What follows belongs to an exercise in optimizing a design on an open flow for small area; a production flow would make more cautious choices.
Function was checked by simulation only, so behaviour that the tests miss may differ from the original.
Some runs may be left out. An edit can pass the tests and still lose a function that they never use.
Power is estimated from default activity; no workload was simulated.

$ cat flow/flow/run.sh
#!/bin/bash
# Own flow: the standard synthesis (kept for reference), then the
# hand-built netlist in flow/net.v (same registers, same names) in its place,
# then the standard layout from floorplan to finish. Port buffers are
# buf_1 cells.
set -euo pipefail
R=orfs/results/$FLOW_PLATFORM/ALU/base
bash standard.sh synth > std_synth.log 2>&1
cp $R/1_2_yosys.v std_1_2_yosys.v
cp flow/net.v $R/1_2_yosys.v
touch $R/1_2_yosys.v
bash standard.sh "BUFFER_PORTS_ARGS=-buffer_cell sky130_fd_sc_hd__buf_2" finish > layout.log 2>&1
$ cat flow/flow/net.v
module ALU(a, b, oper, clk, msb, lsb);
input [7:0] a; input [7:0] b; input [3:0] oper; input clk;
output [7:0] msb; output [7:0] lsb;
wire n0,n2,n3,n4,n5,n6,n7,n8,n9,n10,n11,n12,n13,n14,n15,n16,n17,n18,n19,n20;
wire n21,n22,n23,n24,n25,n26,n27,n28,n29,n30,n31,n32,n33,n34,n35,n36,n37,n38,n39,n40;
wire n41,n42,n43,n44,n45,n46,n47,n48,n49,n50,n51,n52,n53,n54,n55,n56,n57,n58,n59,n60;
wire n61,n62,n63,n64,n65,n66,n67,n68,n69,n70,n71,n72,n73,n74,n75,n76,n77,n78,n79,n80;
wire n81,n82,n83,n84,n85,n86,n87,n88,n89,n90,n91,n92,n93,n94,n95,n96,n97,n98,n99,n100;
wire n101,n102,n103,n104,n105,n106,n107,n108,n109,n110,n111,n112,n113,n114,n115,n116,n117,n118,n119,n120;
wire n121,n122,n123,n124,n125,n126,n127,n128,n129,n130,n131,n132,n133,n134,n135,n136,n137,n138,n139,n140;
wire n141,n142,n143,n144,n145,n146,n147,n148,n149,n150,n151,n152,n153,n154,n155,n156,n157,n158,n159,n160;
wire n161,n162,n163,n164,n165,n166,n167,n168,n169,n170,n171,n172,n173,n174,n175,n176,n177,n178,n179,n180;
wire n181,n182,n183,n184,n185,n186,n187,n188,n189,n190,n191,n192,n193,n194,n195,n196,n197,n198,n199,n200;
wire n201,n202,n203,n204,n205,n206,n207,n208,n209,n210,n211,n212,n213,n214,n215,n216,n217,n218,n219,n220;
wire n221,n222,n223,n224,n225,n226,n227,n228,n229,n230,n231,n232,n233,n234,n235,n236,n237,n238,n239,n240;
wire n241,n242,n243,n244,n245,n246,n247,n248,n249,n250,n251,n252,n253,n254,n255,n256,n257,n258,n259,n260;
wire n261,n262,n263,n264,n265,n266,n267,n268,n269,n270,n271,n272,n273,n274,n275,n276,n277,n278,n279,n280;
wire n281,n282,n283,n284,n285,n286,n287,n288,n289,n290,n291,n292,n293,n294,n295,n296,n297,n298,n299,n300;
wire n301,n302,n303,n304,n305,n306,n307,n308,n309,n310,n311,n312,n313,n314,n315,n316,n317,n318,n319,n320;
wire n321,n322,n323,n324,n325,n326,n327,n328,n329,n330,n331,n332,n333,n334,n335,n336,n337,n338,n339,n340;
wire n341,n342,n343,n344,n345,n346,n347,n348,n349,n350,n351,n352,n353,n354,n355,n356,n357,n358,n359,n360;
wire n361,n362,n363,n364,n365,n366,n367,n368,n369,n370,n371,n372,n373,n374,n375,n376,n377,n378,n379,n380;
wire n381,n382,n383,n384,n385,n386,n387,n388,n389,n390,n391,n392,n393,n394,n395,n396,n397,n398,n399,n400;
wire n401,n402,n403,n404,n405,n406,n407,n408,n409,n410,n411,n412,n413,n414,n415,n416,n417,n418,n419,n420;
wire n421,n422,n423,n424,n425,n426,n427,n428,n429,n430,n431,n432,n433,n434,n435,n436,n437,n438,n439,n440;
wire n441,n442,n443,n444,n445,n446,n447,n448,n449,n450,n451,n452,n453,n454,n455,n456,n457,n458,n459,n460;
wire n461,n462,n463,n464,n465,n466,n467,n468,n469,n470,n471,n472,n473,n474,n475,n476,n477,n478,n479,n480;
wire n481,n482,n483,n484,n485,n486,n487,n488,n489,n490,n491;
sky130_fd_sc_hd__clkinv_1 g0(.A(b[3]),.Y(n2));
sky130_fd_sc_hd__clkinv_1 g1(.A(b[1]),.Y(n3));
sky130_fd_sc_hd__clkinv_1 g2(.A(b[0]),.Y(n0));
sky130_fd_sc_hd__clkinv_1 g3(.A(b[5]),.Y(n4));
sky130_fd_sc_hd__nor3_1 g4(.A(b[6]),.B(b[5]),.C(b[7]),.Y(n5));
sky130_fd_sc_hd__nor2_1 g5(.A(b[3]),.B(b[4]),.Y(n6));
sky130_fd_sc_hd__nand2_1 g6(.A(n5),.B(n6),.Y(n7));
sky130_fd_sc_hd__nor3_1 g7(.A(b[1]),.B(b[2]),.C(n7),.Y(n8));
sky130_fd_sc_hd__clkinv_1 g8(.A(a[7]),.Y(n9));
sky130_fd_sc_hd__a21oi_1 g9(.A1(n8),.A2(b[0]),.B1(n9),.Y(n10));
sky130_fd_sc_hd__clkinv_1 g10(.A(b[0]),.Y(n11));
sky130_fd_sc_hd__nor2_1 g11(.A(a[6]),.B(n11),.Y(n12));
sky130_fd_sc_hd__nor3_1 g12(.A(b[2]),.B(n12),.C(n7),.Y(n13));
sky130_fd_sc_hd__clkinv_1 g13(.A(n13),.Y(n14));
sky130_fd_sc_hd__a21oi_1 g14(.A1(b[1]),.A2(n9),.B1(n14),.Y(n15));
sky130_fd_sc_hd__nand2_1 g15(.A(n15),.B(b[0]),.Y(n16));
sky130_fd_sc_hd__nand2_1 g16(.A(n16),.B(a[6]),.Y(n17));
sky130_fd_sc_hd__clkinv_1 g17(.A(b[1]),.Y(n18));
sky130_fd_sc_hd__o21ai_0 g18(.A1(n18),.A2(n14),.B1(n10),.Y(n19));
sky130_fd_sc_hd__nor3_1 g19(.A(a[5]),.B(n18),.C(n11),.Y(n20));
sky130_fd_sc_hd__nor2_1 g20(.A(a[5]),.B(n11),.Y(n21));
sky130_fd_sc_hd__nor2_1 g21(.A(b[1]),.B(n21),.Y(n22));
sky130_fd_sc_hd__nor2_1 g22(.A(n20),.B(n22),.Y(n23));
sky130_fd_sc_hd__a21o_2 g23(.A1(n17),.A2(n23),.B1(n20),.X(n24));
sky130_fd_sc_hd__a21oi_1 g24(.A1(n24),.A2(b[2]),.B1(n7),.Y(n25));
sky130_fd_sc_hd__o21ai_0 g25(.A1(b[2]),.A2(n24),.B1(n19),.Y(n26));
sky130_fd_sc_hd__and2_2 g26(.A(n25),.B(n26),.X(n27));
sky130_fd_sc_hd__o21a_1 g27(.A1(n11),.A2(a[7]),.B1(n8),.X(n28));
sky130_fd_sc_hd__mux2_2 g28(.A0(oper[2]),.A1(oper[0]),.S(oper[1]),.X(n29));
sky130_fd_sc_hd__a21oi_1 g29(.A1(oper[0]),.A2(oper[2]),.B1(oper[3]),.Y(n30));
sky130_fd_sc_hd__nand2_1 g30(.A(n29),.B(n30),.Y(n31));
sky130_fd_sc_hd__nor3_1 g31(.A(b[1]),.B(b[2]),.C(b[0]),.Y(n32));
sky130_fd_sc_hd__nor2_1 g32(.A(n32),.B(n31),.Y(n33));
sky130_fd_sc_hd__a21oi_1 g33(.A1(n25),.A2(n33),.B1(n9),.Y(n34));
sky130_fd_sc_hd__nor2_1 g34(.A(a[1]),.B(n11),.Y(n35));
sky130_fd_sc_hd__nor2_1 g35(.A(a[2]),.B(n11),.Y(n36));
sky130_fd_sc_hd__nor2_1 g36(.A(a[3]),.B(n11),.Y(n37));
sky130_fd_sc_hd__nor2_1 g37(.A(a[4]),.B(n11),.Y(n38));
sky130_fd_sc_hd__clkinv_1 g38(.A(n31),.Y(n39));
sky130_fd_sc_hd__nand2_1 g39(.A(n27),.B(n39),.Y(n40));
sky130_fd_sc_hd__nor2_1 g40(.A(n11),.B(n40),.Y(n41));
sky130_fd_sc_hd__xor2_1 g41(.A(a[5]),.B(n41),.X(n42));
sky130_fd_sc_hd__or2_2 g42(.A(b[7]),.B(n31),.X(n43));
sky130_fd_sc_hd__nand2_1 g43(.A(n39),.B(n5),.Y(n44));
sky130_fd_sc_hd__nor2_1 g44(.A(b[6]),.B(n43),.Y(n45));
sky130_fd_sc_hd__nor2_1 g45(.A(b[4]),.B(n44),.Y(n46));
sky130_fd_sc_hd__nor3_1 g46(.A(n20),.B(n22),.C(n40),.Y(n47));
sky130_fd_sc_hd__o21ai_0 g47(.A1(n31),.A2(n16),.B1(a[6]),.Y(n48));
sky130_fd_sc_hd__nor2_1 g48(.A(n48),.B(n47),.Y(n49));
sky130_fd_sc_hd__a21oi_1 g49(.A1(n17),.A2(n47),.B1(n49),.Y(n50));
sky130_fd_sc_hd__nor2_1 g50(.A(oper[0]),.B(oper[2]),.Y(n51));
sky130_fd_sc_hd__clkinv_1 g51(.A(n51),.Y(n52));
sky130_fd_sc_hd__clkinv_1 g52(.A(oper[1]),.Y(n53));
sky130_fd_sc_hd__clkinv_1 g53(.A(oper[3]),.Y(n54));
sky130_fd_sc_hd__nand2_1 g54(.A(n53),.B(n54),.Y(n55));
sky130_fd_sc_hd__nor2_1 g55(.A(n52),.B(n55),.Y(n56));
sky130_fd_sc_hd__clkinv_1 g56(.A(n56),.Y(n57));
sky130_fd_sc_hd__nor2_1 g57(.A(b[3]),.B(n57),.Y(n58));
sky130_fd_sc_hd__a21oi_1 g58(.A1(b[3]),.A2(n57),.B1(n58),.Y(n59));
sky130_fd_sc_hd__nor2_1 g59(.A(b[1]),.B(n57),.Y(n60));
sky130_fd_sc_hd__a21oi_1 g60(.A1(b[1]),.A2(n57),.B1(n60),.Y(n61));
sky130_fd_sc_hd__clkinv_1 g61(.A(oper[2]),.Y(n62));
sky130_fd_sc_hd__nor2_1 g62(.A(n53),.B(oper[3]),.Y(n63));
sky130_fd_sc_hd__nand3_1 g63(.A(oper[0]),.B(n62),.C(n63),.Y(n64));
sky130_fd_sc_hd__clkinv_1 g64(.A(n64),.Y(n65));
sky130_fd_sc_hd__nand2_1 g65(.A(b[6]),.B(n57),.Y(n66));
sky130_fd_sc_hd__o21ai_0 g66(.A1(b[6]),.A2(n57),.B1(n66),.Y(n67));
sky130_fd_sc_hd__nand2_1 g67(.A(b[4]),.B(n57),.Y(n68));
sky130_fd_sc_hd__o21ai_0 g68(.A1(b[4]),.A2(n57),.B1(n68),.Y(n69));
sky130_fd_sc_hd__nand2_1 g69(.A(b[2]),.B(n57),.Y(n70));
sky130_fd_sc_hd__o21ai_0 g70(.A1(b[2]),.A2(n57),.B1(n70),.Y(n71));
sky130_fd_sc_hd__clkinv_1 g71(.A(oper[0]),.Y(n72));
sky130_fd_sc_hd__nor3_1 g72(.A(n72),.B(oper[2]),.C(n55),.Y(n73));
sky130_fd_sc_hd__clkinv_1 g73(.A(n73),.Y(n74));
sky130_fd_sc_hd__nand2_1 g74(.A(n51),.B(n63),.Y(n75));
sky130_fd_sc_hd__nor2_1 g75(.A(n72),.B(n62),.Y(n76));
sky130_fd_sc_hd__clkinv_1 g76(.A(n76),.Y(n77));
sky130_fd_sc_hd__nor3_1 g77(.A(oper[1]),.B(n54),.C(n77),.Y(n78));
sky130_fd_sc_hd__nor4_1 g78(.A(oper[1]),.B(n54),.C(oper[0]),.D(n62),.Y(n79));
sky130_fd_sc_hd__nor2_1 g79(.A(b[5]),.B(n57),.Y(n80));
sky130_fd_sc_hd__a21oi_1 g80(.A1(b[5]),.A2(n57),.B1(n80),.Y(n81));
sky130_fd_sc_hd__nor2_1 g81(.A(n53),.B(n54),.Y(n82));
sky130_fd_sc_hd__clkinv_1 g82(.A(n82),.Y(n83));
sky130_fd_sc_hd__o22ai_1 g83(.A1(oper[2]),.A2(oper[3]),.B1(n62),.B2(n63),.Y(n84));
sky130_fd_sc_hd__a21oi_1 g84(.A1(oper[0]),.A2(n83),.B1(n84),.Y(n85));
sky130_fd_sc_hd__clkinv_1 g85(.A(n85),.Y(n86));
sky130_fd_sc_hd__a22oi_1 g86(.A1(n77),.A2(n83),.B1(oper[3]),.B2(n52),.Y(n87));
sky130_fd_sc_hd__nor3_1 g87(.A(n51),.B(n84),.C(n82),.Y(n88));
sky130_fd_sc_hd__nor2_1 g88(.A(n51),.B(n84),.Y(n89));
sky130_fd_sc_hd__clkinv_1 g89(.A(b[0]),.Y(n90));
sky130_fd_sc_hd__nand3_1 g90(.A(n72),.B(oper[2]),.C(n82),.Y(n91));
sky130_fd_sc_hd__nand2_1 g91(.A(n90),.B(n91),.Y(n92));
sky130_fd_sc_hd__o21ai_0 g92(.A1(n90),.A2(n91),.B1(n92),.Y(n93));
sky130_fd_sc_hd__nand2b_1 g93(.A_N(a[0]),.B(n92),.Y(n94));
sky130_fd_sc_hd__o221ai_1 g94(.A1(n90),.A2(n91),.B1(b[0]),.B2(n57),.C1(n94),.Y(n95));
sky130_fd_sc_hd__nor2_1 g95(.A(b[7]),.B(n57),.Y(n96));
sky130_fd_sc_hd__a21oi_1 g96(.A1(b[7]),.A2(n57),.B1(n96),.Y(n97));
sky130_fd_sc_hd__nor2_1 g97(.A(n77),.B(n83),.Y(n98));
sky130_fd_sc_hd__nand2_1 g98(.A(n64),.B(n91),.Y(n99));
sky130_fd_sc_hd__nor2_1 g99(.A(n55),.B(n76),.Y(n100));
sky130_fd_sc_hd__clkinv_1 g100(.A(n100),.Y(n101));
sky130_fd_sc_hd__a211oi_1 g101(.A1(n78),.A2(a[1]),.B1(n102),.C1(n103),.Y(n104));
sky130_fd_sc_hd__a21oi_1 g102(.A1(n105),.A2(n106),.B1(n107),.Y(n108));
sky130_fd_sc_hd__a21oi_1 g103(.A1(n109),.A2(n110),.B1(n111),.Y(n112));
sky130_fd_sc_hd__a21oi_1 g104(.A1(n113),.A2(n114),.B1(n115),.Y(n116));
sky130_fd_sc_hd__a21oi_1 g105(.A1(n79),.A2(a[6]),.B1(n117),.Y(n118));
sky130_fd_sc_hd__a21oi_1 g106(.A1(n119),.A2(n120),.B1(n121),.Y(n122));
sky130_fd_sc_hd__a21oi_1 g107(.A1(n123),.A2(n124),.B1(n125),.Y(n126));
sky130_fd_sc_hd__a21oi_1 g108(.A1(n127),.A2(n128),.B1(n129),.Y(n130));
sky130_fd_sc_hd__a21oi_1 g109(.A1(n131),.A2(n132),.B1(n133),.Y(n134));
sky130_fd_sc_hd__a21oi_1 g110(.A1(n135),.A2(n136),.B1(n137),.Y(n138));
sky130_fd_sc_hd__a21oi_1 g111(.A1(n139),.A2(n140),.B1(n141),.Y(n142));
sky130_fd_sc_hd__a21oi_1 g112(.A1(n143),.A2(n144),.B1(n145),.Y(n146));
sky130_fd_sc_hd__a21oi_1 g113(.A1(n147),.A2(n148),.B1(n149),.Y(n150));
sky130_fd_sc_hd__a221oi_1 g114(.A1(n79),.A2(a[0]),.B1(n78),.B2(a[2]),.C1(n151),.Y(n152));
sky130_fd_sc_hd__a221oi_1 g115(.A1(n79),.A2(a[1]),.B1(n78),.B2(a[3]),.C1(n153),.Y(n154));
sky130_fd_sc_hd__a221oi_1 g116(.A1(n79),.A2(a[2]),.B1(n78),.B2(a[4]),.C1(n155),.Y(n156));
sky130_fd_sc_hd__a221oi_1 g117(.A1(n79),.A2(a[3]),.B1(n78),.B2(a[5]),.C1(n157),.Y(n158));
sky130_fd_sc_hd__a221oi_1 g118(.A1(n79),.A2(a[4]),.B1(n78),.B2(a[6]),.C1(n159),.Y(n160));
sky130_fd_sc_hd__a221oi_1 g119(.A1(n79),.A2(a[5]),.B1(n78),.B2(a[7]),.C1(n161),.Y(n162));
sky130_fd_sc_hd__a2bb2oi_1 g120(.A1_N(n75),.A2_N(n163),.B1(n65),.B2(n164),.Y(n165));
sky130_fd_sc_hd__a2bb2oi_1 g121(.A1_N(n75),.A2_N(n166),.B1(n65),.B2(n167),.Y(n168));
sky130_fd_sc_hd__a2bb2oi_1 g122(.A1_N(n75),.A2_N(n169),.B1(n65),.B2(n27),.Y(n170));
sky130_fd_sc_hd__a2bb2oi_1 g123(.A1_N(n75),.A2_N(n171),.B1(n65),.B2(n15),.Y(n172));
sky130_fd_sc_hd__a2bb2oi_1 g124(.A1_N(n75),.A2_N(n173),.B1(n65),.B2(n28),.Y(n174));
sky130_fd_sc_hd__buf_2 g125(.A(n175),.X(n176));
sky130_fd_sc_hd__fa_1 g126(.A(n177),.B(n178),.CIN(n179),.COUT(n180),.SUM(n181));
sky130_fd_sc_hd__fa_1 g127(.A(n182),.B(n183),.CIN(n184),.COUT(n185),.SUM(n186));
sky130_fd_sc_hd__fa_1 g128(.A(n187),.B(n188),.CIN(n189),.COUT(n190),.SUM(n191));
sky130_fd_sc_hd__fa_1 g129(.A(n192),.B(n193),.CIN(n194),.COUT(n195),.SUM(n196));
sky130_fd_sc_hd__fa_1 g130(.A(n197),.B(n198),.CIN(n199),.COUT(n200),.SUM(n201));
sky130_fd_sc_hd__fa_1 g131(.A(n202),.B(n203),.CIN(n204),.COUT(n205),.SUM(n206));
sky130_fd_sc_hd__fa_1 g132(.A(n207),.B(n208),.CIN(n209),.COUT(n210),.SUM(n211));
sky130_fd_sc_hd__fa_1 g133(.A(n212),.B(n213),.CIN(n214),.COUT(n215),.SUM(n216));
sky130_fd_sc_hd__fa_1 g134(.A(n217),.B(n191),.CIN(n218),.COUT(n219),.SUM(n220));
sky130_fd_sc_hd__fa_1 g135(.A(n221),.B(n196),.CIN(n190),.COUT(n222),.SUM(n223));
sky130_fd_sc_hd__fa_1 g136(.A(n224),.B(n201),.CIN(n195),.COUT(n225),.SUM(n226));
sky130_fd_sc_hd__fa_1 g137(.A(n227),.B(n206),.CIN(n200),.COUT(n228),.SUM(n229));
sky130_fd_sc_hd__fa_1 g138(.A(n230),.B(n231),.CIN(n232),.COUT(n233),.SUM(n234));
sky130_fd_sc_hd__fa_1 g139(.A(n235),.B(n236),.CIN(n205),.COUT(n237),.SUM(n238));
sky130_fd_sc_hd__fa_1 g140(.A(n239),.B(n216),.CIN(n210),.COUT(n240),.SUM(n169));
sky130_fd_sc_hd__fa_1 g141(.A(n241),.B(n220),.CIN(n215),.COUT(n242),.SUM(n243));
sky130_fd_sc_hd__fa_1 g142(.A(n244),.B(n223),.CIN(n219),.COUT(n245),.SUM(n246));
sky130_fd_sc_hd__fa_1 g143(.A(n247),.B(n226),.CIN(n222),.COUT(n248),.SUM(n249));
sky130_fd_sc_hd__fa_1 g144(.A(n250),.B(n229),.CIN(n225),.COUT(n251),.SUM(n252));
sky130_fd_sc_hd__fa_1 g145(.A(n253),.B(n238),.CIN(n228),.COUT(n254),.SUM(n255));
sky130_fd_sc_hd__fa_1 g146(.A(n256),.B(n257),.CIN(n237),.COUT(n258),.SUM(n259));
sky130_fd_sc_hd__fa_1 g147(.A(n260),.B(n243),.CIN(n240),.COUT(n261),.SUM(n171));
sky130_fd_sc_hd__fa_1 g148(.A(n262),.B(n246),.CIN(n242),.COUT(n263),.SUM(n264));
sky130_fd_sc_hd__fa_1 g149(.A(n265),.B(n266),.CIN(n267),.COUT(n189),.SUM(n268));
sky130_fd_sc_hd__fa_1 g150(.A(n269),.B(n249),.CIN(n245),.COUT(n270),.SUM(n271));
sky130_fd_sc_hd__fa_1 g151(.A(n272),.B(n252),.CIN(n248),.COUT(n273),.SUM(n274));
sky130_fd_sc_hd__fa_1 g152(.A(n275),.B(n255),.CIN(n251),.COUT(n276),.SUM(n277));
sky130_fd_sc_hd__fa_1 g153(.A(n278),.B(n259),.CIN(n254),.COUT(n279),.SUM(n280));
sky130_fd_sc_hd__fa_1 g154(.A(n281),.B(n282),.CIN(n258),.COUT(n283),.SUM(n284));
sky130_fd_sc_hd__fa_1 g155(.A(n285),.B(n264),.CIN(n261),.COUT(n286),.SUM(n173));
sky130_fd_sc_hd__fa_1 g156(.A(n287),.B(n271),.CIN(n263),.COUT(n288),.SUM(n289));
sky130_fd_sc_hd__fa_1 g157(.A(n290),.B(n274),.CIN(n270),.COUT(n291),.SUM(n292));
sky130_fd_sc_hd__fa_1 g158(.A(n293),.B(n277),.CIN(n273),.COUT(n294),.SUM(n295));
sky130_fd_sc_hd__fa_1 g159(.A(n296),.B(n280),.CIN(n276),.COUT(n297),.SUM(n298));
sky130_fd_sc_hd__fa_1 g160(.A(n299),.B(n300),.CIN(n301),.COUT(n194),.SUM(n188));
sky130_fd_sc_hd__fa_1 g161(.A(n302),.B(n284),.CIN(n279),.COUT(n303),.SUM(n304));
sky130_fd_sc_hd__fa_1 g162(.A(n305),.B(n306),.CIN(n283),.COUT(n307),.SUM(n308));
sky130_fd_sc_hd__fa_1 g163(.A(n292),.B(n288),.CIN(n309),.COUT(n310),.SUM(n311));
sky130_fd_sc_hd__fa_1 g164(.A(n295),.B(n291),.CIN(n310),.COUT(n312),.SUM(n313));
sky130_fd_sc_hd__fa_1 g165(.A(n298),.B(n294),.CIN(n312),.COUT(n314),.SUM(n315));
sky130_fd_sc_hd__fa_1 g166(.A(n304),.B(n297),.CIN(n314),.COUT(n316),.SUM(n317));
sky130_fd_sc_hd__fa_1 g167(.A(n308),.B(n303),.CIN(n316),.COUT(n318),.SUM(n319));
sky130_fd_sc_hd__fa_1 g168(.A(n320),.B(n307),.CIN(n318),.COUT(n321),.SUM(n322));
sky130_fd_sc_hd__fa_1 g169(.A(n323),.B(n324),.CIN(n325),.COUT(n199),.SUM(n193));
sky130_fd_sc_hd__fa_1 g170(.A(n326),.B(n327),.CIN(n328),.COUT(n204),.SUM(n198));
sky130_fd_sc_hd__fa_1 g171(.A(n329),.B(n186),.CIN(n180),.COUT(n209),.SUM(n166));
sky130_fd_sc_hd__fa_1 g172(.A(n330),.B(n234),.CIN(n185),.COUT(n214),.SUM(n208));
sky130_fd_sc_hd__fa_1 g173(.A(n331),.B(n268),.CIN(n233),.COUT(n218),.SUM(n213));
sky130_fd_sc_hd__mux2i_1 g174(.A0(n98),.A1(n99),.S(n176),.Y(n332));
sky130_fd_sc_hd__mux2i_1 g175(.A0(n73),.A1(n56),.S(n176),.Y(n333));
sky130_fd_sc_hd__mux4_1 g176(.A0(n85),.A1(n89),.A2(n88),.A3(n87),.S0(b[0]),.S1(a[0]),.X(n102));
sky130_fd_sc_hd__mux4_1 g177(.A0(n85),.A1(n89),.A2(n88),.A3(n87),.S0(b[1]),.S1(a[1]),.X(n151));
sky130_fd_sc_hd__mux4_1 g178(.A0(n85),.A1(n89),.A2(n88),.A3(n87),.S0(b[2]),.S1(a[2]),.X(n153));
sky130_fd_sc_hd__mux4_1 g179(.A0(n85),.A1(n89),.A2(n88),.A3(n87),.S0(b[3]),.S1(a[3]),.X(n155));
sky130_fd_sc_hd__mux4_1 g180(.A0(n85),.A1(n89),.A2(n88),.A3(n87),.S0(b[4]),.S1(a[4]),.X(n157));
sky130_fd_sc_hd__mux4_1 g181(.A0(n85),.A1(n89),.A2(n88),.A3(n87),.S0(b[5]),.S1(a[5]),.X(n159));
sky130_fd_sc_hd__mux4_1 g182(.A0(n85),.A1(n89),.A2(n88),.A3(n87),.S0(b[6]),.S1(a[6]),.X(n161));
sky130_fd_sc_hd__mux4_1 g183(.A0(n85),.A1(n89),.A2(n88),.A3(n87),.S0(b[7]),.S1(a[7]),.X(n117));
sky130_fd_sc_hd__nand2_1 g184(.A(a[0]),.B(b[0]),.Y(n334));
sky130_fd_sc_hd__nand2_1 g185(.A(a[1]),.B(b[0]),.Y(n335));
sky130_fd_sc_hd__nand2_1 g186(.A(a[2]),.B(b[1]),.Y(n336));
sky130_fd_sc_hd__nand2_1 g187(.A(n337),.B(n97),.Y(n338));
sky130_fd_sc_hd__nand2_1 g188(.A(n79),.B(a[7]),.Y(n339));
sky130_fd_sc_hd__nand2_1 g189(.A(n100),.B(n340),.Y(n341));
sky130_fd_sc_hd__nand2_1 g190(.A(n100),.B(n342),.Y(n343));
sky130_fd_sc_hd__nand2_1 g191(.A(n100),.B(n344),.Y(n345));
sky130_fd_sc_hd__nand2_1 g192(.A(n100),.B(n346),.Y(n347));
sky130_fd_sc_hd__nand2_1 g193(.A(n333),.B(n348),.Y(n349));
sky130_fd_sc_hd__nand2_1 g194(.A(a[3]),.B(b[1]),.Y(n350));
sky130_fd_sc_hd__nand2_1 g195(.A(a[4]),.B(b[1]),.Y(n351));
sky130_fd_sc_hd__nand2_1 g196(.A(a[5]),.B(b[1]),.Y(n352));
sky130_fd_sc_hd__nand2_1 g197(.A(a[6]),.B(b[1]),.Y(n353));
sky130_fd_sc_hd__nand2_1 g198(.A(a[7]),.B(b[1]),.Y(n327));
sky130_fd_sc_hd__nand2_1 g199(.A(a[0]),.B(b[2]),.Y(n177));
sky130_fd_sc_hd__nand2_1 g200(.A(a[1]),.B(b[2]),.Y(n182));
sky130_fd_sc_hd__nand2_1 g201(.A(a[2]),.B(b[2]),.Y(n230));
sky130_fd_sc_hd__nand2_1 g202(.A(a[3]),.B(b[2]),.Y(n265));
sky130_fd_sc_hd__nand2_1 g203(.A(a[2]),.B(b[0]),.Y(n354));
sky130_fd_sc_hd__nand2_1 g204(.A(a[4]),.B(b[2]),.Y(n299));
sky130_fd_sc_hd__nand2_1 g205(.A(a[5]),.B(b[2]),.Y(n323));
sky130_fd_sc_hd__nand2_1 g206(.A(a[6]),.B(b[2]),.Y(n326));
sky130_fd_sc_hd__nand2_1 g207(.A(a[7]),.B(b[2]),.Y(n203));
sky130_fd_sc_hd__nand2_1 g208(.A(a[0]),.B(b[3]),.Y(n329));
sky130_fd_sc_hd__nand2_1 g209(.A(a[1]),.B(b[3]),.Y(n330));
sky130_fd_sc_hd__nand2_1 g210(.A(a[2]),.B(b[3]),.Y(n331));
sky130_fd_sc_hd__nand2_1 g211(.A(a[3]),.B(b[3]),.Y(n187));
sky130_fd_sc_hd__nand2_1 g212(.A(a[4]),.B(b[3]),.Y(n192));
sky130_fd_sc_hd__nand2_1 g213(.A(a[5]),.B(b[3]),.Y(n197));
sky130_fd_sc_hd__nand2_1 g214(.A(a[3]),.B(b[0]),.Y(n355));
sky130_fd_sc_hd__nand2_1 g215(.A(a[6]),.B(b[3]),.Y(n202));
sky130_fd_sc_hd__nand2_1 g216(.A(a[7]),.B(b[3]),.Y(n236));
sky130_fd_sc_hd__nand2_1 g217(.A(a[0]),.B(b[4]),.Y(n207));
sky130_fd_sc_hd__nand2_1 g218(.A(a[1]),.B(b[4]),.Y(n212));
sky130_fd_sc_hd__nand2_1 g219(.A(a[2]),.B(b[4]),.Y(n217));
sky130_fd_sc_hd__nand2_1 g220(.A(a[3]),.B(b[4]),.Y(n221));
sky130_fd_sc_hd__nand2_1 g221(.A(a[4]),.B(b[4]),.Y(n224));
sky130_fd_sc_hd__nand2_1 g222(.A(a[5]),.B(b[4]),.Y(n227));
sky130_fd_sc_hd__nand2_1 g223(.A(a[6]),.B(b[4]),.Y(n235));
sky130_fd_sc_hd__nand2_1 g224(.A(a[7]),.B(b[4]),.Y(n257));
sky130_fd_sc_hd__nand2_1 g225(.A(a[4]),.B(b[0]),.Y(n356));
sky130_fd_sc_hd__nand2_1 g226(.A(a[0]),.B(b[5]),.Y(n239));
sky130_fd_sc_hd__nand2_1 g227(.A(a[1]),.B(b[5]),.Y(n241));
sky130_fd_sc_hd__nand2_1 g228(.A(a[2]),.B(b[5]),.Y(n244));
sky130_fd_sc_hd__nand2_1 g229(.A(a[3]),.B(b[5]),.Y(n247));
sky130_fd_sc_hd__nand2_1 g230(.A(a[4]),.B(b[5]),.Y(n250));
sky130_fd_sc_hd__nand2_1 g231(.A(a[5]),.B(b[5]),.Y(n253));
sky130_fd_sc_hd__nand2_1 g232(.A(a[6]),.B(b[5]),.Y(n256));
sky130_fd_sc_hd__nand2_1 g233(.A(a[7]),.B(b[5]),.Y(n282));
sky130_fd_sc_hd__nand2_1 g234(.A(a[0]),.B(b[6]),.Y(n260));
sky130_fd_sc_hd__nand2_1 g235(.A(a[1]),.B(b[6]),.Y(n262));
sky130_fd_sc_hd__nand2_1 g236(.A(a[5]),.B(b[0]),.Y(n357));
sky130_fd_sc_hd__nand2_1 g237(.A(a[2]),.B(b[6]),.Y(n269));
sky130_fd_sc_hd__nand2_1 g238(.A(a[3]),.B(b[6]),.Y(n272));
sky130_fd_sc_hd__nand2_1 g239(.A(a[4]),.B(b[6]),.Y(n275));
sky130_fd_sc_hd__nand2_1 g240(.A(a[5]),.B(b[6]),.Y(n278));
sky130_fd_sc_hd__nand2_1 g241(.A(a[6]),.B(b[6]),.Y(n281));
sky130_fd_sc_hd__nand2_1 g242(.A(a[7]),.B(b[6]),.Y(n306));
sky130_fd_sc_hd__nand2_1 g243(.A(a[0]),.B(b[7]),.Y(n285));
sky130_fd_sc_hd__nand2_1 g244(.A(a[1]),.B(b[7]),.Y(n287));
sky130_fd_sc_hd__nand2_1 g245(.A(a[2]),.B(b[7]),.Y(n290));
sky130_fd_sc_hd__nand2_1 g246(.A(a[3]),.B(b[7]),.Y(n293));
sky130_fd_sc_hd__nand2_1 g247(.A(a[6]),.B(b[0]),.Y(n358));
sky130_fd_sc_hd__nand2_1 g248(.A(a[4]),.B(b[7]),.Y(n296));
sky130_fd_sc_hd__nand2_1 g249(.A(a[5]),.B(b[7]),.Y(n302));
sky130_fd_sc_hd__nand2_1 g250(.A(a[6]),.B(b[7]),.Y(n305));
sky130_fd_sc_hd__nand2_1 g251(.A(a[7]),.B(b[7]),.Y(n320));
sky130_fd_sc_hd__nand2_1 g252(.A(n42),.B(n3),.Y(n359));
sky130_fd_sc_hd__nand2_1 g253(.A(n50),.B(b[2]),.Y(n105));
sky130_fd_sc_hd__nand2_1 g254(.A(n34),.B(n2),.Y(n360));
sky130_fd_sc_hd__nand2_1 g255(.A(n361),.B(n3),.Y(n362));
sky130_fd_sc_hd__nand2_1 g256(.A(n363),.B(b[2]),.Y(n109));
sky130_fd_sc_hd__nand2_1 g257(.A(n364),.B(n2),.Y(n365));
sky130_fd_sc_hd__nand2_1 g258(.A(a[7]),.B(b[0]),.Y(n366));
sky130_fd_sc_hd__nand2_1 g259(.A(n367),.B(b[4]),.Y(n119));
sky130_fd_sc_hd__nand2_1 g260(.A(n167),.B(b[0]),.Y(n368));
sky130_fd_sc_hd__nand2_1 g261(.A(n167),.B(n369),.Y(n370));
sky130_fd_sc_hd__nand2_1 g262(.A(n167),.B(n371),.Y(n372));
sky130_fd_sc_hd__nand2_1 g263(.A(n167),.B(n373),.Y(n374));
sky130_fd_sc_hd__nand2_1 g264(.A(n167),.B(n375),.Y(n376));
sky130_fd_sc_hd__nand2_1 g265(.A(n377),.B(n3),.Y(n378));
sky130_fd_sc_hd__nand2_1 g266(.A(n379),.B(b[2]),.Y(n123));
sky130_fd_sc_hd__nand2_1 g267(.A(n380),.B(n2),.Y(n381));
sky130_fd_sc_hd__nand2_1 g268(.A(n382),.B(b[4]),.Y(n127));
sky130_fd_sc_hd__nand2_1 g269(.A(a[0]),.B(b[1]),.Y(n383));
sky130_fd_sc_hd__nand2_1 g270(.A(n384),.B(n4),.Y(n385));
sky130_fd_sc_hd__nand2_1 g271(.A(n386),.B(n3),.Y(n387));
sky130_fd_sc_hd__nand2_1 g272(.A(n388),.B(b[2]),.Y(n131));
sky130_fd_sc_hd__nand2_1 g273(.A(n389),.B(n2),.Y(n390));
sky130_fd_sc_hd__nand2_1 g274(.A(n391),.B(b[4]),.Y(n135));
sky130_fd_sc_hd__nand2_1 g275(.A(n392),.B(n4),.Y(n393));
sky130_fd_sc_hd__nand2_1 g276(.A(n394),.B(b[6]),.Y(n139));
sky130_fd_sc_hd__nand2_1 g277(.A(n164),.B(b[0]),.Y(n395));
sky130_fd_sc_hd__nand2_1 g278(.A(n164),.B(n396),.Y(n397));
sky130_fd_sc_hd__nand2_1 g279(.A(n164),.B(n398),.Y(n399));
sky130_fd_sc_hd__nand2_1 g280(.A(a[1]),.B(b[1]),.Y(n400));
sky130_fd_sc_hd__nand2_1 g281(.A(n164),.B(n401),.Y(n402));
sky130_fd_sc_hd__nand2_1 g282(.A(n164),.B(n403),.Y(n404));
sky130_fd_sc_hd__nand2_1 g283(.A(n164),.B(n405),.Y(n406));
sky130_fd_sc_hd__nand2_1 g284(.A(n164),.B(n407),.Y(n408));
sky130_fd_sc_hd__nand2_1 g285(.A(n409),.B(n61),.Y(n410));
sky130_fd_sc_hd__nand2_1 g286(.A(n411),.B(n71),.Y(n143));
sky130_fd_sc_hd__nand2_1 g287(.A(n412),.B(n59),.Y(n413));
sky130_fd_sc_hd__nand2_1 g288(.A(n414),.B(n69),.Y(n147));
sky130_fd_sc_hd__nand2_1 g289(.A(n415),.B(n81),.Y(n416));
sky130_fd_sc_hd__nand2_1 g290(.A(n417),.B(n67),.Y(n113));
sky130_fd_sc_hd__nand2_2 g291(.A(n46),.B(n418),.Y(n419));
sky130_fd_sc_hd__nand2_2 g292(.A(n45),.B(n420),.Y(n421));
sky130_fd_sc_hd__nand3_1 g293(.A(n341),.B(n422),.C(n154),.Y(n423));
sky130_fd_sc_hd__nand3_1 g294(.A(n343),.B(n424),.C(n158),.Y(n425));
sky130_fd_sc_hd__nand3_1 g295(.A(n345),.B(n172),.C(n162),.Y(n426));
sky130_fd_sc_hd__nand3_1 g296(.A(n347),.B(n332),.C(n104),.Y(n427));
sky130_fd_sc_hd__nor2_1 g297(.A(n42),.B(n3),.Y(n428));
sky130_fd_sc_hd__nor2_1 g298(.A(n50),.B(b[2]),.Y(n107));
sky130_fd_sc_hd__nor2_1 g299(.A(n367),.B(b[4]),.Y(n121));
sky130_fd_sc_hd__nor2_1 g300(.A(n377),.B(n3),.Y(n429));
sky130_fd_sc_hd__nor2_1 g301(.A(n379),.B(b[2]),.Y(n125));
sky130_fd_sc_hd__nor2_1 g302(.A(n380),.B(n2),.Y(n430));
sky130_fd_sc_hd__nor2_1 g303(.A(n382),.B(b[4]),.Y(n129));
sky130_fd_sc_hd__nor2_1 g304(.A(n384),.B(n4),.Y(n431));
sky130_fd_sc_hd__nor2_1 g305(.A(n421),.B(n0),.Y(n432));
sky130_fd_sc_hd__nor2_1 g306(.A(n421),.B(n433),.Y(n434));
sky130_fd_sc_hd__nor2_1 g307(.A(n421),.B(n435),.Y(n436));
sky130_fd_sc_hd__nor2_1 g308(.A(n421),.B(n437),.Y(n438));
sky130_fd_sc_hd__nor2_1 g309(.A(n34),.B(n2),.Y(n439));
sky130_fd_sc_hd__nor2_1 g310(.A(n421),.B(n440),.Y(n441));
sky130_fd_sc_hd__nor2_1 g311(.A(n421),.B(n442),.Y(n443));
sky130_fd_sc_hd__nor2_1 g312(.A(n386),.B(n3),.Y(n444));
sky130_fd_sc_hd__nor2_1 g313(.A(n388),.B(b[2]),.Y(n133));
sky130_fd_sc_hd__nor2_1 g314(.A(n389),.B(n2),.Y(n445));
sky130_fd_sc_hd__nor2_1 g315(.A(n391),.B(b[4]),.Y(n137));
sky130_fd_sc_hd__nor2_1 g316(.A(n392),.B(n4),.Y(n446));
sky130_fd_sc_hd__nor2_1 g317(.A(n394),.B(b[6]),.Y(n141));
sky130_fd_sc_hd__nor2_1 g318(.A(n409),.B(n61),.Y(n447));
sky130_fd_sc_hd__nor2_1 g319(.A(n411),.B(n71),.Y(n145));
sky130_fd_sc_hd__nor2_1 g320(.A(n419),.B(n0),.Y(n448));
sky130_fd_sc_hd__nor2_1 g321(.A(n412),.B(n59),.Y(n449));
sky130_fd_sc_hd__nor2_1 g322(.A(n414),.B(n69),.Y(n149));
sky130_fd_sc_hd__nor2_1 g323(.A(n415),.B(n81),.Y(n450));
sky130_fd_sc_hd__nor2_1 g324(.A(n417),.B(n67),.Y(n115));
sky130_fd_sc_hd__nor2_1 g325(.A(n337),.B(n97),.Y(n451));
sky130_fd_sc_hd__nor2_1 g326(.A(n452),.B(n93),.Y(n453));
sky130_fd_sc_hd__nor2_1 g327(.A(n452),.B(n454),.Y(n455));
sky130_fd_sc_hd__nor2_1 g328(.A(n452),.B(n456),.Y(n457));
sky130_fd_sc_hd__nor2_1 g329(.A(n452),.B(n458),.Y(n459));
sky130_fd_sc_hd__nor2_1 g330(.A(n452),.B(n460),.Y(n461));
sky130_fd_sc_hd__nor2_1 g331(.A(n419),.B(n462),.Y(n463));
sky130_fd_sc_hd__nor2_1 g332(.A(n452),.B(n464),.Y(n465));
sky130_fd_sc_hd__nor2_1 g333(.A(n452),.B(n466),.Y(n467));
sky130_fd_sc_hd__nor2_1 g334(.A(n452),.B(n468),.Y(n469));
sky130_fd_sc_hd__nor2_1 g335(.A(n75),.B(n334),.Y(n103));
sky130_fd_sc_hd__nor2_1 g336(.A(n419),.B(n470),.Y(n471));
sky130_fd_sc_hd__nor2_1 g337(.A(n419),.B(n472),.Y(n473));
sky130_fd_sc_hd__nor2_1 g338(.A(n361),.B(n3),.Y(n474));
sky130_fd_sc_hd__nor2_1 g339(.A(n363),.B(b[2]),.Y(n111));
sky130_fd_sc_hd__nor2_1 g340(.A(n364),.B(n2),.Y(n475));
sky130_fd_sc_hd__nor2_2 g341(.A(n44),.B(n122),.Y(n167));
sky130_fd_sc_hd__nor2_2 g342(.A(n43),.B(n142),.Y(n164));
sky130_fd_sc_hd__nor2_2 g343(.A(n31),.B(n175),.Y(n452));
sky130_fd_sc_hd__o211a_1 g344(.A1(n75),.A2(n476),.B1(n86),.C1(n339),.X(n348));
sky130_fd_sc_hd__o211ai_1 g345(.A1(n101),.A2(n477),.B1(n165),.C1(n152),.Y(n478));
sky130_fd_sc_hd__o211ai_1 g346(.A1(n101),.A2(n479),.B1(n168),.C1(n156),.Y(n480));
sky130_fd_sc_hd__o211ai_1 g347(.A1(n101),.A2(n481),.B1(n170),.C1(n160),.Y(n482));
sky130_fd_sc_hd__o211ai_1 g348(.A1(n101),.A2(n483),.B1(n174),.C1(n118),.Y(n484));
sky130_fd_sc_hd__o21ai_1 g349(.A1(n428),.A2(n38),.B1(n359),.Y(n106));
sky130_fd_sc_hd__o21ai_1 g350(.A1(n439),.A2(n108),.B1(n360),.Y(n418));
sky130_fd_sc_hd__o21ai_1 g351(.A1(n447),.A2(n95),.B1(n410),.Y(n144));
sky130_fd_sc_hd__o21ai_1 g352(.A1(n449),.A2(n146),.B1(n413),.Y(n148));
sky130_fd_sc_hd__o21ai_1 g353(.A1(n450),.A2(n150),.B1(n416),.Y(n114));
sky130_fd_sc_hd__o21ai_1 g354(.A1(n451),.A2(n116),.B1(n338),.Y(n175));
sky130_fd_sc_hd__o21ai_1 g355(.A1(n474),.A2(n37),.B1(n362),.Y(n110));
sky130_fd_sc_hd__o21ai_1 g356(.A1(n475),.A2(n112),.B1(n365),.Y(n120));
sky130_fd_sc_hd__o21ai_1 g357(.A1(n429),.A2(n36),.B1(n378),.Y(n124));
sky130_fd_sc_hd__o21ai_1 g358(.A1(n430),.A2(n126),.B1(n381),.Y(n128));
sky130_fd_sc_hd__o21ai_1 g359(.A1(n431),.A2(n130),.B1(n385),.Y(n420));
sky130_fd_sc_hd__o21ai_1 g360(.A1(n444),.A2(n35),.B1(n387),.Y(n132));
sky130_fd_sc_hd__o21ai_1 g361(.A1(n445),.A2(n134),.B1(n390),.Y(n136));
sky130_fd_sc_hd__o21ai_1 g362(.A1(n446),.A2(n138),.B1(n393),.Y(n140));
sky130_fd_sc_hd__o221ai_1 g363(.A1(n74),.A2(n176),.B1(n75),.B2(n311),.C1(n86),.Y(n485));
sky130_fd_sc_hd__o221ai_1 g364(.A1(n74),.A2(n176),.B1(n75),.B2(n313),.C1(n86),.Y(n486));
sky130_fd_sc_hd__o221ai_1 g365(.A1(n74),.A2(n176),.B1(n75),.B2(n315),.C1(n86),.Y(n487));
sky130_fd_sc_hd__o221ai_1 g366(.A1(n74),.A2(n176),.B1(n75),.B2(n317),.C1(n86),.Y(n488));
sky130_fd_sc_hd__o221ai_1 g367(.A1(n74),.A2(n176),.B1(n75),.B2(n319),.C1(n86),.Y(n489));
sky130_fd_sc_hd__o221ai_1 g368(.A1(n74),.A2(n176),.B1(n75),.B2(n322),.C1(n86),.Y(n490));
sky130_fd_sc_hd__o221ai_1 g369(.A1(n74),.A2(n176),.B1(n75),.B2(n321),.C1(n86),.Y(n491));
sky130_fd_sc_hd__o22a_1 g370(.A1(n64),.A2(n421),.B1(n75),.B2(n181),.X(n422));
sky130_fd_sc_hd__o22a_1 g371(.A1(n64),.A2(n419),.B1(n75),.B2(n211),.X(n424));
sky130_fd_sc_hd__or2_1 g372(.A(n383),.B(n335),.X(n179));
sky130_fd_sc_hd__or2_1 g373(.A(n400),.B(n354),.X(n184));
sky130_fd_sc_hd__or2_1 g374(.A(n336),.B(n355),.X(n232));
sky130_fd_sc_hd__or2_1 g375(.A(n350),.B(n356),.X(n267));
sky130_fd_sc_hd__or2_1 g376(.A(n351),.B(n357),.X(n301));
sky130_fd_sc_hd__or2_1 g377(.A(n352),.B(n358),.X(n325));
sky130_fd_sc_hd__or2_1 g378(.A(n353),.B(n366),.X(n328));
sky130_fd_sc_hd__or2_1 g379(.A(n289),.B(n286),.X(n309));
sky130_fd_sc_hd__xnor2_1 g380(.A(n383),.B(n335),.Y(n163));
sky130_fd_sc_hd__xnor2_1 g381(.A(n400),.B(n354),.Y(n178));
sky130_fd_sc_hd__xnor2_1 g382(.A(n50),.B(n471),.Y(n364));
sky130_fd_sc_hd__xnor2_1 g383(.A(b[3]),.B(n108),.Y(n472));
sky130_fd_sc_hd__xnor2_1 g384(.A(n34),.B(n473),.Y(n367));
sky130_fd_sc_hd__xnor2_1 g385(.A(a[3]),.B(n368),.Y(n377));
sky130_fd_sc_hd__xnor2_1 g386(.A(b[2]),.B(n110),.Y(n371));
sky130_fd_sc_hd__xnor2_1 g387(.A(b[4]),.B(n120),.Y(n375));
sky130_fd_sc_hd__xnor2_1 g388(.A(b[1]),.B(n36),.Y(n433));
sky130_fd_sc_hd__xnor2_1 g389(.A(n377),.B(n434),.Y(n388));
sky130_fd_sc_hd__xnor2_1 g390(.A(n379),.B(n436),.Y(n389));
sky130_fd_sc_hd__xnor2_1 g391(.A(b[3]),.B(n126),.Y(n437));
sky130_fd_sc_hd__xnor2_1 g392(.A(n336),.B(n355),.Y(n183));
sky130_fd_sc_hd__xnor2_1 g393(.A(n380),.B(n438),.Y(n391));
sky130_fd_sc_hd__xnor2_1 g394(.A(n382),.B(n441),.Y(n392));
sky130_fd_sc_hd__xnor2_1 g395(.A(b[5]),.B(n130),.Y(n442));
sky130_fd_sc_hd__xnor2_1 g396(.A(n384),.B(n443),.Y(n394));
sky130_fd_sc_hd__xnor2_1 g397(.A(a[1]),.B(n395),.Y(n409));
sky130_fd_sc_hd__xnor2_1 g398(.A(b[2]),.B(n132),.Y(n398));
sky130_fd_sc_hd__xnor2_1 g399(.A(b[4]),.B(n136),.Y(n403));
sky130_fd_sc_hd__xnor2_1 g400(.A(b[6]),.B(n140),.Y(n407));
sky130_fd_sc_hd__xnor2_1 g401(.A(n409),.B(n455),.Y(n477));
sky130_fd_sc_hd__xnor2_1 g402(.A(n411),.B(n457),.Y(n340));
sky130_fd_sc_hd__xnor2_1 g403(.A(n350),.B(n356),.Y(n231));
sky130_fd_sc_hd__xnor2_1 g404(.A(n412),.B(n459),.Y(n479));
sky130_fd_sc_hd__xnor2_1 g405(.A(n414),.B(n461),.Y(n342));
sky130_fd_sc_hd__xnor2_1 g406(.A(n415),.B(n465),.Y(n481));
sky130_fd_sc_hd__xnor2_1 g407(.A(n417),.B(n467),.Y(n344));
sky130_fd_sc_hd__xnor2_1 g408(.A(n337),.B(n469),.Y(n483));
sky130_fd_sc_hd__xnor2_1 g409(.A(n351),.B(n357),.Y(n266));
sky130_fd_sc_hd__xnor2_1 g410(.A(n352),.B(n358),.Y(n300));
sky130_fd_sc_hd__xnor2_1 g411(.A(n353),.B(n366),.Y(n324));
sky130_fd_sc_hd__xnor2_1 g412(.A(n289),.B(n286),.Y(n476));
sky130_fd_sc_hd__xnor2_1 g413(.A(b[1]),.B(n38),.Y(n462));
sky130_fd_sc_hd__xnor2_1 g414(.A(n42),.B(n463),.Y(n363));
sky130_fd_sc_hd__xor2_1 g415(.A(a[4]),.B(n448),.X(n361));
sky130_fd_sc_hd__xor2_1 g416(.A(b[2]),.B(n106),.X(n470));
sky130_fd_sc_hd__xor2_1 g417(.A(b[4]),.B(n128),.X(n440));
sky130_fd_sc_hd__xor2_1 g418(.A(b[1]),.B(n35),.X(n396));
sky130_fd_sc_hd__xor2_1 g419(.A(n386),.B(n397),.X(n411));
sky130_fd_sc_hd__xor2_1 g420(.A(n388),.B(n399),.X(n412));
sky130_fd_sc_hd__xor2_1 g421(.A(b[3]),.B(n134),.X(n401));
sky130_fd_sc_hd__xor2_1 g422(.A(n389),.B(n402),.X(n414));
sky130_fd_sc_hd__xor2_1 g423(.A(n391),.B(n404),.X(n415));
sky130_fd_sc_hd__xor2_1 g424(.A(b[5]),.B(n138),.X(n405));
sky130_fd_sc_hd__xor2_1 g425(.A(n392),.B(n406),.X(n417));
sky130_fd_sc_hd__xor2_1 g426(.A(n394),.B(n408),.X(n337));
sky130_fd_sc_hd__xor2_1 g427(.A(b[1]),.B(n37),.X(n369));
sky130_fd_sc_hd__xor2_1 g428(.A(a[0]),.B(n453),.X(n346));
sky130_fd_sc_hd__xor2_1 g429(.A(n61),.B(n95),.X(n454));
sky130_fd_sc_hd__xor2_1 g430(.A(n71),.B(n144),.X(n456));
sky130_fd_sc_hd__xor2_1 g431(.A(n59),.B(n146),.X(n458));
sky130_fd_sc_hd__xor2_1 g432(.A(n69),.B(n148),.X(n460));
sky130_fd_sc_hd__xor2_1 g433(.A(n81),.B(n150),.X(n464));
sky130_fd_sc_hd__xor2_1 g434(.A(n67),.B(n114),.X(n466));
sky130_fd_sc_hd__xor2_1 g435(.A(n97),.B(n116),.X(n468));
sky130_fd_sc_hd__xor2_1 g436(.A(n361),.B(n370),.X(n379));
sky130_fd_sc_hd__xor2_1 g437(.A(n363),.B(n372),.X(n380));
sky130_fd_sc_hd__xor2_1 g438(.A(b[3]),.B(n112),.X(n373));
sky130_fd_sc_hd__xor2_1 g439(.A(n364),.B(n374),.X(n382));
sky130_fd_sc_hd__xor2_1 g440(.A(n367),.B(n376),.X(n384));
sky130_fd_sc_hd__xor2_1 g441(.A(a[2]),.B(n432),.X(n386));
sky130_fd_sc_hd__xor2_1 g442(.A(b[2]),.B(n124),.X(n435));
sky130_fd_sc_hd__dfxtp_1 \lsb[0]$_DFF_P_ (.CLK(clk),.D(n427),.Q(lsb[0]));
sky130_fd_sc_hd__dfxtp_1 \lsb[1]$_DFF_P_ (.CLK(clk),.D(n478),.Q(lsb[1]));
sky130_fd_sc_hd__dfxtp_1 \lsb[2]$_DFF_P_ (.CLK(clk),.D(n423),.Q(lsb[2]));
sky130_fd_sc_hd__dfxtp_1 \lsb[3]$_DFF_P_ (.CLK(clk),.D(n480),.Q(lsb[3]));
sky130_fd_sc_hd__dfxtp_1 \lsb[4]$_DFF_P_ (.CLK(clk),.D(n425),.Q(lsb[4]));
sky130_fd_sc_hd__dfxtp_1 \lsb[5]$_DFF_P_ (.CLK(clk),.D(n482),.Q(lsb[5]));
sky130_fd_sc_hd__dfxtp_1 \lsb[6]$_DFF_P_ (.CLK(clk),.D(n426),.Q(lsb[6]));
sky130_fd_sc_hd__dfxtp_1 \lsb[7]$_DFF_P_ (.CLK(clk),.D(n484),.Q(lsb[7]));
sky130_fd_sc_hd__dfxtp_1 \msb[0]$_DFF_P_ (.CLK(clk),.D(n349),.Q(msb[0]));
sky130_fd_sc_hd__dfxtp_1 \msb[1]$_DFF_P_ (.CLK(clk),.D(n485),.Q(msb[1]));
sky130_fd_sc_hd__dfxtp_1 \msb[2]$_DFF_P_ (.CLK(clk),.D(n486),.Q(msb[2]));
sky130_fd_sc_hd__dfxtp_1 \msb[3]$_DFF_P_ (.CLK(clk),.D(n487),.Q(msb[3]));
sky130_fd_sc_hd__dfxtp_1 \msb[4]$_DFF_P_ (.CLK(clk),.D(n488),.Q(msb[4]));
sky130_fd_sc_hd__dfxtp_1 \msb[5]$_DFF_P_ (.CLK(clk),.D(n489),.Q(msb[5]));
sky130_fd_sc_hd__dfxtp_1 \msb[6]$_DFF_P_ (.CLK(clk),.D(n490),.Q(msb[6]));
sky130_fd_sc_hd__dfxtp_1 \msb[7]$_DFF_P_ (.CLK(clk),.D(n491),.Q(msb[7]));
endmodule
$ cat flow/standard.sh
#!/bin/bash
# synth_recipe.tcl (not shown) runs the flow's synth.tcl, then flattens the netlist and writes it again
# the make line also repeats each setting of config.mk as NAME=value (left out here)
make -C /OpenROAD-flow-scripts/flow DESIGN_CONFIG=/design/flow/config.mk WORK_HOME=/design/flow/orfs CLKGATE_MAP_FILE= SYNTH_SCRIPT=/design/flow/synth_recipe.tcl "${@:-finish}"
$ cat flow/config.mk
export PLATFORM = sky130hd
export DESIGN_NAME = ALU
export DESIGN_NICKNAME = ALU
export VERILOG_FILES = /design/flow/design.v
export SDC_FILE = /design/flow/constraint.sdc
export NUM_CORES = 4
export LEC_CHECK = 0
export CAP_MARGIN = 0
export CORE_MARGIN = 2
export CORE_UTILIZATION = 40
export CTS_BUF_LIST = sky130_fd_sc_hd__clkbuf_4
export GPL_TIMING_DRIVEN = 0
export SETUP_SLACK_MARGIN = -0.8
export SLEW_MARGIN = 0
$ cat flow/constraint.sdc
create_clock -name core_clock -period 12.5 [get_ports {clk}]
set_input_delay 2.5000 -clock core_clock [delete_from_list [all_inputs] [get_ports {clk}]]
set_output_delay 2.5000 -clock core_clock [all_outputs]
set_load 0.01 [all_outputs]
$ cat flow/design.v
module ALU(input [7:0] a, b, input [3:0] oper, input clk,
           output reg [7:0] msb, lsb);
    wire [7:0] pp [0:7];
    wire [7:0] s  [0:7];    
    wire [6:0] c  [0:7];    
    wire [15:0] prod;
    genvar i, j, k;
    generate
        for (i = 0; i < 8; i = i + 1) begin : ppg
            assign pp[i] = a & {8{b[i]}};
        end
        assign s[0] = pp[0];
        assign c[0] = 7'h00;
        for (i = 1; i < 8; i = i + 1) begin : mrow
            for (j = 0; j < 7; j = j + 1) begin : mcl
                wire x = pp[i][j];
                wire y = s[i-1][j+1];
                wire z = c[i-1][j];
                assign s[i][j] = x ^ y ^ z;
                assign c[i][j] = (x & y) | (x & z) | (y & z);
            end
            assign s[i][7] = pp[i][7];
        end
        for (i = 0; i < 8; i = i + 1) begin : plo
            assign prod[i] = s[i][0];
        end
    endgenerate
    wire [7:0] fc;
    assign fc[0] = 1'b0;
    generate
        for (j = 0; j < 7; j = j + 1) begin : fadd
            wire x = s[7][j+1];
            wire y = c[7][j];
            assign prod[8+j] = x ^ y ^ fc[j];
            assign fc[j+1] = (x & y) | (x & fc[j]) | (y & fc[j]);
        end
    endgenerate
    assign prod[15] = fc[7];
    wire isdiv = (oper == 4'h3) | (oper == 4'h4);
    wire add   = (oper == 4'h0);
    wire gt    = (oper == 4'hE);
    wire [7:0] q;
    wire co;
    generate
        for (k = 7; k >= 0; k = k - 1) begin : row
            localparam integer W = 8 - k;
            wire [W-1:0] x;
            wire [W-1:0] bb;
            wire [W:0]   cc;
            wire [W-1:0] r;
            wire         qq;
            if (k == 7) begin : first
                assign x = a[7];
            end else begin : next
                assign x = {row[k+1].r, a[k]};
            end
            if (k == 0) begin : r0
                assign bb = b ^ {8{add}};
                assign cc[0] = ~(add | gt);
                assign qq = ~isdiv | cc[W];
                assign co = cc[W];
            end else begin : rk
                assign bb = b[W-1:0];
                assign cc[0] = 1'b1;
                assign qq = isdiv & ~|b[7:W] & cc[W];
            end
            for (j = 0; j < W; j = j + 1) begin : bt
                assign cc[j+1] = (x[j] & ~bb[j]) | (x[j] & cc[j]) | (~bb[j] & cc[j]);
                assign r[j] = x[j] ^ (qq & (~bb[j] ^ cc[j]));
            end
            assign q[k] = (k == 0) ? cc[W] : qq;
        end
    endgenerate
    wire [7:0] rem = row[0].r;
    always @(posedge clk) begin
        case (oper)
            4'h0: {msb, lsb} <= {7'h00, co, rem};
            4'h1: {msb, lsb} <= {{8{~co}}, rem};
            4'h2: {msb, lsb} <= prod;
            4'h3: {msb, lsb} <= {8'h00, q};
            4'h4: {msb, lsb} <= {8'h00, rem};
            4'h5: {msb, lsb} <= {8'h00, a & b};
            4'h6: {msb, lsb} <= {8'hFF, ~(a & b)};
            4'h7: {msb, lsb} <= {8'h00, a | b};
            4'h8: {msb, lsb} <= {8'hFF, ~(a | b)};
            4'h9: {msb, lsb} <= {8'h00, a ^ b};
            4'hA: {msb, lsb} <= {8'hFF, a ~^ b};
            4'hB: {msb, lsb} <= {8'hFF, ~a};
            4'hC: {msb, lsb} <= {7'h00, a, 1'b0};
            4'hD: {msb, lsb} <= {9'h000, a[7:1]};
            4'hE: {msb, lsb} <= {15'h0000, co};
            default: {msb, lsb} <= {15'h0000, ~co};
        endcase
    end
endmodule
==> flow_summary.toml, run 1 <==
[run_status]
status = "timing/DRC/antenna clean"

[logic_synthesis]
synth_area_um2 = 3550
avgSynthCellArea_um2 = 7.73

[floorplan]
die_x_um = 98.2
die_h_um = 98.2
dieArea_um2 = 9640

[drt]
wl_per_cell_um = 14.2
firstDrtPassIters = 5
avgViaCountPerCell = 5.27
drc = 0

[clock_tree]
clockBufferDepth = 2
cts_sinks = 16
cts_buffers = 3
clk_pin_slew_ns = 0.09
cts_resized = 0

[sta]
setup_viol = 0
maxSlewViolCount = 0
slew-limit-headroom_pct = 14.6
final_hold_viol_count = 0
fin_crit_ns = 12.08

[power]
ir_drop_uv = 36.3
seqPwrFrac_pct = 18.0

[grt]
grt_max_degree = 29

[finish]
drive_above_1_share_pct = 10.4

[placed_design]
hpwl_um = 6760

[setup_path]
worst_path_max_delay_cell = "a21oi_1"
slowest_delay_ns = 0.29
cp-startpoint = "b[6]"
[run 1: power groups by stage]
stage	combinational, mW	clock, mW	sequential (mW)
detailed placement	0.263	0	0.0640
global placement	0.260	0	0.0637
global route	0.297	0.0294	0.0634
CTS	0.264	0.0276	0.0628
floorplan	0.192	0	0.0698
finish	0.259	0.0265	0.0626
[run 1: cell type report]
| cell class | count | area, µm² | share of cell area (%) |
|---|---|---|---|
| plain buffers | 1 | 5.00 | 0.128 |
| inverters | 22 | 86.3 | 2.20 |
| clock buffers | 3 | 22.5 | 0.575 |
| repair buffers | 36 | 180 | 4.60 |
| well taps | 108 | 135 | 3.45 |
| flip-flops and latches | 16 | 320 | 8.18 |
| multi-input cells | 420 | 3170 | 80.9 |
[run 1: worst min-delay path by stage]
stage	slack [ns]	from	to	cells past startpoint
6_report	2.66	oper[2]	msb[0]	4
3_5_place_dp	2.89	msb[7]	msb[7]	1
3_3_place_gp	2.89	lsb[6]	lsb[6]	1
5_1_grt	2.72	a[0]	lsb[1]	3
2_1_floorplan	2.64	a[6]	lsb[7]	2
4_1_cts	2.65	oper[2]	msb[0]	4
[run 1: flip-flops by register name, summed over array words and instances (netlist names)]
name and count:
lsb 8, msb 8
[run 1: per-layer routing]
layer / track usage [%] / wire (µm) / up-vias
met5: 0 / 0 / -
met4: 6.22 / 240 / 0
met3: 1.15 / 379 / 14
met2: 31.3 / 4060 / 65
met1: 24.8 / 3900 / 1503
li1: - / - / 1614
[run 1: stage by stage]
stage	utilization, %	setup WS (ns)
global placement	44.5	-0.0491
global route	45.1	-0.790
finish	45.1	0.422
floorplan	-	1.86
detailed placement	44.5	-0.213
CTS	44.8	0.0651
Figure 1. M1 wires (run 1).
Bar = 20 µm. Supply wires on this layer in gray.
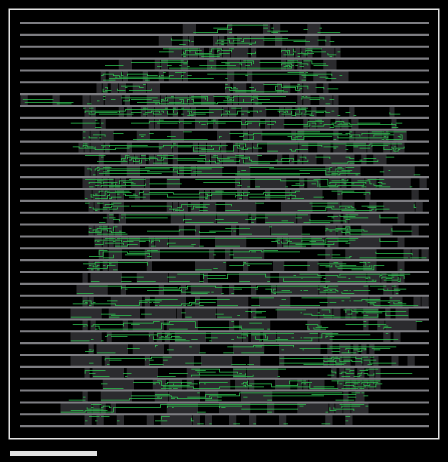
- nets with wire on the layer: 478
- main direction: horizontal
- longest straight run: 46.9 µm
- wire length on this layer: 3900 µm

Figure 2. Met2 routing (run 1).
Bar = 20 µm.
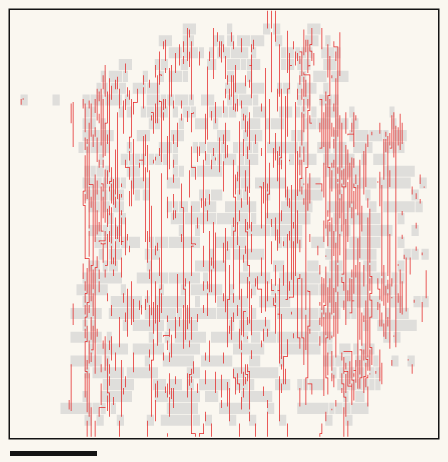
- nets with wire on the layer: 456
- share of all routed wire: 47%

Figure 3. The metal 3 layer (run 1).
Bar = 20 µm.
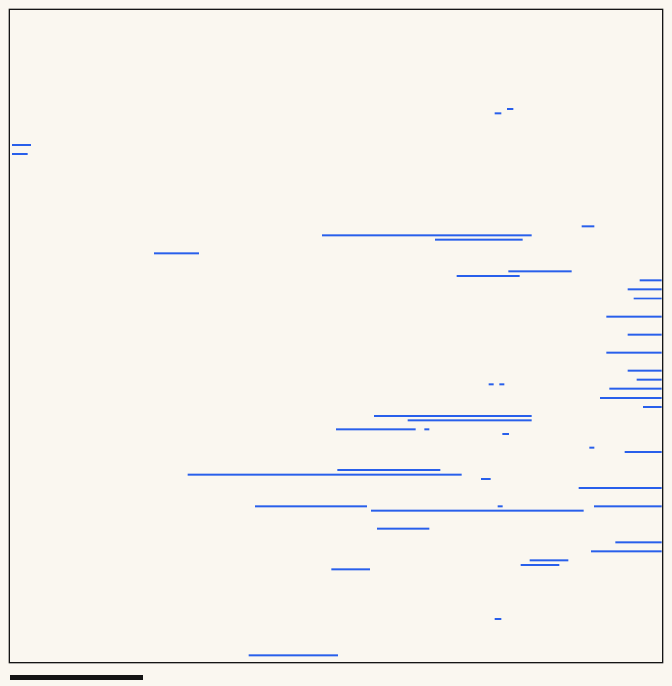
- share of all routed wire: 4.4%
- longest straight run: 40.9 µm
- nets with wire on the layer: 37

Figure 4. Supply voltage drop heat map (run 1).
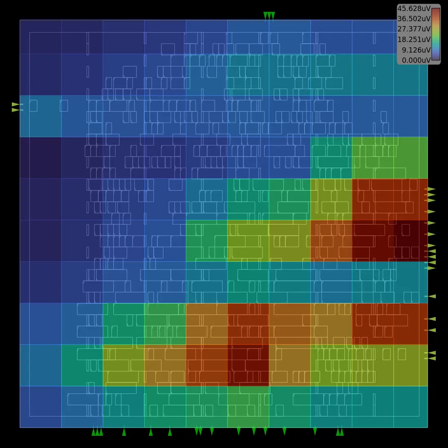
PD cells: 88.9 nW/µm²
Int Pwr: 0.190 mW
Switch Pwr: 0.158 mW
post-route total power: 0.348 mW

Figure 5. Cells by drive strength (run 1).
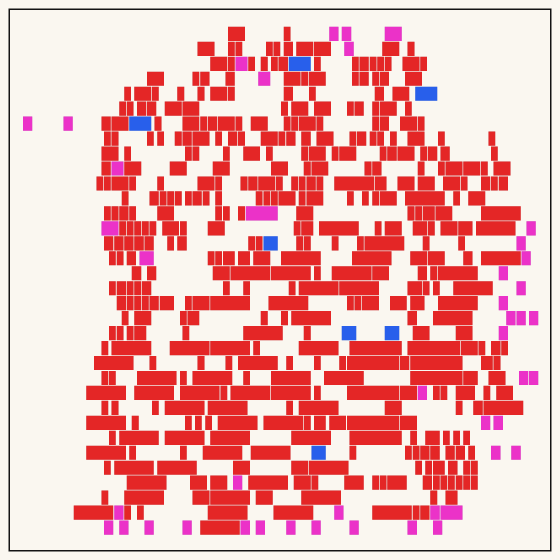

--- run 2 (changed files replaced; the others as in run 1) ---
==> flow/flow/net.v <==
module ALU(a, b, oper, clk, msb, lsb);
input [7:0] a; input [7:0] b; input [3:0] oper; input clk;
output [7:0] msb; output [7:0] lsb;
wire n0,n2,n3,n4,n5,n6,n7,n8,n9,n10,n11,n12,n13,n14,n15,n16,n17,n18,n19,n20;
wire n21,n22,n23,n24,n25,n26,n27,n28,n29,n30,n31,n32,n33,n34,n35,n36,n37,n38,n39,n40;
wire n41,n42,n43,n44,n45,n46,n47,n48,n49,n50,n51,n52,n53,n54,n55,n56,n57,n58,n59,n60;
wire n61,n62,n63,n64,n65,n66,n67,n68,n69,n70,n71,n72,n73,n74,n75,n76,n77,n78,n79,n80;
wire n81,n82,n83,n84,n85,n86,n87,n88,n89,n90,n91,n92,n93,n94,n95,n96,n97,n98,n99,n100;
wire n101,n102,n103,n104,n105,n106,n107,n108,n109,n110,n111,n112,n113,n114,n115,n116,n117,n118,n119,n120;
wire n121,n122,n123,n124,n125,n126,n127,n128,n129,n130,n131,n132,n133,n134,n135,n136,n137,n138,n139,n140;
wire n141,n142,n143,n144,n145,n146,n147,n148,n149,n150,n151,n152,n153,n154,n155,n156,n157,n158,n159,n160;
wire n161,n162,n163,n164,n165,n166,n167,n168,n169,n170,n171,n172,n173,n174,n175,n176,n177,n178,n179,n180;
wire n181,n182,n183,n184,n185,n186,n187,n188,n189,n190,n191,n192,n193,n194,n195,n196,n197,n198,n199,n200;
wire n201,n202,n203,n204,n205,n206,n207,n208,n209,n210,n211,n212,n213,n214,n215,n216,n217,n218,n219,n220;
wire n221,n222,n223,n224,n225,n226,n227,n228,n229,n230,n231,n232,n233,n234,n235,n236,n237,n238,n239,n240;
wire n241,n242,n243,n244,n245,n246,n247,n248,n249,n250,n251,n252,n253,n254,n255,n256,n257,n258,n259,n260;
wire n261,n262,n263,n264,n265,n266,n267,n268,n269,n270,n271,n272,n273,n274,n275,n276,n277,n278,n279,n280;
wire n281,n282,n283,n284,n285,n286,n287,n288,n289,n290,n291,n292,n293,n294,n295,n296,n297,n298,n299,n300;
wire n301,n302,n303,n304,n305,n306,n307,n308,n309,n310,n311,n312,n313,n314,n315,n316,n317,n318,n319,n320;
wire n321,n322,n323,n324,n325,n326,n327,n328,n329,n330,n331,n332,n333,n334,n335,n336,n337,n338,n339,n340;
wire n341,n342,n343,n344,n345,n346,n347,n348,n349,n350,n351,n352,n353,n354,n355,n356,n357,n358,n359,n360;
wire n361,n362,n363,n364,n365,n366,n367,n368,n369,n370,n371,n372,n373,n374,n375,n376,n377,n378,n379,n380;
wire n381,n382,n383,n384,n385,n386,n387,n388,n389,n390,n391,n392,n393,n394,n395,n396,n397,n398,n399,n400;
wire n401,n402,n403,n404,n405,n406,n407,n408,n409,n410,n411,n412,n413,n414,n415,n416,n417,n418,n419,n420;
wire n421,n422,n423,n424,n425,n426,n427,n428,n429,n430,n431,n432,n433,n434,n435,n436,n437,n438,n439,n440;
wire n441,n442,n443,n444,n445,n446,n447,n448,n449,n450,n451,n452,n453,n454,n455,n456,n457,n458,n459,n460;
wire n461,n462,n463,n464,n465,n466,n467,n468,n469,n470,n471,n472,n473,n474,n475,n476,n477,n478,n479,n480;
wire n481,n482,n483,n484,n485,n486,n487,n488,n489,n490,n491,n492;
sky130_fd_sc_hd__clkinv_1 g0(.A(b[3]),.Y(n2));
sky130_fd_sc_hd__clkinv_1 g1(.A(b[1]),.Y(n3));
sky130_fd_sc_hd__clkinv_1 g2(.A(b[0]),.Y(n0));
sky130_fd_sc_hd__clkinv_1 g3(.A(b[5]),.Y(n4));
sky130_fd_sc_hd__nor3_1 g4(.A(b[6]),.B(b[5]),.C(b[7]),.Y(n5));
sky130_fd_sc_hd__nor2_1 g5(.A(b[3]),.B(b[4]),.Y(n6));
sky130_fd_sc_hd__nand2_1 g6(.A(n5),.B(n6),.Y(n7));
sky130_fd_sc_hd__nor3_1 g7(.A(b[1]),.B(b[2]),.C(n7),.Y(n8));
sky130_fd_sc_hd__clkinv_1 g8(.A(a[7]),.Y(n9));
sky130_fd_sc_hd__a21oi_1 g9(.A1(n8),.A2(b[0]),.B1(n9),.Y(n10));
sky130_fd_sc_hd__clkinv_1 g10(.A(b[1]),.Y(n11));
sky130_fd_sc_hd__nor2_1 g11(.A(a[7]),.B(n11),.Y(n12));
sky130_fd_sc_hd__clkinv_1 g12(.A(b[0]),.Y(n13));
sky130_fd_sc_hd__clkinv_1 g13(.A(b[2]),.Y(n14));
sky130_fd_sc_hd__o2111ai_1 g14(.A1(a[6]),.A2(n13),.B1(n14),.C1(n6),.D1(n5),.Y(n15));
sky130_fd_sc_hd__nor2_1 g15(.A(n12),.B(n15),.Y(n16));
sky130_fd_sc_hd__o31ai_1 g16(.A1(n13),.A2(n12),.A3(n15),.B1(a[6]),.Y(n17));
sky130_fd_sc_hd__o21ai_0 g17(.A1(n11),.A2(n15),.B1(n10),.Y(n18));
sky130_fd_sc_hd__nor2_1 g18(.A(a[5]),.B(n13),.Y(n19));
sky130_fd_sc_hd__xor2_1 g19(.A(b[1]),.B(n19),.X(n20));
sky130_fd_sc_hd__nand2_1 g20(.A(n17),.B(n20),.Y(n21));
sky130_fd_sc_hd__nand2_1 g21(.A(n19),.B(b[1]),.Y(n22));
sky130_fd_sc_hd__nand2_1 g22(.A(n21),.B(n22),.Y(n23));
sky130_fd_sc_hd__a21oi_1 g23(.A1(n23),.A2(b[2]),.B1(n7),.Y(n24));
sky130_fd_sc_hd__o21ai_0 g24(.A1(b[2]),.A2(n23),.B1(n18),.Y(n25));
sky130_fd_sc_hd__and2_2 g25(.A(n24),.B(n25),.X(n26));
sky130_fd_sc_hd__o21a_1 g26(.A1(n13),.A2(a[7]),.B1(n8),.X(n27));
sky130_fd_sc_hd__clkinv_1 g27(.A(oper[1]),.Y(n28));
sky130_fd_sc_hd__nand2_1 g28(.A(n28),.B(oper[2]),.Y(n29));
sky130_fd_sc_hd__nand2_1 g29(.A(oper[1]),.B(oper[0]),.Y(n30));
sky130_fd_sc_hd__a21oi_1 g30(.A1(oper[0]),.A2(oper[2]),.B1(oper[3]),.Y(n31));
sky130_fd_sc_hd__a21boi_0 g31(.A1(n29),.A2(n30),.B1_N(n31),.Y(n32));
sky130_fd_sc_hd__clkinv_1 g32(.A(n32),.Y(n33));
sky130_fd_sc_hd__a31oi_1 g33(.A1(n11),.A2(n14),.A3(n13),.B1(n33),.Y(n34));
sky130_fd_sc_hd__a21oi_1 g34(.A1(n24),.A2(n34),.B1(n9),.Y(n35));
sky130_fd_sc_hd__nor2_1 g35(.A(a[1]),.B(n13),.Y(n36));
sky130_fd_sc_hd__nor2_1 g36(.A(a[2]),.B(n13),.Y(n37));
sky130_fd_sc_hd__nor2_1 g37(.A(a[3]),.B(n13),.Y(n38));
sky130_fd_sc_hd__nor2_1 g38(.A(a[4]),.B(n13),.Y(n39));
sky130_fd_sc_hd__nand3_1 g39(.A(n24),.B(n25),.C(n32),.Y(n40));
sky130_fd_sc_hd__o21ai_0 g40(.A1(n13),.A2(n40),.B1(a[5]),.Y(n41));
sky130_fd_sc_hd__nand4_1 g41(.A(n24),.B(n25),.C(n19),.D(n32),.Y(n42));
sky130_fd_sc_hd__nand2_1 g42(.A(n41),.B(n42),.Y(n43));
sky130_fd_sc_hd__or2_2 g43(.A(b[7]),.B(n33),.X(n44));
sky130_fd_sc_hd__nand2_1 g44(.A(n32),.B(n5),.Y(n45));
sky130_fd_sc_hd__nor2_1 g45(.A(b[6]),.B(n44),.Y(n46));
sky130_fd_sc_hd__nor2_1 g46(.A(b[4]),.B(n45),.Y(n47));
sky130_fd_sc_hd__nand4_1 g47(.A(n24),.B(n25),.C(n20),.D(n32),.Y(n48));
sky130_fd_sc_hd__clkinv_1 g48(.A(a[6]),.Y(n49));
sky130_fd_sc_hd__a31oi_1 g49(.A1(n16),.A2(b[0]),.A3(n32),.B1(n49),.Y(n50));
sky130_fd_sc_hd__nor2_1 g50(.A(n21),.B(n40),.Y(n51));
sky130_fd_sc_hd__a21oi_1 g51(.A1(n48),.A2(n50),.B1(n51),.Y(n52));
sky130_fd_sc_hd__clkinv_1 g52(.A(n53),.Y(n54));
sky130_fd_sc_hd__nor2_1 g53(.A(oper[0]),.B(oper[2]),.Y(n55));
sky130_fd_sc_hd__clkinv_1 g54(.A(n55),.Y(n56));
sky130_fd_sc_hd__clkinv_1 g55(.A(oper[1]),.Y(n57));
sky130_fd_sc_hd__clkinv_1 g56(.A(oper[3]),.Y(n58));
sky130_fd_sc_hd__nand2_1 g57(.A(n57),.B(n58),.Y(n59));
sky130_fd_sc_hd__nor2_1 g58(.A(n56),.B(n59),.Y(n60));
sky130_fd_sc_hd__clkinv_1 g59(.A(n60),.Y(n61));
sky130_fd_sc_hd__nor2_1 g60(.A(b[3]),.B(n61),.Y(n62));
sky130_fd_sc_hd__a21oi_1 g61(.A1(b[3]),.A2(n61),.B1(n62),.Y(n63));
sky130_fd_sc_hd__nor2_1 g62(.A(b[1]),.B(n61),.Y(n64));
sky130_fd_sc_hd__a21oi_1 g63(.A1(b[1]),.A2(n61),.B1(n64),.Y(n65));
sky130_fd_sc_hd__clkinv_1 g64(.A(oper[2]),.Y(n66));
sky130_fd_sc_hd__nor2_1 g65(.A(n57),.B(oper[3]),.Y(n67));
sky130_fd_sc_hd__nand3_1 g66(.A(oper[0]),.B(n66),.C(n67),.Y(n68));
sky130_fd_sc_hd__clkinv_1 g67(.A(n68),.Y(n69));
sky130_fd_sc_hd__nand2_1 g68(.A(b[6]),.B(n61),.Y(n70));
sky130_fd_sc_hd__o21ai_0 g69(.A1(b[6]),.A2(n61),.B1(n70),.Y(n71));
sky130_fd_sc_hd__nand2_1 g70(.A(b[4]),.B(n61),.Y(n72));
sky130_fd_sc_hd__o21ai_0 g71(.A1(b[4]),.A2(n61),.B1(n72),.Y(n73));
sky130_fd_sc_hd__nand2_1 g72(.A(b[2]),.B(n61),.Y(n74));
sky130_fd_sc_hd__o21ai_0 g73(.A1(b[2]),.A2(n61),.B1(n74),.Y(n75));
sky130_fd_sc_hd__clkinv_1 g74(.A(oper[0]),.Y(n76));
sky130_fd_sc_hd__nor3_1 g75(.A(n76),.B(oper[2]),.C(n59),.Y(n77));
sky130_fd_sc_hd__clkinv_1 g76(.A(n77),.Y(n78));
sky130_fd_sc_hd__nand2_1 g77(.A(n55),.B(n67),.Y(n79));
sky130_fd_sc_hd__nor2_1 g78(.A(n76),.B(n66),.Y(n80));
sky130_fd_sc_hd__clkinv_1 g79(.A(n80),.Y(n81));
sky130_fd_sc_hd__nor3_1 g80(.A(oper[1]),.B(n58),.C(n81),.Y(n82));
sky130_fd_sc_hd__nor4_1 g81(.A(oper[1]),.B(n58),.C(oper[0]),.D(n66),.Y(n83));
sky130_fd_sc_hd__nor2_1 g82(.A(b[5]),.B(n61),.Y(n84));
sky130_fd_sc_hd__a21oi_1 g83(.A1(b[5]),.A2(n61),.B1(n84),.Y(n85));
sky130_fd_sc_hd__nor2_1 g84(.A(n57),.B(n58),.Y(n86));
sky130_fd_sc_hd__clkinv_1 g85(.A(n86),.Y(n87));
sky130_fd_sc_hd__o22ai_1 g86(.A1(oper[2]),.A2(oper[3]),.B1(n66),.B2(n67),.Y(n88));
sky130_fd_sc_hd__a21oi_1 g87(.A1(oper[0]),.A2(n87),.B1(n88),.Y(n89));
sky130_fd_sc_hd__clkinv_1 g88(.A(n89),.Y(n90));
sky130_fd_sc_hd__a22oi_1 g89(.A1(n81),.A2(n87),.B1(oper[3]),.B2(n56),.Y(n91));
sky130_fd_sc_hd__nor3_1 g90(.A(n55),.B(n88),.C(n86),.Y(n92));
sky130_fd_sc_hd__nor2_1 g91(.A(n55),.B(n88),.Y(n93));
sky130_fd_sc_hd__clkinv_1 g92(.A(b[0]),.Y(n94));
sky130_fd_sc_hd__nand3_1 g93(.A(n76),.B(oper[2]),.C(n86),.Y(n95));
sky130_fd_sc_hd__nand2_1 g94(.A(n94),.B(n95),.Y(n96));
sky130_fd_sc_hd__o21ai_0 g95(.A1(n94),.A2(n95),.B1(n96),.Y(n97));
sky130_fd_sc_hd__nand2b_1 g96(.A_N(a[0]),.B(n96),.Y(n98));
sky130_fd_sc_hd__o221ai_1 g97(.A1(n94),.A2(n95),.B1(b[0]),.B2(n61),.C1(n98),.Y(n99));
sky130_fd_sc_hd__nor2_1 g98(.A(b[7]),.B(n61),.Y(n100));
sky130_fd_sc_hd__a21oi_1 g99(.A1(b[7]),.A2(n61),.B1(n100),.Y(n101));
sky130_fd_sc_hd__nor2_1 g100(.A(n81),.B(n87),.Y(n102));
sky130_fd_sc_hd__nand2_1 g101(.A(n68),.B(n95),.Y(n103));
sky130_fd_sc_hd__nor2_1 g102(.A(n59),.B(n80),.Y(n53));
sky130_fd_sc_hd__a211oi_1 g103(.A1(n82),.A2(a[1]),.B1(n104),.C1(n105),.Y(n106));
sky130_fd_sc_hd__a21oi_1 g104(.A1(n107),.A2(n108),.B1(n109),.Y(n110));
sky130_fd_sc_hd__a21oi_1 g105(.A1(n111),.A2(n112),.B1(n113),.Y(n114));
sky130_fd_sc_hd__a21oi_1 g106(.A1(n115),.A2(n116),.B1(n117),.Y(n118));
sky130_fd_sc_hd__a21oi_1 g107(.A1(n83),.A2(a[6]),.B1(n119),.Y(n120));
sky130_fd_sc_hd__a21oi_1 g108(.A1(n121),.A2(n122),.B1(n123),.Y(n124));
sky130_fd_sc_hd__a21oi_1 g109(.A1(n125),.A2(n126),.B1(n127),.Y(n128));
sky130_fd_sc_hd__a21oi_1 g110(.A1(n129),.A2(n130),.B1(n131),.Y(n132));
sky130_fd_sc_hd__a21oi_1 g111(.A1(n133),.A2(n134),.B1(n135),.Y(n136));
sky130_fd_sc_hd__a21oi_1 g112(.A1(n137),.A2(n138),.B1(n139),.Y(n140));
sky130_fd_sc_hd__a21oi_1 g113(.A1(n141),.A2(n142),.B1(n143),.Y(n144));
sky130_fd_sc_hd__a21oi_1 g114(.A1(n145),.A2(n146),.B1(n147),.Y(n148));
sky130_fd_sc_hd__a21oi_1 g115(.A1(n149),.A2(n150),.B1(n151),.Y(n152));
sky130_fd_sc_hd__a221oi_1 g116(.A1(n83),.A2(a[0]),.B1(n82),.B2(a[2]),.C1(n153),.Y(n154));
sky130_fd_sc_hd__a221oi_1 g117(.A1(n83),.A2(a[1]),.B1(n82),.B2(a[3]),.C1(n155),.Y(n156));
sky130_fd_sc_hd__a221oi_1 g118(.A1(n83),.A2(a[2]),.B1(n82),.B2(a[4]),.C1(n157),.Y(n158));
sky130_fd_sc_hd__a221oi_1 g119(.A1(n83),.A2(a[3]),.B1(n82),.B2(a[5]),.C1(n159),.Y(n160));
sky130_fd_sc_hd__a221oi_1 g120(.A1(n83),.A2(a[4]),.B1(n82),.B2(a[6]),.C1(n161),.Y(n162));
sky130_fd_sc_hd__a221oi_1 g121(.A1(n83),.A2(a[5]),.B1(n82),.B2(a[7]),.C1(n163),.Y(n164));
sky130_fd_sc_hd__a2bb2oi_1 g122(.A1_N(n79),.A2_N(n165),.B1(n69),.B2(n166),.Y(n167));
sky130_fd_sc_hd__a2bb2oi_1 g123(.A1_N(n79),.A2_N(n168),.B1(n69),.B2(n169),.Y(n170));
sky130_fd_sc_hd__a2bb2oi_1 g124(.A1_N(n79),.A2_N(n171),.B1(n69),.B2(n26),.Y(n172));
sky130_fd_sc_hd__a2bb2oi_1 g125(.A1_N(n79),.A2_N(n173),.B1(n69),.B2(n16),.Y(n174));
sky130_fd_sc_hd__a2bb2oi_1 g126(.A1_N(n79),.A2_N(n175),.B1(n69),.B2(n27),.Y(n176));
sky130_fd_sc_hd__fa_1 g127(.A(n177),.B(n178),.CIN(n179),.COUT(n180),.SUM(n181));
sky130_fd_sc_hd__fa_1 g128(.A(n182),.B(n183),.CIN(n184),.COUT(n185),.SUM(n186));
sky130_fd_sc_hd__fa_1 g129(.A(n187),.B(n188),.CIN(n189),.COUT(n190),.SUM(n191));
sky130_fd_sc_hd__fa_1 g130(.A(n192),.B(n193),.CIN(n194),.COUT(n195),.SUM(n196));
sky130_fd_sc_hd__fa_1 g131(.A(n197),.B(n198),.CIN(n199),.COUT(n200),.SUM(n201));
sky130_fd_sc_hd__fa_1 g132(.A(n202),.B(n203),.CIN(n204),.COUT(n205),.SUM(n206));
sky130_fd_sc_hd__fa_1 g133(.A(n207),.B(n208),.CIN(n209),.COUT(n210),.SUM(n211));
sky130_fd_sc_hd__fa_1 g134(.A(n212),.B(n213),.CIN(n214),.COUT(n215),.SUM(n216));
sky130_fd_sc_hd__fa_1 g135(.A(n217),.B(n191),.CIN(n218),.COUT(n219),.SUM(n220));
sky130_fd_sc_hd__fa_1 g136(.A(n221),.B(n196),.CIN(n190),.COUT(n222),.SUM(n223));
sky130_fd_sc_hd__fa_1 g137(.A(n224),.B(n201),.CIN(n195),.COUT(n225),.SUM(n226));
sky130_fd_sc_hd__fa_1 g138(.A(n227),.B(n206),.CIN(n200),.COUT(n228),.SUM(n229));
sky130_fd_sc_hd__fa_1 g139(.A(n230),.B(n231),.CIN(n232),.COUT(n233),.SUM(n234));
sky130_fd_sc_hd__fa_1 g140(.A(n235),.B(n236),.CIN(n205),.COUT(n237),.SUM(n238));
sky130_fd_sc_hd__fa_1 g141(.A(n239),.B(n216),.CIN(n210),.COUT(n240),.SUM(n171));
sky130_fd_sc_hd__fa_1 g142(.A(n241),.B(n220),.CIN(n215),.COUT(n242),.SUM(n243));
sky130_fd_sc_hd__fa_1 g143(.A(n244),.B(n223),.CIN(n219),.COUT(n245),.SUM(n246));
sky130_fd_sc_hd__fa_1 g144(.A(n247),.B(n226),.CIN(n222),.COUT(n248),.SUM(n249));
sky130_fd_sc_hd__fa_1 g145(.A(n250),.B(n229),.CIN(n225),.COUT(n251),.SUM(n252));
sky130_fd_sc_hd__fa_1 g146(.A(n253),.B(n238),.CIN(n228),.COUT(n254),.SUM(n255));
sky130_fd_sc_hd__fa_1 g147(.A(n256),.B(n257),.CIN(n237),.COUT(n258),.SUM(n259));
sky130_fd_sc_hd__fa_1 g148(.A(n260),.B(n243),.CIN(n240),.COUT(n261),.SUM(n173));
sky130_fd_sc_hd__fa_1 g149(.A(n262),.B(n246),.CIN(n242),.COUT(n263),.SUM(n264));
sky130_fd_sc_hd__fa_1 g150(.A(n265),.B(n266),.CIN(n267),.COUT(n189),.SUM(n268));
sky130_fd_sc_hd__fa_1 g151(.A(n269),.B(n249),.CIN(n245),.COUT(n270),.SUM(n271));
sky130_fd_sc_hd__fa_1 g152(.A(n272),.B(n252),.CIN(n248),.COUT(n273),.SUM(n274));
sky130_fd_sc_hd__fa_1 g153(.A(n275),.B(n255),.CIN(n251),.COUT(n276),.SUM(n277));
sky130_fd_sc_hd__fa_1 g154(.A(n278),.B(n259),.CIN(n254),.COUT(n279),.SUM(n280));
sky130_fd_sc_hd__fa_1 g155(.A(n281),.B(n282),.CIN(n258),.COUT(n283),.SUM(n284));
sky130_fd_sc_hd__fa_1 g156(.A(n285),.B(n264),.CIN(n261),.COUT(n286),.SUM(n175));
sky130_fd_sc_hd__fa_1 g157(.A(n287),.B(n271),.CIN(n263),.COUT(n288),.SUM(n289));
sky130_fd_sc_hd__fa_1 g158(.A(n290),.B(n274),.CIN(n270),.COUT(n291),.SUM(n292));
sky130_fd_sc_hd__fa_1 g159(.A(n293),.B(n277),.CIN(n273),.COUT(n294),.SUM(n295));
sky130_fd_sc_hd__fa_1 g160(.A(n296),.B(n280),.CIN(n276),.COUT(n297),.SUM(n298));
sky130_fd_sc_hd__fa_1 g161(.A(n299),.B(n300),.CIN(n301),.COUT(n194),.SUM(n188));
sky130_fd_sc_hd__fa_1 g162(.A(n302),.B(n284),.CIN(n279),.COUT(n303),.SUM(n304));
sky130_fd_sc_hd__fa_1 g163(.A(n305),.B(n306),.CIN(n283),.COUT(n307),.SUM(n308));
sky130_fd_sc_hd__fa_1 g164(.A(n292),.B(n288),.CIN(n309),.COUT(n310),.SUM(n311));
sky130_fd_sc_hd__fa_1 g165(.A(n295),.B(n291),.CIN(n310),.COUT(n312),.SUM(n313));
sky130_fd_sc_hd__fa_1 g166(.A(n298),.B(n294),.CIN(n312),.COUT(n314),.SUM(n315));
sky130_fd_sc_hd__fa_1 g167(.A(n304),.B(n297),.CIN(n314),.COUT(n316),.SUM(n317));
sky130_fd_sc_hd__fa_1 g168(.A(n308),.B(n303),.CIN(n316),.COUT(n318),.SUM(n319));
sky130_fd_sc_hd__fa_1 g169(.A(n320),.B(n307),.CIN(n318),.COUT(n321),.SUM(n322));
sky130_fd_sc_hd__fa_1 g170(.A(n323),.B(n324),.CIN(n325),.COUT(n199),.SUM(n193));
sky130_fd_sc_hd__fa_1 g171(.A(n326),.B(n327),.CIN(n328),.COUT(n204),.SUM(n198));
sky130_fd_sc_hd__fa_1 g172(.A(n329),.B(n186),.CIN(n180),.COUT(n209),.SUM(n168));
sky130_fd_sc_hd__fa_1 g173(.A(n330),.B(n234),.CIN(n185),.COUT(n214),.SUM(n208));
sky130_fd_sc_hd__fa_1 g174(.A(n331),.B(n268),.CIN(n233),.COUT(n218),.SUM(n213));
sky130_fd_sc_hd__mux2i_1 g175(.A0(n102),.A1(n103),.S(n332),.Y(n333));
sky130_fd_sc_hd__mux2i_1 g176(.A0(n77),.A1(n60),.S(n332),.Y(n334));
sky130_fd_sc_hd__mux4_1 g177(.A0(n89),.A1(n93),.A2(n92),.A3(n91),.S0(b[0]),.S1(a[0]),.X(n104));
sky130_fd_sc_hd__mux4_1 g178(.A0(n89),.A1(n93),.A2(n92),.A3(n91),.S0(b[1]),.S1(a[1]),.X(n153));
sky130_fd_sc_hd__mux4_1 g179(.A0(n89),.A1(n93),.A2(n92),.A3(n91),.S0(b[2]),.S1(a[2]),.X(n155));
sky130_fd_sc_hd__mux4_1 g180(.A0(n89),.A1(n93),.A2(n92),.A3(n91),.S0(b[3]),.S1(a[3]),.X(n157));
sky130_fd_sc_hd__mux4_1 g181(.A0(n89),.A1(n93),.A2(n92),.A3(n91),.S0(b[4]),.S1(a[4]),.X(n159));
sky130_fd_sc_hd__mux4_1 g182(.A0(n89),.A1(n93),.A2(n92),.A3(n91),.S0(b[5]),.S1(a[5]),.X(n161));
sky130_fd_sc_hd__mux4_1 g183(.A0(n89),.A1(n93),.A2(n92),.A3(n91),.S0(b[6]),.S1(a[6]),.X(n163));
sky130_fd_sc_hd__mux4_1 g184(.A0(n89),.A1(n93),.A2(n92),.A3(n91),.S0(b[7]),.S1(a[7]),.X(n119));
sky130_fd_sc_hd__nand2_1 g185(.A(a[0]),.B(b[0]),.Y(n335));
sky130_fd_sc_hd__nand2_1 g186(.A(a[1]),.B(b[0]),.Y(n336));
sky130_fd_sc_hd__nand2_1 g187(.A(a[2]),.B(b[1]),.Y(n337));
sky130_fd_sc_hd__nand2_1 g188(.A(n338),.B(n85),.Y(n339));
sky130_fd_sc_hd__nand2_1 g189(.A(n340),.B(n71),.Y(n115));
sky130_fd_sc_hd__nand2_1 g190(.A(n341),.B(n101),.Y(n342));
sky130_fd_sc_hd__nand2_1 g191(.A(n83),.B(a[7]),.Y(n343));
sky130_fd_sc_hd__nand2_1 g192(.A(n53),.B(n344),.Y(n345));
sky130_fd_sc_hd__nand2_1 g193(.A(n53),.B(n346),.Y(n347));
sky130_fd_sc_hd__nand2_1 g194(.A(n53),.B(n348),.Y(n349));
sky130_fd_sc_hd__nand2_1 g195(.A(n53),.B(n350),.Y(n351));
sky130_fd_sc_hd__nand2_1 g196(.A(n334),.B(n352),.Y(n353));
sky130_fd_sc_hd__nand2_1 g197(.A(a[3]),.B(b[1]),.Y(n354));
sky130_fd_sc_hd__nand2_1 g198(.A(a[4]),.B(b[1]),.Y(n355));
sky130_fd_sc_hd__nand2_1 g199(.A(a[5]),.B(b[1]),.Y(n356));
sky130_fd_sc_hd__nand2_1 g200(.A(a[6]),.B(b[1]),.Y(n357));
sky130_fd_sc_hd__nand2_1 g201(.A(a[7]),.B(b[1]),.Y(n327));
sky130_fd_sc_hd__nand2_1 g202(.A(a[0]),.B(b[2]),.Y(n177));
sky130_fd_sc_hd__nand2_1 g203(.A(a[1]),.B(b[2]),.Y(n182));
sky130_fd_sc_hd__nand2_1 g204(.A(a[2]),.B(b[2]),.Y(n230));
sky130_fd_sc_hd__nand2_1 g205(.A(a[3]),.B(b[2]),.Y(n265));
sky130_fd_sc_hd__nand2_1 g206(.A(a[2]),.B(b[0]),.Y(n358));
sky130_fd_sc_hd__nand2_1 g207(.A(a[4]),.B(b[2]),.Y(n299));
sky130_fd_sc_hd__nand2_1 g208(.A(a[5]),.B(b[2]),.Y(n323));
sky130_fd_sc_hd__nand2_1 g209(.A(a[6]),.B(b[2]),.Y(n326));
sky130_fd_sc_hd__nand2_1 g210(.A(a[7]),.B(b[2]),.Y(n203));
sky130_fd_sc_hd__nand2_1 g211(.A(a[0]),.B(b[3]),.Y(n329));
sky130_fd_sc_hd__nand2_1 g212(.A(a[1]),.B(b[3]),.Y(n330));
sky130_fd_sc_hd__nand2_1 g213(.A(a[2]),.B(b[3]),.Y(n331));
sky130_fd_sc_hd__nand2_1 g214(.A(a[3]),.B(b[3]),.Y(n187));
sky130_fd_sc_hd__nand2_1 g215(.A(a[4]),.B(b[3]),.Y(n192));
sky130_fd_sc_hd__nand2_1 g216(.A(a[5]),.B(b[3]),.Y(n197));
sky130_fd_sc_hd__nand2_1 g217(.A(a[3]),.B(b[0]),.Y(n359));
sky130_fd_sc_hd__nand2_1 g218(.A(a[6]),.B(b[3]),.Y(n202));
sky130_fd_sc_hd__nand2_1 g219(.A(a[7]),.B(b[3]),.Y(n236));
sky130_fd_sc_hd__nand2_1 g220(.A(a[0]),.B(b[4]),.Y(n207));
sky130_fd_sc_hd__nand2_1 g221(.A(a[1]),.B(b[4]),.Y(n212));
sky130_fd_sc_hd__nand2_1 g222(.A(a[2]),.B(b[4]),.Y(n217));
sky130_fd_sc_hd__nand2_1 g223(.A(a[3]),.B(b[4]),.Y(n221));
sky130_fd_sc_hd__nand2_1 g224(.A(a[4]),.B(b[4]),.Y(n224));
sky130_fd_sc_hd__nand2_1 g225(.A(a[5]),.B(b[4]),.Y(n227));
sky130_fd_sc_hd__nand2_1 g226(.A(a[6]),.B(b[4]),.Y(n235));
sky130_fd_sc_hd__nand2_1 g227(.A(a[7]),.B(b[4]),.Y(n257));
sky130_fd_sc_hd__nand2_1 g228(.A(a[4]),.B(b[0]),.Y(n360));
sky130_fd_sc_hd__nand2_1 g229(.A(a[0]),.B(b[5]),.Y(n239));
sky130_fd_sc_hd__nand2_1 g230(.A(a[1]),.B(b[5]),.Y(n241));
sky130_fd_sc_hd__nand2_1 g231(.A(a[2]),.B(b[5]),.Y(n244));
sky130_fd_sc_hd__nand2_1 g232(.A(a[3]),.B(b[5]),.Y(n247));
sky130_fd_sc_hd__nand2_1 g233(.A(a[4]),.B(b[5]),.Y(n250));
sky130_fd_sc_hd__nand2_1 g234(.A(a[5]),.B(b[5]),.Y(n253));
sky130_fd_sc_hd__nand2_1 g235(.A(a[6]),.B(b[5]),.Y(n256));
sky130_fd_sc_hd__nand2_1 g236(.A(a[7]),.B(b[5]),.Y(n282));
sky130_fd_sc_hd__nand2_1 g237(.A(a[0]),.B(b[6]),.Y(n260));
sky130_fd_sc_hd__nand2_1 g238(.A(a[1]),.B(b[6]),.Y(n262));
sky130_fd_sc_hd__nand2_1 g239(.A(a[5]),.B(b[0]),.Y(n361));
sky130_fd_sc_hd__nand2_1 g240(.A(a[2]),.B(b[6]),.Y(n269));
sky130_fd_sc_hd__nand2_1 g241(.A(a[3]),.B(b[6]),.Y(n272));
sky130_fd_sc_hd__nand2_1 g242(.A(a[4]),.B(b[6]),.Y(n275));
sky130_fd_sc_hd__nand2_1 g243(.A(a[5]),.B(b[6]),.Y(n278));
sky130_fd_sc_hd__nand2_1 g244(.A(a[6]),.B(b[6]),.Y(n281));
sky130_fd_sc_hd__nand2_1 g245(.A(a[7]),.B(b[6]),.Y(n306));
sky130_fd_sc_hd__nand2_1 g246(.A(a[0]),.B(b[7]),.Y(n285));
sky130_fd_sc_hd__nand2_1 g247(.A(a[1]),.B(b[7]),.Y(n287));
sky130_fd_sc_hd__nand2_1 g248(.A(a[2]),.B(b[7]),.Y(n290));
sky130_fd_sc_hd__nand2_1 g249(.A(a[3]),.B(b[7]),.Y(n293));
sky130_fd_sc_hd__nand2_1 g250(.A(a[6]),.B(b[0]),.Y(n362));
sky130_fd_sc_hd__nand2_1 g251(.A(a[4]),.B(b[7]),.Y(n296));
sky130_fd_sc_hd__nand2_1 g252(.A(a[5]),.B(b[7]),.Y(n302));
sky130_fd_sc_hd__nand2_1 g253(.A(a[6]),.B(b[7]),.Y(n305));
sky130_fd_sc_hd__nand2_1 g254(.A(a[7]),.B(b[7]),.Y(n320));
sky130_fd_sc_hd__nand2_1 g255(.A(n43),.B(n3),.Y(n363));
sky130_fd_sc_hd__nand2_1 g256(.A(n52),.B(b[2]),.Y(n107));
sky130_fd_sc_hd__nand2_1 g257(.A(n35),.B(n2),.Y(n364));
sky130_fd_sc_hd__nand2_1 g258(.A(n47),.B(n365),.Y(n366));
sky130_fd_sc_hd__nand2_1 g259(.A(n367),.B(n3),.Y(n368));
sky130_fd_sc_hd__nand2_1 g260(.A(n369),.B(b[2]),.Y(n111));
sky130_fd_sc_hd__nand2_1 g261(.A(a[7]),.B(b[0]),.Y(n370));
sky130_fd_sc_hd__nand2_1 g262(.A(n371),.B(n2),.Y(n372));
sky130_fd_sc_hd__nand2_1 g263(.A(n373),.B(b[4]),.Y(n121));
sky130_fd_sc_hd__nand2_1 g264(.A(n169),.B(b[0]),.Y(n374));
sky130_fd_sc_hd__nand2_1 g265(.A(n169),.B(n375),.Y(n376));
sky130_fd_sc_hd__nand2_1 g266(.A(n169),.B(n377),.Y(n378));
sky130_fd_sc_hd__nand2_1 g267(.A(n169),.B(n379),.Y(n380));
sky130_fd_sc_hd__nand2_1 g268(.A(n169),.B(n381),.Y(n382));
sky130_fd_sc_hd__nand2_1 g269(.A(n383),.B(n3),.Y(n384));
sky130_fd_sc_hd__nand2_1 g270(.A(n385),.B(b[2]),.Y(n125));
sky130_fd_sc_hd__nand2_1 g271(.A(n386),.B(n2),.Y(n387));
sky130_fd_sc_hd__nand2_1 g272(.A(a[0]),.B(b[1]),.Y(n388));
sky130_fd_sc_hd__nand2_1 g273(.A(n389),.B(b[4]),.Y(n129));
sky130_fd_sc_hd__nand2_1 g274(.A(n390),.B(n4),.Y(n391));
sky130_fd_sc_hd__nand2_1 g275(.A(n46),.B(n392),.Y(n393));
sky130_fd_sc_hd__nand2_1 g276(.A(n394),.B(n3),.Y(n395));
sky130_fd_sc_hd__nand2_1 g277(.A(n396),.B(b[2]),.Y(n133));
sky130_fd_sc_hd__nand2_1 g278(.A(n397),.B(n2),.Y(n398));
sky130_fd_sc_hd__nand2_1 g279(.A(n399),.B(b[4]),.Y(n137));
sky130_fd_sc_hd__nand2_1 g280(.A(n400),.B(n4),.Y(n401));
sky130_fd_sc_hd__nand2_1 g281(.A(n402),.B(b[6]),.Y(n141));
sky130_fd_sc_hd__nand2_1 g282(.A(n166),.B(b[0]),.Y(n403));
sky130_fd_sc_hd__nand2_1 g283(.A(a[1]),.B(b[1]),.Y(n404));
sky130_fd_sc_hd__nand2_1 g284(.A(n166),.B(n405),.Y(n406));
sky130_fd_sc_hd__nand2_1 g285(.A(n166),.B(n407),.Y(n408));
sky130_fd_sc_hd__nand2_1 g286(.A(n166),.B(n409),.Y(n410));
sky130_fd_sc_hd__nand2_1 g287(.A(n166),.B(n411),.Y(n412));
sky130_fd_sc_hd__nand2_1 g288(.A(n166),.B(n413),.Y(n414));
sky130_fd_sc_hd__nand2_1 g289(.A(n166),.B(n415),.Y(n416));
sky130_fd_sc_hd__nand2_1 g290(.A(n417),.B(n65),.Y(n418));
sky130_fd_sc_hd__nand2_1 g291(.A(n419),.B(n75),.Y(n145));
sky130_fd_sc_hd__nand2_1 g292(.A(n420),.B(n63),.Y(n421));
sky130_fd_sc_hd__nand2_1 g293(.A(n422),.B(n73),.Y(n149));
sky130_fd_sc_hd__nand3_1 g294(.A(n345),.B(n423),.C(n156),.Y(n424));
sky130_fd_sc_hd__nand3_1 g295(.A(n347),.B(n425),.C(n160),.Y(n426));
sky130_fd_sc_hd__nand3_1 g296(.A(n349),.B(n174),.C(n164),.Y(n427));
sky130_fd_sc_hd__nand3_1 g297(.A(n351),.B(n333),.C(n106),.Y(n428));
sky130_fd_sc_hd__nor2_1 g298(.A(n43),.B(n3),.Y(n429));
sky130_fd_sc_hd__nor2_1 g299(.A(n52),.B(b[2]),.Y(n109));
sky130_fd_sc_hd__nor2_1 g300(.A(n373),.B(b[4]),.Y(n123));
sky130_fd_sc_hd__nor2_1 g301(.A(n45),.B(n124),.Y(n169));
sky130_fd_sc_hd__nor2_1 g302(.A(n383),.B(n3),.Y(n430));
sky130_fd_sc_hd__nor2_1 g303(.A(n385),.B(b[2]),.Y(n127));
sky130_fd_sc_hd__nor2_1 g304(.A(n386),.B(n2),.Y(n431));
sky130_fd_sc_hd__nor2_1 g305(.A(n389),.B(b[4]),.Y(n131));
sky130_fd_sc_hd__nor2_1 g306(.A(n390),.B(n4),.Y(n432));
sky130_fd_sc_hd__nor2_1 g307(.A(n393),.B(n0),.Y(n433));
sky130_fd_sc_hd__nor2_1 g308(.A(n393),.B(n434),.Y(n435));
sky130_fd_sc_hd__nor2_1 g309(.A(n393),.B(n436),.Y(n437));
sky130_fd_sc_hd__nor2_1 g310(.A(n35),.B(n2),.Y(n438));
sky130_fd_sc_hd__nor2_1 g311(.A(n393),.B(n439),.Y(n440));
sky130_fd_sc_hd__nor2_1 g312(.A(n393),.B(n441),.Y(n442));
sky130_fd_sc_hd__nor2_1 g313(.A(n393),.B(n443),.Y(n444));
sky130_fd_sc_hd__nor2_1 g314(.A(n394),.B(n3),.Y(n445));
sky130_fd_sc_hd__nor2_1 g315(.A(n396),.B(b[2]),.Y(n135));
sky130_fd_sc_hd__nor2_1 g316(.A(n397),.B(n2),.Y(n446));
sky130_fd_sc_hd__nor2_1 g317(.A(n399),.B(b[4]),.Y(n139));
sky130_fd_sc_hd__nor2_1 g318(.A(n400),.B(n4),.Y(n447));
sky130_fd_sc_hd__nor2_1 g319(.A(n402),.B(b[6]),.Y(n143));
sky130_fd_sc_hd__nor2_1 g320(.A(n417),.B(n65),.Y(n448));
sky130_fd_sc_hd__nor2_1 g321(.A(n366),.B(n0),.Y(n449));
sky130_fd_sc_hd__nor2_1 g322(.A(n419),.B(n75),.Y(n147));
sky130_fd_sc_hd__nor2_1 g323(.A(n420),.B(n63),.Y(n450));
sky130_fd_sc_hd__nor2_1 g324(.A(n422),.B(n73),.Y(n151));
sky130_fd_sc_hd__nor2_1 g325(.A(n338),.B(n85),.Y(n451));
sky130_fd_sc_hd__nor2_1 g326(.A(n340),.B(n71),.Y(n117));
sky130_fd_sc_hd__nor2_1 g327(.A(n341),.B(n101),.Y(n452));
sky130_fd_sc_hd__nor2_1 g328(.A(n453),.B(n97),.Y(n454));
sky130_fd_sc_hd__nor2_1 g329(.A(n453),.B(n455),.Y(n456));
sky130_fd_sc_hd__nor2_1 g330(.A(n453),.B(n457),.Y(n458));
sky130_fd_sc_hd__nor2_1 g331(.A(n453),.B(n459),.Y(n460));
sky130_fd_sc_hd__nor2_1 g332(.A(n366),.B(n461),.Y(n462));
sky130_fd_sc_hd__nor2_1 g333(.A(n453),.B(n463),.Y(n464));
sky130_fd_sc_hd__nor2_1 g334(.A(n453),.B(n465),.Y(n466));
sky130_fd_sc_hd__nor2_1 g335(.A(n453),.B(n467),.Y(n468));
sky130_fd_sc_hd__nor2_1 g336(.A(n453),.B(n469),.Y(n470));
sky130_fd_sc_hd__nor2_1 g337(.A(n79),.B(n335),.Y(n105));
sky130_fd_sc_hd__nor2_1 g338(.A(n366),.B(n471),.Y(n472));
sky130_fd_sc_hd__nor2_1 g339(.A(n366),.B(n473),.Y(n474));
sky130_fd_sc_hd__nor2_1 g340(.A(n367),.B(n3),.Y(n475));
sky130_fd_sc_hd__nor2_1 g341(.A(n369),.B(b[2]),.Y(n113));
sky130_fd_sc_hd__nor2_1 g342(.A(n371),.B(n2),.Y(n476));
sky130_fd_sc_hd__nor2_2 g343(.A(n44),.B(n144),.Y(n166));
sky130_fd_sc_hd__nor2_2 g344(.A(n33),.B(n332),.Y(n453));
sky130_fd_sc_hd__o211a_1 g345(.A1(n79),.A2(n477),.B1(n90),.C1(n343),.X(n352));
sky130_fd_sc_hd__o211ai_1 g346(.A1(n54),.A2(n478),.B1(n167),.C1(n154),.Y(n479));
sky130_fd_sc_hd__o211ai_1 g347(.A1(n54),.A2(n480),.B1(n170),.C1(n158),.Y(n481));
sky130_fd_sc_hd__o211ai_1 g348(.A1(n54),.A2(n482),.B1(n172),.C1(n162),.Y(n483));
sky130_fd_sc_hd__o211ai_1 g349(.A1(n54),.A2(n484),.B1(n176),.C1(n120),.Y(n485));
sky130_fd_sc_hd__o21ai_1 g350(.A1(n429),.A2(n39),.B1(n363),.Y(n108));
sky130_fd_sc_hd__o21ai_1 g351(.A1(n438),.A2(n110),.B1(n364),.Y(n365));
sky130_fd_sc_hd__o21ai_1 g352(.A1(n448),.A2(n99),.B1(n418),.Y(n146));
sky130_fd_sc_hd__o21ai_1 g353(.A1(n450),.A2(n148),.B1(n421),.Y(n150));
sky130_fd_sc_hd__o21ai_1 g354(.A1(n451),.A2(n152),.B1(n339),.Y(n116));
sky130_fd_sc_hd__o21ai_1 g355(.A1(n452),.A2(n118),.B1(n342),.Y(n332));
sky130_fd_sc_hd__o21ai_1 g356(.A1(n475),.A2(n38),.B1(n368),.Y(n112));
sky130_fd_sc_hd__o21ai_1 g357(.A1(n476),.A2(n114),.B1(n372),.Y(n122));
sky130_fd_sc_hd__o21ai_1 g358(.A1(n430),.A2(n37),.B1(n384),.Y(n126));
sky130_fd_sc_hd__o21ai_1 g359(.A1(n431),.A2(n128),.B1(n387),.Y(n130));
sky130_fd_sc_hd__o21ai_1 g360(.A1(n432),.A2(n132),.B1(n391),.Y(n392));
sky130_fd_sc_hd__o21ai_1 g361(.A1(n445),.A2(n36),.B1(n395),.Y(n134));
sky130_fd_sc_hd__o21ai_1 g362(.A1(n446),.A2(n136),.B1(n398),.Y(n138));
sky130_fd_sc_hd__o21ai_1 g363(.A1(n447),.A2(n140),.B1(n401),.Y(n142));
sky130_fd_sc_hd__o221ai_1 g364(.A1(n78),.A2(n332),.B1(n79),.B2(n311),.C1(n90),.Y(n486));
sky130_fd_sc_hd__o221ai_1 g365(.A1(n78),.A2(n332),.B1(n79),.B2(n313),.C1(n90),.Y(n487));
sky130_fd_sc_hd__o221ai_1 g366(.A1(n78),.A2(n332),.B1(n79),.B2(n315),.C1(n90),.Y(n488));
sky130_fd_sc_hd__o221ai_1 g367(.A1(n78),.A2(n332),.B1(n79),.B2(n317),.C1(n90),.Y(n489));
sky130_fd_sc_hd__o221ai_1 g368(.A1(n78),.A2(n332),.B1(n79),.B2(n319),.C1(n90),.Y(n490));
sky130_fd_sc_hd__o221ai_1 g369(.A1(n78),.A2(n332),.B1(n79),.B2(n322),.C1(n90),.Y(n491));
sky130_fd_sc_hd__o221ai_1 g370(.A1(n78),.A2(n332),.B1(n79),.B2(n321),.C1(n90),.Y(n492));
sky130_fd_sc_hd__o22a_1 g371(.A1(n68),.A2(n393),.B1(n79),.B2(n181),.X(n423));
sky130_fd_sc_hd__o22a_1 g372(.A1(n68),.A2(n366),.B1(n79),.B2(n211),.X(n425));
sky130_fd_sc_hd__or2_1 g373(.A(n388),.B(n336),.X(n179));
sky130_fd_sc_hd__or2_1 g374(.A(n404),.B(n358),.X(n184));
sky130_fd_sc_hd__or2_1 g375(.A(n337),.B(n359),.X(n232));
sky130_fd_sc_hd__or2_1 g376(.A(n354),.B(n360),.X(n267));
sky130_fd_sc_hd__or2_1 g377(.A(n355),.B(n361),.X(n301));
sky130_fd_sc_hd__or2_1 g378(.A(n356),.B(n362),.X(n325));
sky130_fd_sc_hd__or2_1 g379(.A(n357),.B(n370),.X(n328));
sky130_fd_sc_hd__or2_1 g380(.A(n289),.B(n286),.X(n309));
sky130_fd_sc_hd__xnor2_1 g381(.A(n388),.B(n336),.Y(n165));
sky130_fd_sc_hd__xnor2_1 g382(.A(n404),.B(n358),.Y(n178));
sky130_fd_sc_hd__xnor2_1 g383(.A(n52),.B(n472),.Y(n371));
sky130_fd_sc_hd__xnor2_1 g384(.A(b[3]),.B(n110),.Y(n473));
sky130_fd_sc_hd__xnor2_1 g385(.A(n35),.B(n474),.Y(n373));
sky130_fd_sc_hd__xnor2_1 g386(.A(a[3]),.B(n374),.Y(n383));
sky130_fd_sc_hd__xnor2_1 g387(.A(b[2]),.B(n112),.Y(n377));
sky130_fd_sc_hd__xnor2_1 g388(.A(b[4]),.B(n122),.Y(n381));
sky130_fd_sc_hd__xnor2_1 g389(.A(b[1]),.B(n37),.Y(n434));
sky130_fd_sc_hd__xnor2_1 g390(.A(n383),.B(n435),.Y(n396));
sky130_fd_sc_hd__xnor2_1 g391(.A(n385),.B(n437),.Y(n397));
sky130_fd_sc_hd__xnor2_1 g392(.A(b[3]),.B(n128),.Y(n439));
sky130_fd_sc_hd__xnor2_1 g393(.A(n337),.B(n359),.Y(n183));
sky130_fd_sc_hd__xnor2_1 g394(.A(n386),.B(n440),.Y(n399));
sky130_fd_sc_hd__xnor2_1 g395(.A(n389),.B(n442),.Y(n400));
sky130_fd_sc_hd__xnor2_1 g396(.A(b[5]),.B(n132),.Y(n443));
sky130_fd_sc_hd__xnor2_1 g397(.A(n390),.B(n444),.Y(n402));
sky130_fd_sc_hd__xnor2_1 g398(.A(a[1]),.B(n403),.Y(n417));
sky130_fd_sc_hd__xnor2_1 g399(.A(b[2]),.B(n134),.Y(n407));
sky130_fd_sc_hd__xnor2_1 g400(.A(b[4]),.B(n138),.Y(n411));
sky130_fd_sc_hd__xnor2_1 g401(.A(b[6]),.B(n142),.Y(n415));
sky130_fd_sc_hd__xnor2_1 g402(.A(n417),.B(n456),.Y(n478));
sky130_fd_sc_hd__xnor2_1 g403(.A(n419),.B(n458),.Y(n344));
sky130_fd_sc_hd__xnor2_1 g404(.A(n354),.B(n360),.Y(n231));
sky130_fd_sc_hd__xnor2_1 g405(.A(n420),.B(n460),.Y(n480));
sky130_fd_sc_hd__xnor2_1 g406(.A(n422),.B(n464),.Y(n346));
sky130_fd_sc_hd__xnor2_1 g407(.A(n338),.B(n466),.Y(n482));
sky130_fd_sc_hd__xnor2_1 g408(.A(n340),.B(n468),.Y(n348));
sky130_fd_sc_hd__xnor2_1 g409(.A(n341),.B(n470),.Y(n484));
sky130_fd_sc_hd__xnor2_1 g410(.A(n355),.B(n361),.Y(n266));
sky130_fd_sc_hd__xnor2_1 g411(.A(n356),.B(n362),.Y(n300));
sky130_fd_sc_hd__xnor2_1 g412(.A(n357),.B(n370),.Y(n324));
sky130_fd_sc_hd__xnor2_1 g413(.A(n289),.B(n286),.Y(n477));
sky130_fd_sc_hd__xnor2_1 g414(.A(b[1]),.B(n39),.Y(n461));
sky130_fd_sc_hd__xnor2_1 g415(.A(n43),.B(n462),.Y(n369));
sky130_fd_sc_hd__xor2_1 g416(.A(a[4]),.B(n449),.X(n367));
sky130_fd_sc_hd__xor2_1 g417(.A(b[2]),.B(n108),.X(n471));
sky130_fd_sc_hd__xor2_1 g418(.A(b[4]),.B(n130),.X(n441));
sky130_fd_sc_hd__xor2_1 g419(.A(b[1]),.B(n36),.X(n405));
sky130_fd_sc_hd__xor2_1 g420(.A(n394),.B(n406),.X(n419));
sky130_fd_sc_hd__xor2_1 g421(.A(n396),.B(n408),.X(n420));
sky130_fd_sc_hd__xor2_1 g422(.A(b[3]),.B(n136),.X(n409));
sky130_fd_sc_hd__xor2_1 g423(.A(n397),.B(n410),.X(n422));
sky130_fd_sc_hd__xor2_1 g424(.A(n399),.B(n412),.X(n338));
sky130_fd_sc_hd__xor2_1 g425(.A(b[5]),.B(n140),.X(n413));
sky130_fd_sc_hd__xor2_1 g426(.A(n400),.B(n414),.X(n340));
sky130_fd_sc_hd__xor2_1 g427(.A(n402),.B(n416),.X(n341));
sky130_fd_sc_hd__xor2_1 g428(.A(b[1]),.B(n38),.X(n375));
sky130_fd_sc_hd__xor2_1 g429(.A(a[0]),.B(n454),.X(n350));
sky130_fd_sc_hd__xor2_1 g430(.A(n65),.B(n99),.X(n455));
sky130_fd_sc_hd__xor2_1 g431(.A(n75),.B(n146),.X(n457));
sky130_fd_sc_hd__xor2_1 g432(.A(n63),.B(n148),.X(n459));
sky130_fd_sc_hd__xor2_1 g433(.A(n73),.B(n150),.X(n463));
sky130_fd_sc_hd__xor2_1 g434(.A(n85),.B(n152),.X(n465));
sky130_fd_sc_hd__xor2_1 g435(.A(n71),.B(n116),.X(n467));
sky130_fd_sc_hd__xor2_1 g436(.A(n101),.B(n118),.X(n469));
sky130_fd_sc_hd__xor2_1 g437(.A(n367),.B(n376),.X(n385));
sky130_fd_sc_hd__xor2_1 g438(.A(n369),.B(n378),.X(n386));
sky130_fd_sc_hd__xor2_1 g439(.A(b[3]),.B(n114),.X(n379));
sky130_fd_sc_hd__xor2_1 g440(.A(n371),.B(n380),.X(n389));
sky130_fd_sc_hd__xor2_1 g441(.A(n373),.B(n382),.X(n390));
sky130_fd_sc_hd__xor2_1 g442(.A(a[2]),.B(n433),.X(n394));
sky130_fd_sc_hd__xor2_1 g443(.A(b[2]),.B(n126),.X(n436));
sky130_fd_sc_hd__dfxtp_1 \lsb[0]$_DFF_P_ (.CLK(clk),.D(n428),.Q(lsb[0]));
sky130_fd_sc_hd__dfxtp_1 \lsb[1]$_DFF_P_ (.CLK(clk),.D(n479),.Q(lsb[1]));
sky130_fd_sc_hd__dfxtp_1 \lsb[2]$_DFF_P_ (.CLK(clk),.D(n424),.Q(lsb[2]));
sky130_fd_sc_hd__dfxtp_1 \lsb[3]$_DFF_P_ (.CLK(clk),.D(n481),.Q(lsb[3]));
sky130_fd_sc_hd__dfxtp_1 \lsb[4]$_DFF_P_ (.CLK(clk),.D(n426),.Q(lsb[4]));
sky130_fd_sc_hd__dfxtp_1 \lsb[5]$_DFF_P_ (.CLK(clk),.D(n483),.Q(lsb[5]));
sky130_fd_sc_hd__dfxtp_1 \lsb[6]$_DFF_P_ (.CLK(clk),.D(n427),.Q(lsb[6]));
sky130_fd_sc_hd__dfxtp_1 \lsb[7]$_DFF_P_ (.CLK(clk),.D(n485),.Q(lsb[7]));
sky130_fd_sc_hd__dfxtp_1 \msb[0]$_DFF_P_ (.CLK(clk),.D(n353),.Q(msb[0]));
sky130_fd_sc_hd__dfxtp_1 \msb[1]$_DFF_P_ (.CLK(clk),.D(n486),.Q(msb[1]));
sky130_fd_sc_hd__dfxtp_1 \msb[2]$_DFF_P_ (.CLK(clk),.D(n487),.Q(msb[2]));
sky130_fd_sc_hd__dfxtp_1 \msb[3]$_DFF_P_ (.CLK(clk),.D(n488),.Q(msb[3]));
sky130_fd_sc_hd__dfxtp_1 \msb[4]$_DFF_P_ (.CLK(clk),.D(n489),.Q(msb[4]));
sky130_fd_sc_hd__dfxtp_1 \msb[5]$_DFF_P_ (.CLK(clk),.D(n490),.Q(msb[5]));
sky130_fd_sc_hd__dfxtp_1 \msb[6]$_DFF_P_ (.CLK(clk),.D(n491),.Q(msb[6]));
sky130_fd_sc_hd__dfxtp_1 \msb[7]$_DFF_P_ (.CLK(clk),.D(n492),.Q(msb[7]));
endmodule
==> flow/config.mk <==
export PLATFORM = sky130hd
export DESIGN_NAME = ALU
export DESIGN_NICKNAME = ALU
export VERILOG_FILES = /design/flow/design.v
export SDC_FILE = /design/flow/constraint.sdc
export NUM_CORES = 4
export LEC_CHECK = 0
export CAP_MARGIN = 0
export CORE_MARGIN = 2
export CORE_UTILIZATION = 40
export CTS_BUF_LIST = sky130_fd_sc_hd__clkbuf_4
export GPL_TIMING_DRIVEN = 0
export SETUP_SLACK_MARGIN = -1.1
export SLEW_MARGIN = 0
Figure 6. Cells by drive strength (run 2).
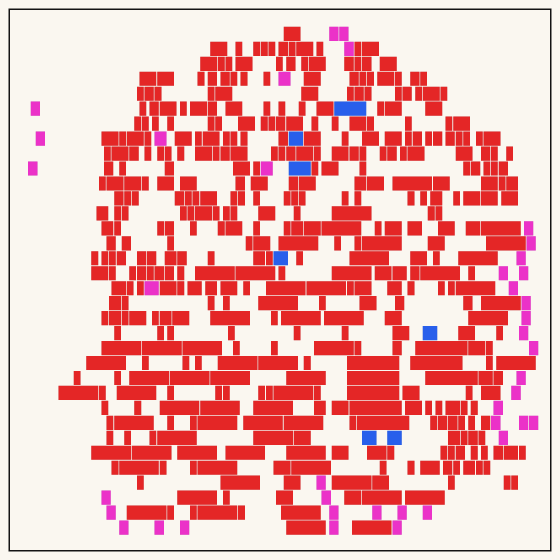
- red: _0 and _1 cells (cells 453; share 91%)
- magenta: _2 cells (cells 40; share 8.0%)
- blue: _3 and _4 cells (cells 7; share 1.4%)

Figure 7. Supply voltage drop heat map (run 2).
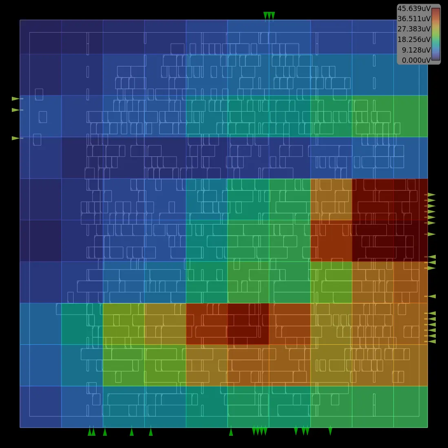
Int Pwr: 0.190 mW
PD cells: 88.9 nW/µm²
post-route total power: 0.348 mW

Figure 8. Met2 routing (run 2).
Bar = 20 µm.
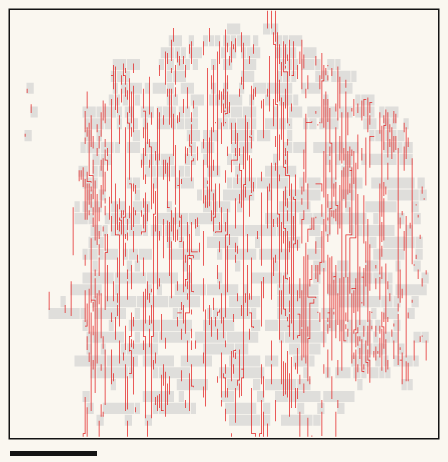
- nets with wire on the layer: 449
- main direction: vertical
- wire length on this layer: 4120 µm
- share of all routed wire: 47%

==> flow_summary.toml, run 2 <==
[run_status]
status = "timing/DRC/antenna clean"

[worst_hold_path]
hold_end = "msb[0]"
hold-path-cell-count = 4
worstHoldStart = "oper[2]"

[finish]
fin_util_pct = 45.1
drive_above_1_share_pct = 9.40

[sta]
fin_ws_ns = 0.364
slew-limit-headroom_pct = 15.5
final_hold_viol_count = 0
fin_crit_ns = 12.14
maxSlewViolCount = 0

[clock_tree]
cts_sinks = 16
clockBufferDepth = 2
cts_buffers = 3
clk_pin_slew_ns = 0.09

[power]
ir_drop_uv = 40.2

[logic_synthesis]
avgSynthCellArea_um2 = 7.71
synth_area_um2 = 3550

[drt]
wl_per_cell_um = 14.4
drc = 0
avgViaCountPerCell = 5.33
firstDrtPassIters = 4

[setup_path]
slowest_delay_ns = 0.36
worst_path_max_delay_cell = "o21ai_0"

[placed_design]
dp_slack_ns = -0.791

[floorplan]
dieArea_um2 = 9640
die_h_um = 98.2
die_x_um = 98.2

[grt]
grt_max_degree = 28
-- run 2: how the worst max path moves through the flow --
stage,endpoint,slack [ns],depth (start not counted)
global route,lsb[5],-1.00,56
detailed placement,lsb[0],-0.79,57
global placement,lsb[0],-0.49,57
finish,lsb[5],0.36,56
floorplan,lsb[1],1.73,55
CTS,lsb[0],-0.54,57
-- run 2: metal layers --
metal	global-route usage, %	part of all wire, %	routed length, µm
met5	0	0	0
met4	3.58	1.5	131
met3	1.29	3.3	287
met2	33.4	47	4120
met1	25.6	48	4230
-- run 2: tightest hold or removal path, cell delays in order --
cell and delay (ns):
buf_2 0.14, nor3_1 0.08, mux2i_1 0.12, nand2_1 0.06
-- run 2: through the flow --
stage | std cells | total power [mW] | hold WS (ns) | setup TNS, ns
5_1_grt | 608 | 0.392 | 2.71 | -13.66
6_report | 608 | 0.348 | 2.66 | 0
3_3_place_gp | 604 | 0.323 | 2.89 | -3.96
4_1_cts | 607 | 0.352 | 2.65 | -4.33
3_5_place_dp | 604 | 0.326 | 2.89 | -8.51
2_1_floorplan | 460 | 0.260 | 2.64 | 0
-- run 2: final cells by class --
class                   instances  area (µm²)
clock buffers                   3        22.5
fillers                       889        4760
inverters                      24        93.8
multi-input cells             420        3160
flip-flops and latches         16         320
well taps                     108         135
repair buffers                 37         188
-- run 2: where the power goes --
| group | internal (mW) | switching [mW] |
|---|---|---|
| clock network | 0.0112 | 0.0145 |
| registers | 0.0607 | 0.00179 |
| logic | 0.118 | 0.142 |
-- run 2: repair_timing --
action / in CTS / in global routing
buffers inserted: 0 / 1
gates resized for setup: 0 / 5
setup endpoints to repair: 0 / 16
hold buffers: 0 / 0
Figure 9. The metal 3 layer (run 2).
Bar = 20 µm.
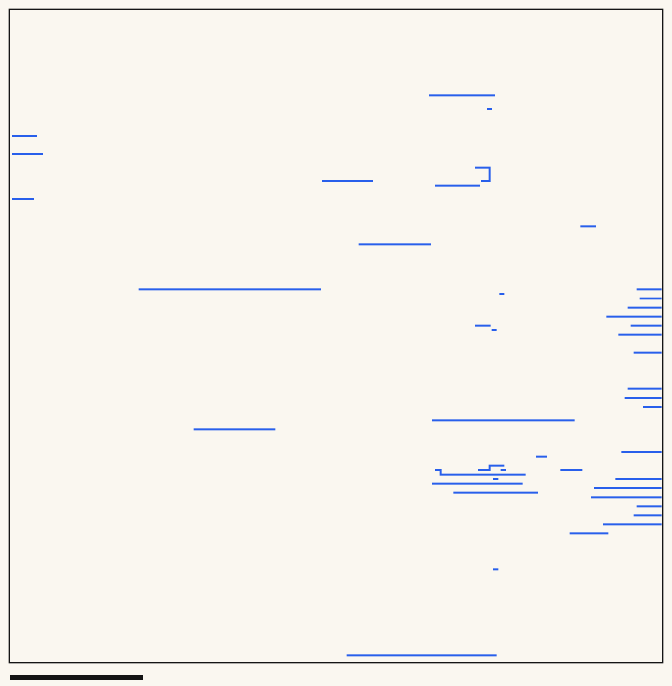

==> run 3: a larger rewrite; changed files in full <==
==> flow/flow/run.sh <==
#!/bin/bash
# Own flow: the standard synthesis (kept for reference), then the
# hand-built netlist in flow/net.v (same registers, same names) in its place,
# then the standard layout from floorplan to finish. Port buffers are
# buf_1 cells.
set -euo pipefail
R=orfs/results/$FLOW_PLATFORM/ALU/base
bash standard.sh synth > std_synth.log 2>&1
cp $R/1_2_yosys.v std_1_2_yosys.v
cp flow/net.v $R/1_2_yosys.v
touch $R/1_2_yosys.v
bash standard.sh finish > layout.log 2>&1
==> flow/flow/net.v <==
module ALU(a, b, oper, clk, msb, lsb);
input [7:0] a; input [7:0] b; input [3:0] oper; input clk;
output [7:0] msb; output [7:0] lsb;
wire n0,n2,n3,n4,n5,n6,n7,n8,n9,n10,n11,n12,n13,n14,n15,n16,n17,n18,n19,n20;
wire n21,n22,n23,n24,n25,n26,n27,n28,n29,n30,n31,n32,n33,n34,n35,n36,n37,n38,n39,n40;
wire n41,n42,n43,n44,n45,n46,n47,n48,n49,n50,n51,n52,n53,n54,n55,n56,n57,n58,n59,n60;
wire n61,n62,n63,n64,n65,n66,n67,n68,n69,n70,n71,n72,n73,n74,n75,n76,n77,n78,n79,n80;
wire n81,n82,n83,n84,n85,n86,n87,n88,n89,n90,n91,n92,n93,n94,n95,n96,n97,n98,n99,n100;
wire n101,n102,n103,n104,n105,n106,n107,n108,n109,n110,n111,n112,n113,n114,n115,n116,n117,n118,n119,n120;
wire n121,n122,n123,n124,n125,n126,n127,n128,n129,n130,n131,n132,n133,n134,n135,n136,n137,n138,n139,n140;
wire n141,n142,n143,n144,n145,n146,n147,n148,n149,n150,n151,n152,n153,n154,n155,n156,n157,n158,n159,n160;
wire n161,n162,n163,n164,n165,n166,n167,n168,n169,n170,n171,n172,n173,n174,n175,n176,n177,n178,n179,n180;
wire n181,n182,n183,n184,n185,n186,n187,n188,n189,n190,n191,n192,n193,n194,n195,n196,n197,n198,n199,n200;
wire n201,n202,n203,n204,n205,n206,n207,n208,n209,n210,n211,n212,n213,n214,n215,n216,n217,n218,n219,n220;
wire n221,n222,n223,n224,n225,n226,n227,n228,n229,n230,n231,n232,n233,n234,n235,n236,n237,n238,n239,n240;
wire n241,n242,n243,n244,n245,n246,n247,n248,n249,n250,n251,n252,n253,n254,n255,n256,n257,n258,n259,n260;
wire n261,n262,n263,n264,n265,n266,n267,n268,n269,n270,n271,n272,n273,n274,n275,n276,n277,n278,n279,n280;
wire n281,n282,n283,n284,n285,n286,n287,n288,n289,n290,n291,n292,n293,n294,n295,n296,n297,n298,n299,n300;
wire n301,n302,n303,n304,n305,n306,n307,n308,n309,n310,n311,n312,n313,n314,n315,n316,n317,n318,n319,n320;
wire n321,n322,n323,n324,n325,n326,n327,n328,n329,n330,n331,n332,n333,n334,n335,n336,n337,n338,n339,n340;
wire n341,n342,n343,n344,n345,n346,n347,n348,n349,n350,n351,n352,n353,n354,n355,n356,n357,n358,n359,n360;
wire n361,n362,n363,n364,n365,n366,n367,n368,n369,n370,n371,n372,n373,n374,n375,n376,n377,n378,n379,n380;
wire n381,n382,n383,n384,n385,n386,n387,n388,n389,n390,n391,n392,n393,n394,n395,n396,n397,n398,n399,n400;
wire n401,n402,n403,n404,n405,n406,n407,n408,n409,n410,n411,n412,n413,n414,n415,n416,n417,n418,n419,n420;
wire n421,n422,n423,n424,n425,n426,n427,n428,n429,n430,n431,n432,n433,n434,n435,n436,n437,n438,n439,n440;
wire n441,n442,n443,n444,n445,n446,n447,n448,n449,n450,n451,n452,n453,n454,n455,n456,n457,n458,n459,n460;
wire n461,n462,n463,n464,n465,n466,n467,n468,n469,n470,n471,n472,n473,n474,n475,n476,n477,n478,n479,n480;
wire n481,n482,n483,n484,n485,n486,n487,n488,n489,n490,n491,n492,n493,n494,n495,n496,n497,n498,n499,n500;
wire n501,n502,n503,n504,n505,n506,n507,n508,n509,n510,n511,n512,n513,n514,n515,n516,n517,n518,n519,n520;
wire n521,n522,n523,n524,n525,n526,n527,n528,n529,n530,n531,n532,n533,n534,n535,n536,n537,n538,n539,n540;
wire n541,n542,n543,n544,n545,n546,n547,n548,n549,n550,n551,n552,n553,n554,n555,n556,n557,n558,n559,n560;
wire n561,n562,n563,n564,n565,n566,n567,n568,n569,n570,n571,n572,n573,n574;
sky130_fd_sc_hd__clkinv_1 g0(.A(b[5]),.Y(n2));
sky130_fd_sc_hd__clkinv_1 g1(.A(b[3]),.Y(n3));
sky130_fd_sc_hd__clkinv_1 g2(.A(b[1]),.Y(n4));
sky130_fd_sc_hd__clkinv_1 g3(.A(b[0]),.Y(n0));
sky130_fd_sc_hd__nor2_1 g4(.A(n0),.B(a[1]),.Y(n5));
sky130_fd_sc_hd__nor2_1 g5(.A(n0),.B(a[2]),.Y(n6));
sky130_fd_sc_hd__nor2_1 g6(.A(n0),.B(a[3]),.Y(n7));
sky130_fd_sc_hd__nor2_1 g7(.A(n0),.B(a[4]),.Y(n8));
sky130_fd_sc_hd__nor2_1 g8(.A(n0),.B(a[5]),.Y(n9));
sky130_fd_sc_hd__nor2_1 g9(.A(n0),.B(a[6]),.Y(n10));
sky130_fd_sc_hd__nor2_1 g10(.A(n0),.B(a[7]),.Y(n11));
sky130_fd_sc_hd__nor2_1 g11(.A(oper[1]),.B(oper[0]),.Y(n12));
sky130_fd_sc_hd__and3b_1 g12(.A_N(oper[2]),.B(oper[0]),.C(oper[1]),.X(n13));
sky130_fd_sc_hd__a21oi_1 g13(.A1(oper[2]),.A2(n12),.B1(n13),.Y(n14));
sky130_fd_sc_hd__clkbuf_1 g14(.A(n14),.X(n15));
sky130_fd_sc_hd__or2_2 g15(.A(oper[3]),.B(n15),.X(n16));
sky130_fd_sc_hd__or3_1 g16(.A(oper[3]),.B(b[7]),.C(n15),.X(n17));
sky130_fd_sc_hd__or2_2 g17(.A(b[7]),.B(b[6]),.X(n18));
sky130_fd_sc_hd__nor3_1 g18(.A(oper[3]),.B(n15),.C(n18),.Y(n19));
sky130_fd_sc_hd__or4_1 g19(.A(oper[3]),.B(b[5]),.C(n14),.D(n18),.X(n20));
sky130_fd_sc_hd__or4_1 g20(.A(b[7]),.B(b[6]),.C(b[5]),.D(b[4]),.X(n21));
sky130_fd_sc_hd__buf_2 g21(.A(n21),.X(n22));
sky130_fd_sc_hd__nor3_1 g22(.A(oper[3]),.B(n15),.C(n22),.Y(n23));
sky130_fd_sc_hd__or4_1 g23(.A(oper[3]),.B(b[3]),.C(n14),.D(n22),.X(n24));
sky130_fd_sc_hd__nor4_1 g24(.A(oper[3]),.B(b[3]),.C(b[2]),.D(n22),.Y(n25));
sky130_fd_sc_hd__nor2b_1 g25(.A(n15),.B_N(n25),.Y(n26));
sky130_fd_sc_hd__nor4_1 g26(.A(oper[3]),.B(b[3]),.C(b[2]),.D(b[1]),.Y(n27));
sky130_fd_sc_hd__or3b_1 g27(.A(n14),.B(n22),.C_N(n27),.X(n28));
sky130_fd_sc_hd__clkinv_1 g28(.A(oper[1]),.Y(n29));
sky130_fd_sc_hd__nor2_1 g29(.A(oper[0]),.B(n29),.Y(n30));
sky130_fd_sc_hd__clkinv_1 g30(.A(n30),.Y(n31));
sky130_fd_sc_hd__nor2_1 g31(.A(oper[2]),.B(n31),.Y(n32));
sky130_fd_sc_hd__clkinv_1 g32(.A(n33),.Y(n34));
sky130_fd_sc_hd__clkinv_1 g33(.A(oper[2]),.Y(n35));
sky130_fd_sc_hd__nand2_1 g34(.A(n35),.B(oper[3]),.Y(n36));
sky130_fd_sc_hd__clkinv_1 g35(.A(oper[0]),.Y(n37));
sky130_fd_sc_hd__nor2_1 g36(.A(oper[1]),.B(n37),.Y(n38));
sky130_fd_sc_hd__clkinv_1 g37(.A(oper[3]),.Y(n39));
sky130_fd_sc_hd__nand2_1 g38(.A(n39),.B(oper[2]),.Y(n40));
sky130_fd_sc_hd__o22ai_1 g39(.A1(n36),.A2(n38),.B1(n40),.B2(n31),.Y(n41));
sky130_fd_sc_hd__a21oi_1 g40(.A1(n32),.A2(n34),.B1(n41),.Y(n42));
sky130_fd_sc_hd__clkinv_1 g41(.A(n43),.Y(n44));
sky130_fd_sc_hd__a21oi_1 g42(.A1(n32),.A2(n44),.B1(n41),.Y(n45));
sky130_fd_sc_hd__clkinv_1 g43(.A(n46),.Y(n47));
sky130_fd_sc_hd__a21oi_1 g44(.A1(n32),.A2(n47),.B1(n41),.Y(n48));
sky130_fd_sc_hd__nand3_1 g45(.A(n30),.B(oper[3]),.C(n35),.Y(n49));
sky130_fd_sc_hd__o21ai_0 g46(.A1(n37),.A2(n40),.B1(n49),.Y(n50));
sky130_fd_sc_hd__clkinv_1 g47(.A(n50),.Y(n51));
sky130_fd_sc_hd__nand3_1 g48(.A(n39),.B(oper[1]),.C(oper[2]),.Y(n52));
sky130_fd_sc_hd__o21ai_0 g49(.A1(n37),.A2(n36),.B1(n52),.Y(n53));
sky130_fd_sc_hd__o21ai_0 g50(.A1(a[0]),.A2(n53),.B1(b[0]),.Y(n54));
sky130_fd_sc_hd__a21oi_1 g51(.A1(n51),.A2(a[0]),.B1(n54),.Y(n55));
sky130_fd_sc_hd__nor2_1 g52(.A(oper[3]),.B(oper[2]),.Y(n56));
sky130_fd_sc_hd__nand2_1 g53(.A(n30),.B(n56),.Y(n57));
sky130_fd_sc_hd__clkinv_1 g54(.A(a[1]),.Y(n58));
sky130_fd_sc_hd__nor2_1 g55(.A(n39),.B(n35),.Y(n59));
sky130_fd_sc_hd__nand2_1 g56(.A(n59),.B(n38),.Y(n60));
sky130_fd_sc_hd__o22ai_1 g57(.A1(n61),.A2(n57),.B1(n58),.B2(n60),.Y(n62));
sky130_fd_sc_hd__clkinv_1 g58(.A(b[0]),.Y(n63));
sky130_fd_sc_hd__o21ai_0 g59(.A1(a[0]),.A2(n41),.B1(n63),.Y(n64));
sky130_fd_sc_hd__clkinv_1 g60(.A(a[0]),.Y(n65));
sky130_fd_sc_hd__nor2_1 g61(.A(n36),.B(n38),.Y(n66));
sky130_fd_sc_hd__clkinv_1 g62(.A(n53),.Y(n67));
sky130_fd_sc_hd__nor2_1 g63(.A(n66),.B(n67),.Y(n68));
sky130_fd_sc_hd__nor2_1 g64(.A(n65),.B(n68),.Y(n69));
sky130_fd_sc_hd__nor2_1 g65(.A(n64),.B(n69),.Y(n70));
sky130_fd_sc_hd__nor3_1 g66(.A(n55),.B(n62),.C(n70),.Y(n71));
sky130_fd_sc_hd__clkinv_1 g67(.A(n72),.Y(n73));
sky130_fd_sc_hd__a21oi_1 g68(.A1(n32),.A2(n73),.B1(n41),.Y(n74));
sky130_fd_sc_hd__clkinv_1 g69(.A(n75),.Y(n76));
sky130_fd_sc_hd__a21oi_1 g70(.A1(n32),.A2(n76),.B1(n41),.Y(n77));
sky130_fd_sc_hd__clkinv_1 g71(.A(n78),.Y(n79));
sky130_fd_sc_hd__a21oi_1 g72(.A1(n32),.A2(n79),.B1(n41),.Y(n80));
sky130_fd_sc_hd__clkinv_1 g73(.A(a[7]),.Y(n81));
sky130_fd_sc_hd__nor2_1 g74(.A(oper[0]),.B(oper[1]),.Y(n82));
sky130_fd_sc_hd__nand2_1 g75(.A(n59),.B(n82),.Y(n83));
sky130_fd_sc_hd__nor2_1 g76(.A(n81),.B(n83),.Y(n84));
sky130_fd_sc_hd__nor3_1 g77(.A(oper[2]),.B(n85),.C(n31),.Y(n86));
sky130_fd_sc_hd__nor3_1 g78(.A(n84),.B(n41),.C(n86),.Y(n87));
sky130_fd_sc_hd__nand2_1 g79(.A(n50),.B(a[6]),.Y(n88));
sky130_fd_sc_hd__o21ai_0 g80(.A1(a[6]),.A2(n67),.B1(n88),.Y(n89));
sky130_fd_sc_hd__nor2_1 g81(.A(n90),.B(n57),.Y(n91));
sky130_fd_sc_hd__clkinv_1 g82(.A(a[5]),.Y(n92));
sky130_fd_sc_hd__o22ai_1 g83(.A1(n81),.A2(n60),.B1(n92),.B2(n83),.Y(n93));
sky130_fd_sc_hd__clkinv_1 g84(.A(b[6]),.Y(n94));
sky130_fd_sc_hd__o21ai_0 g85(.A1(a[6]),.A2(n41),.B1(n94),.Y(n95));
sky130_fd_sc_hd__clkinv_1 g86(.A(a[6]),.Y(n96));
sky130_fd_sc_hd__nor2_1 g87(.A(n96),.B(n68),.Y(n97));
sky130_fd_sc_hd__nor2_1 g88(.A(n95),.B(n97),.Y(n98));
sky130_fd_sc_hd__a2111oi_0 g89(.A1(b[6]),.A2(n89),.B1(n91),.C1(n93),.D1(n98),.Y(n99));
sky130_fd_sc_hd__nand2_1 g90(.A(n50),.B(a[5]),.Y(n100));
sky130_fd_sc_hd__o21ai_0 g91(.A1(a[5]),.A2(n67),.B1(n100),.Y(n101));
sky130_fd_sc_hd__nor2_1 g92(.A(n102),.B(n57),.Y(n103));
sky130_fd_sc_hd__clkinv_1 g93(.A(a[4]),.Y(n104));
sky130_fd_sc_hd__o22ai_1 g94(.A1(n96),.A2(n60),.B1(n104),.B2(n83),.Y(n105));
sky130_fd_sc_hd__clkinv_1 g95(.A(b[5]),.Y(n106));
sky130_fd_sc_hd__o21ai_0 g96(.A1(a[5]),.A2(n41),.B1(n106),.Y(n107));
sky130_fd_sc_hd__nor2_1 g97(.A(n92),.B(n68),.Y(n108));
sky130_fd_sc_hd__nor2_1 g98(.A(n107),.B(n108),.Y(n109));
sky130_fd_sc_hd__a2111oi_0 g99(.A1(b[5]),.A2(n101),.B1(n103),.C1(n105),.D1(n109),.Y(n110));
sky130_fd_sc_hd__nand2_1 g100(.A(n50),.B(a[3]),.Y(n111));
sky130_fd_sc_hd__o21ai_0 g101(.A1(a[3]),.A2(n67),.B1(n111),.Y(n112));
sky130_fd_sc_hd__nor2_1 g102(.A(n113),.B(n57),.Y(n114));
sky130_fd_sc_hd__clkinv_1 g103(.A(a[2]),.Y(n115));
sky130_fd_sc_hd__o22ai_1 g104(.A1(n104),.A2(n60),.B1(n115),.B2(n83),.Y(n116));
sky130_fd_sc_hd__clkinv_1 g105(.A(b[3]),.Y(n117));
sky130_fd_sc_hd__o21ai_0 g106(.A1(a[3]),.A2(n41),.B1(n117),.Y(n118));
sky130_fd_sc_hd__clkinv_1 g107(.A(a[3]),.Y(n119));
sky130_fd_sc_hd__nor2_1 g108(.A(n119),.B(n68),.Y(n120));
sky130_fd_sc_hd__nor2_1 g109(.A(n118),.B(n120),.Y(n121));
sky130_fd_sc_hd__a2111oi_0 g110(.A1(b[3]),.A2(n112),.B1(n114),.C1(n116),.D1(n121),.Y(n122));
sky130_fd_sc_hd__nand2_1 g111(.A(n50),.B(a[4]),.Y(n123));
sky130_fd_sc_hd__o21ai_0 g112(.A1(a[4]),.A2(n67),.B1(n123),.Y(n124));
sky130_fd_sc_hd__nor2_1 g113(.A(n125),.B(n57),.Y(n126));
sky130_fd_sc_hd__o22ai_1 g114(.A1(n92),.A2(n60),.B1(n119),.B2(n83),.Y(n127));
sky130_fd_sc_hd__clkinv_1 g115(.A(b[4]),.Y(n128));
sky130_fd_sc_hd__o21ai_0 g116(.A1(a[4]),.A2(n41),.B1(n128),.Y(n129));
sky130_fd_sc_hd__nor2_1 g117(.A(n104),.B(n68),.Y(n130));
sky130_fd_sc_hd__nor2_1 g118(.A(n129),.B(n130),.Y(n131));
sky130_fd_sc_hd__a2111oi_0 g119(.A1(b[4]),.A2(n124),.B1(n126),.C1(n127),.D1(n131),.Y(n132));
sky130_fd_sc_hd__nand2_1 g120(.A(n50),.B(a[2]),.Y(n133));
sky130_fd_sc_hd__o21ai_0 g121(.A1(a[2]),.A2(n67),.B1(n133),.Y(n134));
sky130_fd_sc_hd__nor2_1 g122(.A(n135),.B(n57),.Y(n136));
sky130_fd_sc_hd__o22ai_1 g123(.A1(n58),.A2(n83),.B1(n119),.B2(n60),.Y(n137));
sky130_fd_sc_hd__clkinv_1 g124(.A(b[2]),.Y(n138));
sky130_fd_sc_hd__o21ai_0 g125(.A1(a[2]),.A2(n41),.B1(n138),.Y(n139));
sky130_fd_sc_hd__nor2_1 g126(.A(n115),.B(n68),.Y(n140));
sky130_fd_sc_hd__nor2_1 g127(.A(n139),.B(n140),.Y(n141));
sky130_fd_sc_hd__a2111oi_0 g128(.A1(b[2]),.A2(n134),.B1(n136),.C1(n137),.D1(n141),.Y(n142));
sky130_fd_sc_hd__nand2_1 g129(.A(n56),.B(n82),.Y(n143));
sky130_fd_sc_hd__clkinv_1 g130(.A(n143),.Y(n144));
sky130_fd_sc_hd__xor2_1 g131(.A(n94),.B(n143),.X(n145));
sky130_fd_sc_hd__xor2_1 g132(.A(n106),.B(n143),.X(n146));
sky130_fd_sc_hd__clkinv_1 g133(.A(n146),.Y(n147));
sky130_fd_sc_hd__xor2_1 g134(.A(n128),.B(n143),.X(n148));
sky130_fd_sc_hd__xor2_1 g135(.A(n117),.B(n143),.X(n149));
sky130_fd_sc_hd__clkinv_1 g136(.A(n149),.Y(n150));
sky130_fd_sc_hd__xor2_1 g137(.A(n138),.B(n143),.X(n151));
sky130_fd_sc_hd__clkinv_1 g138(.A(b[1]),.Y(n152));
sky130_fd_sc_hd__xor2_1 g139(.A(n152),.B(n143),.X(n153));
sky130_fd_sc_hd__clkinv_1 g140(.A(n153),.Y(n154));
sky130_fd_sc_hd__nor2_1 g141(.A(b[0]),.B(n144),.Y(n155));
sky130_fd_sc_hd__nand2_1 g142(.A(n50),.B(a[1]),.Y(n156));
sky130_fd_sc_hd__o21ai_0 g143(.A1(a[1]),.A2(n67),.B1(n156),.Y(n157));
sky130_fd_sc_hd__nor2_1 g144(.A(n158),.B(n57),.Y(n159));
sky130_fd_sc_hd__o22ai_1 g145(.A1(n65),.A2(n83),.B1(n115),.B2(n60),.Y(n160));
sky130_fd_sc_hd__o21ai_0 g146(.A1(a[1]),.A2(n41),.B1(n152),.Y(n161));
sky130_fd_sc_hd__nor2_1 g147(.A(n58),.B(n68),.Y(n162));
sky130_fd_sc_hd__nor2_1 g148(.A(n161),.B(n162),.Y(n163));
sky130_fd_sc_hd__a2111oi_0 g149(.A1(b[1]),.A2(n157),.B1(n159),.C1(n160),.D1(n163),.Y(n164));
sky130_fd_sc_hd__clkinv_1 g150(.A(n56),.Y(n165));
sky130_fd_sc_hd__nor3_1 g151(.A(n37),.B(n29),.C(n165),.Y(n166));
sky130_fd_sc_hd__clkinv_1 g152(.A(n166),.Y(n167));
sky130_fd_sc_hd__nand2_1 g153(.A(n38),.B(n56),.Y(n168));
sky130_fd_sc_hd__clkinv_1 g154(.A(n168),.Y(n169));
sky130_fd_sc_hd__clkinv_1 g155(.A(n170),.Y(n171));
sky130_fd_sc_hd__a21oi_1 g156(.A1(n32),.A2(n171),.B1(n41),.Y(n172));
sky130_fd_sc_hd__o21ai_0 g157(.A1(a[7]),.A2(n53),.B1(b[7]),.Y(n173));
sky130_fd_sc_hd__a21oi_1 g158(.A1(n51),.A2(a[7]),.B1(n173),.Y(n174));
sky130_fd_sc_hd__o22ai_1 g159(.A1(n175),.A2(n57),.B1(n96),.B2(n83),.Y(n176));
sky130_fd_sc_hd__clkinv_1 g160(.A(b[7]),.Y(n177));
sky130_fd_sc_hd__o21ai_0 g161(.A1(a[7]),.A2(n41),.B1(n177),.Y(n178));
sky130_fd_sc_hd__nor2_1 g162(.A(n81),.B(n68),.Y(n179));
sky130_fd_sc_hd__nor2_1 g163(.A(n178),.B(n179),.Y(n180));
sky130_fd_sc_hd__nor3_1 g164(.A(n174),.B(n176),.C(n180),.Y(n181));
sky130_fd_sc_hd__clkinv_1 g165(.A(n59),.Y(n182));
sky130_fd_sc_hd__nor2_1 g166(.A(n31),.B(n182),.Y(n183));
sky130_fd_sc_hd__nor2_1 g167(.A(b[0]),.B(n183),.Y(n184));
sky130_fd_sc_hd__clkinv_1 g168(.A(n183),.Y(n185));
sky130_fd_sc_hd__a21oi_1 g169(.A1(n185),.A2(b[0]),.B1(n155),.Y(n186));
sky130_fd_sc_hd__nor2_1 g170(.A(n184),.B(n186),.Y(n187));
sky130_fd_sc_hd__clkinv_1 g171(.A(n187),.Y(n188));
sky130_fd_sc_hd__o21bai_1 g172(.A1(a[0]),.A2(n184),.B1_N(n186),.Y(n189));
sky130_fd_sc_hd__xor2_1 g173(.A(n177),.B(n143),.X(n190));
sky130_fd_sc_hd__clkinv_1 g174(.A(n190),.Y(n191));
sky130_fd_sc_hd__nor3_1 g175(.A(n37),.B(n29),.C(n182),.Y(n192));
sky130_fd_sc_hd__nand2_1 g176(.A(n185),.B(n167),.Y(n193));
sky130_fd_sc_hd__nor3_1 g177(.A(oper[1]),.B(oper[3]),.C(n50),.Y(n194));
sky130_fd_sc_hd__clkinv_1 g178(.A(n194),.Y(n195));
sky130_fd_sc_hd__a21oi_1 g179(.A1(n196),.A2(n197),.B1(n198),.Y(n199));
sky130_fd_sc_hd__a21oi_1 g180(.A1(n200),.A2(n201),.B1(n202),.Y(n203));
sky130_fd_sc_hd__a21oi_1 g181(.A1(n204),.A2(n205),.B1(n206),.Y(n207));
sky130_fd_sc_hd__a21oi_1 g182(.A1(n208),.A2(n209),.B1(n210),.Y(n211));
sky130_fd_sc_hd__a21oi_1 g183(.A1(n212),.A2(n213),.B1(n214),.Y(n215));
sky130_fd_sc_hd__a21oi_1 g184(.A1(n216),.A2(n217),.B1(n218),.Y(n219));
sky130_fd_sc_hd__a21oi_1 g185(.A1(n220),.A2(n221),.B1(n222),.Y(n223));
sky130_fd_sc_hd__a21oi_1 g186(.A1(n224),.A2(n225),.B1(n226),.Y(n227));
sky130_fd_sc_hd__a21oi_1 g187(.A1(n228),.A2(n229),.B1(n230),.Y(n231));
sky130_fd_sc_hd__a21oi_1 g188(.A1(n232),.A2(n233),.B1(n234),.Y(n235));
sky130_fd_sc_hd__a21oi_1 g189(.A1(n236),.A2(n237),.B1(n238),.Y(n239));
sky130_fd_sc_hd__a21oi_1 g190(.A1(n240),.A2(n241),.B1(n242),.Y(n243));
sky130_fd_sc_hd__buf_2 g191(.A(n244),.X(n245));
sky130_fd_sc_hd__fa_1 g192(.A(n246),.B(n247),.CIN(n248),.COUT(n249),.SUM(n135));
sky130_fd_sc_hd__fa_1 g193(.A(n250),.B(n251),.CIN(n252),.COUT(n253),.SUM(n254));
sky130_fd_sc_hd__fa_1 g194(.A(n255),.B(n256),.CIN(n257),.COUT(n258),.SUM(n259));
sky130_fd_sc_hd__fa_1 g195(.A(n260),.B(n261),.CIN(n262),.COUT(n263),.SUM(n264));
sky130_fd_sc_hd__fa_1 g196(.A(n265),.B(n266),.CIN(n267),.COUT(n268),.SUM(n269));
sky130_fd_sc_hd__fa_1 g197(.A(n270),.B(n271),.CIN(n272),.COUT(n273),.SUM(n274));
sky130_fd_sc_hd__fa_1 g198(.A(n275),.B(n276),.CIN(n277),.COUT(n278),.SUM(n125));
sky130_fd_sc_hd__fa_1 g199(.A(n279),.B(n280),.CIN(n281),.COUT(n282),.SUM(n283));
sky130_fd_sc_hd__fa_1 g200(.A(n284),.B(n259),.CIN(n285),.COUT(n286),.SUM(n287));
sky130_fd_sc_hd__fa_1 g201(.A(n288),.B(n264),.CIN(n258),.COUT(n289),.SUM(n290));
sky130_fd_sc_hd__fa_1 g202(.A(n291),.B(n269),.CIN(n263),.COUT(n292),.SUM(n293));
sky130_fd_sc_hd__fa_1 g203(.A(n294),.B(n274),.CIN(n268),.COUT(n295),.SUM(n296));
sky130_fd_sc_hd__fa_1 g204(.A(n297),.B(n298),.CIN(n299),.COUT(n300),.SUM(n301));
sky130_fd_sc_hd__fa_1 g205(.A(n302),.B(n303),.CIN(n273),.COUT(n304),.SUM(n305));
sky130_fd_sc_hd__fa_1 g206(.A(n306),.B(n283),.CIN(n278),.COUT(n307),.SUM(n102));
sky130_fd_sc_hd__fa_1 g207(.A(n308),.B(n287),.CIN(n282),.COUT(n309),.SUM(n310));
sky130_fd_sc_hd__fa_1 g208(.A(n311),.B(n290),.CIN(n286),.COUT(n312),.SUM(n313));
sky130_fd_sc_hd__fa_1 g209(.A(n314),.B(n293),.CIN(n289),.COUT(n315),.SUM(n316));
sky130_fd_sc_hd__fa_1 g210(.A(n317),.B(n296),.CIN(n292),.COUT(n318),.SUM(n319));
sky130_fd_sc_hd__fa_1 g211(.A(n320),.B(n305),.CIN(n295),.COUT(n321),.SUM(n322));
sky130_fd_sc_hd__fa_1 g212(.A(n323),.B(n324),.CIN(n304),.COUT(n325),.SUM(n326));
sky130_fd_sc_hd__fa_1 g213(.A(n327),.B(n310),.CIN(n307),.COUT(n328),.SUM(n90));
sky130_fd_sc_hd__fa_1 g214(.A(n329),.B(n313),.CIN(n309),.COUT(n330),.SUM(n331));
sky130_fd_sc_hd__fa_1 g215(.A(n332),.B(n333),.CIN(n334),.COUT(n257),.SUM(n335));
sky130_fd_sc_hd__fa_1 g216(.A(n336),.B(n316),.CIN(n312),.COUT(n337),.SUM(n338));
sky130_fd_sc_hd__fa_1 g217(.A(n339),.B(n319),.CIN(n315),.COUT(n340),.SUM(n341));
sky130_fd_sc_hd__fa_1 g218(.A(n342),.B(n322),.CIN(n318),.COUT(n343),.SUM(n344));
sky130_fd_sc_hd__fa_1 g219(.A(n345),.B(n326),.CIN(n321),.COUT(n346),.SUM(n347));
sky130_fd_sc_hd__fa_1 g220(.A(n348),.B(n349),.CIN(n325),.COUT(n350),.SUM(n351));
sky130_fd_sc_hd__fa_1 g221(.A(n352),.B(n331),.CIN(n328),.COUT(n353),.SUM(n175));
sky130_fd_sc_hd__fa_1 g222(.A(n354),.B(n338),.CIN(n330),.COUT(n355),.SUM(n356));
sky130_fd_sc_hd__fa_1 g223(.A(n357),.B(n341),.CIN(n337),.COUT(n358),.SUM(n359));
sky130_fd_sc_hd__fa_1 g224(.A(n360),.B(n344),.CIN(n340),.COUT(n361),.SUM(n362));
sky130_fd_sc_hd__fa_1 g225(.A(n363),.B(n347),.CIN(n343),.COUT(n364),.SUM(n365));
sky130_fd_sc_hd__fa_1 g226(.A(n366),.B(n367),.CIN(n368),.COUT(n262),.SUM(n256));
sky130_fd_sc_hd__fa_1 g227(.A(n369),.B(n351),.CIN(n346),.COUT(n370),.SUM(n371));
sky130_fd_sc_hd__fa_1 g228(.A(n372),.B(n373),.CIN(n350),.COUT(n374),.SUM(n375));
sky130_fd_sc_hd__fa_1 g229(.A(n359),.B(n355),.CIN(n376),.COUT(n377),.SUM(n78));
sky130_fd_sc_hd__fa_1 g230(.A(n362),.B(n358),.CIN(n377),.COUT(n378),.SUM(n75));
sky130_fd_sc_hd__fa_1 g231(.A(n365),.B(n361),.CIN(n378),.COUT(n379),.SUM(n72));
sky130_fd_sc_hd__fa_1 g232(.A(n371),.B(n364),.CIN(n379),.COUT(n380),.SUM(n43));
sky130_fd_sc_hd__fa_1 g233(.A(n375),.B(n370),.CIN(n380),.COUT(n381),.SUM(n33));
sky130_fd_sc_hd__fa_1 g234(.A(n382),.B(n374),.CIN(n381),.COUT(n170),.SUM(n46));
sky130_fd_sc_hd__fa_1 g235(.A(n383),.B(n384),.CIN(n385),.COUT(n267),.SUM(n261));
sky130_fd_sc_hd__fa_1 g236(.A(n386),.B(n387),.CIN(n388),.COUT(n272),.SUM(n266));
sky130_fd_sc_hd__fa_1 g237(.A(n389),.B(n254),.CIN(n249),.COUT(n277),.SUM(n113));
sky130_fd_sc_hd__fa_1 g238(.A(n390),.B(n301),.CIN(n253),.COUT(n281),.SUM(n276));
sky130_fd_sc_hd__fa_1 g239(.A(n391),.B(n335),.CIN(n300),.COUT(n285),.SUM(n280));
sky130_fd_sc_hd__mux2i_1 g240(.A0(n192),.A1(n193),.S(n245),.Y(n392));
sky130_fd_sc_hd__mux2i_1 g241(.A0(n169),.A1(n144),.S(n245),.Y(n393));
sky130_fd_sc_hd__nand2_1 g242(.A(a[0]),.B(b[0]),.Y(n61));
sky130_fd_sc_hd__nand2_1 g243(.A(a[1]),.B(b[0]),.Y(n394));
sky130_fd_sc_hd__nand2_1 g244(.A(a[2]),.B(b[1]),.Y(n395));
sky130_fd_sc_hd__nand2_1 g245(.A(n396),.B(n397),.Y(n398));
sky130_fd_sc_hd__nand2_1 g246(.A(n396),.B(n399),.Y(n400));
sky130_fd_sc_hd__nand2_1 g247(.A(n401),.B(n154),.Y(n402));
sky130_fd_sc_hd__nand2_1 g248(.A(n403),.B(n151),.Y(n240));
sky130_fd_sc_hd__nand2_1 g249(.A(n404),.B(n150),.Y(n405));
sky130_fd_sc_hd__nand2_1 g250(.A(n406),.B(n148),.Y(n204));
sky130_fd_sc_hd__nand2_1 g251(.A(n407),.B(n147),.Y(n408));
sky130_fd_sc_hd__nand2_1 g252(.A(n409),.B(n145),.Y(n208));
sky130_fd_sc_hd__nand2_1 g253(.A(n410),.B(n191),.Y(n411));
sky130_fd_sc_hd__nand2_1 g254(.A(n166),.B(n396),.Y(n412));
sky130_fd_sc_hd__nand2_1 g255(.A(a[3]),.B(b[1]),.Y(n413));
sky130_fd_sc_hd__nand2_1 g256(.A(n194),.B(n414),.Y(n415));
sky130_fd_sc_hd__nand2_1 g257(.A(n166),.B(n416),.Y(n417));
sky130_fd_sc_hd__nand2_1 g258(.A(n194),.B(n418),.Y(n419));
sky130_fd_sc_hd__nand2_1 g259(.A(n166),.B(n420),.Y(n421));
sky130_fd_sc_hd__nand2_1 g260(.A(n194),.B(n422),.Y(n423));
sky130_fd_sc_hd__nand2_1 g261(.A(n166),.B(n424),.Y(n425));
sky130_fd_sc_hd__nand2_1 g262(.A(n194),.B(n426),.Y(n427));
sky130_fd_sc_hd__nand2_1 g263(.A(n393),.B(n87),.Y(n428));
sky130_fd_sc_hd__nand2_1 g264(.A(a[4]),.B(b[1]),.Y(n429));
sky130_fd_sc_hd__nand2_1 g265(.A(a[5]),.B(b[1]),.Y(n430));
sky130_fd_sc_hd__nand2_1 g266(.A(a[6]),.B(b[1]),.Y(n431));
sky130_fd_sc_hd__nand2_1 g267(.A(a[7]),.B(b[1]),.Y(n387));
sky130_fd_sc_hd__nand2_1 g268(.A(a[0]),.B(b[2]),.Y(n246));
sky130_fd_sc_hd__nand2_1 g269(.A(a[1]),.B(b[2]),.Y(n250));
sky130_fd_sc_hd__nand2_1 g270(.A(a[2]),.B(b[2]),.Y(n297));
sky130_fd_sc_hd__nand2_1 g271(.A(a[3]),.B(b[2]),.Y(n332));
sky130_fd_sc_hd__nand2_1 g272(.A(a[2]),.B(b[0]),.Y(n432));
sky130_fd_sc_hd__nand2_1 g273(.A(a[4]),.B(b[2]),.Y(n366));
sky130_fd_sc_hd__nand2_1 g274(.A(a[5]),.B(b[2]),.Y(n383));
sky130_fd_sc_hd__nand2_1 g275(.A(a[6]),.B(b[2]),.Y(n386));
sky130_fd_sc_hd__nand2_1 g276(.A(a[7]),.B(b[2]),.Y(n271));
sky130_fd_sc_hd__nand2_1 g277(.A(a[0]),.B(b[3]),.Y(n389));
sky130_fd_sc_hd__nand2_1 g278(.A(a[1]),.B(b[3]),.Y(n390));
sky130_fd_sc_hd__nand2_1 g279(.A(a[2]),.B(b[3]),.Y(n391));
sky130_fd_sc_hd__nand2_1 g280(.A(a[3]),.B(b[3]),.Y(n255));
sky130_fd_sc_hd__nand2_1 g281(.A(a[4]),.B(b[3]),.Y(n260));
sky130_fd_sc_hd__nand2_1 g282(.A(a[5]),.B(b[3]),.Y(n265));
sky130_fd_sc_hd__nand2_1 g283(.A(a[3]),.B(b[0]),.Y(n433));
sky130_fd_sc_hd__nand2_1 g284(.A(a[6]),.B(b[3]),.Y(n270));
sky130_fd_sc_hd__nand2_1 g285(.A(a[7]),.B(b[3]),.Y(n303));
sky130_fd_sc_hd__nand2_1 g286(.A(a[0]),.B(b[4]),.Y(n275));
sky130_fd_sc_hd__nand2_1 g287(.A(a[1]),.B(b[4]),.Y(n279));
sky130_fd_sc_hd__nand2_1 g288(.A(a[2]),.B(b[4]),.Y(n284));
sky130_fd_sc_hd__nand2_1 g289(.A(a[3]),.B(b[4]),.Y(n288));
sky130_fd_sc_hd__nand2_1 g290(.A(a[4]),.B(b[4]),.Y(n291));
sky130_fd_sc_hd__nand2_1 g291(.A(a[5]),.B(b[4]),.Y(n294));
sky130_fd_sc_hd__nand2_1 g292(.A(a[6]),.B(b[4]),.Y(n302));
sky130_fd_sc_hd__nand2_1 g293(.A(a[7]),.B(b[4]),.Y(n324));
sky130_fd_sc_hd__nand2_1 g294(.A(a[4]),.B(b[0]),.Y(n434));
sky130_fd_sc_hd__nand2_1 g295(.A(a[0]),.B(b[5]),.Y(n306));
sky130_fd_sc_hd__nand2_1 g296(.A(a[1]),.B(b[5]),.Y(n308));
sky130_fd_sc_hd__nand2_1 g297(.A(a[2]),.B(b[5]),.Y(n311));
sky130_fd_sc_hd__nand2_1 g298(.A(a[3]),.B(b[5]),.Y(n314));
sky130_fd_sc_hd__nand2_1 g299(.A(a[4]),.B(b[5]),.Y(n317));
sky130_fd_sc_hd__nand2_1 g300(.A(a[5]),.B(b[5]),.Y(n320));
sky130_fd_sc_hd__nand2_1 g301(.A(a[6]),.B(b[5]),.Y(n323));
sky130_fd_sc_hd__nand2_1 g302(.A(a[7]),.B(b[5]),.Y(n349));
sky130_fd_sc_hd__nand2_1 g303(.A(a[0]),.B(b[6]),.Y(n327));
sky130_fd_sc_hd__nand2_1 g304(.A(a[1]),.B(b[6]),.Y(n329));
sky130_fd_sc_hd__nand2_1 g305(.A(a[5]),.B(b[0]),.Y(n435));
sky130_fd_sc_hd__nand2_1 g306(.A(a[2]),.B(b[6]),.Y(n336));
sky130_fd_sc_hd__nand2_1 g307(.A(a[3]),.B(b[6]),.Y(n339));
sky130_fd_sc_hd__nand2_1 g308(.A(a[4]),.B(b[6]),.Y(n342));
sky130_fd_sc_hd__nand2_1 g309(.A(a[5]),.B(b[6]),.Y(n345));
sky130_fd_sc_hd__nand2_1 g310(.A(a[6]),.B(b[6]),.Y(n348));
sky130_fd_sc_hd__nand2_1 g311(.A(a[7]),.B(b[6]),.Y(n373));
sky130_fd_sc_hd__nand2_1 g312(.A(a[0]),.B(b[7]),.Y(n352));
sky130_fd_sc_hd__nand2_1 g313(.A(a[1]),.B(b[7]),.Y(n354));
sky130_fd_sc_hd__nand2_1 g314(.A(a[2]),.B(b[7]),.Y(n357));
sky130_fd_sc_hd__nand2_1 g315(.A(a[3]),.B(b[7]),.Y(n360));
sky130_fd_sc_hd__nand2_1 g316(.A(a[6]),.B(b[0]),.Y(n436));
sky130_fd_sc_hd__nand2_1 g317(.A(a[4]),.B(b[7]),.Y(n363));
sky130_fd_sc_hd__nand2_1 g318(.A(a[5]),.B(b[7]),.Y(n369));
sky130_fd_sc_hd__nand2_1 g319(.A(a[6]),.B(b[7]),.Y(n372));
sky130_fd_sc_hd__nand2_1 g320(.A(a[7]),.B(b[7]),.Y(n382));
sky130_fd_sc_hd__nand2_1 g321(.A(n424),.B(b[0]),.Y(n437));
sky130_fd_sc_hd__nand2_1 g322(.A(n438),.B(n4),.Y(n439));
sky130_fd_sc_hd__nand2_1 g323(.A(n26),.B(n440),.Y(n441));
sky130_fd_sc_hd__nand2_1 g324(.A(n442),.B(n4),.Y(n443));
sky130_fd_sc_hd__nand2_1 g325(.A(n444),.B(b[2]),.Y(n196));
sky130_fd_sc_hd__nand2_1 g326(.A(n420),.B(b[0]),.Y(n445));
sky130_fd_sc_hd__nand2_1 g327(.A(a[7]),.B(b[0]),.Y(n446));
sky130_fd_sc_hd__nand2_1 g328(.A(n420),.B(n447),.Y(n448));
sky130_fd_sc_hd__nand2_1 g329(.A(n420),.B(n449),.Y(n450));
sky130_fd_sc_hd__nand2_1 g330(.A(n451),.B(n4),.Y(n452));
sky130_fd_sc_hd__nand2_1 g331(.A(n453),.B(b[2]),.Y(n200));
sky130_fd_sc_hd__nand2_1 g332(.A(n454),.B(n3),.Y(n455));
sky130_fd_sc_hd__nand2_1 g333(.A(n456),.B(n4),.Y(n457));
sky130_fd_sc_hd__nand2_1 g334(.A(n458),.B(b[2]),.Y(n212));
sky130_fd_sc_hd__nand2_1 g335(.A(n459),.B(n3),.Y(n460));
sky130_fd_sc_hd__nand2_1 g336(.A(n461),.B(b[4]),.Y(n216));
sky130_fd_sc_hd__nand2_1 g337(.A(n416),.B(b[0]),.Y(n462));
sky130_fd_sc_hd__nand2_1 g338(.A(a[0]),.B(b[1]),.Y(n463));
sky130_fd_sc_hd__nand2_1 g339(.A(n416),.B(n464),.Y(n465));
sky130_fd_sc_hd__nand2_1 g340(.A(n416),.B(n466),.Y(n467));
sky130_fd_sc_hd__nand2_1 g341(.A(n416),.B(n468),.Y(n469));
sky130_fd_sc_hd__nand2_1 g342(.A(n416),.B(n470),.Y(n471));
sky130_fd_sc_hd__nand2_1 g343(.A(n472),.B(n4),.Y(n473));
sky130_fd_sc_hd__nand2_1 g344(.A(n474),.B(b[2]),.Y(n220));
sky130_fd_sc_hd__nand2_1 g345(.A(n475),.B(n3),.Y(n476));
sky130_fd_sc_hd__nand2_1 g346(.A(n477),.B(b[4]),.Y(n224));
sky130_fd_sc_hd__nand2_1 g347(.A(n478),.B(n2),.Y(n479));
sky130_fd_sc_hd__nand2_1 g348(.A(n480),.B(n4),.Y(n481));
sky130_fd_sc_hd__nand2_1 g349(.A(a[1]),.B(b[1]),.Y(n482));
sky130_fd_sc_hd__nand2_1 g350(.A(n483),.B(b[2]),.Y(n228));
sky130_fd_sc_hd__nand2_1 g351(.A(n484),.B(n3),.Y(n485));
sky130_fd_sc_hd__nand2_1 g352(.A(n486),.B(b[4]),.Y(n232));
sky130_fd_sc_hd__nand2_1 g353(.A(n487),.B(n2),.Y(n488));
sky130_fd_sc_hd__nand2_1 g354(.A(n489),.B(b[6]),.Y(n236));
sky130_fd_sc_hd__nand2_1 g355(.A(n396),.B(b[0]),.Y(n490));
sky130_fd_sc_hd__nand2_1 g356(.A(n396),.B(n491),.Y(n492));
sky130_fd_sc_hd__nand2_1 g357(.A(n396),.B(n493),.Y(n494));
sky130_fd_sc_hd__nand2_1 g358(.A(n396),.B(n495),.Y(n496));
sky130_fd_sc_hd__nand2_1 g359(.A(n396),.B(n497),.Y(n498));
sky130_fd_sc_hd__nand2_2 g360(.A(n23),.B(n499),.Y(n500));
sky130_fd_sc_hd__nand2_2 g361(.A(n19),.B(n501),.Y(n502));
sky130_fd_sc_hd__nand3_1 g362(.A(n427),.B(n392),.C(n71),.Y(n503));
sky130_fd_sc_hd__nor2_1 g363(.A(n28),.B(n11),.Y(n424));
sky130_fd_sc_hd__nor2_1 g364(.A(n438),.B(n4),.Y(n504));
sky130_fd_sc_hd__nor2_1 g365(.A(n500),.B(n0),.Y(n505));
sky130_fd_sc_hd__nor2_1 g366(.A(n500),.B(n506),.Y(n507));
sky130_fd_sc_hd__nor2_1 g367(.A(n500),.B(n508),.Y(n509));
sky130_fd_sc_hd__nor2_1 g368(.A(n500),.B(n510),.Y(n511));
sky130_fd_sc_hd__nor2_1 g369(.A(n456),.B(n4),.Y(n512));
sky130_fd_sc_hd__nor2_1 g370(.A(n458),.B(b[2]),.Y(n214));
sky130_fd_sc_hd__nor2_1 g371(.A(n459),.B(n3),.Y(n513));
sky130_fd_sc_hd__nor2_1 g372(.A(n461),.B(b[4]),.Y(n218));
sky130_fd_sc_hd__nor2_1 g373(.A(n472),.B(n4),.Y(n514));
sky130_fd_sc_hd__nor2_1 g374(.A(n474),.B(b[2]),.Y(n222));
sky130_fd_sc_hd__nor2_1 g375(.A(n441),.B(n0),.Y(n515));
sky130_fd_sc_hd__nor2_1 g376(.A(n475),.B(n3),.Y(n516));
sky130_fd_sc_hd__nor2_1 g377(.A(n477),.B(b[4]),.Y(n226));
sky130_fd_sc_hd__nor2_1 g378(.A(n478),.B(n2),.Y(n517));
sky130_fd_sc_hd__nor2_1 g379(.A(n502),.B(n0),.Y(n518));
sky130_fd_sc_hd__nor2_1 g380(.A(n502),.B(n519),.Y(n520));
sky130_fd_sc_hd__nor2_1 g381(.A(n502),.B(n521),.Y(n522));
sky130_fd_sc_hd__nor2_1 g382(.A(n502),.B(n523),.Y(n524));
sky130_fd_sc_hd__nor2_1 g383(.A(n502),.B(n525),.Y(n526));
sky130_fd_sc_hd__nor2_1 g384(.A(n502),.B(n527),.Y(n528));
sky130_fd_sc_hd__nor2_1 g385(.A(n480),.B(n4),.Y(n529));
sky130_fd_sc_hd__nor2_1 g386(.A(n441),.B(n530),.Y(n531));
sky130_fd_sc_hd__nor2_1 g387(.A(n483),.B(b[2]),.Y(n230));
sky130_fd_sc_hd__nor2_1 g388(.A(n484),.B(n3),.Y(n532));
sky130_fd_sc_hd__nor2_1 g389(.A(n486),.B(b[4]),.Y(n234));
sky130_fd_sc_hd__nor2_1 g390(.A(n487),.B(n2),.Y(n533));
sky130_fd_sc_hd__nor2_1 g391(.A(n489),.B(b[6]),.Y(n238));
sky130_fd_sc_hd__nor2_1 g392(.A(n401),.B(n154),.Y(n534));
sky130_fd_sc_hd__nor2_1 g393(.A(n403),.B(n151),.Y(n242));
sky130_fd_sc_hd__nor2_1 g394(.A(n404),.B(n150),.Y(n535));
sky130_fd_sc_hd__nor2_1 g395(.A(n406),.B(n148),.Y(n206));
sky130_fd_sc_hd__nor2_1 g396(.A(n407),.B(n147),.Y(n536));
sky130_fd_sc_hd__nor2_1 g397(.A(n442),.B(n4),.Y(n537));
sky130_fd_sc_hd__nor2_1 g398(.A(n409),.B(n145),.Y(n210));
sky130_fd_sc_hd__nor2_1 g399(.A(n410),.B(n191),.Y(n538));
sky130_fd_sc_hd__nor2_1 g400(.A(n539),.B(n188),.Y(n540));
sky130_fd_sc_hd__nor2_1 g401(.A(n539),.B(n541),.Y(n542));
sky130_fd_sc_hd__nor2_1 g402(.A(n539),.B(n543),.Y(n544));
sky130_fd_sc_hd__nor2_1 g403(.A(n539),.B(n545),.Y(n546));
sky130_fd_sc_hd__nor2_1 g404(.A(n539),.B(n547),.Y(n548));
sky130_fd_sc_hd__nor2_1 g405(.A(n539),.B(n549),.Y(n550));
sky130_fd_sc_hd__nor2_1 g406(.A(n539),.B(n551),.Y(n552));
sky130_fd_sc_hd__nor2_1 g407(.A(n539),.B(n553),.Y(n554));
sky130_fd_sc_hd__nor2_1 g408(.A(n444),.B(b[2]),.Y(n198));
sky130_fd_sc_hd__nor2_1 g409(.A(n24),.B(n199),.Y(n420));
sky130_fd_sc_hd__nor2_1 g410(.A(n451),.B(n4),.Y(n555));
sky130_fd_sc_hd__nor2_1 g411(.A(n453),.B(b[2]),.Y(n202));
sky130_fd_sc_hd__nor2_1 g412(.A(n454),.B(n3),.Y(n556));
sky130_fd_sc_hd__nor2_2 g413(.A(n20),.B(n219),.Y(n416));
sky130_fd_sc_hd__nor2_2 g414(.A(n17),.B(n239),.Y(n396));
sky130_fd_sc_hd__nor2_2 g415(.A(n16),.B(n244),.Y(n539));
sky130_fd_sc_hd__o211ai_1 g416(.A1(n195),.A2(n557),.B1(n412),.C1(n164),.Y(n558));
sky130_fd_sc_hd__o211ai_1 g417(.A1(n167),.A2(n502),.B1(n415),.C1(n142),.Y(n559));
sky130_fd_sc_hd__o211ai_1 g418(.A1(n195),.A2(n560),.B1(n417),.C1(n122),.Y(n561));
sky130_fd_sc_hd__o211ai_1 g419(.A1(n167),.A2(n500),.B1(n419),.C1(n132),.Y(n562));
sky130_fd_sc_hd__o211ai_1 g420(.A1(n195),.A2(n563),.B1(n421),.C1(n110),.Y(n564));
sky130_fd_sc_hd__o211ai_1 g421(.A1(n167),.A2(n441),.B1(n423),.C1(n99),.Y(n565));
sky130_fd_sc_hd__o211ai_1 g422(.A1(n195),.A2(n566),.B1(n425),.C1(n181),.Y(n567));
sky130_fd_sc_hd__o21ai_1 g423(.A1(n504),.A2(n10),.B1(n439),.Y(n440));
sky130_fd_sc_hd__o21ai_1 g424(.A1(n537),.A2(n9),.B1(n443),.Y(n197));
sky130_fd_sc_hd__o21ai_1 g425(.A1(n532),.A2(n231),.B1(n485),.Y(n233));
sky130_fd_sc_hd__o21ai_1 g426(.A1(n533),.A2(n235),.B1(n488),.Y(n237));
sky130_fd_sc_hd__o21ai_1 g427(.A1(n534),.A2(n189),.B1(n402),.Y(n241));
sky130_fd_sc_hd__o21ai_1 g428(.A1(n535),.A2(n243),.B1(n405),.Y(n205));
sky130_fd_sc_hd__o21ai_1 g429(.A1(n536),.A2(n207),.B1(n408),.Y(n209));
sky130_fd_sc_hd__o21ai_1 g430(.A1(n538),.A2(n211),.B1(n411),.Y(n244));
sky130_fd_sc_hd__o21ai_1 g431(.A1(n168),.A2(n245),.B1(n80),.Y(n568));
sky130_fd_sc_hd__o21ai_1 g432(.A1(n168),.A2(n245),.B1(n77),.Y(n569));
sky130_fd_sc_hd__o21ai_1 g433(.A1(n168),.A2(n245),.B1(n74),.Y(n570));
sky130_fd_sc_hd__o21ai_1 g434(.A1(n168),.A2(n245),.B1(n45),.Y(n571));
sky130_fd_sc_hd__o21ai_1 g435(.A1(n555),.A2(n8),.B1(n452),.Y(n201));
sky130_fd_sc_hd__o21ai_1 g436(.A1(n168),.A2(n245),.B1(n42),.Y(n572));
sky130_fd_sc_hd__o21ai_1 g437(.A1(n168),.A2(n245),.B1(n48),.Y(n573));
sky130_fd_sc_hd__o21ai_1 g438(.A1(n168),.A2(n245),.B1(n172),.Y(n574));
sky130_fd_sc_hd__o21ai_1 g439(.A1(n556),.A2(n203),.B1(n455),.Y(n499));
sky130_fd_sc_hd__o21ai_1 g440(.A1(n512),.A2(n7),.B1(n457),.Y(n213));
sky130_fd_sc_hd__o21ai_1 g441(.A1(n513),.A2(n215),.B1(n460),.Y(n217));
sky130_fd_sc_hd__o21ai_1 g442(.A1(n514),.A2(n6),.B1(n473),.Y(n221));
sky130_fd_sc_hd__o21ai_1 g443(.A1(n516),.A2(n223),.B1(n476),.Y(n225));
sky130_fd_sc_hd__o21ai_1 g444(.A1(n517),.A2(n227),.B1(n479),.Y(n501));
sky130_fd_sc_hd__o21ai_1 g445(.A1(n529),.A2(n5),.B1(n481),.Y(n229));
sky130_fd_sc_hd__or2_1 g446(.A(n463),.B(n394),.X(n248));
sky130_fd_sc_hd__or2_1 g447(.A(n482),.B(n432),.X(n252));
sky130_fd_sc_hd__or2_1 g448(.A(n395),.B(n433),.X(n299));
sky130_fd_sc_hd__or2_1 g449(.A(n413),.B(n434),.X(n334));
sky130_fd_sc_hd__or2_1 g450(.A(n429),.B(n435),.X(n368));
sky130_fd_sc_hd__or2_1 g451(.A(n430),.B(n436),.X(n385));
sky130_fd_sc_hd__or2_1 g452(.A(n431),.B(n446),.X(n388));
sky130_fd_sc_hd__or2_1 g453(.A(n356),.B(n353),.X(n376));
sky130_fd_sc_hd__xnor2_1 g454(.A(n463),.B(n394),.Y(n158));
sky130_fd_sc_hd__xnor2_1 g455(.A(n482),.B(n432),.Y(n247));
sky130_fd_sc_hd__xnor2_1 g456(.A(n438),.B(n531),.Y(n444));
sky130_fd_sc_hd__xnor2_1 g457(.A(a[5]),.B(n445),.Y(n451));
sky130_fd_sc_hd__xnor2_1 g458(.A(b[2]),.B(n197),.Y(n449));
sky130_fd_sc_hd__xnor2_1 g459(.A(b[1]),.B(n8),.Y(n506));
sky130_fd_sc_hd__xnor2_1 g460(.A(n451),.B(n507),.Y(n458));
sky130_fd_sc_hd__xnor2_1 g461(.A(n453),.B(n509),.Y(n459));
sky130_fd_sc_hd__xnor2_1 g462(.A(b[3]),.B(n203),.Y(n510));
sky130_fd_sc_hd__xnor2_1 g463(.A(n454),.B(n511),.Y(n461));
sky130_fd_sc_hd__xnor2_1 g464(.A(a[3]),.B(n462),.Y(n472));
sky130_fd_sc_hd__xnor2_1 g465(.A(b[2]),.B(n213),.Y(n466));
sky130_fd_sc_hd__xnor2_1 g466(.A(n395),.B(n433),.Y(n251));
sky130_fd_sc_hd__xnor2_1 g467(.A(b[4]),.B(n217),.Y(n470));
sky130_fd_sc_hd__xnor2_1 g468(.A(b[1]),.B(n6),.Y(n519));
sky130_fd_sc_hd__xnor2_1 g469(.A(n472),.B(n520),.Y(n483));
sky130_fd_sc_hd__xnor2_1 g470(.A(n474),.B(n522),.Y(n484));
sky130_fd_sc_hd__xnor2_1 g471(.A(b[3]),.B(n223),.Y(n523));
sky130_fd_sc_hd__xnor2_1 g472(.A(n475),.B(n524),.Y(n486));
sky130_fd_sc_hd__xnor2_1 g473(.A(n477),.B(n526),.Y(n487));
sky130_fd_sc_hd__xnor2_1 g474(.A(b[5]),.B(n227),.Y(n527));
sky130_fd_sc_hd__xnor2_1 g475(.A(n478),.B(n528),.Y(n489));
sky130_fd_sc_hd__xnor2_1 g476(.A(a[1]),.B(n490),.Y(n401));
sky130_fd_sc_hd__xnor2_1 g477(.A(n413),.B(n434),.Y(n298));
sky130_fd_sc_hd__xnor2_1 g478(.A(b[2]),.B(n229),.Y(n493));
sky130_fd_sc_hd__xnor2_1 g479(.A(b[4]),.B(n233),.Y(n497));
sky130_fd_sc_hd__xnor2_1 g480(.A(b[6]),.B(n237),.Y(n399));
sky130_fd_sc_hd__xnor2_1 g481(.A(n153),.B(n189),.Y(n541));
sky130_fd_sc_hd__xnor2_1 g482(.A(n401),.B(n542),.Y(n557));
sky130_fd_sc_hd__xnor2_1 g483(.A(n403),.B(n544),.Y(n414));
sky130_fd_sc_hd__xnor2_1 g484(.A(n149),.B(n243),.Y(n545));
sky130_fd_sc_hd__xnor2_1 g485(.A(n404),.B(n546),.Y(n560));
sky130_fd_sc_hd__xnor2_1 g486(.A(n406),.B(n548),.Y(n418));
sky130_fd_sc_hd__xnor2_1 g487(.A(n146),.B(n207),.Y(n549));
sky130_fd_sc_hd__xnor2_1 g488(.A(n429),.B(n435),.Y(n333));
sky130_fd_sc_hd__xnor2_1 g489(.A(n407),.B(n550),.Y(n563));
sky130_fd_sc_hd__xnor2_1 g490(.A(n409),.B(n552),.Y(n422));
sky130_fd_sc_hd__xnor2_1 g491(.A(n190),.B(n211),.Y(n553));
sky130_fd_sc_hd__xnor2_1 g492(.A(n410),.B(n554),.Y(n566));
sky130_fd_sc_hd__xnor2_1 g493(.A(n430),.B(n436),.Y(n367));
sky130_fd_sc_hd__xnor2_1 g494(.A(n431),.B(n446),.Y(n384));
sky130_fd_sc_hd__xnor2_1 g495(.A(n356),.B(n353),.Y(n85));
sky130_fd_sc_hd__xnor2_1 g496(.A(a[7]),.B(n437),.Y(n438));
sky130_fd_sc_hd__xnor2_1 g497(.A(b[1]),.B(n10),.Y(n530));
sky130_fd_sc_hd__xor2_1 g498(.A(a[6]),.B(n515),.X(n442));
sky130_fd_sc_hd__xor2_1 g499(.A(b[1]),.B(n9),.X(n447));
sky130_fd_sc_hd__xor2_1 g500(.A(n459),.B(n469),.X(n477));
sky130_fd_sc_hd__xor2_1 g501(.A(n461),.B(n471),.X(n478));
sky130_fd_sc_hd__xor2_1 g502(.A(a[2]),.B(n518),.X(n480));
sky130_fd_sc_hd__xor2_1 g503(.A(b[2]),.B(n221),.X(n521));
sky130_fd_sc_hd__xor2_1 g504(.A(b[4]),.B(n225),.X(n525));
sky130_fd_sc_hd__xor2_1 g505(.A(b[1]),.B(n5),.X(n491));
sky130_fd_sc_hd__xor2_1 g506(.A(n480),.B(n492),.X(n403));
sky130_fd_sc_hd__xor2_1 g507(.A(n483),.B(n494),.X(n404));
sky130_fd_sc_hd__xor2_1 g508(.A(b[3]),.B(n231),.X(n495));
sky130_fd_sc_hd__xor2_1 g509(.A(n484),.B(n496),.X(n406));
sky130_fd_sc_hd__xor2_1 g510(.A(n442),.B(n448),.X(n453));
sky130_fd_sc_hd__xor2_1 g511(.A(n486),.B(n498),.X(n407));
sky130_fd_sc_hd__xor2_1 g512(.A(b[5]),.B(n235),.X(n397));
sky130_fd_sc_hd__xor2_1 g513(.A(n487),.B(n398),.X(n409));
sky130_fd_sc_hd__xor2_1 g514(.A(n489),.B(n400),.X(n410));
sky130_fd_sc_hd__xor2_1 g515(.A(a[0]),.B(n540),.X(n426));
sky130_fd_sc_hd__xor2_1 g516(.A(n151),.B(n241),.X(n543));
sky130_fd_sc_hd__xor2_1 g517(.A(n148),.B(n205),.X(n547));
sky130_fd_sc_hd__xor2_1 g518(.A(n145),.B(n209),.X(n551));
sky130_fd_sc_hd__xor2_1 g519(.A(n444),.B(n450),.X(n454));
sky130_fd_sc_hd__xor2_1 g520(.A(a[4]),.B(n505),.X(n456));
sky130_fd_sc_hd__xor2_1 g521(.A(b[2]),.B(n201),.X(n508));
sky130_fd_sc_hd__xor2_1 g522(.A(b[1]),.B(n7),.X(n464));
sky130_fd_sc_hd__xor2_1 g523(.A(n456),.B(n465),.X(n474));
sky130_fd_sc_hd__xor2_1 g524(.A(n458),.B(n467),.X(n475));
sky130_fd_sc_hd__xor2_1 g525(.A(b[3]),.B(n215),.X(n468));
sky130_fd_sc_hd__dfxtp_1 \lsb[0]$_DFF_P_ (.CLK(clk),.D(n503),.Q(lsb[0]));
sky130_fd_sc_hd__dfxtp_1 \lsb[1]$_DFF_P_ (.CLK(clk),.D(n558),.Q(lsb[1]));
sky130_fd_sc_hd__dfxtp_1 \lsb[2]$_DFF_P_ (.CLK(clk),.D(n559),.Q(lsb[2]));
sky130_fd_sc_hd__dfxtp_1 \lsb[3]$_DFF_P_ (.CLK(clk),.D(n561),.Q(lsb[3]));
sky130_fd_sc_hd__dfxtp_1 \lsb[4]$_DFF_P_ (.CLK(clk),.D(n562),.Q(lsb[4]));
sky130_fd_sc_hd__dfxtp_1 \lsb[5]$_DFF_P_ (.CLK(clk),.D(n564),.Q(lsb[5]));
sky130_fd_sc_hd__dfxtp_1 \lsb[6]$_DFF_P_ (.CLK(clk),.D(n565),.Q(lsb[6]));
sky130_fd_sc_hd__dfxtp_1 \lsb[7]$_DFF_P_ (.CLK(clk),.D(n567),.Q(lsb[7]));
sky130_fd_sc_hd__dfxtp_1 \msb[0]$_DFF_P_ (.CLK(clk),.D(n428),.Q(msb[0]));
sky130_fd_sc_hd__dfxtp_1 \msb[1]$_DFF_P_ (.CLK(clk),.D(n568),.Q(msb[1]));
sky130_fd_sc_hd__dfxtp_1 \msb[2]$_DFF_P_ (.CLK(clk),.D(n569),.Q(msb[2]));
sky130_fd_sc_hd__dfxtp_1 \msb[3]$_DFF_P_ (.CLK(clk),.D(n570),.Q(msb[3]));
sky130_fd_sc_hd__dfxtp_1 \msb[4]$_DFF_P_ (.CLK(clk),.D(n571),.Q(msb[4]));
sky130_fd_sc_hd__dfxtp_1 \msb[5]$_DFF_P_ (.CLK(clk),.D(n572),.Q(msb[5]));
sky130_fd_sc_hd__dfxtp_1 \msb[6]$_DFF_P_ (.CLK(clk),.D(n573),.Q(msb[6]));
sky130_fd_sc_hd__dfxtp_1 \msb[7]$_DFF_P_ (.CLK(clk),.D(n574),.Q(msb[7]));
endmodule
==> flow/config.mk <==
export PLATFORM = sky130hd
export DESIGN_NAME = ALU
export DESIGN_NICKNAME = ALU
export VERILOG_FILES = /design/flow/design.v
export SDC_FILE = /design/flow/constraint.sdc
export NUM_CORES = 4
export LEC_CHECK = 0
export CAP_MARGIN = 20
export CORE_MARGIN = 2
export CORE_UTILIZATION = 40
export SLEW_MARGIN = 20
Figure 10. The metal 3 layer (run 3).
Bar = 20 µm.
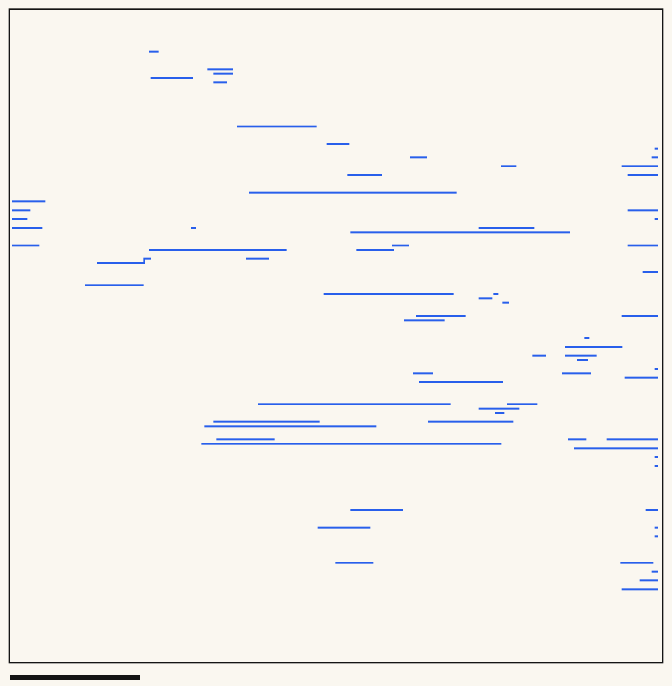
- wire length on this layer: 496 µm
- share of all routed wire: 4.3%
- main direction: horizontal
- longest straight run: 46.0 µm

Figure 11. Met2 routing (run 3).
Bar = 20 µm.
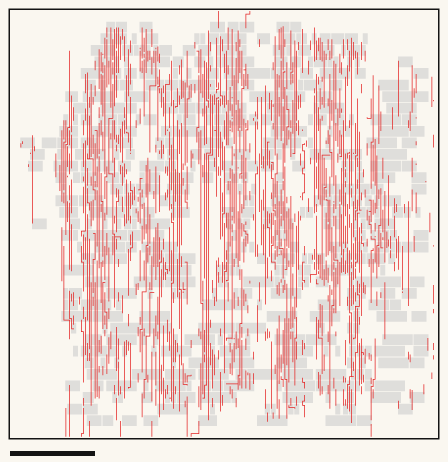
- wire length on this layer: 5880 µm
- share of all routed wire: 51%
- main direction: vertical
- longest straight run: 62.2 µm

==> flow_summary.toml, run 3 <==
[run_status]
status = "timing/DRC/antenna clean"

[logic_synthesis]
avgSynthCellArea_um2 = 6.89
postSynthCellCount = 542
synth_area_um2 = 3730

[sta]
clock.fmax_mhz = 82.9
setup_viol = 0
final_hold_viol_count = 0
slew-limit-headroom_pct = 31.9
maxSlewViolCount = 0
worstMarginPinSlew_ns = 1.01
fin_crit_ns = 12.06

[floorplan]
dieArea_um2 = 10100
core_um2 = 9150
std_cell_rows = 35
die_x_um = 101
die_h_um = 101

[setup_path]
worst_path_max_delay_cell = "clkdlybuf4s50_1"
slowest_delay_ns = 0.52
required_ns = 12.64
crit_type = "in -> reg"
end_kind = "flop"
cp-startpoint = "oper[3]"
start_kind = "primary input"

[power]
ir_drop_uv = 53.4

[clock_tree]
clockBufferDepth = 2
clock-root-buffer = "clkbuf_8"
h-tree-depth = 1
cts_buffers = 3
cts_tree = "yes"
clk_pin_slew_ns = 0.05
cts_sinks = 16

[finish]
drive_above_1_share_pct = 16.6
nFillCells = 875
multi_input_area_um2 = 3460
layout-area-overhead-vs-synth_pct = 30.0
most-common-layout-cells = "nand2_1, nor2_1, fa_1, buf_4, clkinv_1"
seqCellArea_um2 = 320
fin_util_pct = 53.0

[placed_design]
numPortBuffers = 36
hpwl_um = 8890

[worst_hold_path]
hp-class = "in -> reg"
worstHoldStart = "b[6]"

[drt]
avgViaCountPerCell = 5.31
firstDrtPassIters = 4
drc = 0
wl_per_cell_um = 15.7

[grt]
grt_max_degree = 27
grt_pass1_wl_um = 18300
grt_use_total_pct = 23.1
Figure 12. Supply voltage drop heat map (run 3).
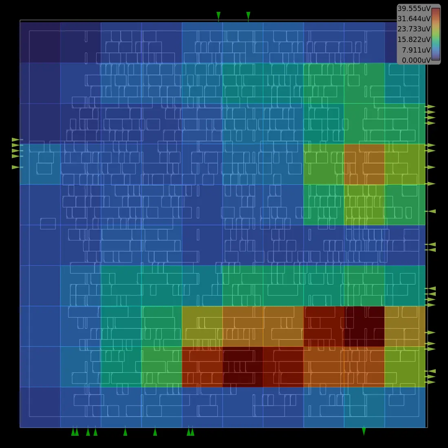
Int Pwr: 0.237 mW
Switch Pwr: 0.191 mW
post-route total power: 0.428 mW
PD cells: 88.1 nW/µm²

run 3: changes by cell type in the layout (fill, tap and decap cells not counted), moves of 9 or more:
cell | previous run | this run
buf_4 | 1 | 47
buf_2 | 36 | 0
clkdlybuf4s50_1 | 0 | 34
clkinv_1 | 23 | 46
nor2_1 | 67 | 85
o21ai_0 | 7 | 18
o21ai_2 | 0 | 11
a21oi_2 | 0 | 9
run 3: repair_timing:
action | 4_1_cts | 5_1_grt
setup buffers | 1 | 13
hold buffers | 0 | 0
setup endpoints to repair | 9 | 16
gates resized for setup | 8 | 43
pin swaps | 0 | 34
endpoints found under the hold margin | 0 | 0
run 3: metrics by stage:
| step | setup TNS, ns | setup WS (ns) | std cells | hold WS, ns |
|---|---|---|---|---|
| 5_1_grt | -1.35 | -0.222 | 736 | 3.02 |
| 3_5_place_dp | -4.05 | -0.495 | 719 | 3.23 |
| 3_3_place_gp | -0.416 | -0.161 | 719 | 3.23 |
| 2_1_floorplan | 0 | 0.443 | 542 | 2.66 |
| 6_report | 0 | 0.440 | 736 | 3.01 |
| 4_1_cts | 0 | 0.0134 | 723 | 3.19 |
run 3: final timing paths:
path	to	slack [ns]	cells after the start
min	lsb[6]	3.01	4
max	lsb[4]	0.44	64
run 3: per-layer routing:
metal / routed length (µm) / track usage (%) / up-vias
met3: 495 / 1.25 / 15
met4: 171 / 5.16 / 0
met5: 0 / 0 / -
li1: - / - / 1896
met2: 5880 / 41.4 / 113
met1: 5030 / 30.6 / 1886
run 3: area by class of cell:
cell class	count	share of cell area [%]
well taps	111	2.86
inverters	46	3.56
multi-input cells	477	71.3
clock buffers	3	0.851
repair buffers	83	14.8
flip-flops and latches	16	6.60
run 3: power breakdown:
part           switching [mW]  internal (mW)
Clock                  0.0145         0.0213
Sequential            0.00235         0.0623
Combinational           0.174          0.153
Figure 13. The metal 4 layer (run 3).
Bar = 20 µm. Supply wires on this layer in gray.
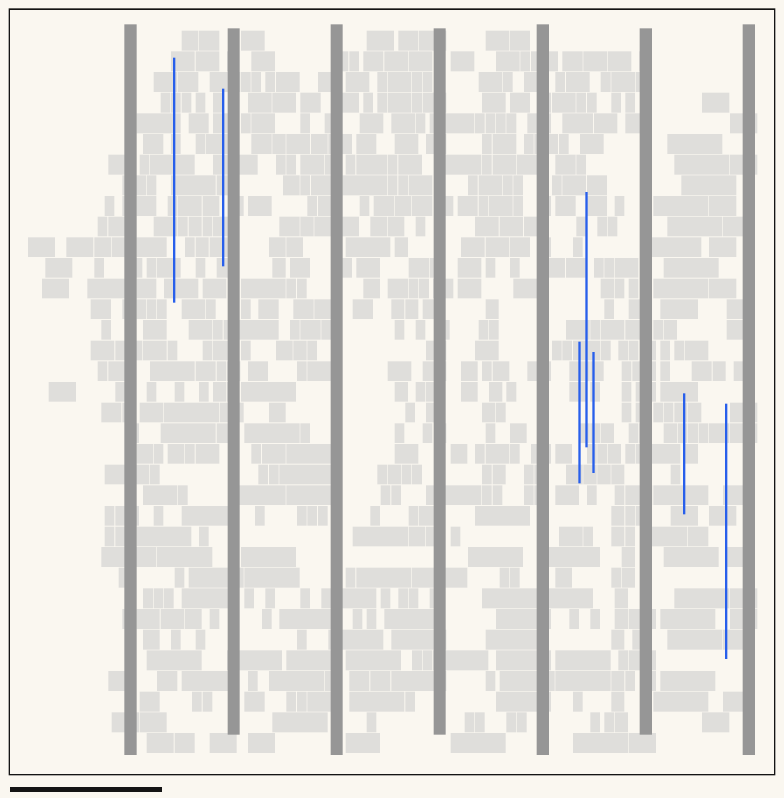

## Run 4: what changed since run 3
--- a/flow/flow/run.sh
+++ b/flow/flow/run.sh
@@ -10,3 +10,3 @@
 cp flow/net.v $R/1_2_yosys.v
 touch $R/1_2_yosys.v
-bash standard.sh finish > layout.log 2>&1
+bash standard.sh "BUFFER_PORTS_ARGS=-buffer_cell sky130_fd_sc_hd__buf_1" finish > layout.log 2>&1
Figure 14. The metal 4 layer (run 4).
Bar = 20 µm. Supply wires on this layer in gray.
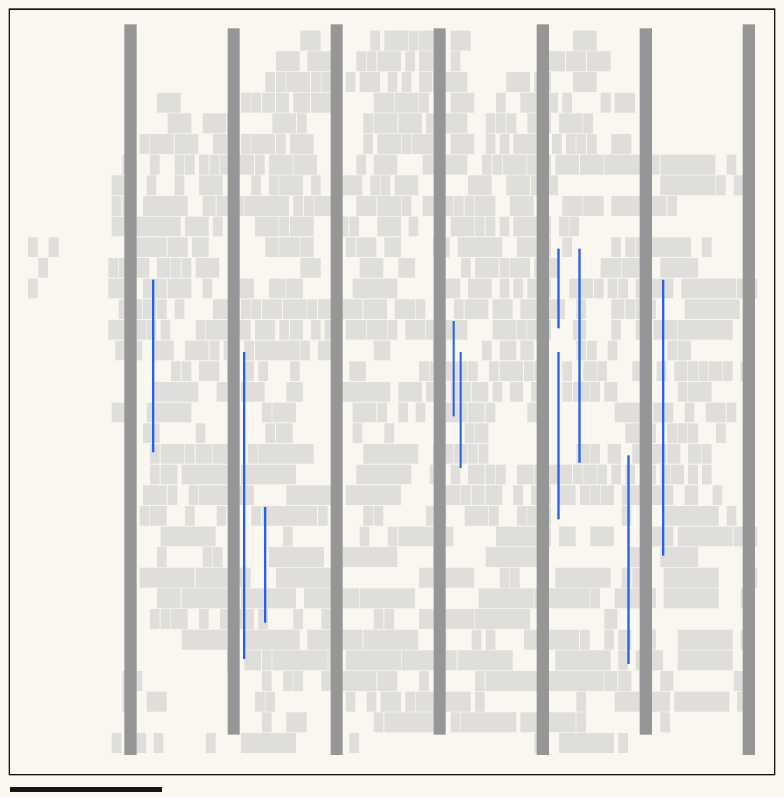
- share of all routed wire: 2.1%
- nets with wire on the layer: 9
- main direction: vertical
- wire length on this layer: 228 µm
- longest straight run: 40.1 µm

Figure 15. Met2 routing (run 4).
Bar = 20 µm.
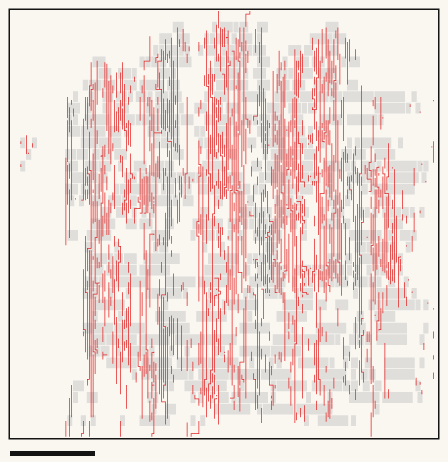
- nets with wire on the layer: 541
- wire length on this layer: 5290 µm
- main direction: vertical
- share of all routed wire: 48%

Figure 16. The metal 3 layer (run 4).
Bar = 20 µm.
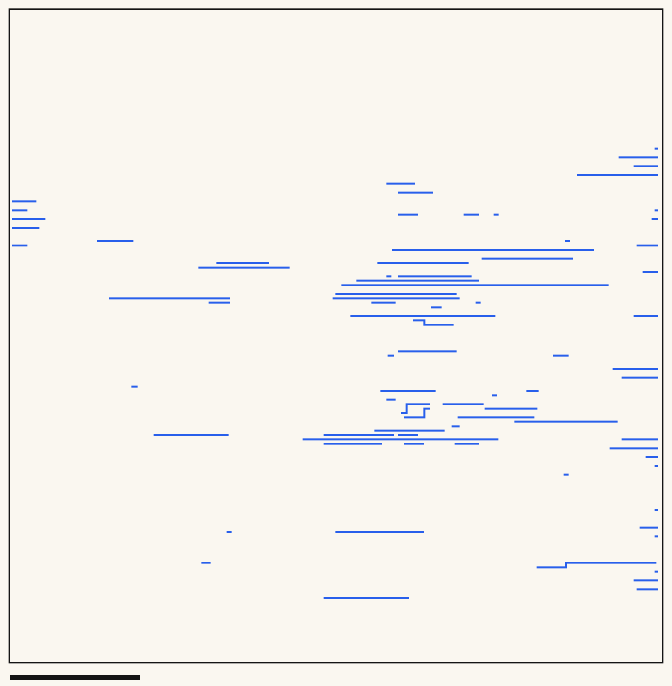
- main direction: horizontal
- nets with wire on the layer: 63

==> flow_summary.toml, run 4 <==
[run_status]
status = "timing/DRC/antenna clean"

[logic_synthesis]
synth_area_um2 = 3730
postSynthCellCount = 542

[power]
switching_share_pct = 46.7
clkPwrFrac_pct = 9.1
power_density_nw_per_um2 = 89.8

[clock_tree]
clk_pin_slew_ns = 0.05
clockBufferDepth = 2
cts_tree = "yes"
cts_sinks = 16

[sta]
worstMarginPinSlew_ns = 0.996
clock.fmax_mhz = 84.5
fin_crit_ns = 11.83

[grt]
grt_use_total_pct = 22.6
grt_max_degree = 27
grt_pass1_wl_um = 18100

[setup_path]
crit_type = "in -> reg"
end_kind = "flop"

[placed_design]
numPortBuffers = 36

[finish]
seqCellArea_um2 = 320
drive_above_1_share_pct = 12.6

[drt]
drc = 0
firstDrtPassIters = 5

[worst_hold_path]
worstHoldStart = "oper[2]"

[floorplan]
std_cell_rows = 35
==> run 4: how the worst max path moves through the flow <==
stage / from / endpoint / slack (ns)
final: b[7] / lsb[2] / 0.67
after global routing: b[7] / lsb[2] / -0.17
after CTS: b[7] / lsb[4] / 0.03
after detailed placement: b[7] / lsb[4] / -0.46
after global placement: b[7] / lsb[2] / -0.03
after floorplan: b[7] / lsb[4] / 0.44
==> run 4: worst max-delay path, delay by kind of cell <==
family | cells | cell delay, ns
and+or+nand+nor | 26 | 3.48
xor gates and xnor gates | 8 | 1.56
buffers and inverters | 4 | 0.60
AOI/OAI and AO/OA | 27 | 3.81
==> run 4: metal layers <==
layer	global-route usage [%]	vias up	wire length [µm]
met5	0	-	0
met4	5.90	0	227
met3	1.04	21	549
met2	37.8	121	5290
met1	32.0	1761	4920
li1	-	1873	-
==> run 4: final cells by class <==
| type | instances | share of cell area (%) |
|---|---|---|
| clock buffers | 3 | 0.929 |
| inverters | 46 | 3.88 |
| multi-input cells | 477 | 76.4 |
| flip-flops and latches | 16 | 7.21 |
| well taps | 111 | 3.12 |
| repair buffers | 68 | 8.44 |
==> run 4: repair_timing <==
action | CTS | global route
setup buffers | 3 | 6
resized for setup | 2 | 33
endpoints found under the setup margin | 9 | 16
pin swaps | 2 | 12
==> run 4: power groups by stage <==
stage	clock network [mW]	logic [mW]	registers [mW]
final	0.0363	0.299	0.0645
after global routing	0.0379	0.340	0.0654
after CTS	0.0373	0.290	0.0646
after detailed placement	0	0.288	0.0657
after global placement	0	0.284	0.0656
after floorplan	0	0.206	0.0722
==> run 4: stage by stage <==
| stage | TNS, ns | util [%] | setup WS [ns] | area [µm²] | total power [mW] |
|---|---|---|---|---|---|
| after detailed placement | -4.00 | 45.5 | -0.465 | 4170 | 0.354 |
| final | 0 | 48.6 | 0.668 | 4450 | 0.399 |
| after CTS | 0 | 46.4 | 0.0277 | 4240 | 0.392 |
| after floorplan | 0 | - | 0.443 | 3730 | 0.279 |
| after global placement | -0.0511 | 45.5 | -0.0302 | 4170 | 0.349 |
| after global routing | -1.07 | 48.6 | -0.174 | 4450 | 0.444 |
Figure 17. M1 wires (run 4).
Bar = 20 µm. Supply wires on this layer in gray.
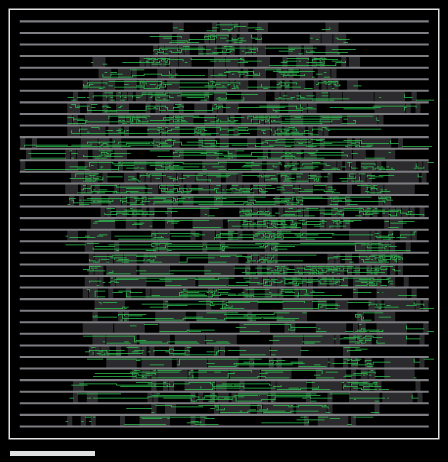

## Run 5: what changed since run 4
--- a/flow/config.mk
+++ b/flow/config.mk
@@ -6,6 +6,6 @@
 export NUM_CORES = 4
 export LEC_CHECK = 0
-export CAP_MARGIN = 20
+export CAP_MARGIN = 0
 export CORE_MARGIN = 2
 export CORE_UTILIZATION = 40
-export SLEW_MARGIN = 20
+export SLEW_MARGIN = 0
Figure 18. M1 wires (run 5).
Bar = 20 µm. Supply wires on this layer in gray.
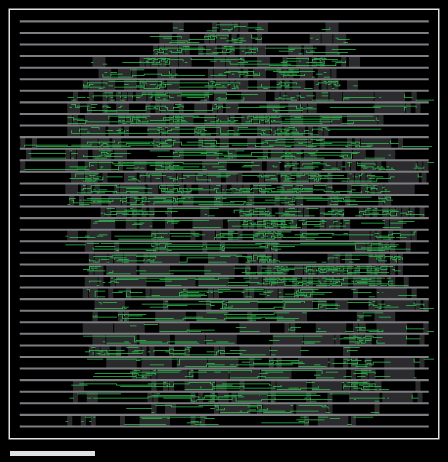
- nets with wire on the layer: 607
- longest straight run: 30.8 µm

Figure 19. The metal 4 layer (run 5).
Bar = 20 µm. Supply wires on this layer in gray.
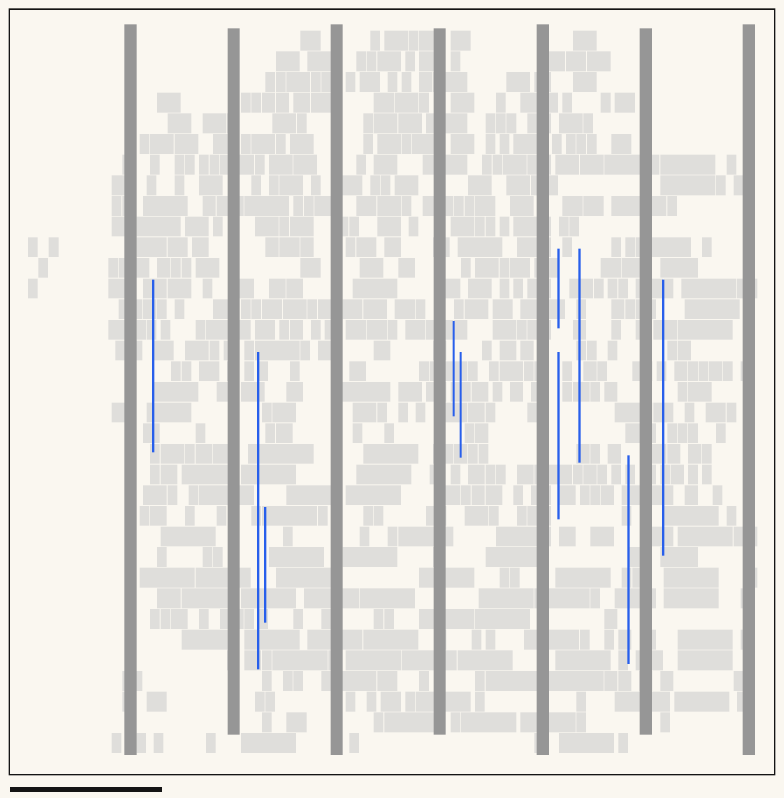
- longest straight run: 41.5 µm
- share of all routed wire: 2.1%
- nets with wire on the layer: 9
- main direction: vertical

==> flow_summary.toml, run 5 <==
[run_status]
status = "timing/DRC/antenna clean"

[finish]
multi_input_area_um2 = 3390
most-common-layout-cells = "nand2_1, nor2_1, fa_1, clkinv_1, xnor2_1"
drive_above_1_share_pct = 12.5
seqCellArea_um2 = 320
final_area_um2 = 4440
layout-area-overhead-vs-synth_pct = 18.9

[setup_path]
slowest_delay_ns = 0.55
end_kind = "flop"
crit_type = "in -> reg"
critical_path.endpoint = "lsb[2]"
cp-startpoint = "b[7]"
worst_path_max_delay_cell = "or4_1"

[drt]
met2_length_um = 5290
wl_per_cell_um = 15.3
firstDrtPassIters = 5
dr_wl_met3_um = 576
wl_met1_um = 4910
avgViaCountPerCell = 5.24

[placed_design]
hpwl_um = 8480
dp_slack_ns = -0.465
place_area_um2 = 4170

[power]
switching_share_pct = 46.7
ir_drop_uv = 41.0
clkPwrFrac_pct = 9.0
p_int_mw = 0.213
totalPowerFinal_mw = 0.399

[floorplan]
die_x_um = 101
dieArea_um2 = 10100

[clock_tree]
clockBufferDepth = 2
clock-root-buffer = "clkbuf_8"
cts_sinks = 16

[sta]
maxSlewViolCount = 0
worstMarginPinSlew_ns = 1.12
slew-limit-headroom_pct = 25.3
fin_ws_ns = 0.661
timing.hold.ws_ns = 2.80

[worst_hold_path]
hold-path-cell-count = 4

[logic_synthesis]
avgSynthCellArea_um2 = 6.89

[grt]
grt_use_total_pct = 22.6
Figure 20. Met2 routing (run 5).
Bar = 20 µm.
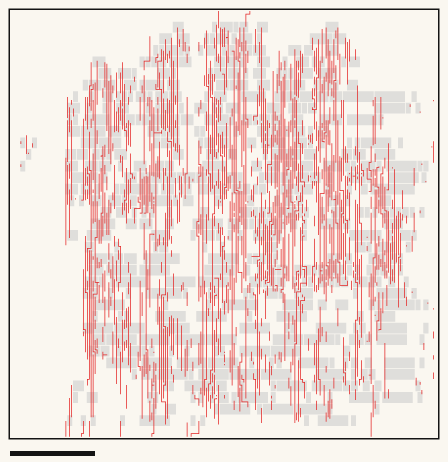
- share of all routed wire: 48%
- longest straight run: 56.4 µm
- wire length on this layer: 5290 µm
- main direction: vertical

==> run 5: power by group through the flow <==
stage / registers, mW / logic [mW] / clock network (mW)
final: 0.0645 / 0.298 / 0.0360
after global routing: 0.0654 / 0.340 / 0.0379
after CTS: 0.0646 / 0.290 / 0.0373
after detailed placement: 0.0657 / 0.288 / 0
after global placement: 0.0656 / 0.284 / 0
after floorplan: 0.0722 / 0.206 / 0
==> run 5: worst min-delay path by stage <==
stage / to / slack, ns
after floorplan: lsb[1] / 2.66
after global placement: lsb[7] / 2.89
after detailed placement: lsb[4] / 2.88
after CTS: msb[0] / 2.79
after global routing: msb[0] / 2.85
final: msb[0] / 2.80
==> run 5: timing repair <==
item,CTS,global route
gates resized for setup,2,33
endpoints found under the setup margin,9,16
setup buffers,3,6
pin swaps,2,12
==> run 5: stage by stage <==
| step | cells | TNS [ns] |
|---|---|---|
| after floorplan | 542 | 0 |
| after global placement | 709 | -0.0511 |
| after detailed placement | 709 | -4.00 |
| after CTS | 715 | 0 |
| after global routing | 721 | -1.07 |
| final | 721 | 0 |
==> run 5: routing by layer <==
metal  vias up  global-route usage (%)
met5         -                       0
met4         0                    5.90
met3        21                    1.04
met2       128                    37.8
met1      1759                    32.0
li1       1873                       -
==> run 5: critical path: cells and delay by family <==
family | cells | cell delay [ns]
XOR/XNOR | 8 | 1.56
AND/OR/NAND/NOR | 26 | 3.48
buffers and inverters | 4 | 0.60
AO/OA/AOI/OAI | 27 | 3.81
==> run 5: cell type report <==
type / count / area share (%)
clock buffers: 3 / 0.930
inverters: 46 / 3.89
multi-input cells: 477 / 76.4
flip-flops and latches: 16 / 7.22
well taps: 111 / 3.13
repair buffers: 68 / 8.46
Figure 21. The metal 3 layer (run 5).
Bar = 20 µm.
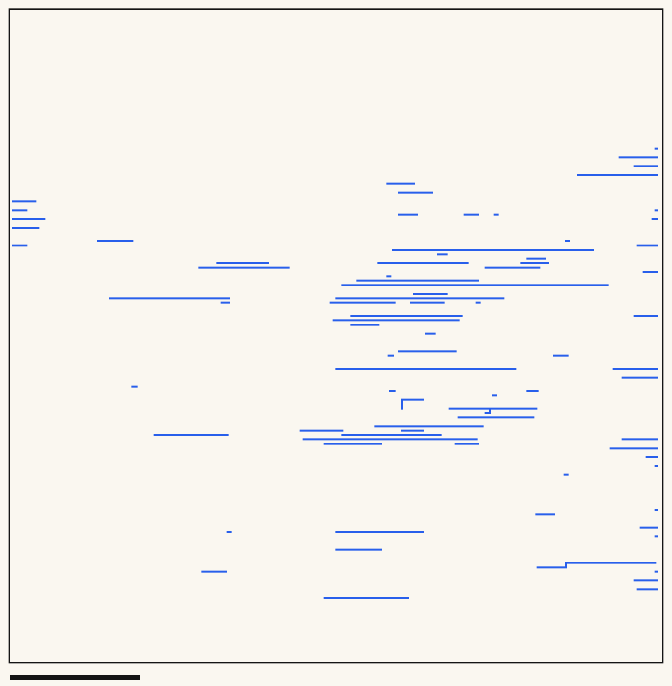

==> run 6: too many edits to list; what changed since run 5 <==
changed, not shown: flow/flow/net.v
Figure 22. The metal 3 layer (run 6).
Bar = 20 µm.
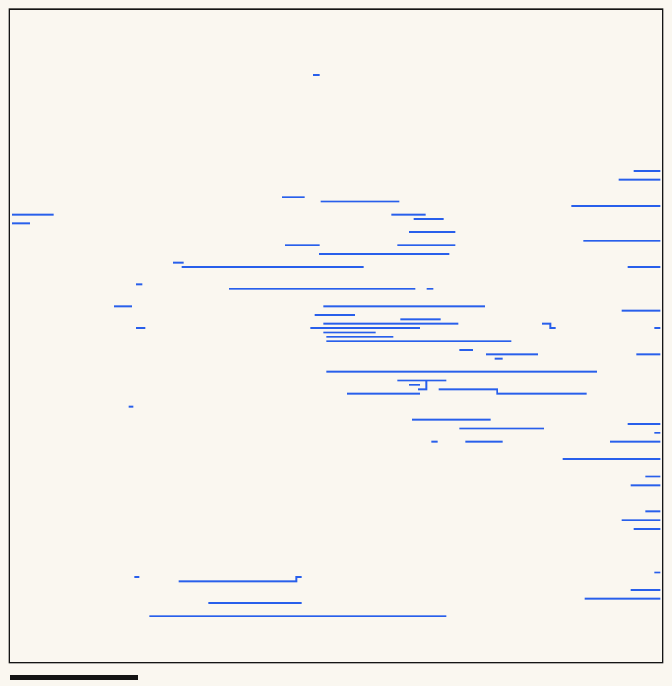
- share of all routed wire: 5.5%
- nets with wire on the layer: 54
- wire length on this layer: 583 µm
- longest straight run: 46.0 µm

Figure 23. M1 wires (run 6).
Bar = 20 µm. Supply wires on this layer in gray.
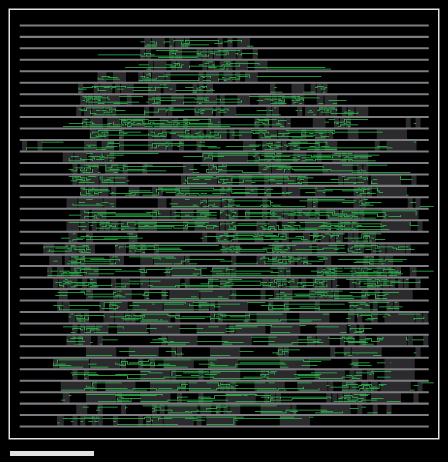
- main direction: horizontal
- longest straight run: 29.0 µm
- wire length on this layer: 4990 µm

Figure 24. Supply voltage drop heat map (run 6).
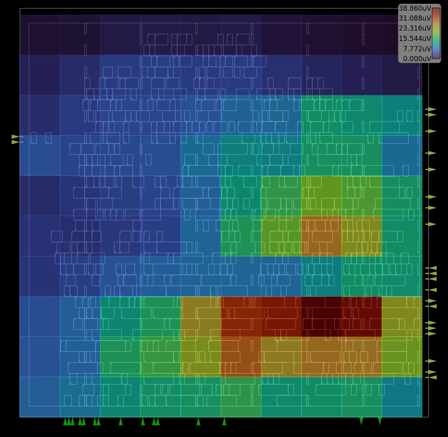
Switch Pwr: 0.185 mW
post-route total power: 0.392 mW

==> flow_summary.toml, run 6 <==
[logic_synthesis]
avgSynthCellArea_um2 = 6.98
synth_area_um2 = 3810
postSynthCellCount = 546

[floorplan]
die_x_um = 102
std_cell_rows = 35
dieArea_um2 = 10300

[clock_tree]
clock-root-buffer = "clkbuf_8"
cts_tree = "yes"
h-tree-depth = 1
clockBufferDepth = 2
cts_hold_buf = 0

[placed_design]
dp.cells = 721
hpwl_um = 8490
numPortBuffers = 36

[sta]
tns_ns = 0
timing.hold.ws_ns = 2.81
final_hold_viol_count = 0
fin_ws_ns = 1.03
clock.fmax_mhz = 87.2
setup_viol = 0

[worst_hold_path]
worstHoldStart = "oper[2]"
hp-class = "in -> reg"

[setup_path]
worst_path_max_delay_cell = "buf_1"
crit_type = "in -> reg"
slowest_delay_ns = 0.45
start_kind = "primary input"

[grt]
grt_use_total_pct = 22.0

[power]
switching_share_pct = 47.2
p_int_mw = 0.207
clkPwrFrac_pct = 9.6
seqPwrFrac_pct = 16.7
power_density_nw_per_um2 = 92.5

[run_status]
status = "timing/DRC/antenna clean"

[drt]
wl_per_cell_um = 14.7
drc = 0

[finish]
drive_above_1_share_pct = 5.71
layout-area-overhead-vs-synth_pct = 11.3
## run 6: how the worst max path moves through the flow
stage | start | end | slack (ns) | cells past startpoint
after floorplan | oper[1] | lsb[2] | 2.47 | 52
after global placement | a[5] | lsb[4] | 1.12 | 53
after detailed placement | a[5] | lsb[4] | 0.77 | 53
after CTS | a[5] | lsb[4] | 1.01 | 53
after global routing | oper[3] | lsb[4] | 0.04 | 54
final | oper[3] | lsb[4] | 1.03 | 54
## run 6: critical path: cells and delay by family
family                    cells  cell delay [ns]
AOI/OAI and AO/OA            27             4.44
xor gates and xnor gates      6             1.27
buffers and inverters         2             0.63
and+or+nand+nor              19             2.72
## run 6: area by class of cell
cell class | instances | area (µm²)
Fill cell | 992 | 5000
Multi-Input combinational cell | 477 | 3300
Sequential cell | 16 | 320
Timing Repair Buffer | 47 | 224
Inverter | 52 | 195
Tap cell | 129 | 161
Clock buffer | 3 | 41.3
## run 6: repair_timing
| action | in CTS | in global routing |
|---|---|---|
| setup buffers | 0 | 0 |
| resized for setup | 0 | 8 |
| endpoints found under the setup margin | 0 | 8 |
## run 6: power groups by stage
stage	Combinational, mW	Sequential, mW	Clock, mW
detailed placement	0.290	0.0666	0
floorplan	0.207	0.0723	0
finish	0.289	0.0654	0.0378
CTS	0.291	0.0655	0.0386
global placement	0.285	0.0665	0
global route	0.332	0.0665	0.0400
## run 6: metal layers
layer	vias to the layer above	GRT usage (%)	share of wire [%]
met2	103	36.5	46
met4	0	4.37	1.6
met5	-	0	0
li1	1866	-	-
met1	1785	31.5	47
met3	13	1.73	5.5
Figure 25. Met2 routing (run 6).
Bar = 20 µm.
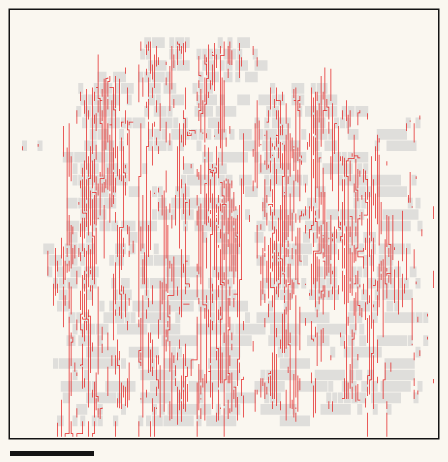

## Run 7: what changed since run 6
--- a/flow/flow/run.sh
+++ b/flow/flow/run.sh
@@ -10,3 +10,3 @@
 cp flow/net.v $R/1_2_yosys.v
 touch $R/1_2_yosys.v
-bash standard.sh "BUFFER_PORTS_ARGS=-buffer_cell sky130_fd_sc_hd__buf_1" finish > layout.log 2>&1
+bash standard.sh "BUFFER_PORTS_ARGS=-buffer_cell sky130_fd_sc_hd__buf_2" finish > layout.log 2>&1
Figure 26. Met2 routing (run 7).
Bar = 20 µm.
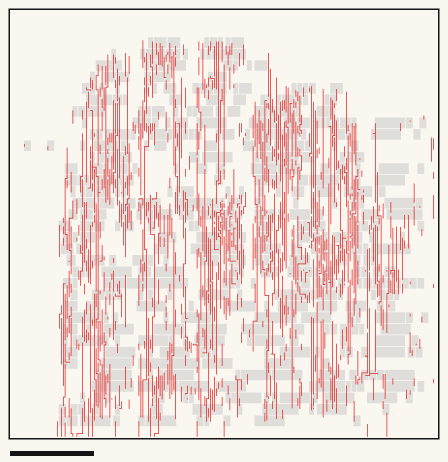
- main direction: vertical
- wire length on this layer: 4750 µm
- nets with wire on the layer: 526
- share of all routed wire: 46%
- longest straight run: 33.9 µm

Figure 27. M1 wires (run 7).
Bar = 20 µm. Supply wires on this layer in gray.
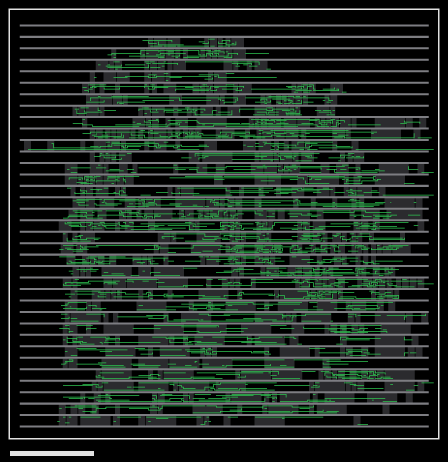
- wire length on this layer: 4900 µm
- longest straight run: 39.1 µm
- nets with wire on the layer: 574
- share of all routed wire: 47%
- main direction: horizontal

==> flow_summary.toml, run 7 <==
[logic_synthesis]
avgSynthCellArea_um2 = 6.98
synth_area_um2 = 3810
postSynthCellCount = 546

[grt]
grt_max_degree = 29
grt_pass1_wl_um = 17500
grt_use_total_pct = 21.4

[floorplan]
dieArea_um2 = 10300
die_x_um = 102
std_cell_rows = 35
die_h_um = 102
core_um2 = 9240

[finish]
fin_util_pct = 45.4
layout-area-overhead-vs-synth_pct = 10.2
most-common-layout-cells = "nand2_1, nor2_1, fa_1, clkinv_1, xnor2_1"
final_common_cell = "nand2_1"
drive_above_1_share_pct = 9.23
final_area_um2 = 4200

[sta]
timing.hold.ws_ns = 2.77
worstMarginPinSlew_ns = 1.15
setup_viol = 0
fin_ws_ns = 1.26
tns_ns = 0
fin_crit_ns = 11.24
maxSlewViolCount = 0
clock.fmax_mhz = 89.0
final_hold_viol_count = 0
slew-limit-headroom_pct = 22.5

[clock_tree]
clk_pin_slew_ns = 0.07
cts_sinks = 16
clockBufferDepth = 2
clock-root-buffer = "clkbuf_8"
cts_buffers = 3
cts_tree = "yes"
h-tree-depth = 1

[setup_path]
worst_path_max_delay_cell = "buf_2"
crit_type = "in -> reg"
slowest_delay_ns = 0.40
arrival_ns = 11.32
start_kind = "primary input"
required_ns = 12.58
end_kind = "flop"
crit_path_frequent_cell = "o21ai_1"

[power]
ir_drop_uv = 47.4
power_density_nw_per_um2 = 93.7

[placed_design]
place_area_um2 = 4150
dp_slack_ns = 0.922
hpwl_um = 8230
numPortBuffers = 36

[worst_hold_path]
hp-class = "in -> reg"
hold-path-cell-count = 4
worstHoldStart = "oper[2]"
hold_end = "msb[0]"

[drt]
wl_per_cell_um = 14.5
avgViaCountPerCell = 5.18
routed_wl_um = 10400
firstDrtPassIters = 5
drc = 0

[run_status]
status = "timing/DRC/antenna clean"
Figure 28. The metal 3 layer (run 7).
Bar = 20 µm.
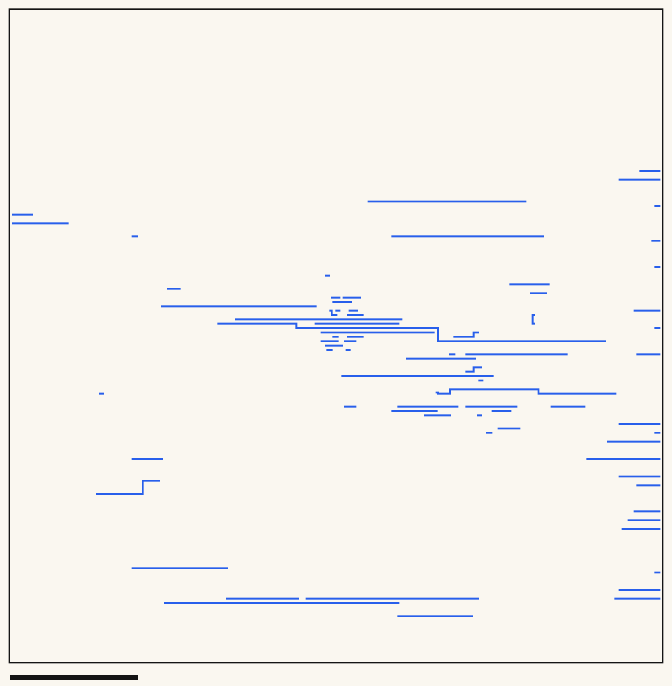
- longest straight run: 36.3 µm
- main direction: horizontal
- share of all routed wire: 5.5%
- nets with wire on the layer: 54

run 7: layer usage:
metal,part of all wire (%),global-route usage [%]
met4,1.5,4.16
met2,46,37.3
met5,0,0
met1,47,29.5
met3,5.5,1.24
run 7: critical path, delay by kind of cell:
kind                      cells  cell delay, ns
AOI/OAI and AO/OA            28            4.56
xor gates and xnor gates      6            1.47
buffers and inverters         2            0.58
and+or+nand+nor              17            2.20
run 7: final cells by class:
| cell class | count | area (µm²) |
|---|---|---|
| Multi-Input combinational cell | 477 | 3290 |
| Timing Repair Buffer | 37 | 190 |
| Tap cell | 129 | 161 |
| Fill cell | 955 | 5040 |
| Clock buffer | 3 | 41.3 |
| Inverter | 52 | 195 |
| Sequential cell | 16 | 320 |
run 7: worst max path at each step:
stage                       start  endpoint  slack [ns]  cells past startpoint
after floorplan           oper[1]    lsb[2]        2.47                     52
after global placement       b[2]    lsb[4]        1.29                     54
after detailed placement     b[2]    lsb[4]        0.92                     54
after CTS                    b[2]    lsb[4]        1.17                     54
after global routing         b[1]    lsb[2]        0.07                     54
final                        b[1]    lsb[1]        1.26                     53
run 7: power breakdown:
group | switching [mW] | total (mW) | internal [mW]
Sequential | 0.00267 | 0.0649 | 0.0623
Clock | 0.0166 | 0.0379 | 0.0213
Combinational | 0.165 | 0.290 | 0.125
run 7: what timing repair did:
| action | in CTS | in global routing |
|---|---|---|
| gates resized for setup | 0 | 1 |
| setup buffers | 0 | 0 |
| endpoints found under the hold margin | 0 | 0 |
| setup endpoints to repair | 0 | 5 |
| hold buffers | 0 | 0 |
run 7: per-stage QoR:
step / cells / total power, mW
after global placement: 711 / 0.352
after detailed placement: 711 / 0.358
after global routing: 714 / 0.437
after CTS: 714 / 0.397
after floorplan: 546 / 0.279
final: 714 / 0.393
Figure 29. Supply voltage drop heat map (run 7).
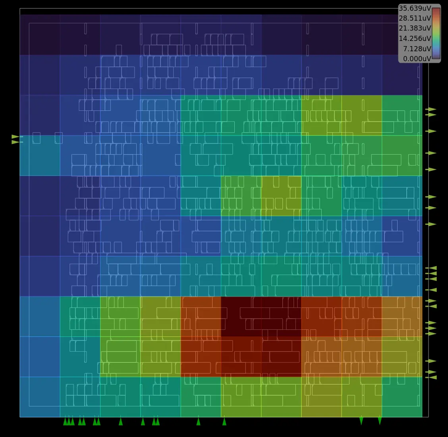

--- run 8: outline of the changes from run 7 ---
changed, not shown: flow/flow/net.v
--- a/flow/config.mk
+++ b/flow/config.mk
@@ -9,3 +9,4 @@
 export CORE_MARGIN = 2
 export CORE_UTILIZATION = 40
+export SETUP_SLACK_MARGIN = -0.5
 export SLEW_MARGIN = 0
Figure 30. Supply voltage drop heat map (run 8).
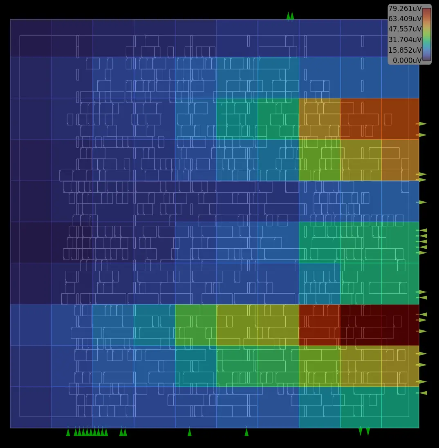
Switch Pwr: 0.167 mW
Int Pwr: 0.212 mW

Figure 31. The metal 3 layer (run 8).
Bar = 20 µm.
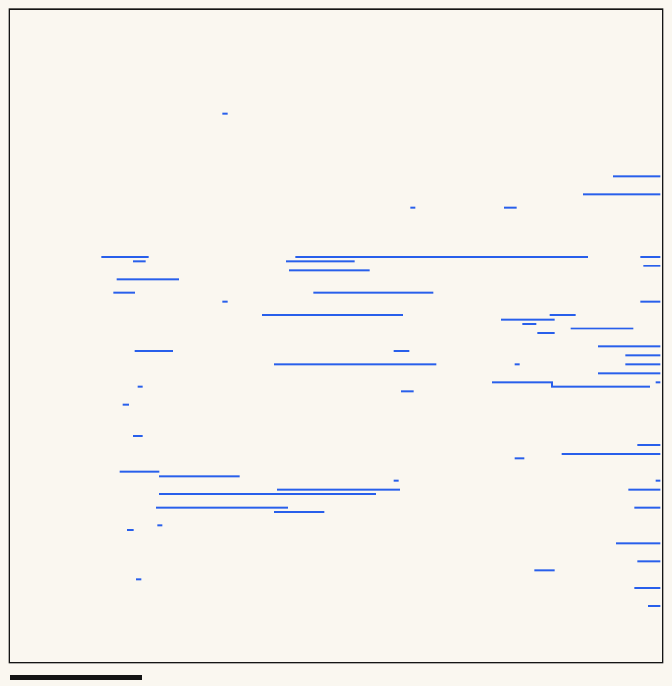
- nets with wire on the layer: 45
- longest straight run: 44.2 µm
- wire length on this layer: 411 µm
- main direction: horizontal

Figure 32. The metal 4 layer (run 8).
Bar = 20 µm. Supply wires on this layer in gray.
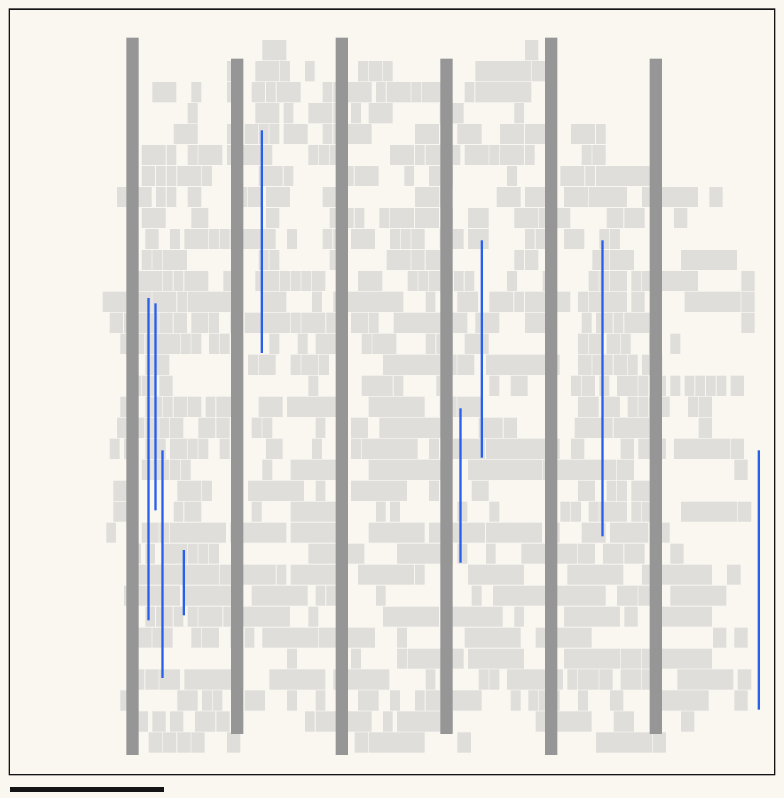
- wire length on this layer: 253 µm
- main direction: vertical

==> flow_summary.toml, run 8 <==
[sta]
fin_crit_ns = 11.93
slew-limit-headroom_pct = 44.5
worstMarginPinSlew_ns = 0.826
timing.hold.ws_ns = 2.67

[setup_path]
required_ns = 12.62
slowest_delay_ns = 0.25
start_kind = "primary input"
end_kind = "flop"

[grt]
grt_use_total_pct = 20.0
grt_pass1_wl_um = 15900

[clock_tree]
cts_sinks = 16
cts_hold_buf = 0
clockBufferDepth = 2

[drt]
avgViaCountPerCell = 5.21
routed_wl_um = 9290
firstDrtPassIters = 4
drc = 0

[run_status]
status = "timing/DRC/antenna clean"

[finish]
most-common-layout-cells = "nand2_1, nor2_1, fa_1, xnor2_1, buf_2"
final_common_cell = "nand2_1"
drive_above_1_share_pct = 13.3

[logic_synthesis]
synth_area_um2 = 3610
postSynthCellCount = 475

[floorplan]
die_x_um = 99.0

[power]
totalPowerFinal_mw = 0.379

[placed_design]
hpwl_um = 7450

[worst_hold_path]
worstHoldStart = "oper[3]"
## run 8: final cells by class
cell class	count	area, µm²	area share (%)
clock buffer	4	55.1	1.33
inverter	29	109	2.64
multi-input combinational	429	3230	78.4
sequential	16	320	7.77
tap	108	135	3.28
timing repair buffer	48	270	6.55
## run 8: how the worst max path moves through the flow
stage	depth (start not counted)	endpoint	slack [ns]	from
finish	61	lsb[6]	0.57	oper[2]
global route	61	lsb[6]	-0.52	oper[0]
CTS	61	lsb[6]	0.18	oper[0]
detailed placement	61	lsb[6]	-0.06	oper[0]
global placement	61	lsb[6]	0.35	oper[0]
floorplan	59	lsb[2]	1.80	oper[2]
## run 8: stage by stage
step           cell area (µm²)  setup slack [ns]  setup TNS (ns)
2_1_floorplan             3610              1.80               0
3_3_place_gp              4010             0.350               0
3_5_place_dp              4010           -0.0565          -0.165
4_1_cts                   4070             0.181               0
5_1_grt                   4120            -0.520           -4.95
6_report                  4120             0.572               0
## run 8: report_power, final
| part | switching, mW | internal (mW) | total [mW] |
|---|---|---|---|
| clock | 0.0179 | 0.0280 | 0.0459 |
| combinational | 0.147 | 0.123 | 0.270 |
| sequential | 0.00171 | 0.0609 | 0.0626 |
## run 8: what timing repair did
item                       4_1_cts  5_1_grt
buffers inserted                 0        0
gates resized for setup          0       10
setup endpoints to repair        0       16
## run 8: per-layer routing
metal  track usage, %  part of all wire (%)
met3             1.49                   4.4
met1             26.2                    45
met2             34.8                    48
met4             6.95                   2.7
met5                0                     0
## run 8: critical path: cells and delay by family
kind	cells	cell delay [ns]
AOI/OAI and AO/OA	31	5.27
and+or+nand+nor	23	2.98
xor gates and xnor gates	5	0.92
buffers and inverters	2	0.30
Figure 33. Met2 routing (run 8).
Bar = 20 µm.
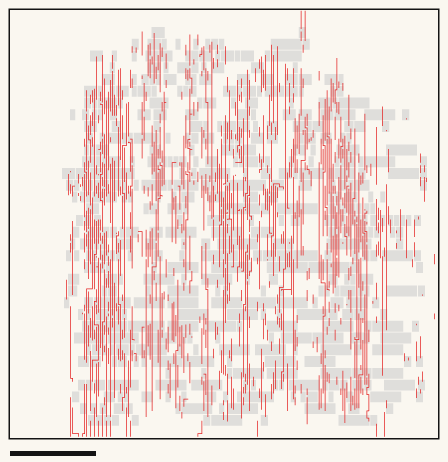

## Run 9: what changed since run 8
--- a/flow/config.mk
+++ b/flow/config.mk
@@ -9,4 +9,5 @@
 export CORE_MARGIN = 2
 export CORE_UTILIZATION = 40
+export CTS_BUF_LIST = sky130_fd_sc_hd__clkbuf_4
 export SETUP_SLACK_MARGIN = -0.5
 export SLEW_MARGIN = 0
Figure 34. Met2 routing (run 9).
Bar = 20 µm.
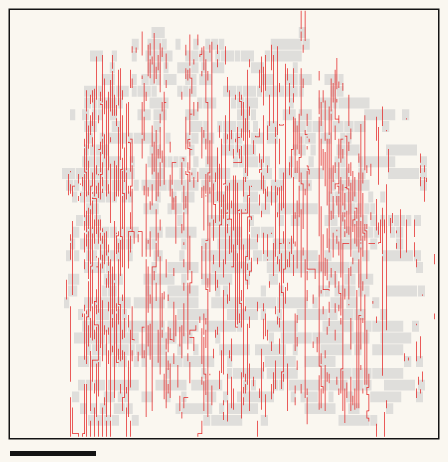
- longest straight run: 47.4 µm
- share of all routed wire: 48%

Figure 35. Supply voltage drop heat map (run 9).
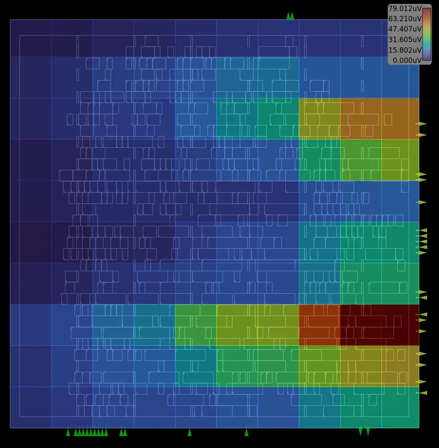
Int Pwr: 0.196 mW
post-route total power: 0.362 mW
Switch Pwr: 0.166 mW
PD cells: 88.4 nW/µm²

==> flow_summary.toml, run 9 <==
[sta]
slew-limit-headroom_pct = 43.3
maxSlewViolCount = 0
fin_crit_ns = 11.94
final_hold_viol_count = 0
clock.fmax_mhz = 83.7
timing.hold.ws_ns = 2.62
fin_ws_ns = 0.558
tns_ns = 0
setup_viol = 0

[setup_path]
crit_type = "in -> reg"
start_kind = "primary input"
end_kind = "flop"
arrival_ns = 12.11
worst_path_max_delay_cell = "a21oi_1"
required_ns = 12.67
crit_path_frequent_cell = "o21ai_1"
slowest_delay_ns = 0.28

[clock_tree]
cts_sinks = 16
clock-root-buffer = "clkbuf_4"
clockBufferDepth = 2
cts_buffers = 3
clk_pin_slew_ns = 0.09
h-tree-depth = 1

[power]
ir_drop_uv = 38.5

[finish]
fin_cells = 634
final_area_um2 = 4090
layout-area-overhead-vs-synth_pct = 13.2
fin_util_pct = 46.9
most-common-layout-cells = "nand2_1, nor2_1, fa_1, xnor2_1, buf_2"
final_common_cell = "nand2_1"

[placed_design]
dp.cells = 630
dp_slack_ns = -0.0565
hpwl_um = 7450
numPortBuffers = 36
place_area_um2 = 4010

[drt]
top_layer = "met4"
drc = 0
routed_wl_um = 9330
dr_wl_met3_um = 409
wl_met1_um = 4230
met2_length_um = 4430
avgViaCountPerCell = 5.23
firstDrtPassIters = 4
wl_per_cell_um = 14.7

[floorplan]
std_cell_rows = 34
core_um2 = 8720
die_h_um = 99.0

[worst_hold_path]
worstHoldStart = "oper[3]"
hold_end = "msb[0]"
hold-path-cell-count = 4
hp-class = "in -> reg"

[grt]
grt_use_total_pct = 20.1
grt_pass1_wl_um = 16000

[logic_synthesis]
postSynthCellCount = 475

[run_status]
status = "timing/DRC/antenna clean"
Figure 36. The metal 4 layer (run 9).
Bar = 20 µm. Supply wires on this layer in gray.
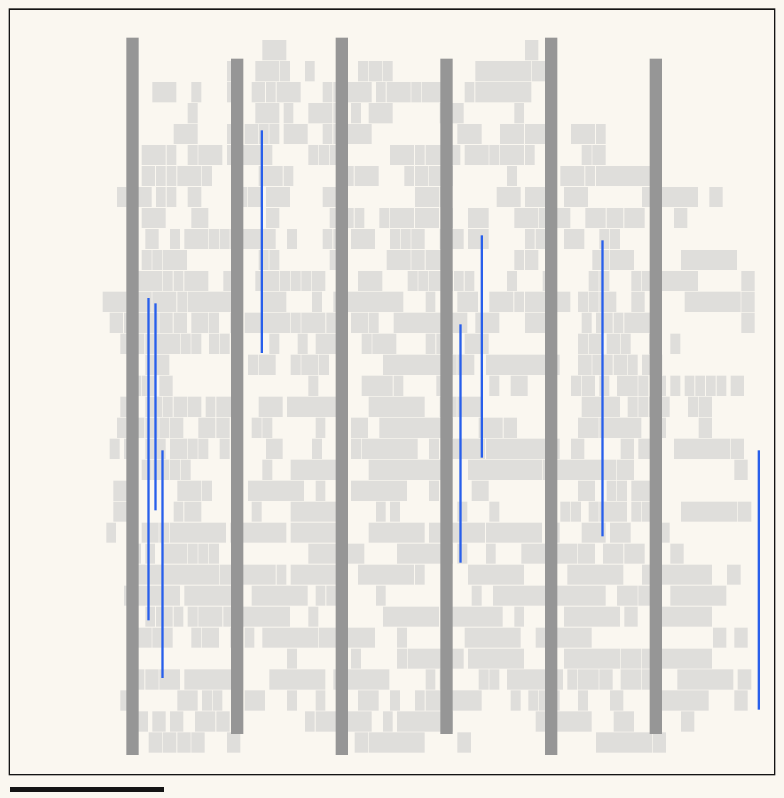
- nets with wire on the layer: 8
- share of all routed wire: 2.8%
- wire length on this layer: 256 µm
- main direction: vertical

==> run 9: area by class of cell <==
cell class	instances	area (µm²)
clock buffer	3	22.5
clock inverter	1	3.75
fill	879	4630
inverter	29	109
multi-input combinational	429	3230
sequential	16	320
tap	108	135
timing repair buffer	48	270
==> run 9: routing by layer <==
layer  vias up  GRT usage, %
met4         0          6.95
met5         -             0
met3        20          1.70
met1      1570          26.3
li1       1648             -
met2        79          34.9
==> run 9: worst max-delay path by stage <==
stage          slack [ns]    start     end
2_1_floorplan        1.80  oper[2]  lsb[2]
3_3_place_gp         0.35  oper[0]  lsb[6]
3_5_place_dp        -0.06  oper[0]  lsb[6]
6_report             0.56  oper[2]  lsb[6]
5_1_grt             -0.48  oper[0]  lsb[6]
4_1_cts              0.23  oper[0]  lsb[6]
==> run 9: timing repair <==
item | in CTS | in global routing
buffers inserted | 0 | 0
hold endpoints to repair | 0 | 0
setup endpoints to repair | 0 | 16
gates resized for setup | 0 | 9
==> run 9: power by group <==
part | switching (mW) | internal (mW)
clock | 0.0171 | 0.0117
sequential | 0.00172 | 0.0608
combinational | 0.147 | 0.123
total | 0.166 | 0.196
==> run 9: worst max-delay path: cells and delay by family <==
family          cells  cell delay, ns
compound gates     31            5.23
simple gates       23            3.06
xor+xnor            5            0.93
buf+inv             2            0.31
Figure 37. M1 wires (run 9).
Bar = 20 µm. Supply wires on this layer in gray.
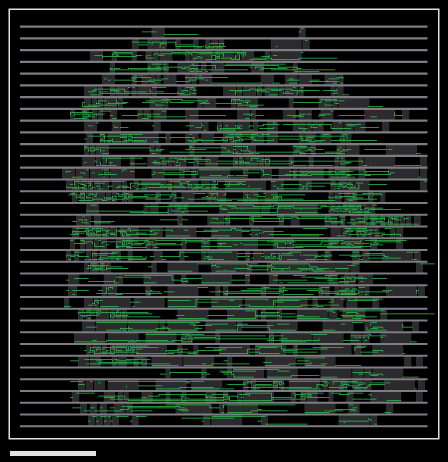

## Run 10: what changed since run 9
--- a/flow/config.mk
+++ b/flow/config.mk
@@ -10,4 +10,5 @@
 export CORE_UTILIZATION = 40
 export CTS_BUF_LIST = sky130_fd_sc_hd__clkbuf_4
+export GPL_TIMING_DRIVEN = 0
 export SETUP_SLACK_MARGIN = -0.5
 export SLEW_MARGIN = 0
Figure 38. M1 wires (run 10).
Bar = 20 µm. Supply wires on this layer in gray.
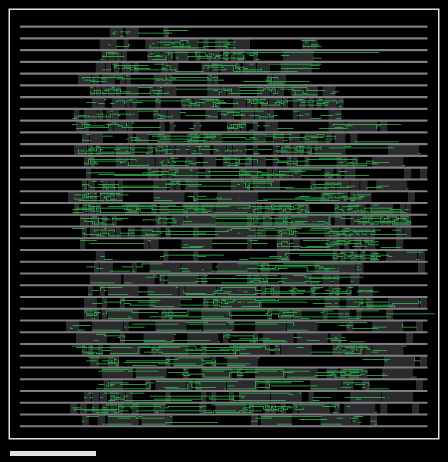
- nets with wire on the layer: 501
- share of all routed wire: 49%
- main direction: horizontal
- longest straight run: 35.9 µm
- wire length on this layer: 4240 µm

Figure 39. Cells by drive strength (run 10).
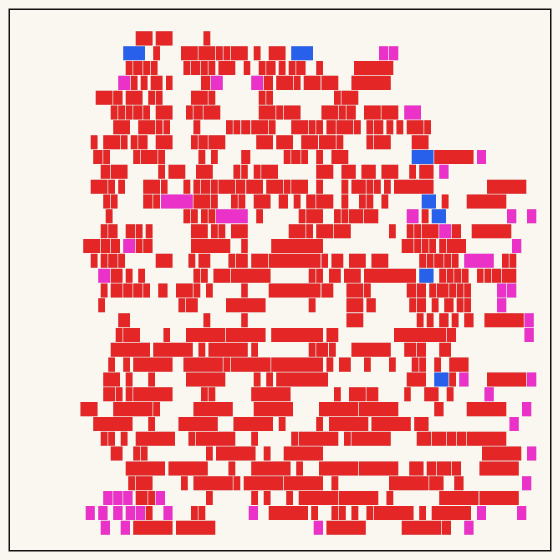
- blue: _3 and _4 cells (cells 7; share 1.4%)
- magenta: _2 cells (cells 47; share 9.1%)
- red: _0 and _1 cells (cells 461; share 90%)

==> flow_summary.toml, run 10 <==
[run_status]
status = "timing/DRC/antenna clean"

[power]
switchingPower_mw = 0.166
ir_drop_uv = 37.0
p_comb_share_pct = 75.1
switching_share_pct = 46.0
p_int_mw = 0.194
clkPwrFrac_pct = 7.6
seqPwrFrac_pct = 17.4

[drt]
firstDrtPassIters = 5
routed_wl_um = 8730
wl_per_cell_um = 14.0
drc = 0
avgViaCountPerCell = 5.16

[setup_path]
required_ns = 12.66
arrival_ns = 11.98
slowest_delay_ns = 0.28
start_kind = "primary input"
crit_type = "in -> reg"
end_kind = "flop"

[clock_tree]
clock-root-buffer = "clkbuf_4"
cts_sinks = 16
h-tree-depth = 1
clk_pin_slew_ns = 0.08
clockBufferDepth = 2
cts_buffers = 3

[finish]
drive_above_1_share_pct = 10.5
nFillCells = 899
most-common-layout-cells = "nand2_1, nor2_1, fa_1, xnor2_1, buf_2"
final_area_um2 = 4000
fin_cells = 623
final_common_cell = "nand2_1"

[sta]
final_hold_viol_count = 0
fin_crit_ns = 11.82
clock.fmax_mhz = 84.6
slew-limit-headroom_pct = 25.0
setup_viol = 0
maxSlewViolCount = 0
worstMarginPinSlew_ns = 1.11

[placed_design]
numPortBuffers = 36
place_area_um2 = 3930
dp.cells = 619
hpwl_um = 6920

[floorplan]
die_x_um = 99.0
std_cell_rows = 34
dieArea_um2 = 9810
core_um2 = 8720

[grt]
grt_use_total_pct = 19.0
use_met2_pct = 32.3
grt_max_degree = 27
met3_usage_pct = 0.922
busiest_layer = "met2"

[logic_synthesis]
synth_area_um2 = 3610
Figure 40. Met2 routing (run 10).
Bar = 20 µm.
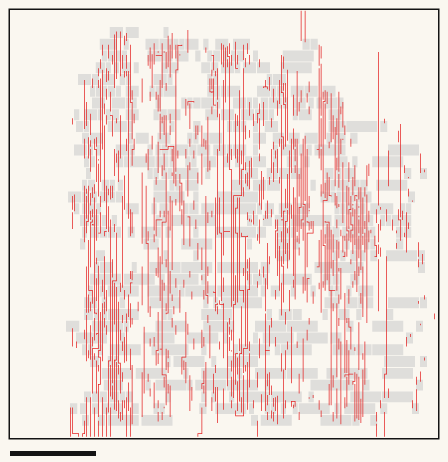
- nets with wire on the layer: 480
- wire length on this layer: 4090 µm
- main direction: vertical
- longest straight run: 40.5 µm

[run 10: cell count changes in the layout (fill, tap and decap cells not counted)]
cell and change:
a21oi_2 -1, xnor2_1 +2, a21oi_1 +1, xnor2_2 -2, buf_4 -12, nor2_4 +2, nor2_2 -2, clkbuf_4 +1
[run 10: critical path, delay by kind of cell]
family	cells	cell delay (ns)
buf+inv	1	0.14
simple gates	23	3.03
compound gates	31	5.30
xor+xnor	5	1.00
[run 10: area by class of cell]
| cell class | count | area (µm²) | share of cell area (%) |
|---|---|---|---|
| multi-input cells | 429 | 3220 | 80.5 |
| flip-flops and latches | 16 | 320 | 8.01 |
| repair buffers | 36 | 180 | 4.50 |
| well taps | 108 | 135 | 3.38 |
| inverters | 29 | 109 | 2.72 |
| clock buffers | 3 | 22.5 | 0.563 |
| plain buffers | 1 | 7.51 | 0.188 |
| clock inverters | 1 | 3.75 | 0.0938 |
[run 10: routing by layer]
metal / part of all wire [%] / up-vias
li1: - / 1628
met1: 49 / 1515
met2: 47 / 63
met3: 2.9 / 10
met4: 1.7 / 0
met5: 0 / -
[run 10: per-stage QoR]
stage | TNS [ns] | util [%] | setup WS [ns] | hold WS (ns)
3_5_place_dp | -0.356 | 45.1 | -0.0928 | 2.89
5_1_grt | -4.89 | 45.9 | -0.458 | 2.67
3_3_place_gp | 0 | 45.1 | 0.109 | 2.89
4_1_cts | 0 | 45.4 | 0.209 | 2.63
2_1_floorplan | 0 | - | 1.80 | 2.63
6_report | 0 | 45.9 | 0.676 | 2.66
[run 10: final timing paths]
kind                 from      to  slack, ns  cells after the start
setup / recovery  oper[2]  lsb[6]       0.68                     60
hold / removal    oper[3]  msb[0]       2.66                      4
[run 10: power by group through the flow]
stage               sequential (mW)  combinational (mW)  clock, mW
finish                       0.0625               0.270     0.0273
global route                 0.0634               0.314     0.0304
CTS                          0.0625               0.272     0.0289
detailed placement           0.0638               0.271          0
global placement             0.0637               0.264          0
floorplan                    0.0698               0.194          0
[run 10: timing repair]
item	in CTS	in global routing
hold buffers	0	0
setup endpoints to repair	0	16
resized for setup	0	9
buffers inserted	0	0
Figure 41. The metal 3 layer (run 10).
Bar = 20 µm.
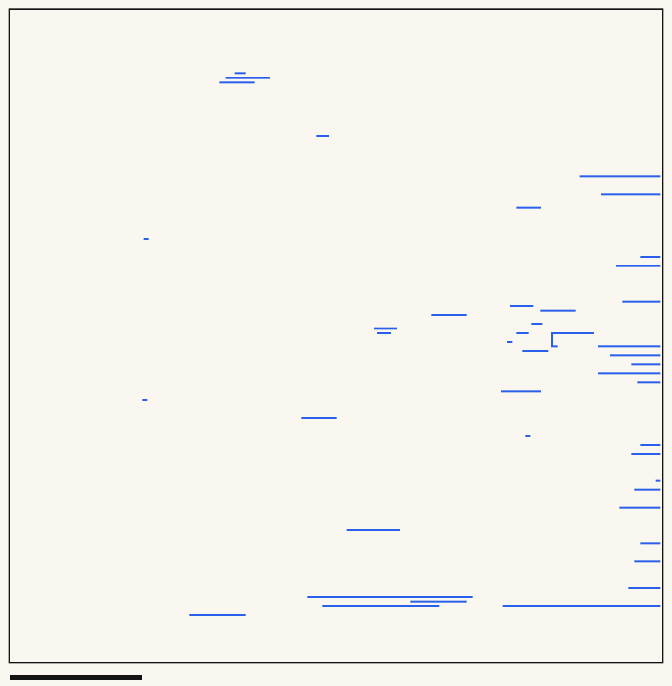

## Run 11: what changed since run 10
--- a/flow/config.mk
+++ b/flow/config.mk
@@ -8,5 +8,5 @@
 export CAP_MARGIN = 0
 export CORE_MARGIN = 2
-export CORE_UTILIZATION = 40
+export CORE_UTILIZATION = 65
 export CTS_BUF_LIST = sky130_fd_sc_hd__clkbuf_4
 export GPL_TIMING_DRIVEN = 0
Figure 42. The metal 3 layer (run 11).
Bar = 20 µm.
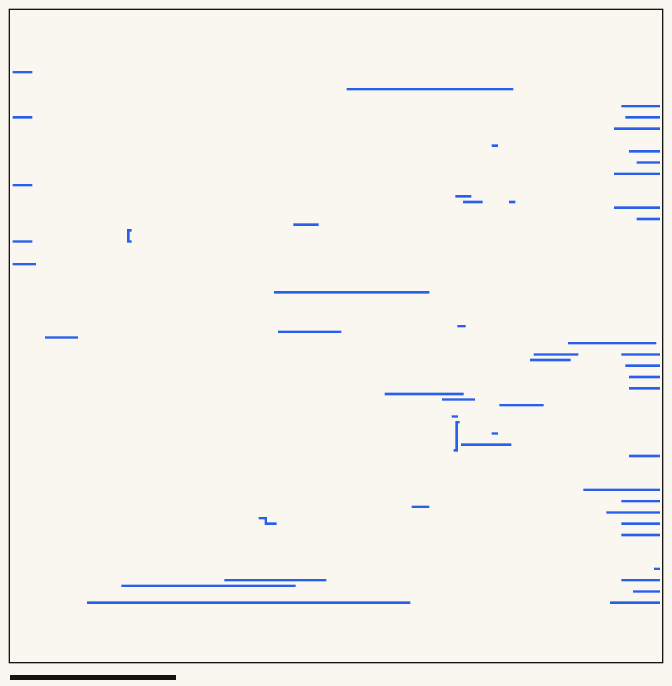
- share of all routed wire: 3.5%
- longest straight run: 38.6 µm
- nets with wire on the layer: 46

Figure 43. Met2 routing (run 11).
Bar = 20 µm.
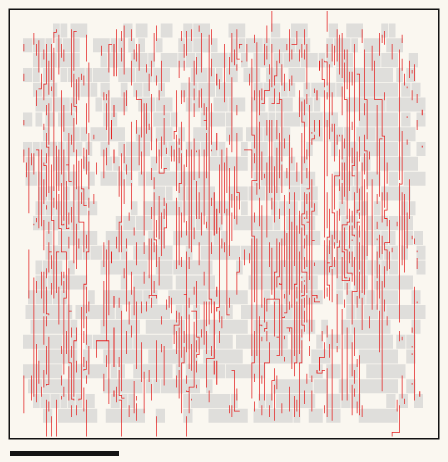
- main direction: vertical
- wire length on this layer: 3960 µm
- share of all routed wire: 49%
- nets with wire on the layer: 480

==> flow_summary.toml, run 11 <==
[floorplan]
dieArea_um2 = 6170
core_um2 = 5440
std_cell_rows = 27

[worst_hold_path]
hp-class = "in -> reg"

[sta]
fin_crit_ns = 11.77
timing.hold.ws_ns = 2.65

[drt]
wl_per_cell_um = 13.8
firstDrtPassIters = 4

[setup_path]
timing.critical_path.max_delay_family = "compound AO/OA/AOI/OAI gates"
end_kind = "flop"
start_kind = "primary input"
worst_path_max_delay_cell = "xor2_1"
arrival_ns = 11.91

[placed_design]
dp.cells = 583
hpwl_um = 6460

[power]
ir_drop_uv = 70.4
power_density_nw_per_um2 = 91.4
seqPwrFrac_pct = 17.2
switchingPower_mw = 0.167
switching_share_pct = 45.9
clkPwrFrac_pct = 6.5

[finish]
final_common_cell = "nand2_1"
layout-area-overhead-vs-synth_pct = 10.0
most-common-layout-cells = "nand2_1, nor2_1, fa_1, buf_2, xnor2_1"

[grt]
grt_pass1_wl_um = 13900
grt_use_total_pct = 28.0

[clock_tree]
cts_tree = "yes"
cts_hold_buf = 0
clk_pin_slew_ns = 0.07
cts_buffers = 3
cts_sinks = 16

[logic_synthesis]
postSynthCellCount = 475

[run_status]
status = "timing/DRC/antenna clean"
Figure 44. Supply voltage drop heat map (run 11).
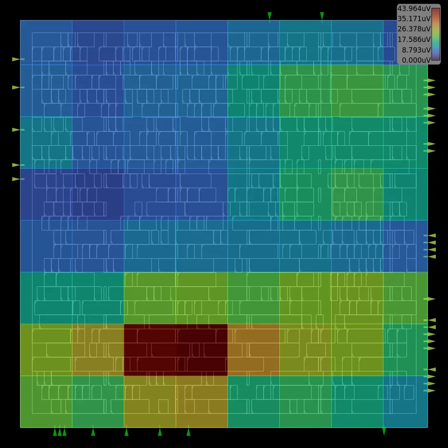
post-route total power: 0.364 mW
Int Pwr: 0.197 mW

==> run 11: cell types whose count changed in the layout (fill, tap and decap cells not counted), sizes merged <==
cell / previous run / this run
buf: 36 / 39
clkbuf: 4 / 3
clkinv: 30 / 29
==> run 11: path summary, 6_finish.rpt <==
| path | start | endpoint | slack, ns | cells after the start |
|---|---|---|---|---|
| hold / removal | oper[3] | msb[0] | 2.65 | 4 |
| setup / recovery | oper[2] | lsb[7] | 0.73 | 59 |
==> run 11: cell type report <==
class	instances	area [µm²]	area share (%)
sequential	16	320	8.06
buffer	1	5.00	0.126
multi-input combinational	429	3230	81.3
tap	72	90.1	2.27
timing repair buffer	38	195	4.91
inverter	29	109	2.74
clock buffer	3	22.5	0.566
==> run 11: stage by stage <==
step           instance area, µm²  power (mW)
2_1_floorplan                3610       0.264
3_3_place_gp                 3880       0.329
3_5_place_dp                 3880       0.338
4_1_cts                      3910       0.362
5_1_grt                      3980       0.401
6_report                     3980       0.364
==> run 11: routing by layer <==
layer  wire (µm)  track usage (%)  vias up  part of all wire [%]
met3         285            0.690       10                   3.5
met5           0                0        -                     0
met2        3960             47.2       72                    49
li1            -                -     1635                     -
met1        3710             40.2     1560                    46
met4         132             6.84        0                   1.6
==> run 11: timing repair <==
| action | CTS | global route |
|---|---|---|
| setup endpoints to repair | 0 | 16 |
| setup buffers | 0 | 2 |
| resized for setup | 0 | 11 |
==> run 11: power by group through the flow <==
stage / registers, mW / clock network, mW / logic (mW)
2_1_floorplan: 0.0698 / 0 / 0.194
3_3_place_gp: 0.0636 / 0 / 0.265
3_5_place_dp: 0.0639 / 0 / 0.275
4_1_cts: 0.0627 / 0.0247 / 0.275
5_1_grt: 0.0635 / 0.0268 / 0.311
6_report: 0.0626 / 0.0235 / 0.277
Figure 45. M1 wires (run 11).
Bar = 20 µm. Supply wires on this layer in gray.
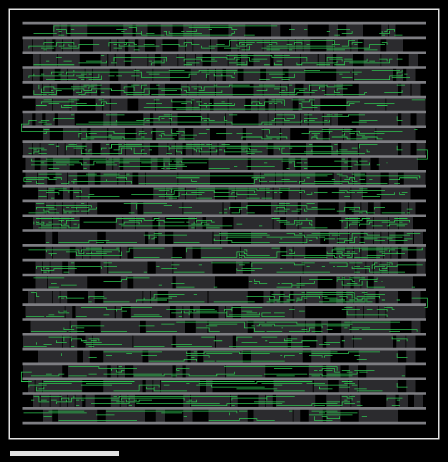

## Run 12: what changed since run 11
--- a/flow/flow/run.sh
+++ b/flow/flow/run.sh
@@ -10,3 +10,3 @@
 cp flow/net.v $R/1_2_yosys.v
 touch $R/1_2_yosys.v
-bash standard.sh "BUFFER_PORTS_ARGS=-buffer_cell sky130_fd_sc_hd__buf_2" finish > layout.log 2>&1
+bash standard.sh "BUFFER_PORTS_ARGS=-buffer_cell sky130_fd_sc_hd__buf_1" finish > layout.log 2>&1
--- a/flow/config.mk
+++ b/flow/config.mk
@@ -8,5 +8,5 @@
 export CAP_MARGIN = 0
 export CORE_MARGIN = 2
-export CORE_UTILIZATION = 65
+export CORE_UTILIZATION = 40
 export CTS_BUF_LIST = sky130_fd_sc_hd__clkbuf_4
 export GPL_TIMING_DRIVEN = 0
Figure 46. M1 wires (run 12).
Bar = 20 µm. Supply wires on this layer in gray.
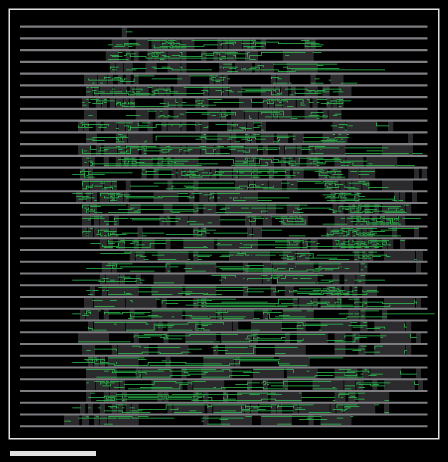
- share of all routed wire: 49%
- main direction: horizontal
- wire length on this layer: 4290 µm
- longest straight run: 42.3 µm

Figure 47. Supply voltage drop heat map (run 12).
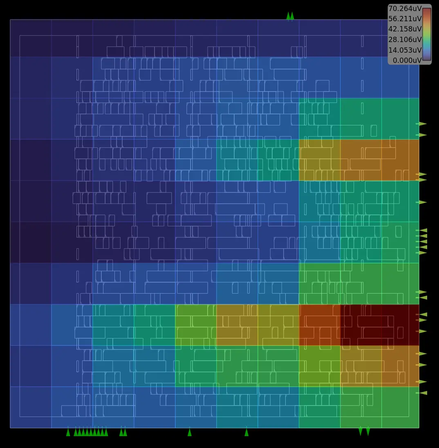
Switch Pwr: 0.165 mW
post-route total power: 0.357 mW
Int Pwr: 0.191 mW
PD cells: 89.3 nW/µm²

==> flow_summary.toml, run 12 <==
[logic_synthesis]
synth_area_um2 = 3610

[run_status]
status = "timing/DRC/antenna clean"

[finish]
layout-area-overhead-vs-synth_pct = 10.6
nFillCells = 897
final_area_um2 = 4000
drive_above_1_share_pct = 5.42

[sta]
slew-limit-headroom_pct = 24.1
fin_crit_ns = 11.82
fin_ws_ns = 0.676
maxSlewViolCount = 0
final_hold_viol_count = 0

[setup_path]
crit_type = "in -> reg"
arrival_ns = 12.00
slowest_delay_ns = 0.27

[clock_tree]
cts_sinks = 16

[power]
seqPwrFrac_pct = 17.7
clkPwrFrac_pct = 7.6

[drt]
routed_wl_um = 8790
drc = 0
wl_per_cell_um = 14.1

[floorplan]
core_um2 = 8720

[placed_design]
place_area_um2 = 3880
numPortBuffers = 36

[grt]
grt_pass1_wl_um = 15100
grt_use_total_pct = 18.7
Figure 48. Met2 routing (run 12).
Bar = 20 µm.
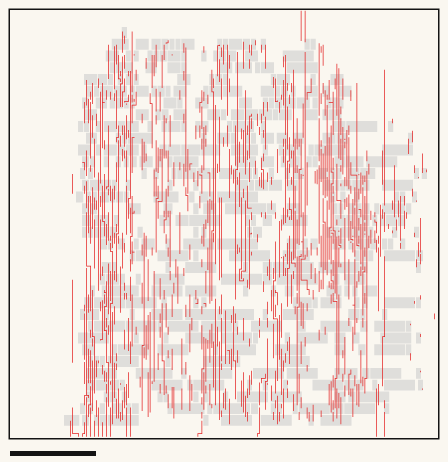
- longest straight run: 47.9 µm
- nets with wire on the layer: 467
- main direction: vertical
- wire length on this layer: 4160 µm

## run 12: cell count changes in the layout (fill, tap and decap cells not counted), sizes merged
| cell | previous run | this run |
|---|---|---|
| buf | 39 | 31 |
| clkdlybuf4s15 | 0 | 1 |
| clkbuf | 3 | 10 |
| clkinv | 29 | 30 |
## run 12: worst max-delay path, delay by kind of cell
kind | cells | cell delay (ns)
AO/OA/AOI/OAI | 31 | 5.35
AND/OR/NAND/NOR | 20 | 2.62
XOR/XNOR | 4 | 0.91
buffers and inverters | 2 | 0.41
multiplexers | 1 | 0.20
## run 12: repair_timing
item                                    in CTS  in global routing
buffers inserted                             0                  2
endpoints found under the setup margin       0                 16
resized for setup                            0                 23
## run 12: metal layers
layer / wire (µm) / up-vias / global-route usage [%]
met3: 260 / 8 / 1.28
li1: - / 1640 / -
met1: 4290 / 1547 / 26.9
met5: 0 / - / 0
met2: 4160 / 66 / 31.0
met4: 80 / 0 / 4.21
## run 12: final cells by class
type | count | area [µm²] | share of cell area (%)
well taps | 108 | 135 | 3.38
clock buffers | 3 | 22.5 | 0.564
inverters | 29 | 109 | 2.72
clock inverters | 1 | 3.75 | 0.0940
flip-flops and latches | 16 | 320 | 8.02
multi-input cells | 429 | 3230 | 80.9
plain buffers | 1 | 7.51 | 0.188
repair buffers | 38 | 164 | 4.10
## run 12: per-stage QoR
stage,hold WS [ns],util (%)
final,2.76,45.8
after global placement,2.89,44.5
after detailed placement,2.89,44.5
after floorplan,2.63,-
after global routing,2.79,45.8
after CTS,2.72,44.8
## run 12: power groups by stage
stage          combinational [mW]  sequential [mW]  clock [mW]
2_1_floorplan               0.194           0.0698           0
5_1_grt                     0.307           0.0638      0.0306
6_report                    0.267           0.0630      0.0272
3_5_place_dp                0.266           0.0642           0
3_3_place_gp                0.261           0.0640           0
4_1_cts                     0.267           0.0630      0.0285
## run 12: final timing paths
kind / from / to / slack (ns)
max: oper[2] / lsb[0] / 0.68
min: oper[3] / msb[0] / 2.76
Figure 49. The metal 3 layer (run 12).
Bar = 20 µm.
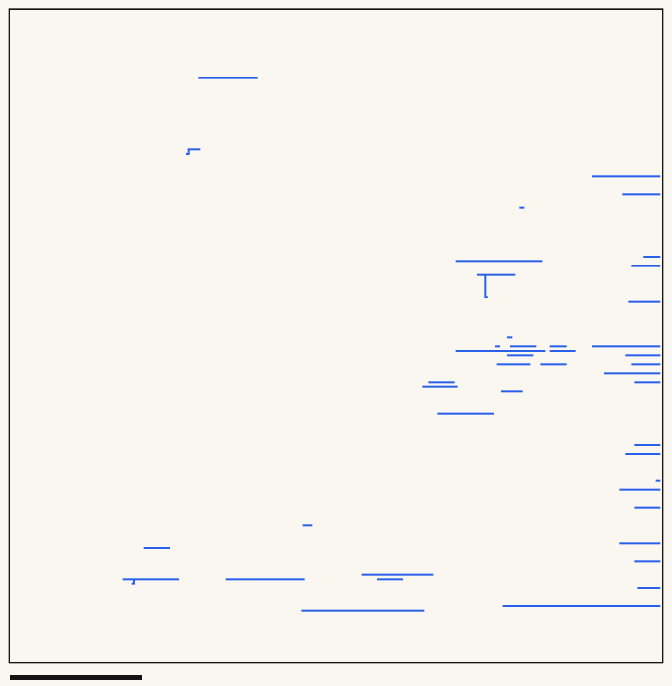

## Run 13: large edit since run 12, in outline
changed, not shown: flow/flow/run.sh
changed, not shown: flow/flow/net.v
--- a/flow/config.mk
+++ b/flow/config.mk
@@ -10,5 +10,7 @@
 export CORE_UTILIZATION = 40
 export CTS_BUF_LIST = sky130_fd_sc_hd__clkbuf_4
+export CTS_CLUSTER_DIAMETER = 150
+export CTS_CLUSTER_SIZE = 20
 export GPL_TIMING_DRIVEN = 0
-export SETUP_SLACK_MARGIN = -0.5
+export SETUP_SLACK_MARGIN = -0.8
 export SLEW_MARGIN = 0
Figure 50. The metal 3 layer (run 13).
Bar = 20 µm.
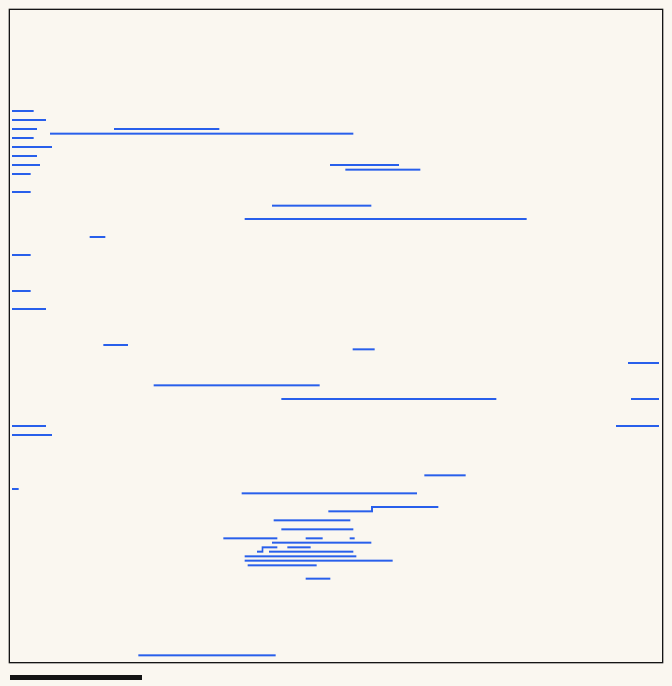
- main direction: horizontal
- nets with wire on the layer: 40
- wire length on this layer: 461 µm
- share of all routed wire: 5.2%

Figure 51. Cells by drive strength (run 13).
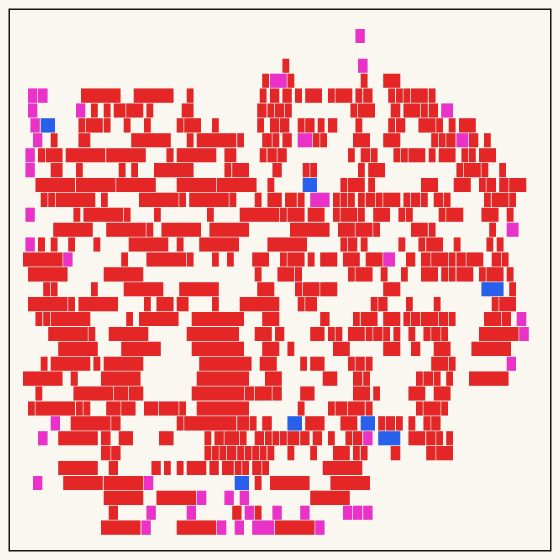
- blue: _3 and _4 cells (cells 7; share 1.4%)
- red: _0 and _1 cells (cells 456; share 90%)
- magenta: _2 cells (cells 44; share 8.7%)

Figure 52. M1 wires (run 13).
Bar = 20 µm. Supply wires on this layer in gray.
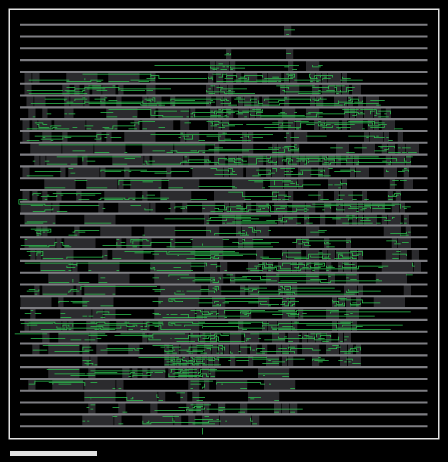
- longest straight run: 40.5 µm
- nets with wire on the layer: 490

==> flow_summary.toml, run 13 <==
[run_status]
status = "timing/DRC/antenna clean"

[clock_tree]
cts_hold_buf = 0
clockBufferDepth = 2
cts_resized = 0
post_cts_buffers = 0
clock-root-buffer = "clkbuf_4"
cts_sinks = 16
cts_buffers = 3
cts_tree = "yes"
clk_pin_slew_ns = 0.09

[drt]
drc = 0
firstDrtPassIters = 5
wl_per_cell_um = 14.5
avgViaCountPerCell = 5.41

[placed_design]
numPortBuffers = 36
hpwl_um = 6850
dp_slack_ns = 0.0640

[finish]
most-common-layout-cells = "nand2_1, nor2_1, fa_1, buf_2, xnor2_1"
final_common_cell = "nand2_1"
layout.nets = 577
layout-area-overhead-vs-synth_pct = 10.1
drive_above_1_share_pct = 10.1

[setup_path]
worst_path_max_delay_cell = "xnor2_1"
crit_type = "in -> reg"
crit_fanout = 16
timing.critical_path.max_delay_family = "compound AO/OA/AOI/OAI gates"
critPathBufInv = 3
crit_path_frequent_cell = "o21ai_1"
arrival_ns = 12.16
start_kind = "primary input"
end_kind = "flop"

[logic_synthesis]
postSynthCellCount = 467

[sta]
maxSlewViolCount = 0
fin_crit_ns = 11.98
clock.fmax_mhz = 83.5
fin_ws_ns = 0.519
final_hold_viol_count = 0
worstMarginPinSlew_ns = 1.08

[floorplan]
die_x_um = 98.6
dieArea_um2 = 9720
core_um2 = 8680
std_cell_rows = 34

[grt]
grt_pass1_wl_um = 15000
grt_max_degree = 29
grt_use_total_pct = 18.9

[power]
ir_drop_uv = 54.7
totalPowerFinal_mw = 0.357
power_density_nw_per_um2 = 90.5

[worst_hold_path]
hp-class = "in -> reg"
[run 13: changes by cell type in the layout (fill, tap and decap cells not counted), moves of 4 or more]
cell       change
buf_2         +36
a2bb2oi_1      +5
clkinv_1       -8
nand3_1        +4
nand2_1        -5
or2_1          -7
clkbuf_2       -6
a21oi_1        +5
buf_1         -29
[run 13: cell type report]
cell class              count  area [µm²]
fillers                   917        4740
multi-input cells         428        3190
flip-flops and latches     16         320
repair buffers             36         183
well taps                 108         135
inverters                  22        86.3
clock buffers               3        22.5
plain buffers               1        5.00
clock inverters             1        3.75
[run 13: metrics by stage]
stage,cells,area (µm²),setup TNS (ns),utilization [%],hold WS [ns]
finish,615,3940,0,45.4,2.67
global route,615,3940,-8.79,45.4,2.68
CTS,615,3920,0,45.2,2.65
detailed placement,611,3890,0,44.9,2.89
global placement,611,3890,0,44.9,2.89
floorplan,467,3580,0,-,2.63
[run 13: routing by layer]
metal  global-route usage [%]  routed length (µm)  vias to the layer above
met4                     2.53                  75                        0
met2                     34.4                4550                       77
met3                     2.27                 460                        8
met1                     24.8                3820                     1607
met5                        0                   0                        -
li1                         -                   -                     1635
[run 13: path summary, 6_finish.rpt]
| path | cells past startpoint | slack, ns | start | to |
|---|---|---|---|---|
| worst max-delay path | 59 | 0.52 | b[6] | lsb[0] |
| worst min-delay path | 4 | 2.67 | oper[2] | msb[0] |
[run 13: power breakdown]
group	total (mW)	leakage, nW	internal [mW]	switching [mW]
Clock	0.0280	0.0154	0.0116	0.0164
Combinational	0.266	1.30	0.121	0.145
Sequential	0.0628	0.135	0.0608	0.00199
## Run 14: what changed since run 13
--- a/flow/config.mk
+++ b/flow/config.mk
@@ -10,6 +10,4 @@
 export CORE_UTILIZATION = 40
 export CTS_BUF_LIST = sky130_fd_sc_hd__clkbuf_4
-export CTS_CLUSTER_DIAMETER = 150
-export CTS_CLUSTER_SIZE = 20
 export GPL_TIMING_DRIVEN = 0
 export SETUP_SLACK_MARGIN = -0.8
Figure 53. Met2 routing (run 14).
Bar = 20 µm.
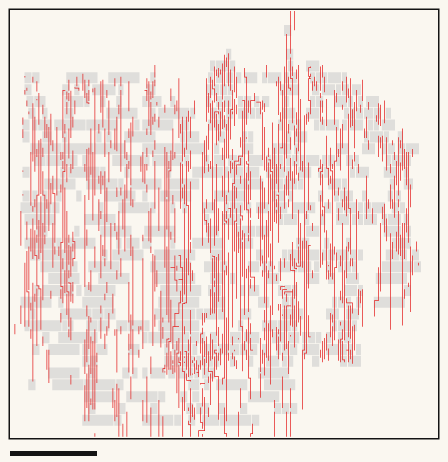
- nets with wire on the layer: 486
- longest straight run: 54.1 µm
- wire length on this layer: 4550 µm
- main direction: vertical

==> flow_summary.toml, run 14 <==
[run_status]
status = "timing/DRC/antenna clean"

[grt]
grt_use_total_pct = 18.9
busiest_layer = "met2"
grt_max_degree = 29
grt_pass1_wl_um = 15000

[finish]
most-common-layout-cells = "nand2_1, nor2_1, fa_1, buf_2, xnor2_1"
nFillCells = 917
final_area_um2 = 3940
final_common_cell = "nand2_1"
multi_input_area_um2 = 3190
layout-area-overhead-vs-synth_pct = 10.1
drive_above_1_share_pct = 10.1

[floorplan]
std_cell_rows = 34
core_um2 = 8680
die_x_um = 98.6
die_h_um = 98.6

[clock_tree]
clk_pin_slew_ns = 0.09
clockBufferDepth = 2
cts_hold_buf = 0
h-tree-depth = 1
cts_tree = "yes"
cts_resized = 0
clock-root-buffer = "clkbuf_4"
post_cts_buffers = 0
cts_buffers = 3
cts_sinks = 16

[setup_path]
slowest_delay_ns = 0.29
crit_type = "in -> reg"
crit_path_frequent_cell = "o21ai_1"
worst_path_max_delay_cell = "xnor2_1"
crit_fanout = 16
arrival_ns = 12.16
end_kind = "flop"
start_kind = "primary input"

[power]
switchingPower_mw = 0.163
ir_drop_uv = 54.7
p_comb_share_pct = 74.5
seqPwrFrac_pct = 17.6
clkPwrFrac_pct = 7.8
switching_share_pct = 45.8

[drt]
wl_per_cell_um = 14.5
avgViaCountPerCell = 5.41
firstDrtPassIters = 5
routed_wl_um = 8910

[sta]
tns_ns = 0
clock.fmax_mhz = 83.5
final_hold_viol_count = 0
fin_crit_ns = 11.98
maxSlewViolCount = 0
setup_viol = 0
timing.hold.ws_ns = 2.67

[logic_synthesis]
postSynthCellCount = 467
avgSynthCellArea_um2 = 7.66
synth_area_um2 = 3580

[placed_design]
hpwl_um = 6850
place_area_um2 = 3890
numPortBuffers = 36
Figure 54. Supply voltage drop heat map (run 14).
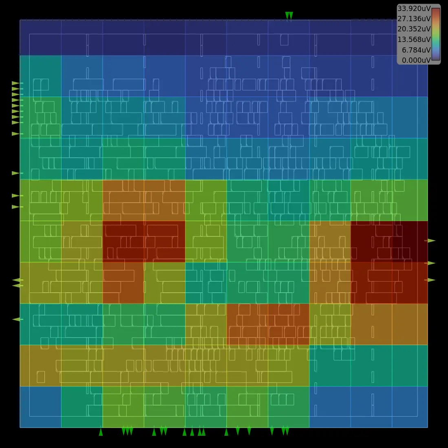
post-route total power: 0.357 mW
PD cells: 90.5 nW/µm²
Int Pwr: 0.193 mW

## run 14: layer usage
| metal | up-vias | wire [µm] |
|---|---|---|
| li1 | 1635 | - |
| met1 | 1607 | 3820 |
| met2 | 77 | 4550 |
| met3 | 8 | 460 |
| met4 | 0 | 75 |
| met5 | - | 0 |
## run 14: layout make-up
type | count | share of cell area (%)
plain buffers | 1 | 0.127
clock buffers | 3 | 0.571
clock inverters | 1 | 0.0952
inverters | 22 | 2.19
multi-input cells | 428 | 80.8
flip-flops and latches | 16 | 8.13
well taps | 108 | 3.43
repair buffers | 36 | 4.63
## run 14: power groups by stage
stage	registers (mW)	logic [mW]	clock network (mW)
after CTS	0.0629	0.273	0.0296
after detailed placement	0.0639	0.272	0
final	0.0628	0.266	0.0280
after floorplan	0.0698	0.195	0
after global placement	0.0638	0.268	0
after global routing	0.0636	0.306	0.0320
## run 14: path summary, 6_finish.rpt
check / start / to / slack, ns / depth (start not counted)
setup / recovery: b[6] / lsb[0] / 0.52 / 59
hold / removal: oper[2] / msb[0] / 2.67 / 4
## run 14: through the flow
step / worst slack (ns) / total power, mW / cells / util (%)
floorplan: 1.86 / 0.264 / 467 / -
global placement: 0.204 / 0.332 / 611 / 44.9
detailed placement: 0.0640 / 0.336 / 611 / 44.9
CTS: 0.303 / 0.365 / 615 / 45.2
global route: -0.705 / 0.401 / 615 / 45.4
finish: 0.519 / 0.357 / 615 / 45.4
## run 14: worst max-delay path, delay by kind of cell
kind / cells / cell delay (ns)
buf+inv: 3 / 0.63
mux: 1 / 0.21
compound gates: 28 / 4.68
simple gates: 22 / 2.74
xor+xnor: 5 / 1.34

==> separate check: timing with driven ports <==
The flow's constraints put no driver on any port. The routed layouts listed below were extracted and timed again, unchanged, in two steps.
Step 1 sets driving cells, clkbuf_16 on the clock port and buf_2 on the other inputs (assumed; they add their load-dependent delay and slew).
Step 2 moves the port delays by t, midway between the first and last clock arrival at a register: inputs arrive t later, outputs are due t later. That takes back most of the time a late clock gives input paths.
a / b / c = ideal / step 1 / step 2; a / b = the first two.
run	t, ns	setup WS [ns]	worst setup path after step 2
run 1	0.306	0.422 / 0.423 / 0.117	input to register
run 2	0.295	0.364 / 0.362 / 0.066	input to register
run 3	0.265	0.440 / 0.443 / 0.178	input to register
run 4	0.272	0.668 / 0.673 / 0.401	input to register
run 5	0.271	0.661 / 0.665 / 0.395	input to register
run 6	0.269	1.035 / 1.039 / 0.770	input to register
run 7	0.272	1.265 / 1.268 / 0.996	input to register
run 8	0.279	0.572 / 0.577 / 0.298	input to register
run 9	0.319	0.558 / 0.561 / 0.242	input to register
run 10	0.309	0.676 / 0.681 / 0.372	input to register
run 11	0.285	0.728 / 0.729 / 0.444	input to register
run 12	0.305	0.676 / 0.681 / 0.376	input to register
run 13	0.310	0.519 / 0.525 / 0.215	input to register
run 14	0.310	0.519 / 0.525 / 0.215	input to register
After both steps setup and hold are still met in every run listed. For run 9, which loses most, drivers alone change the setup slack by +0.003 ns; drivers and shift together by -0.316 ns.
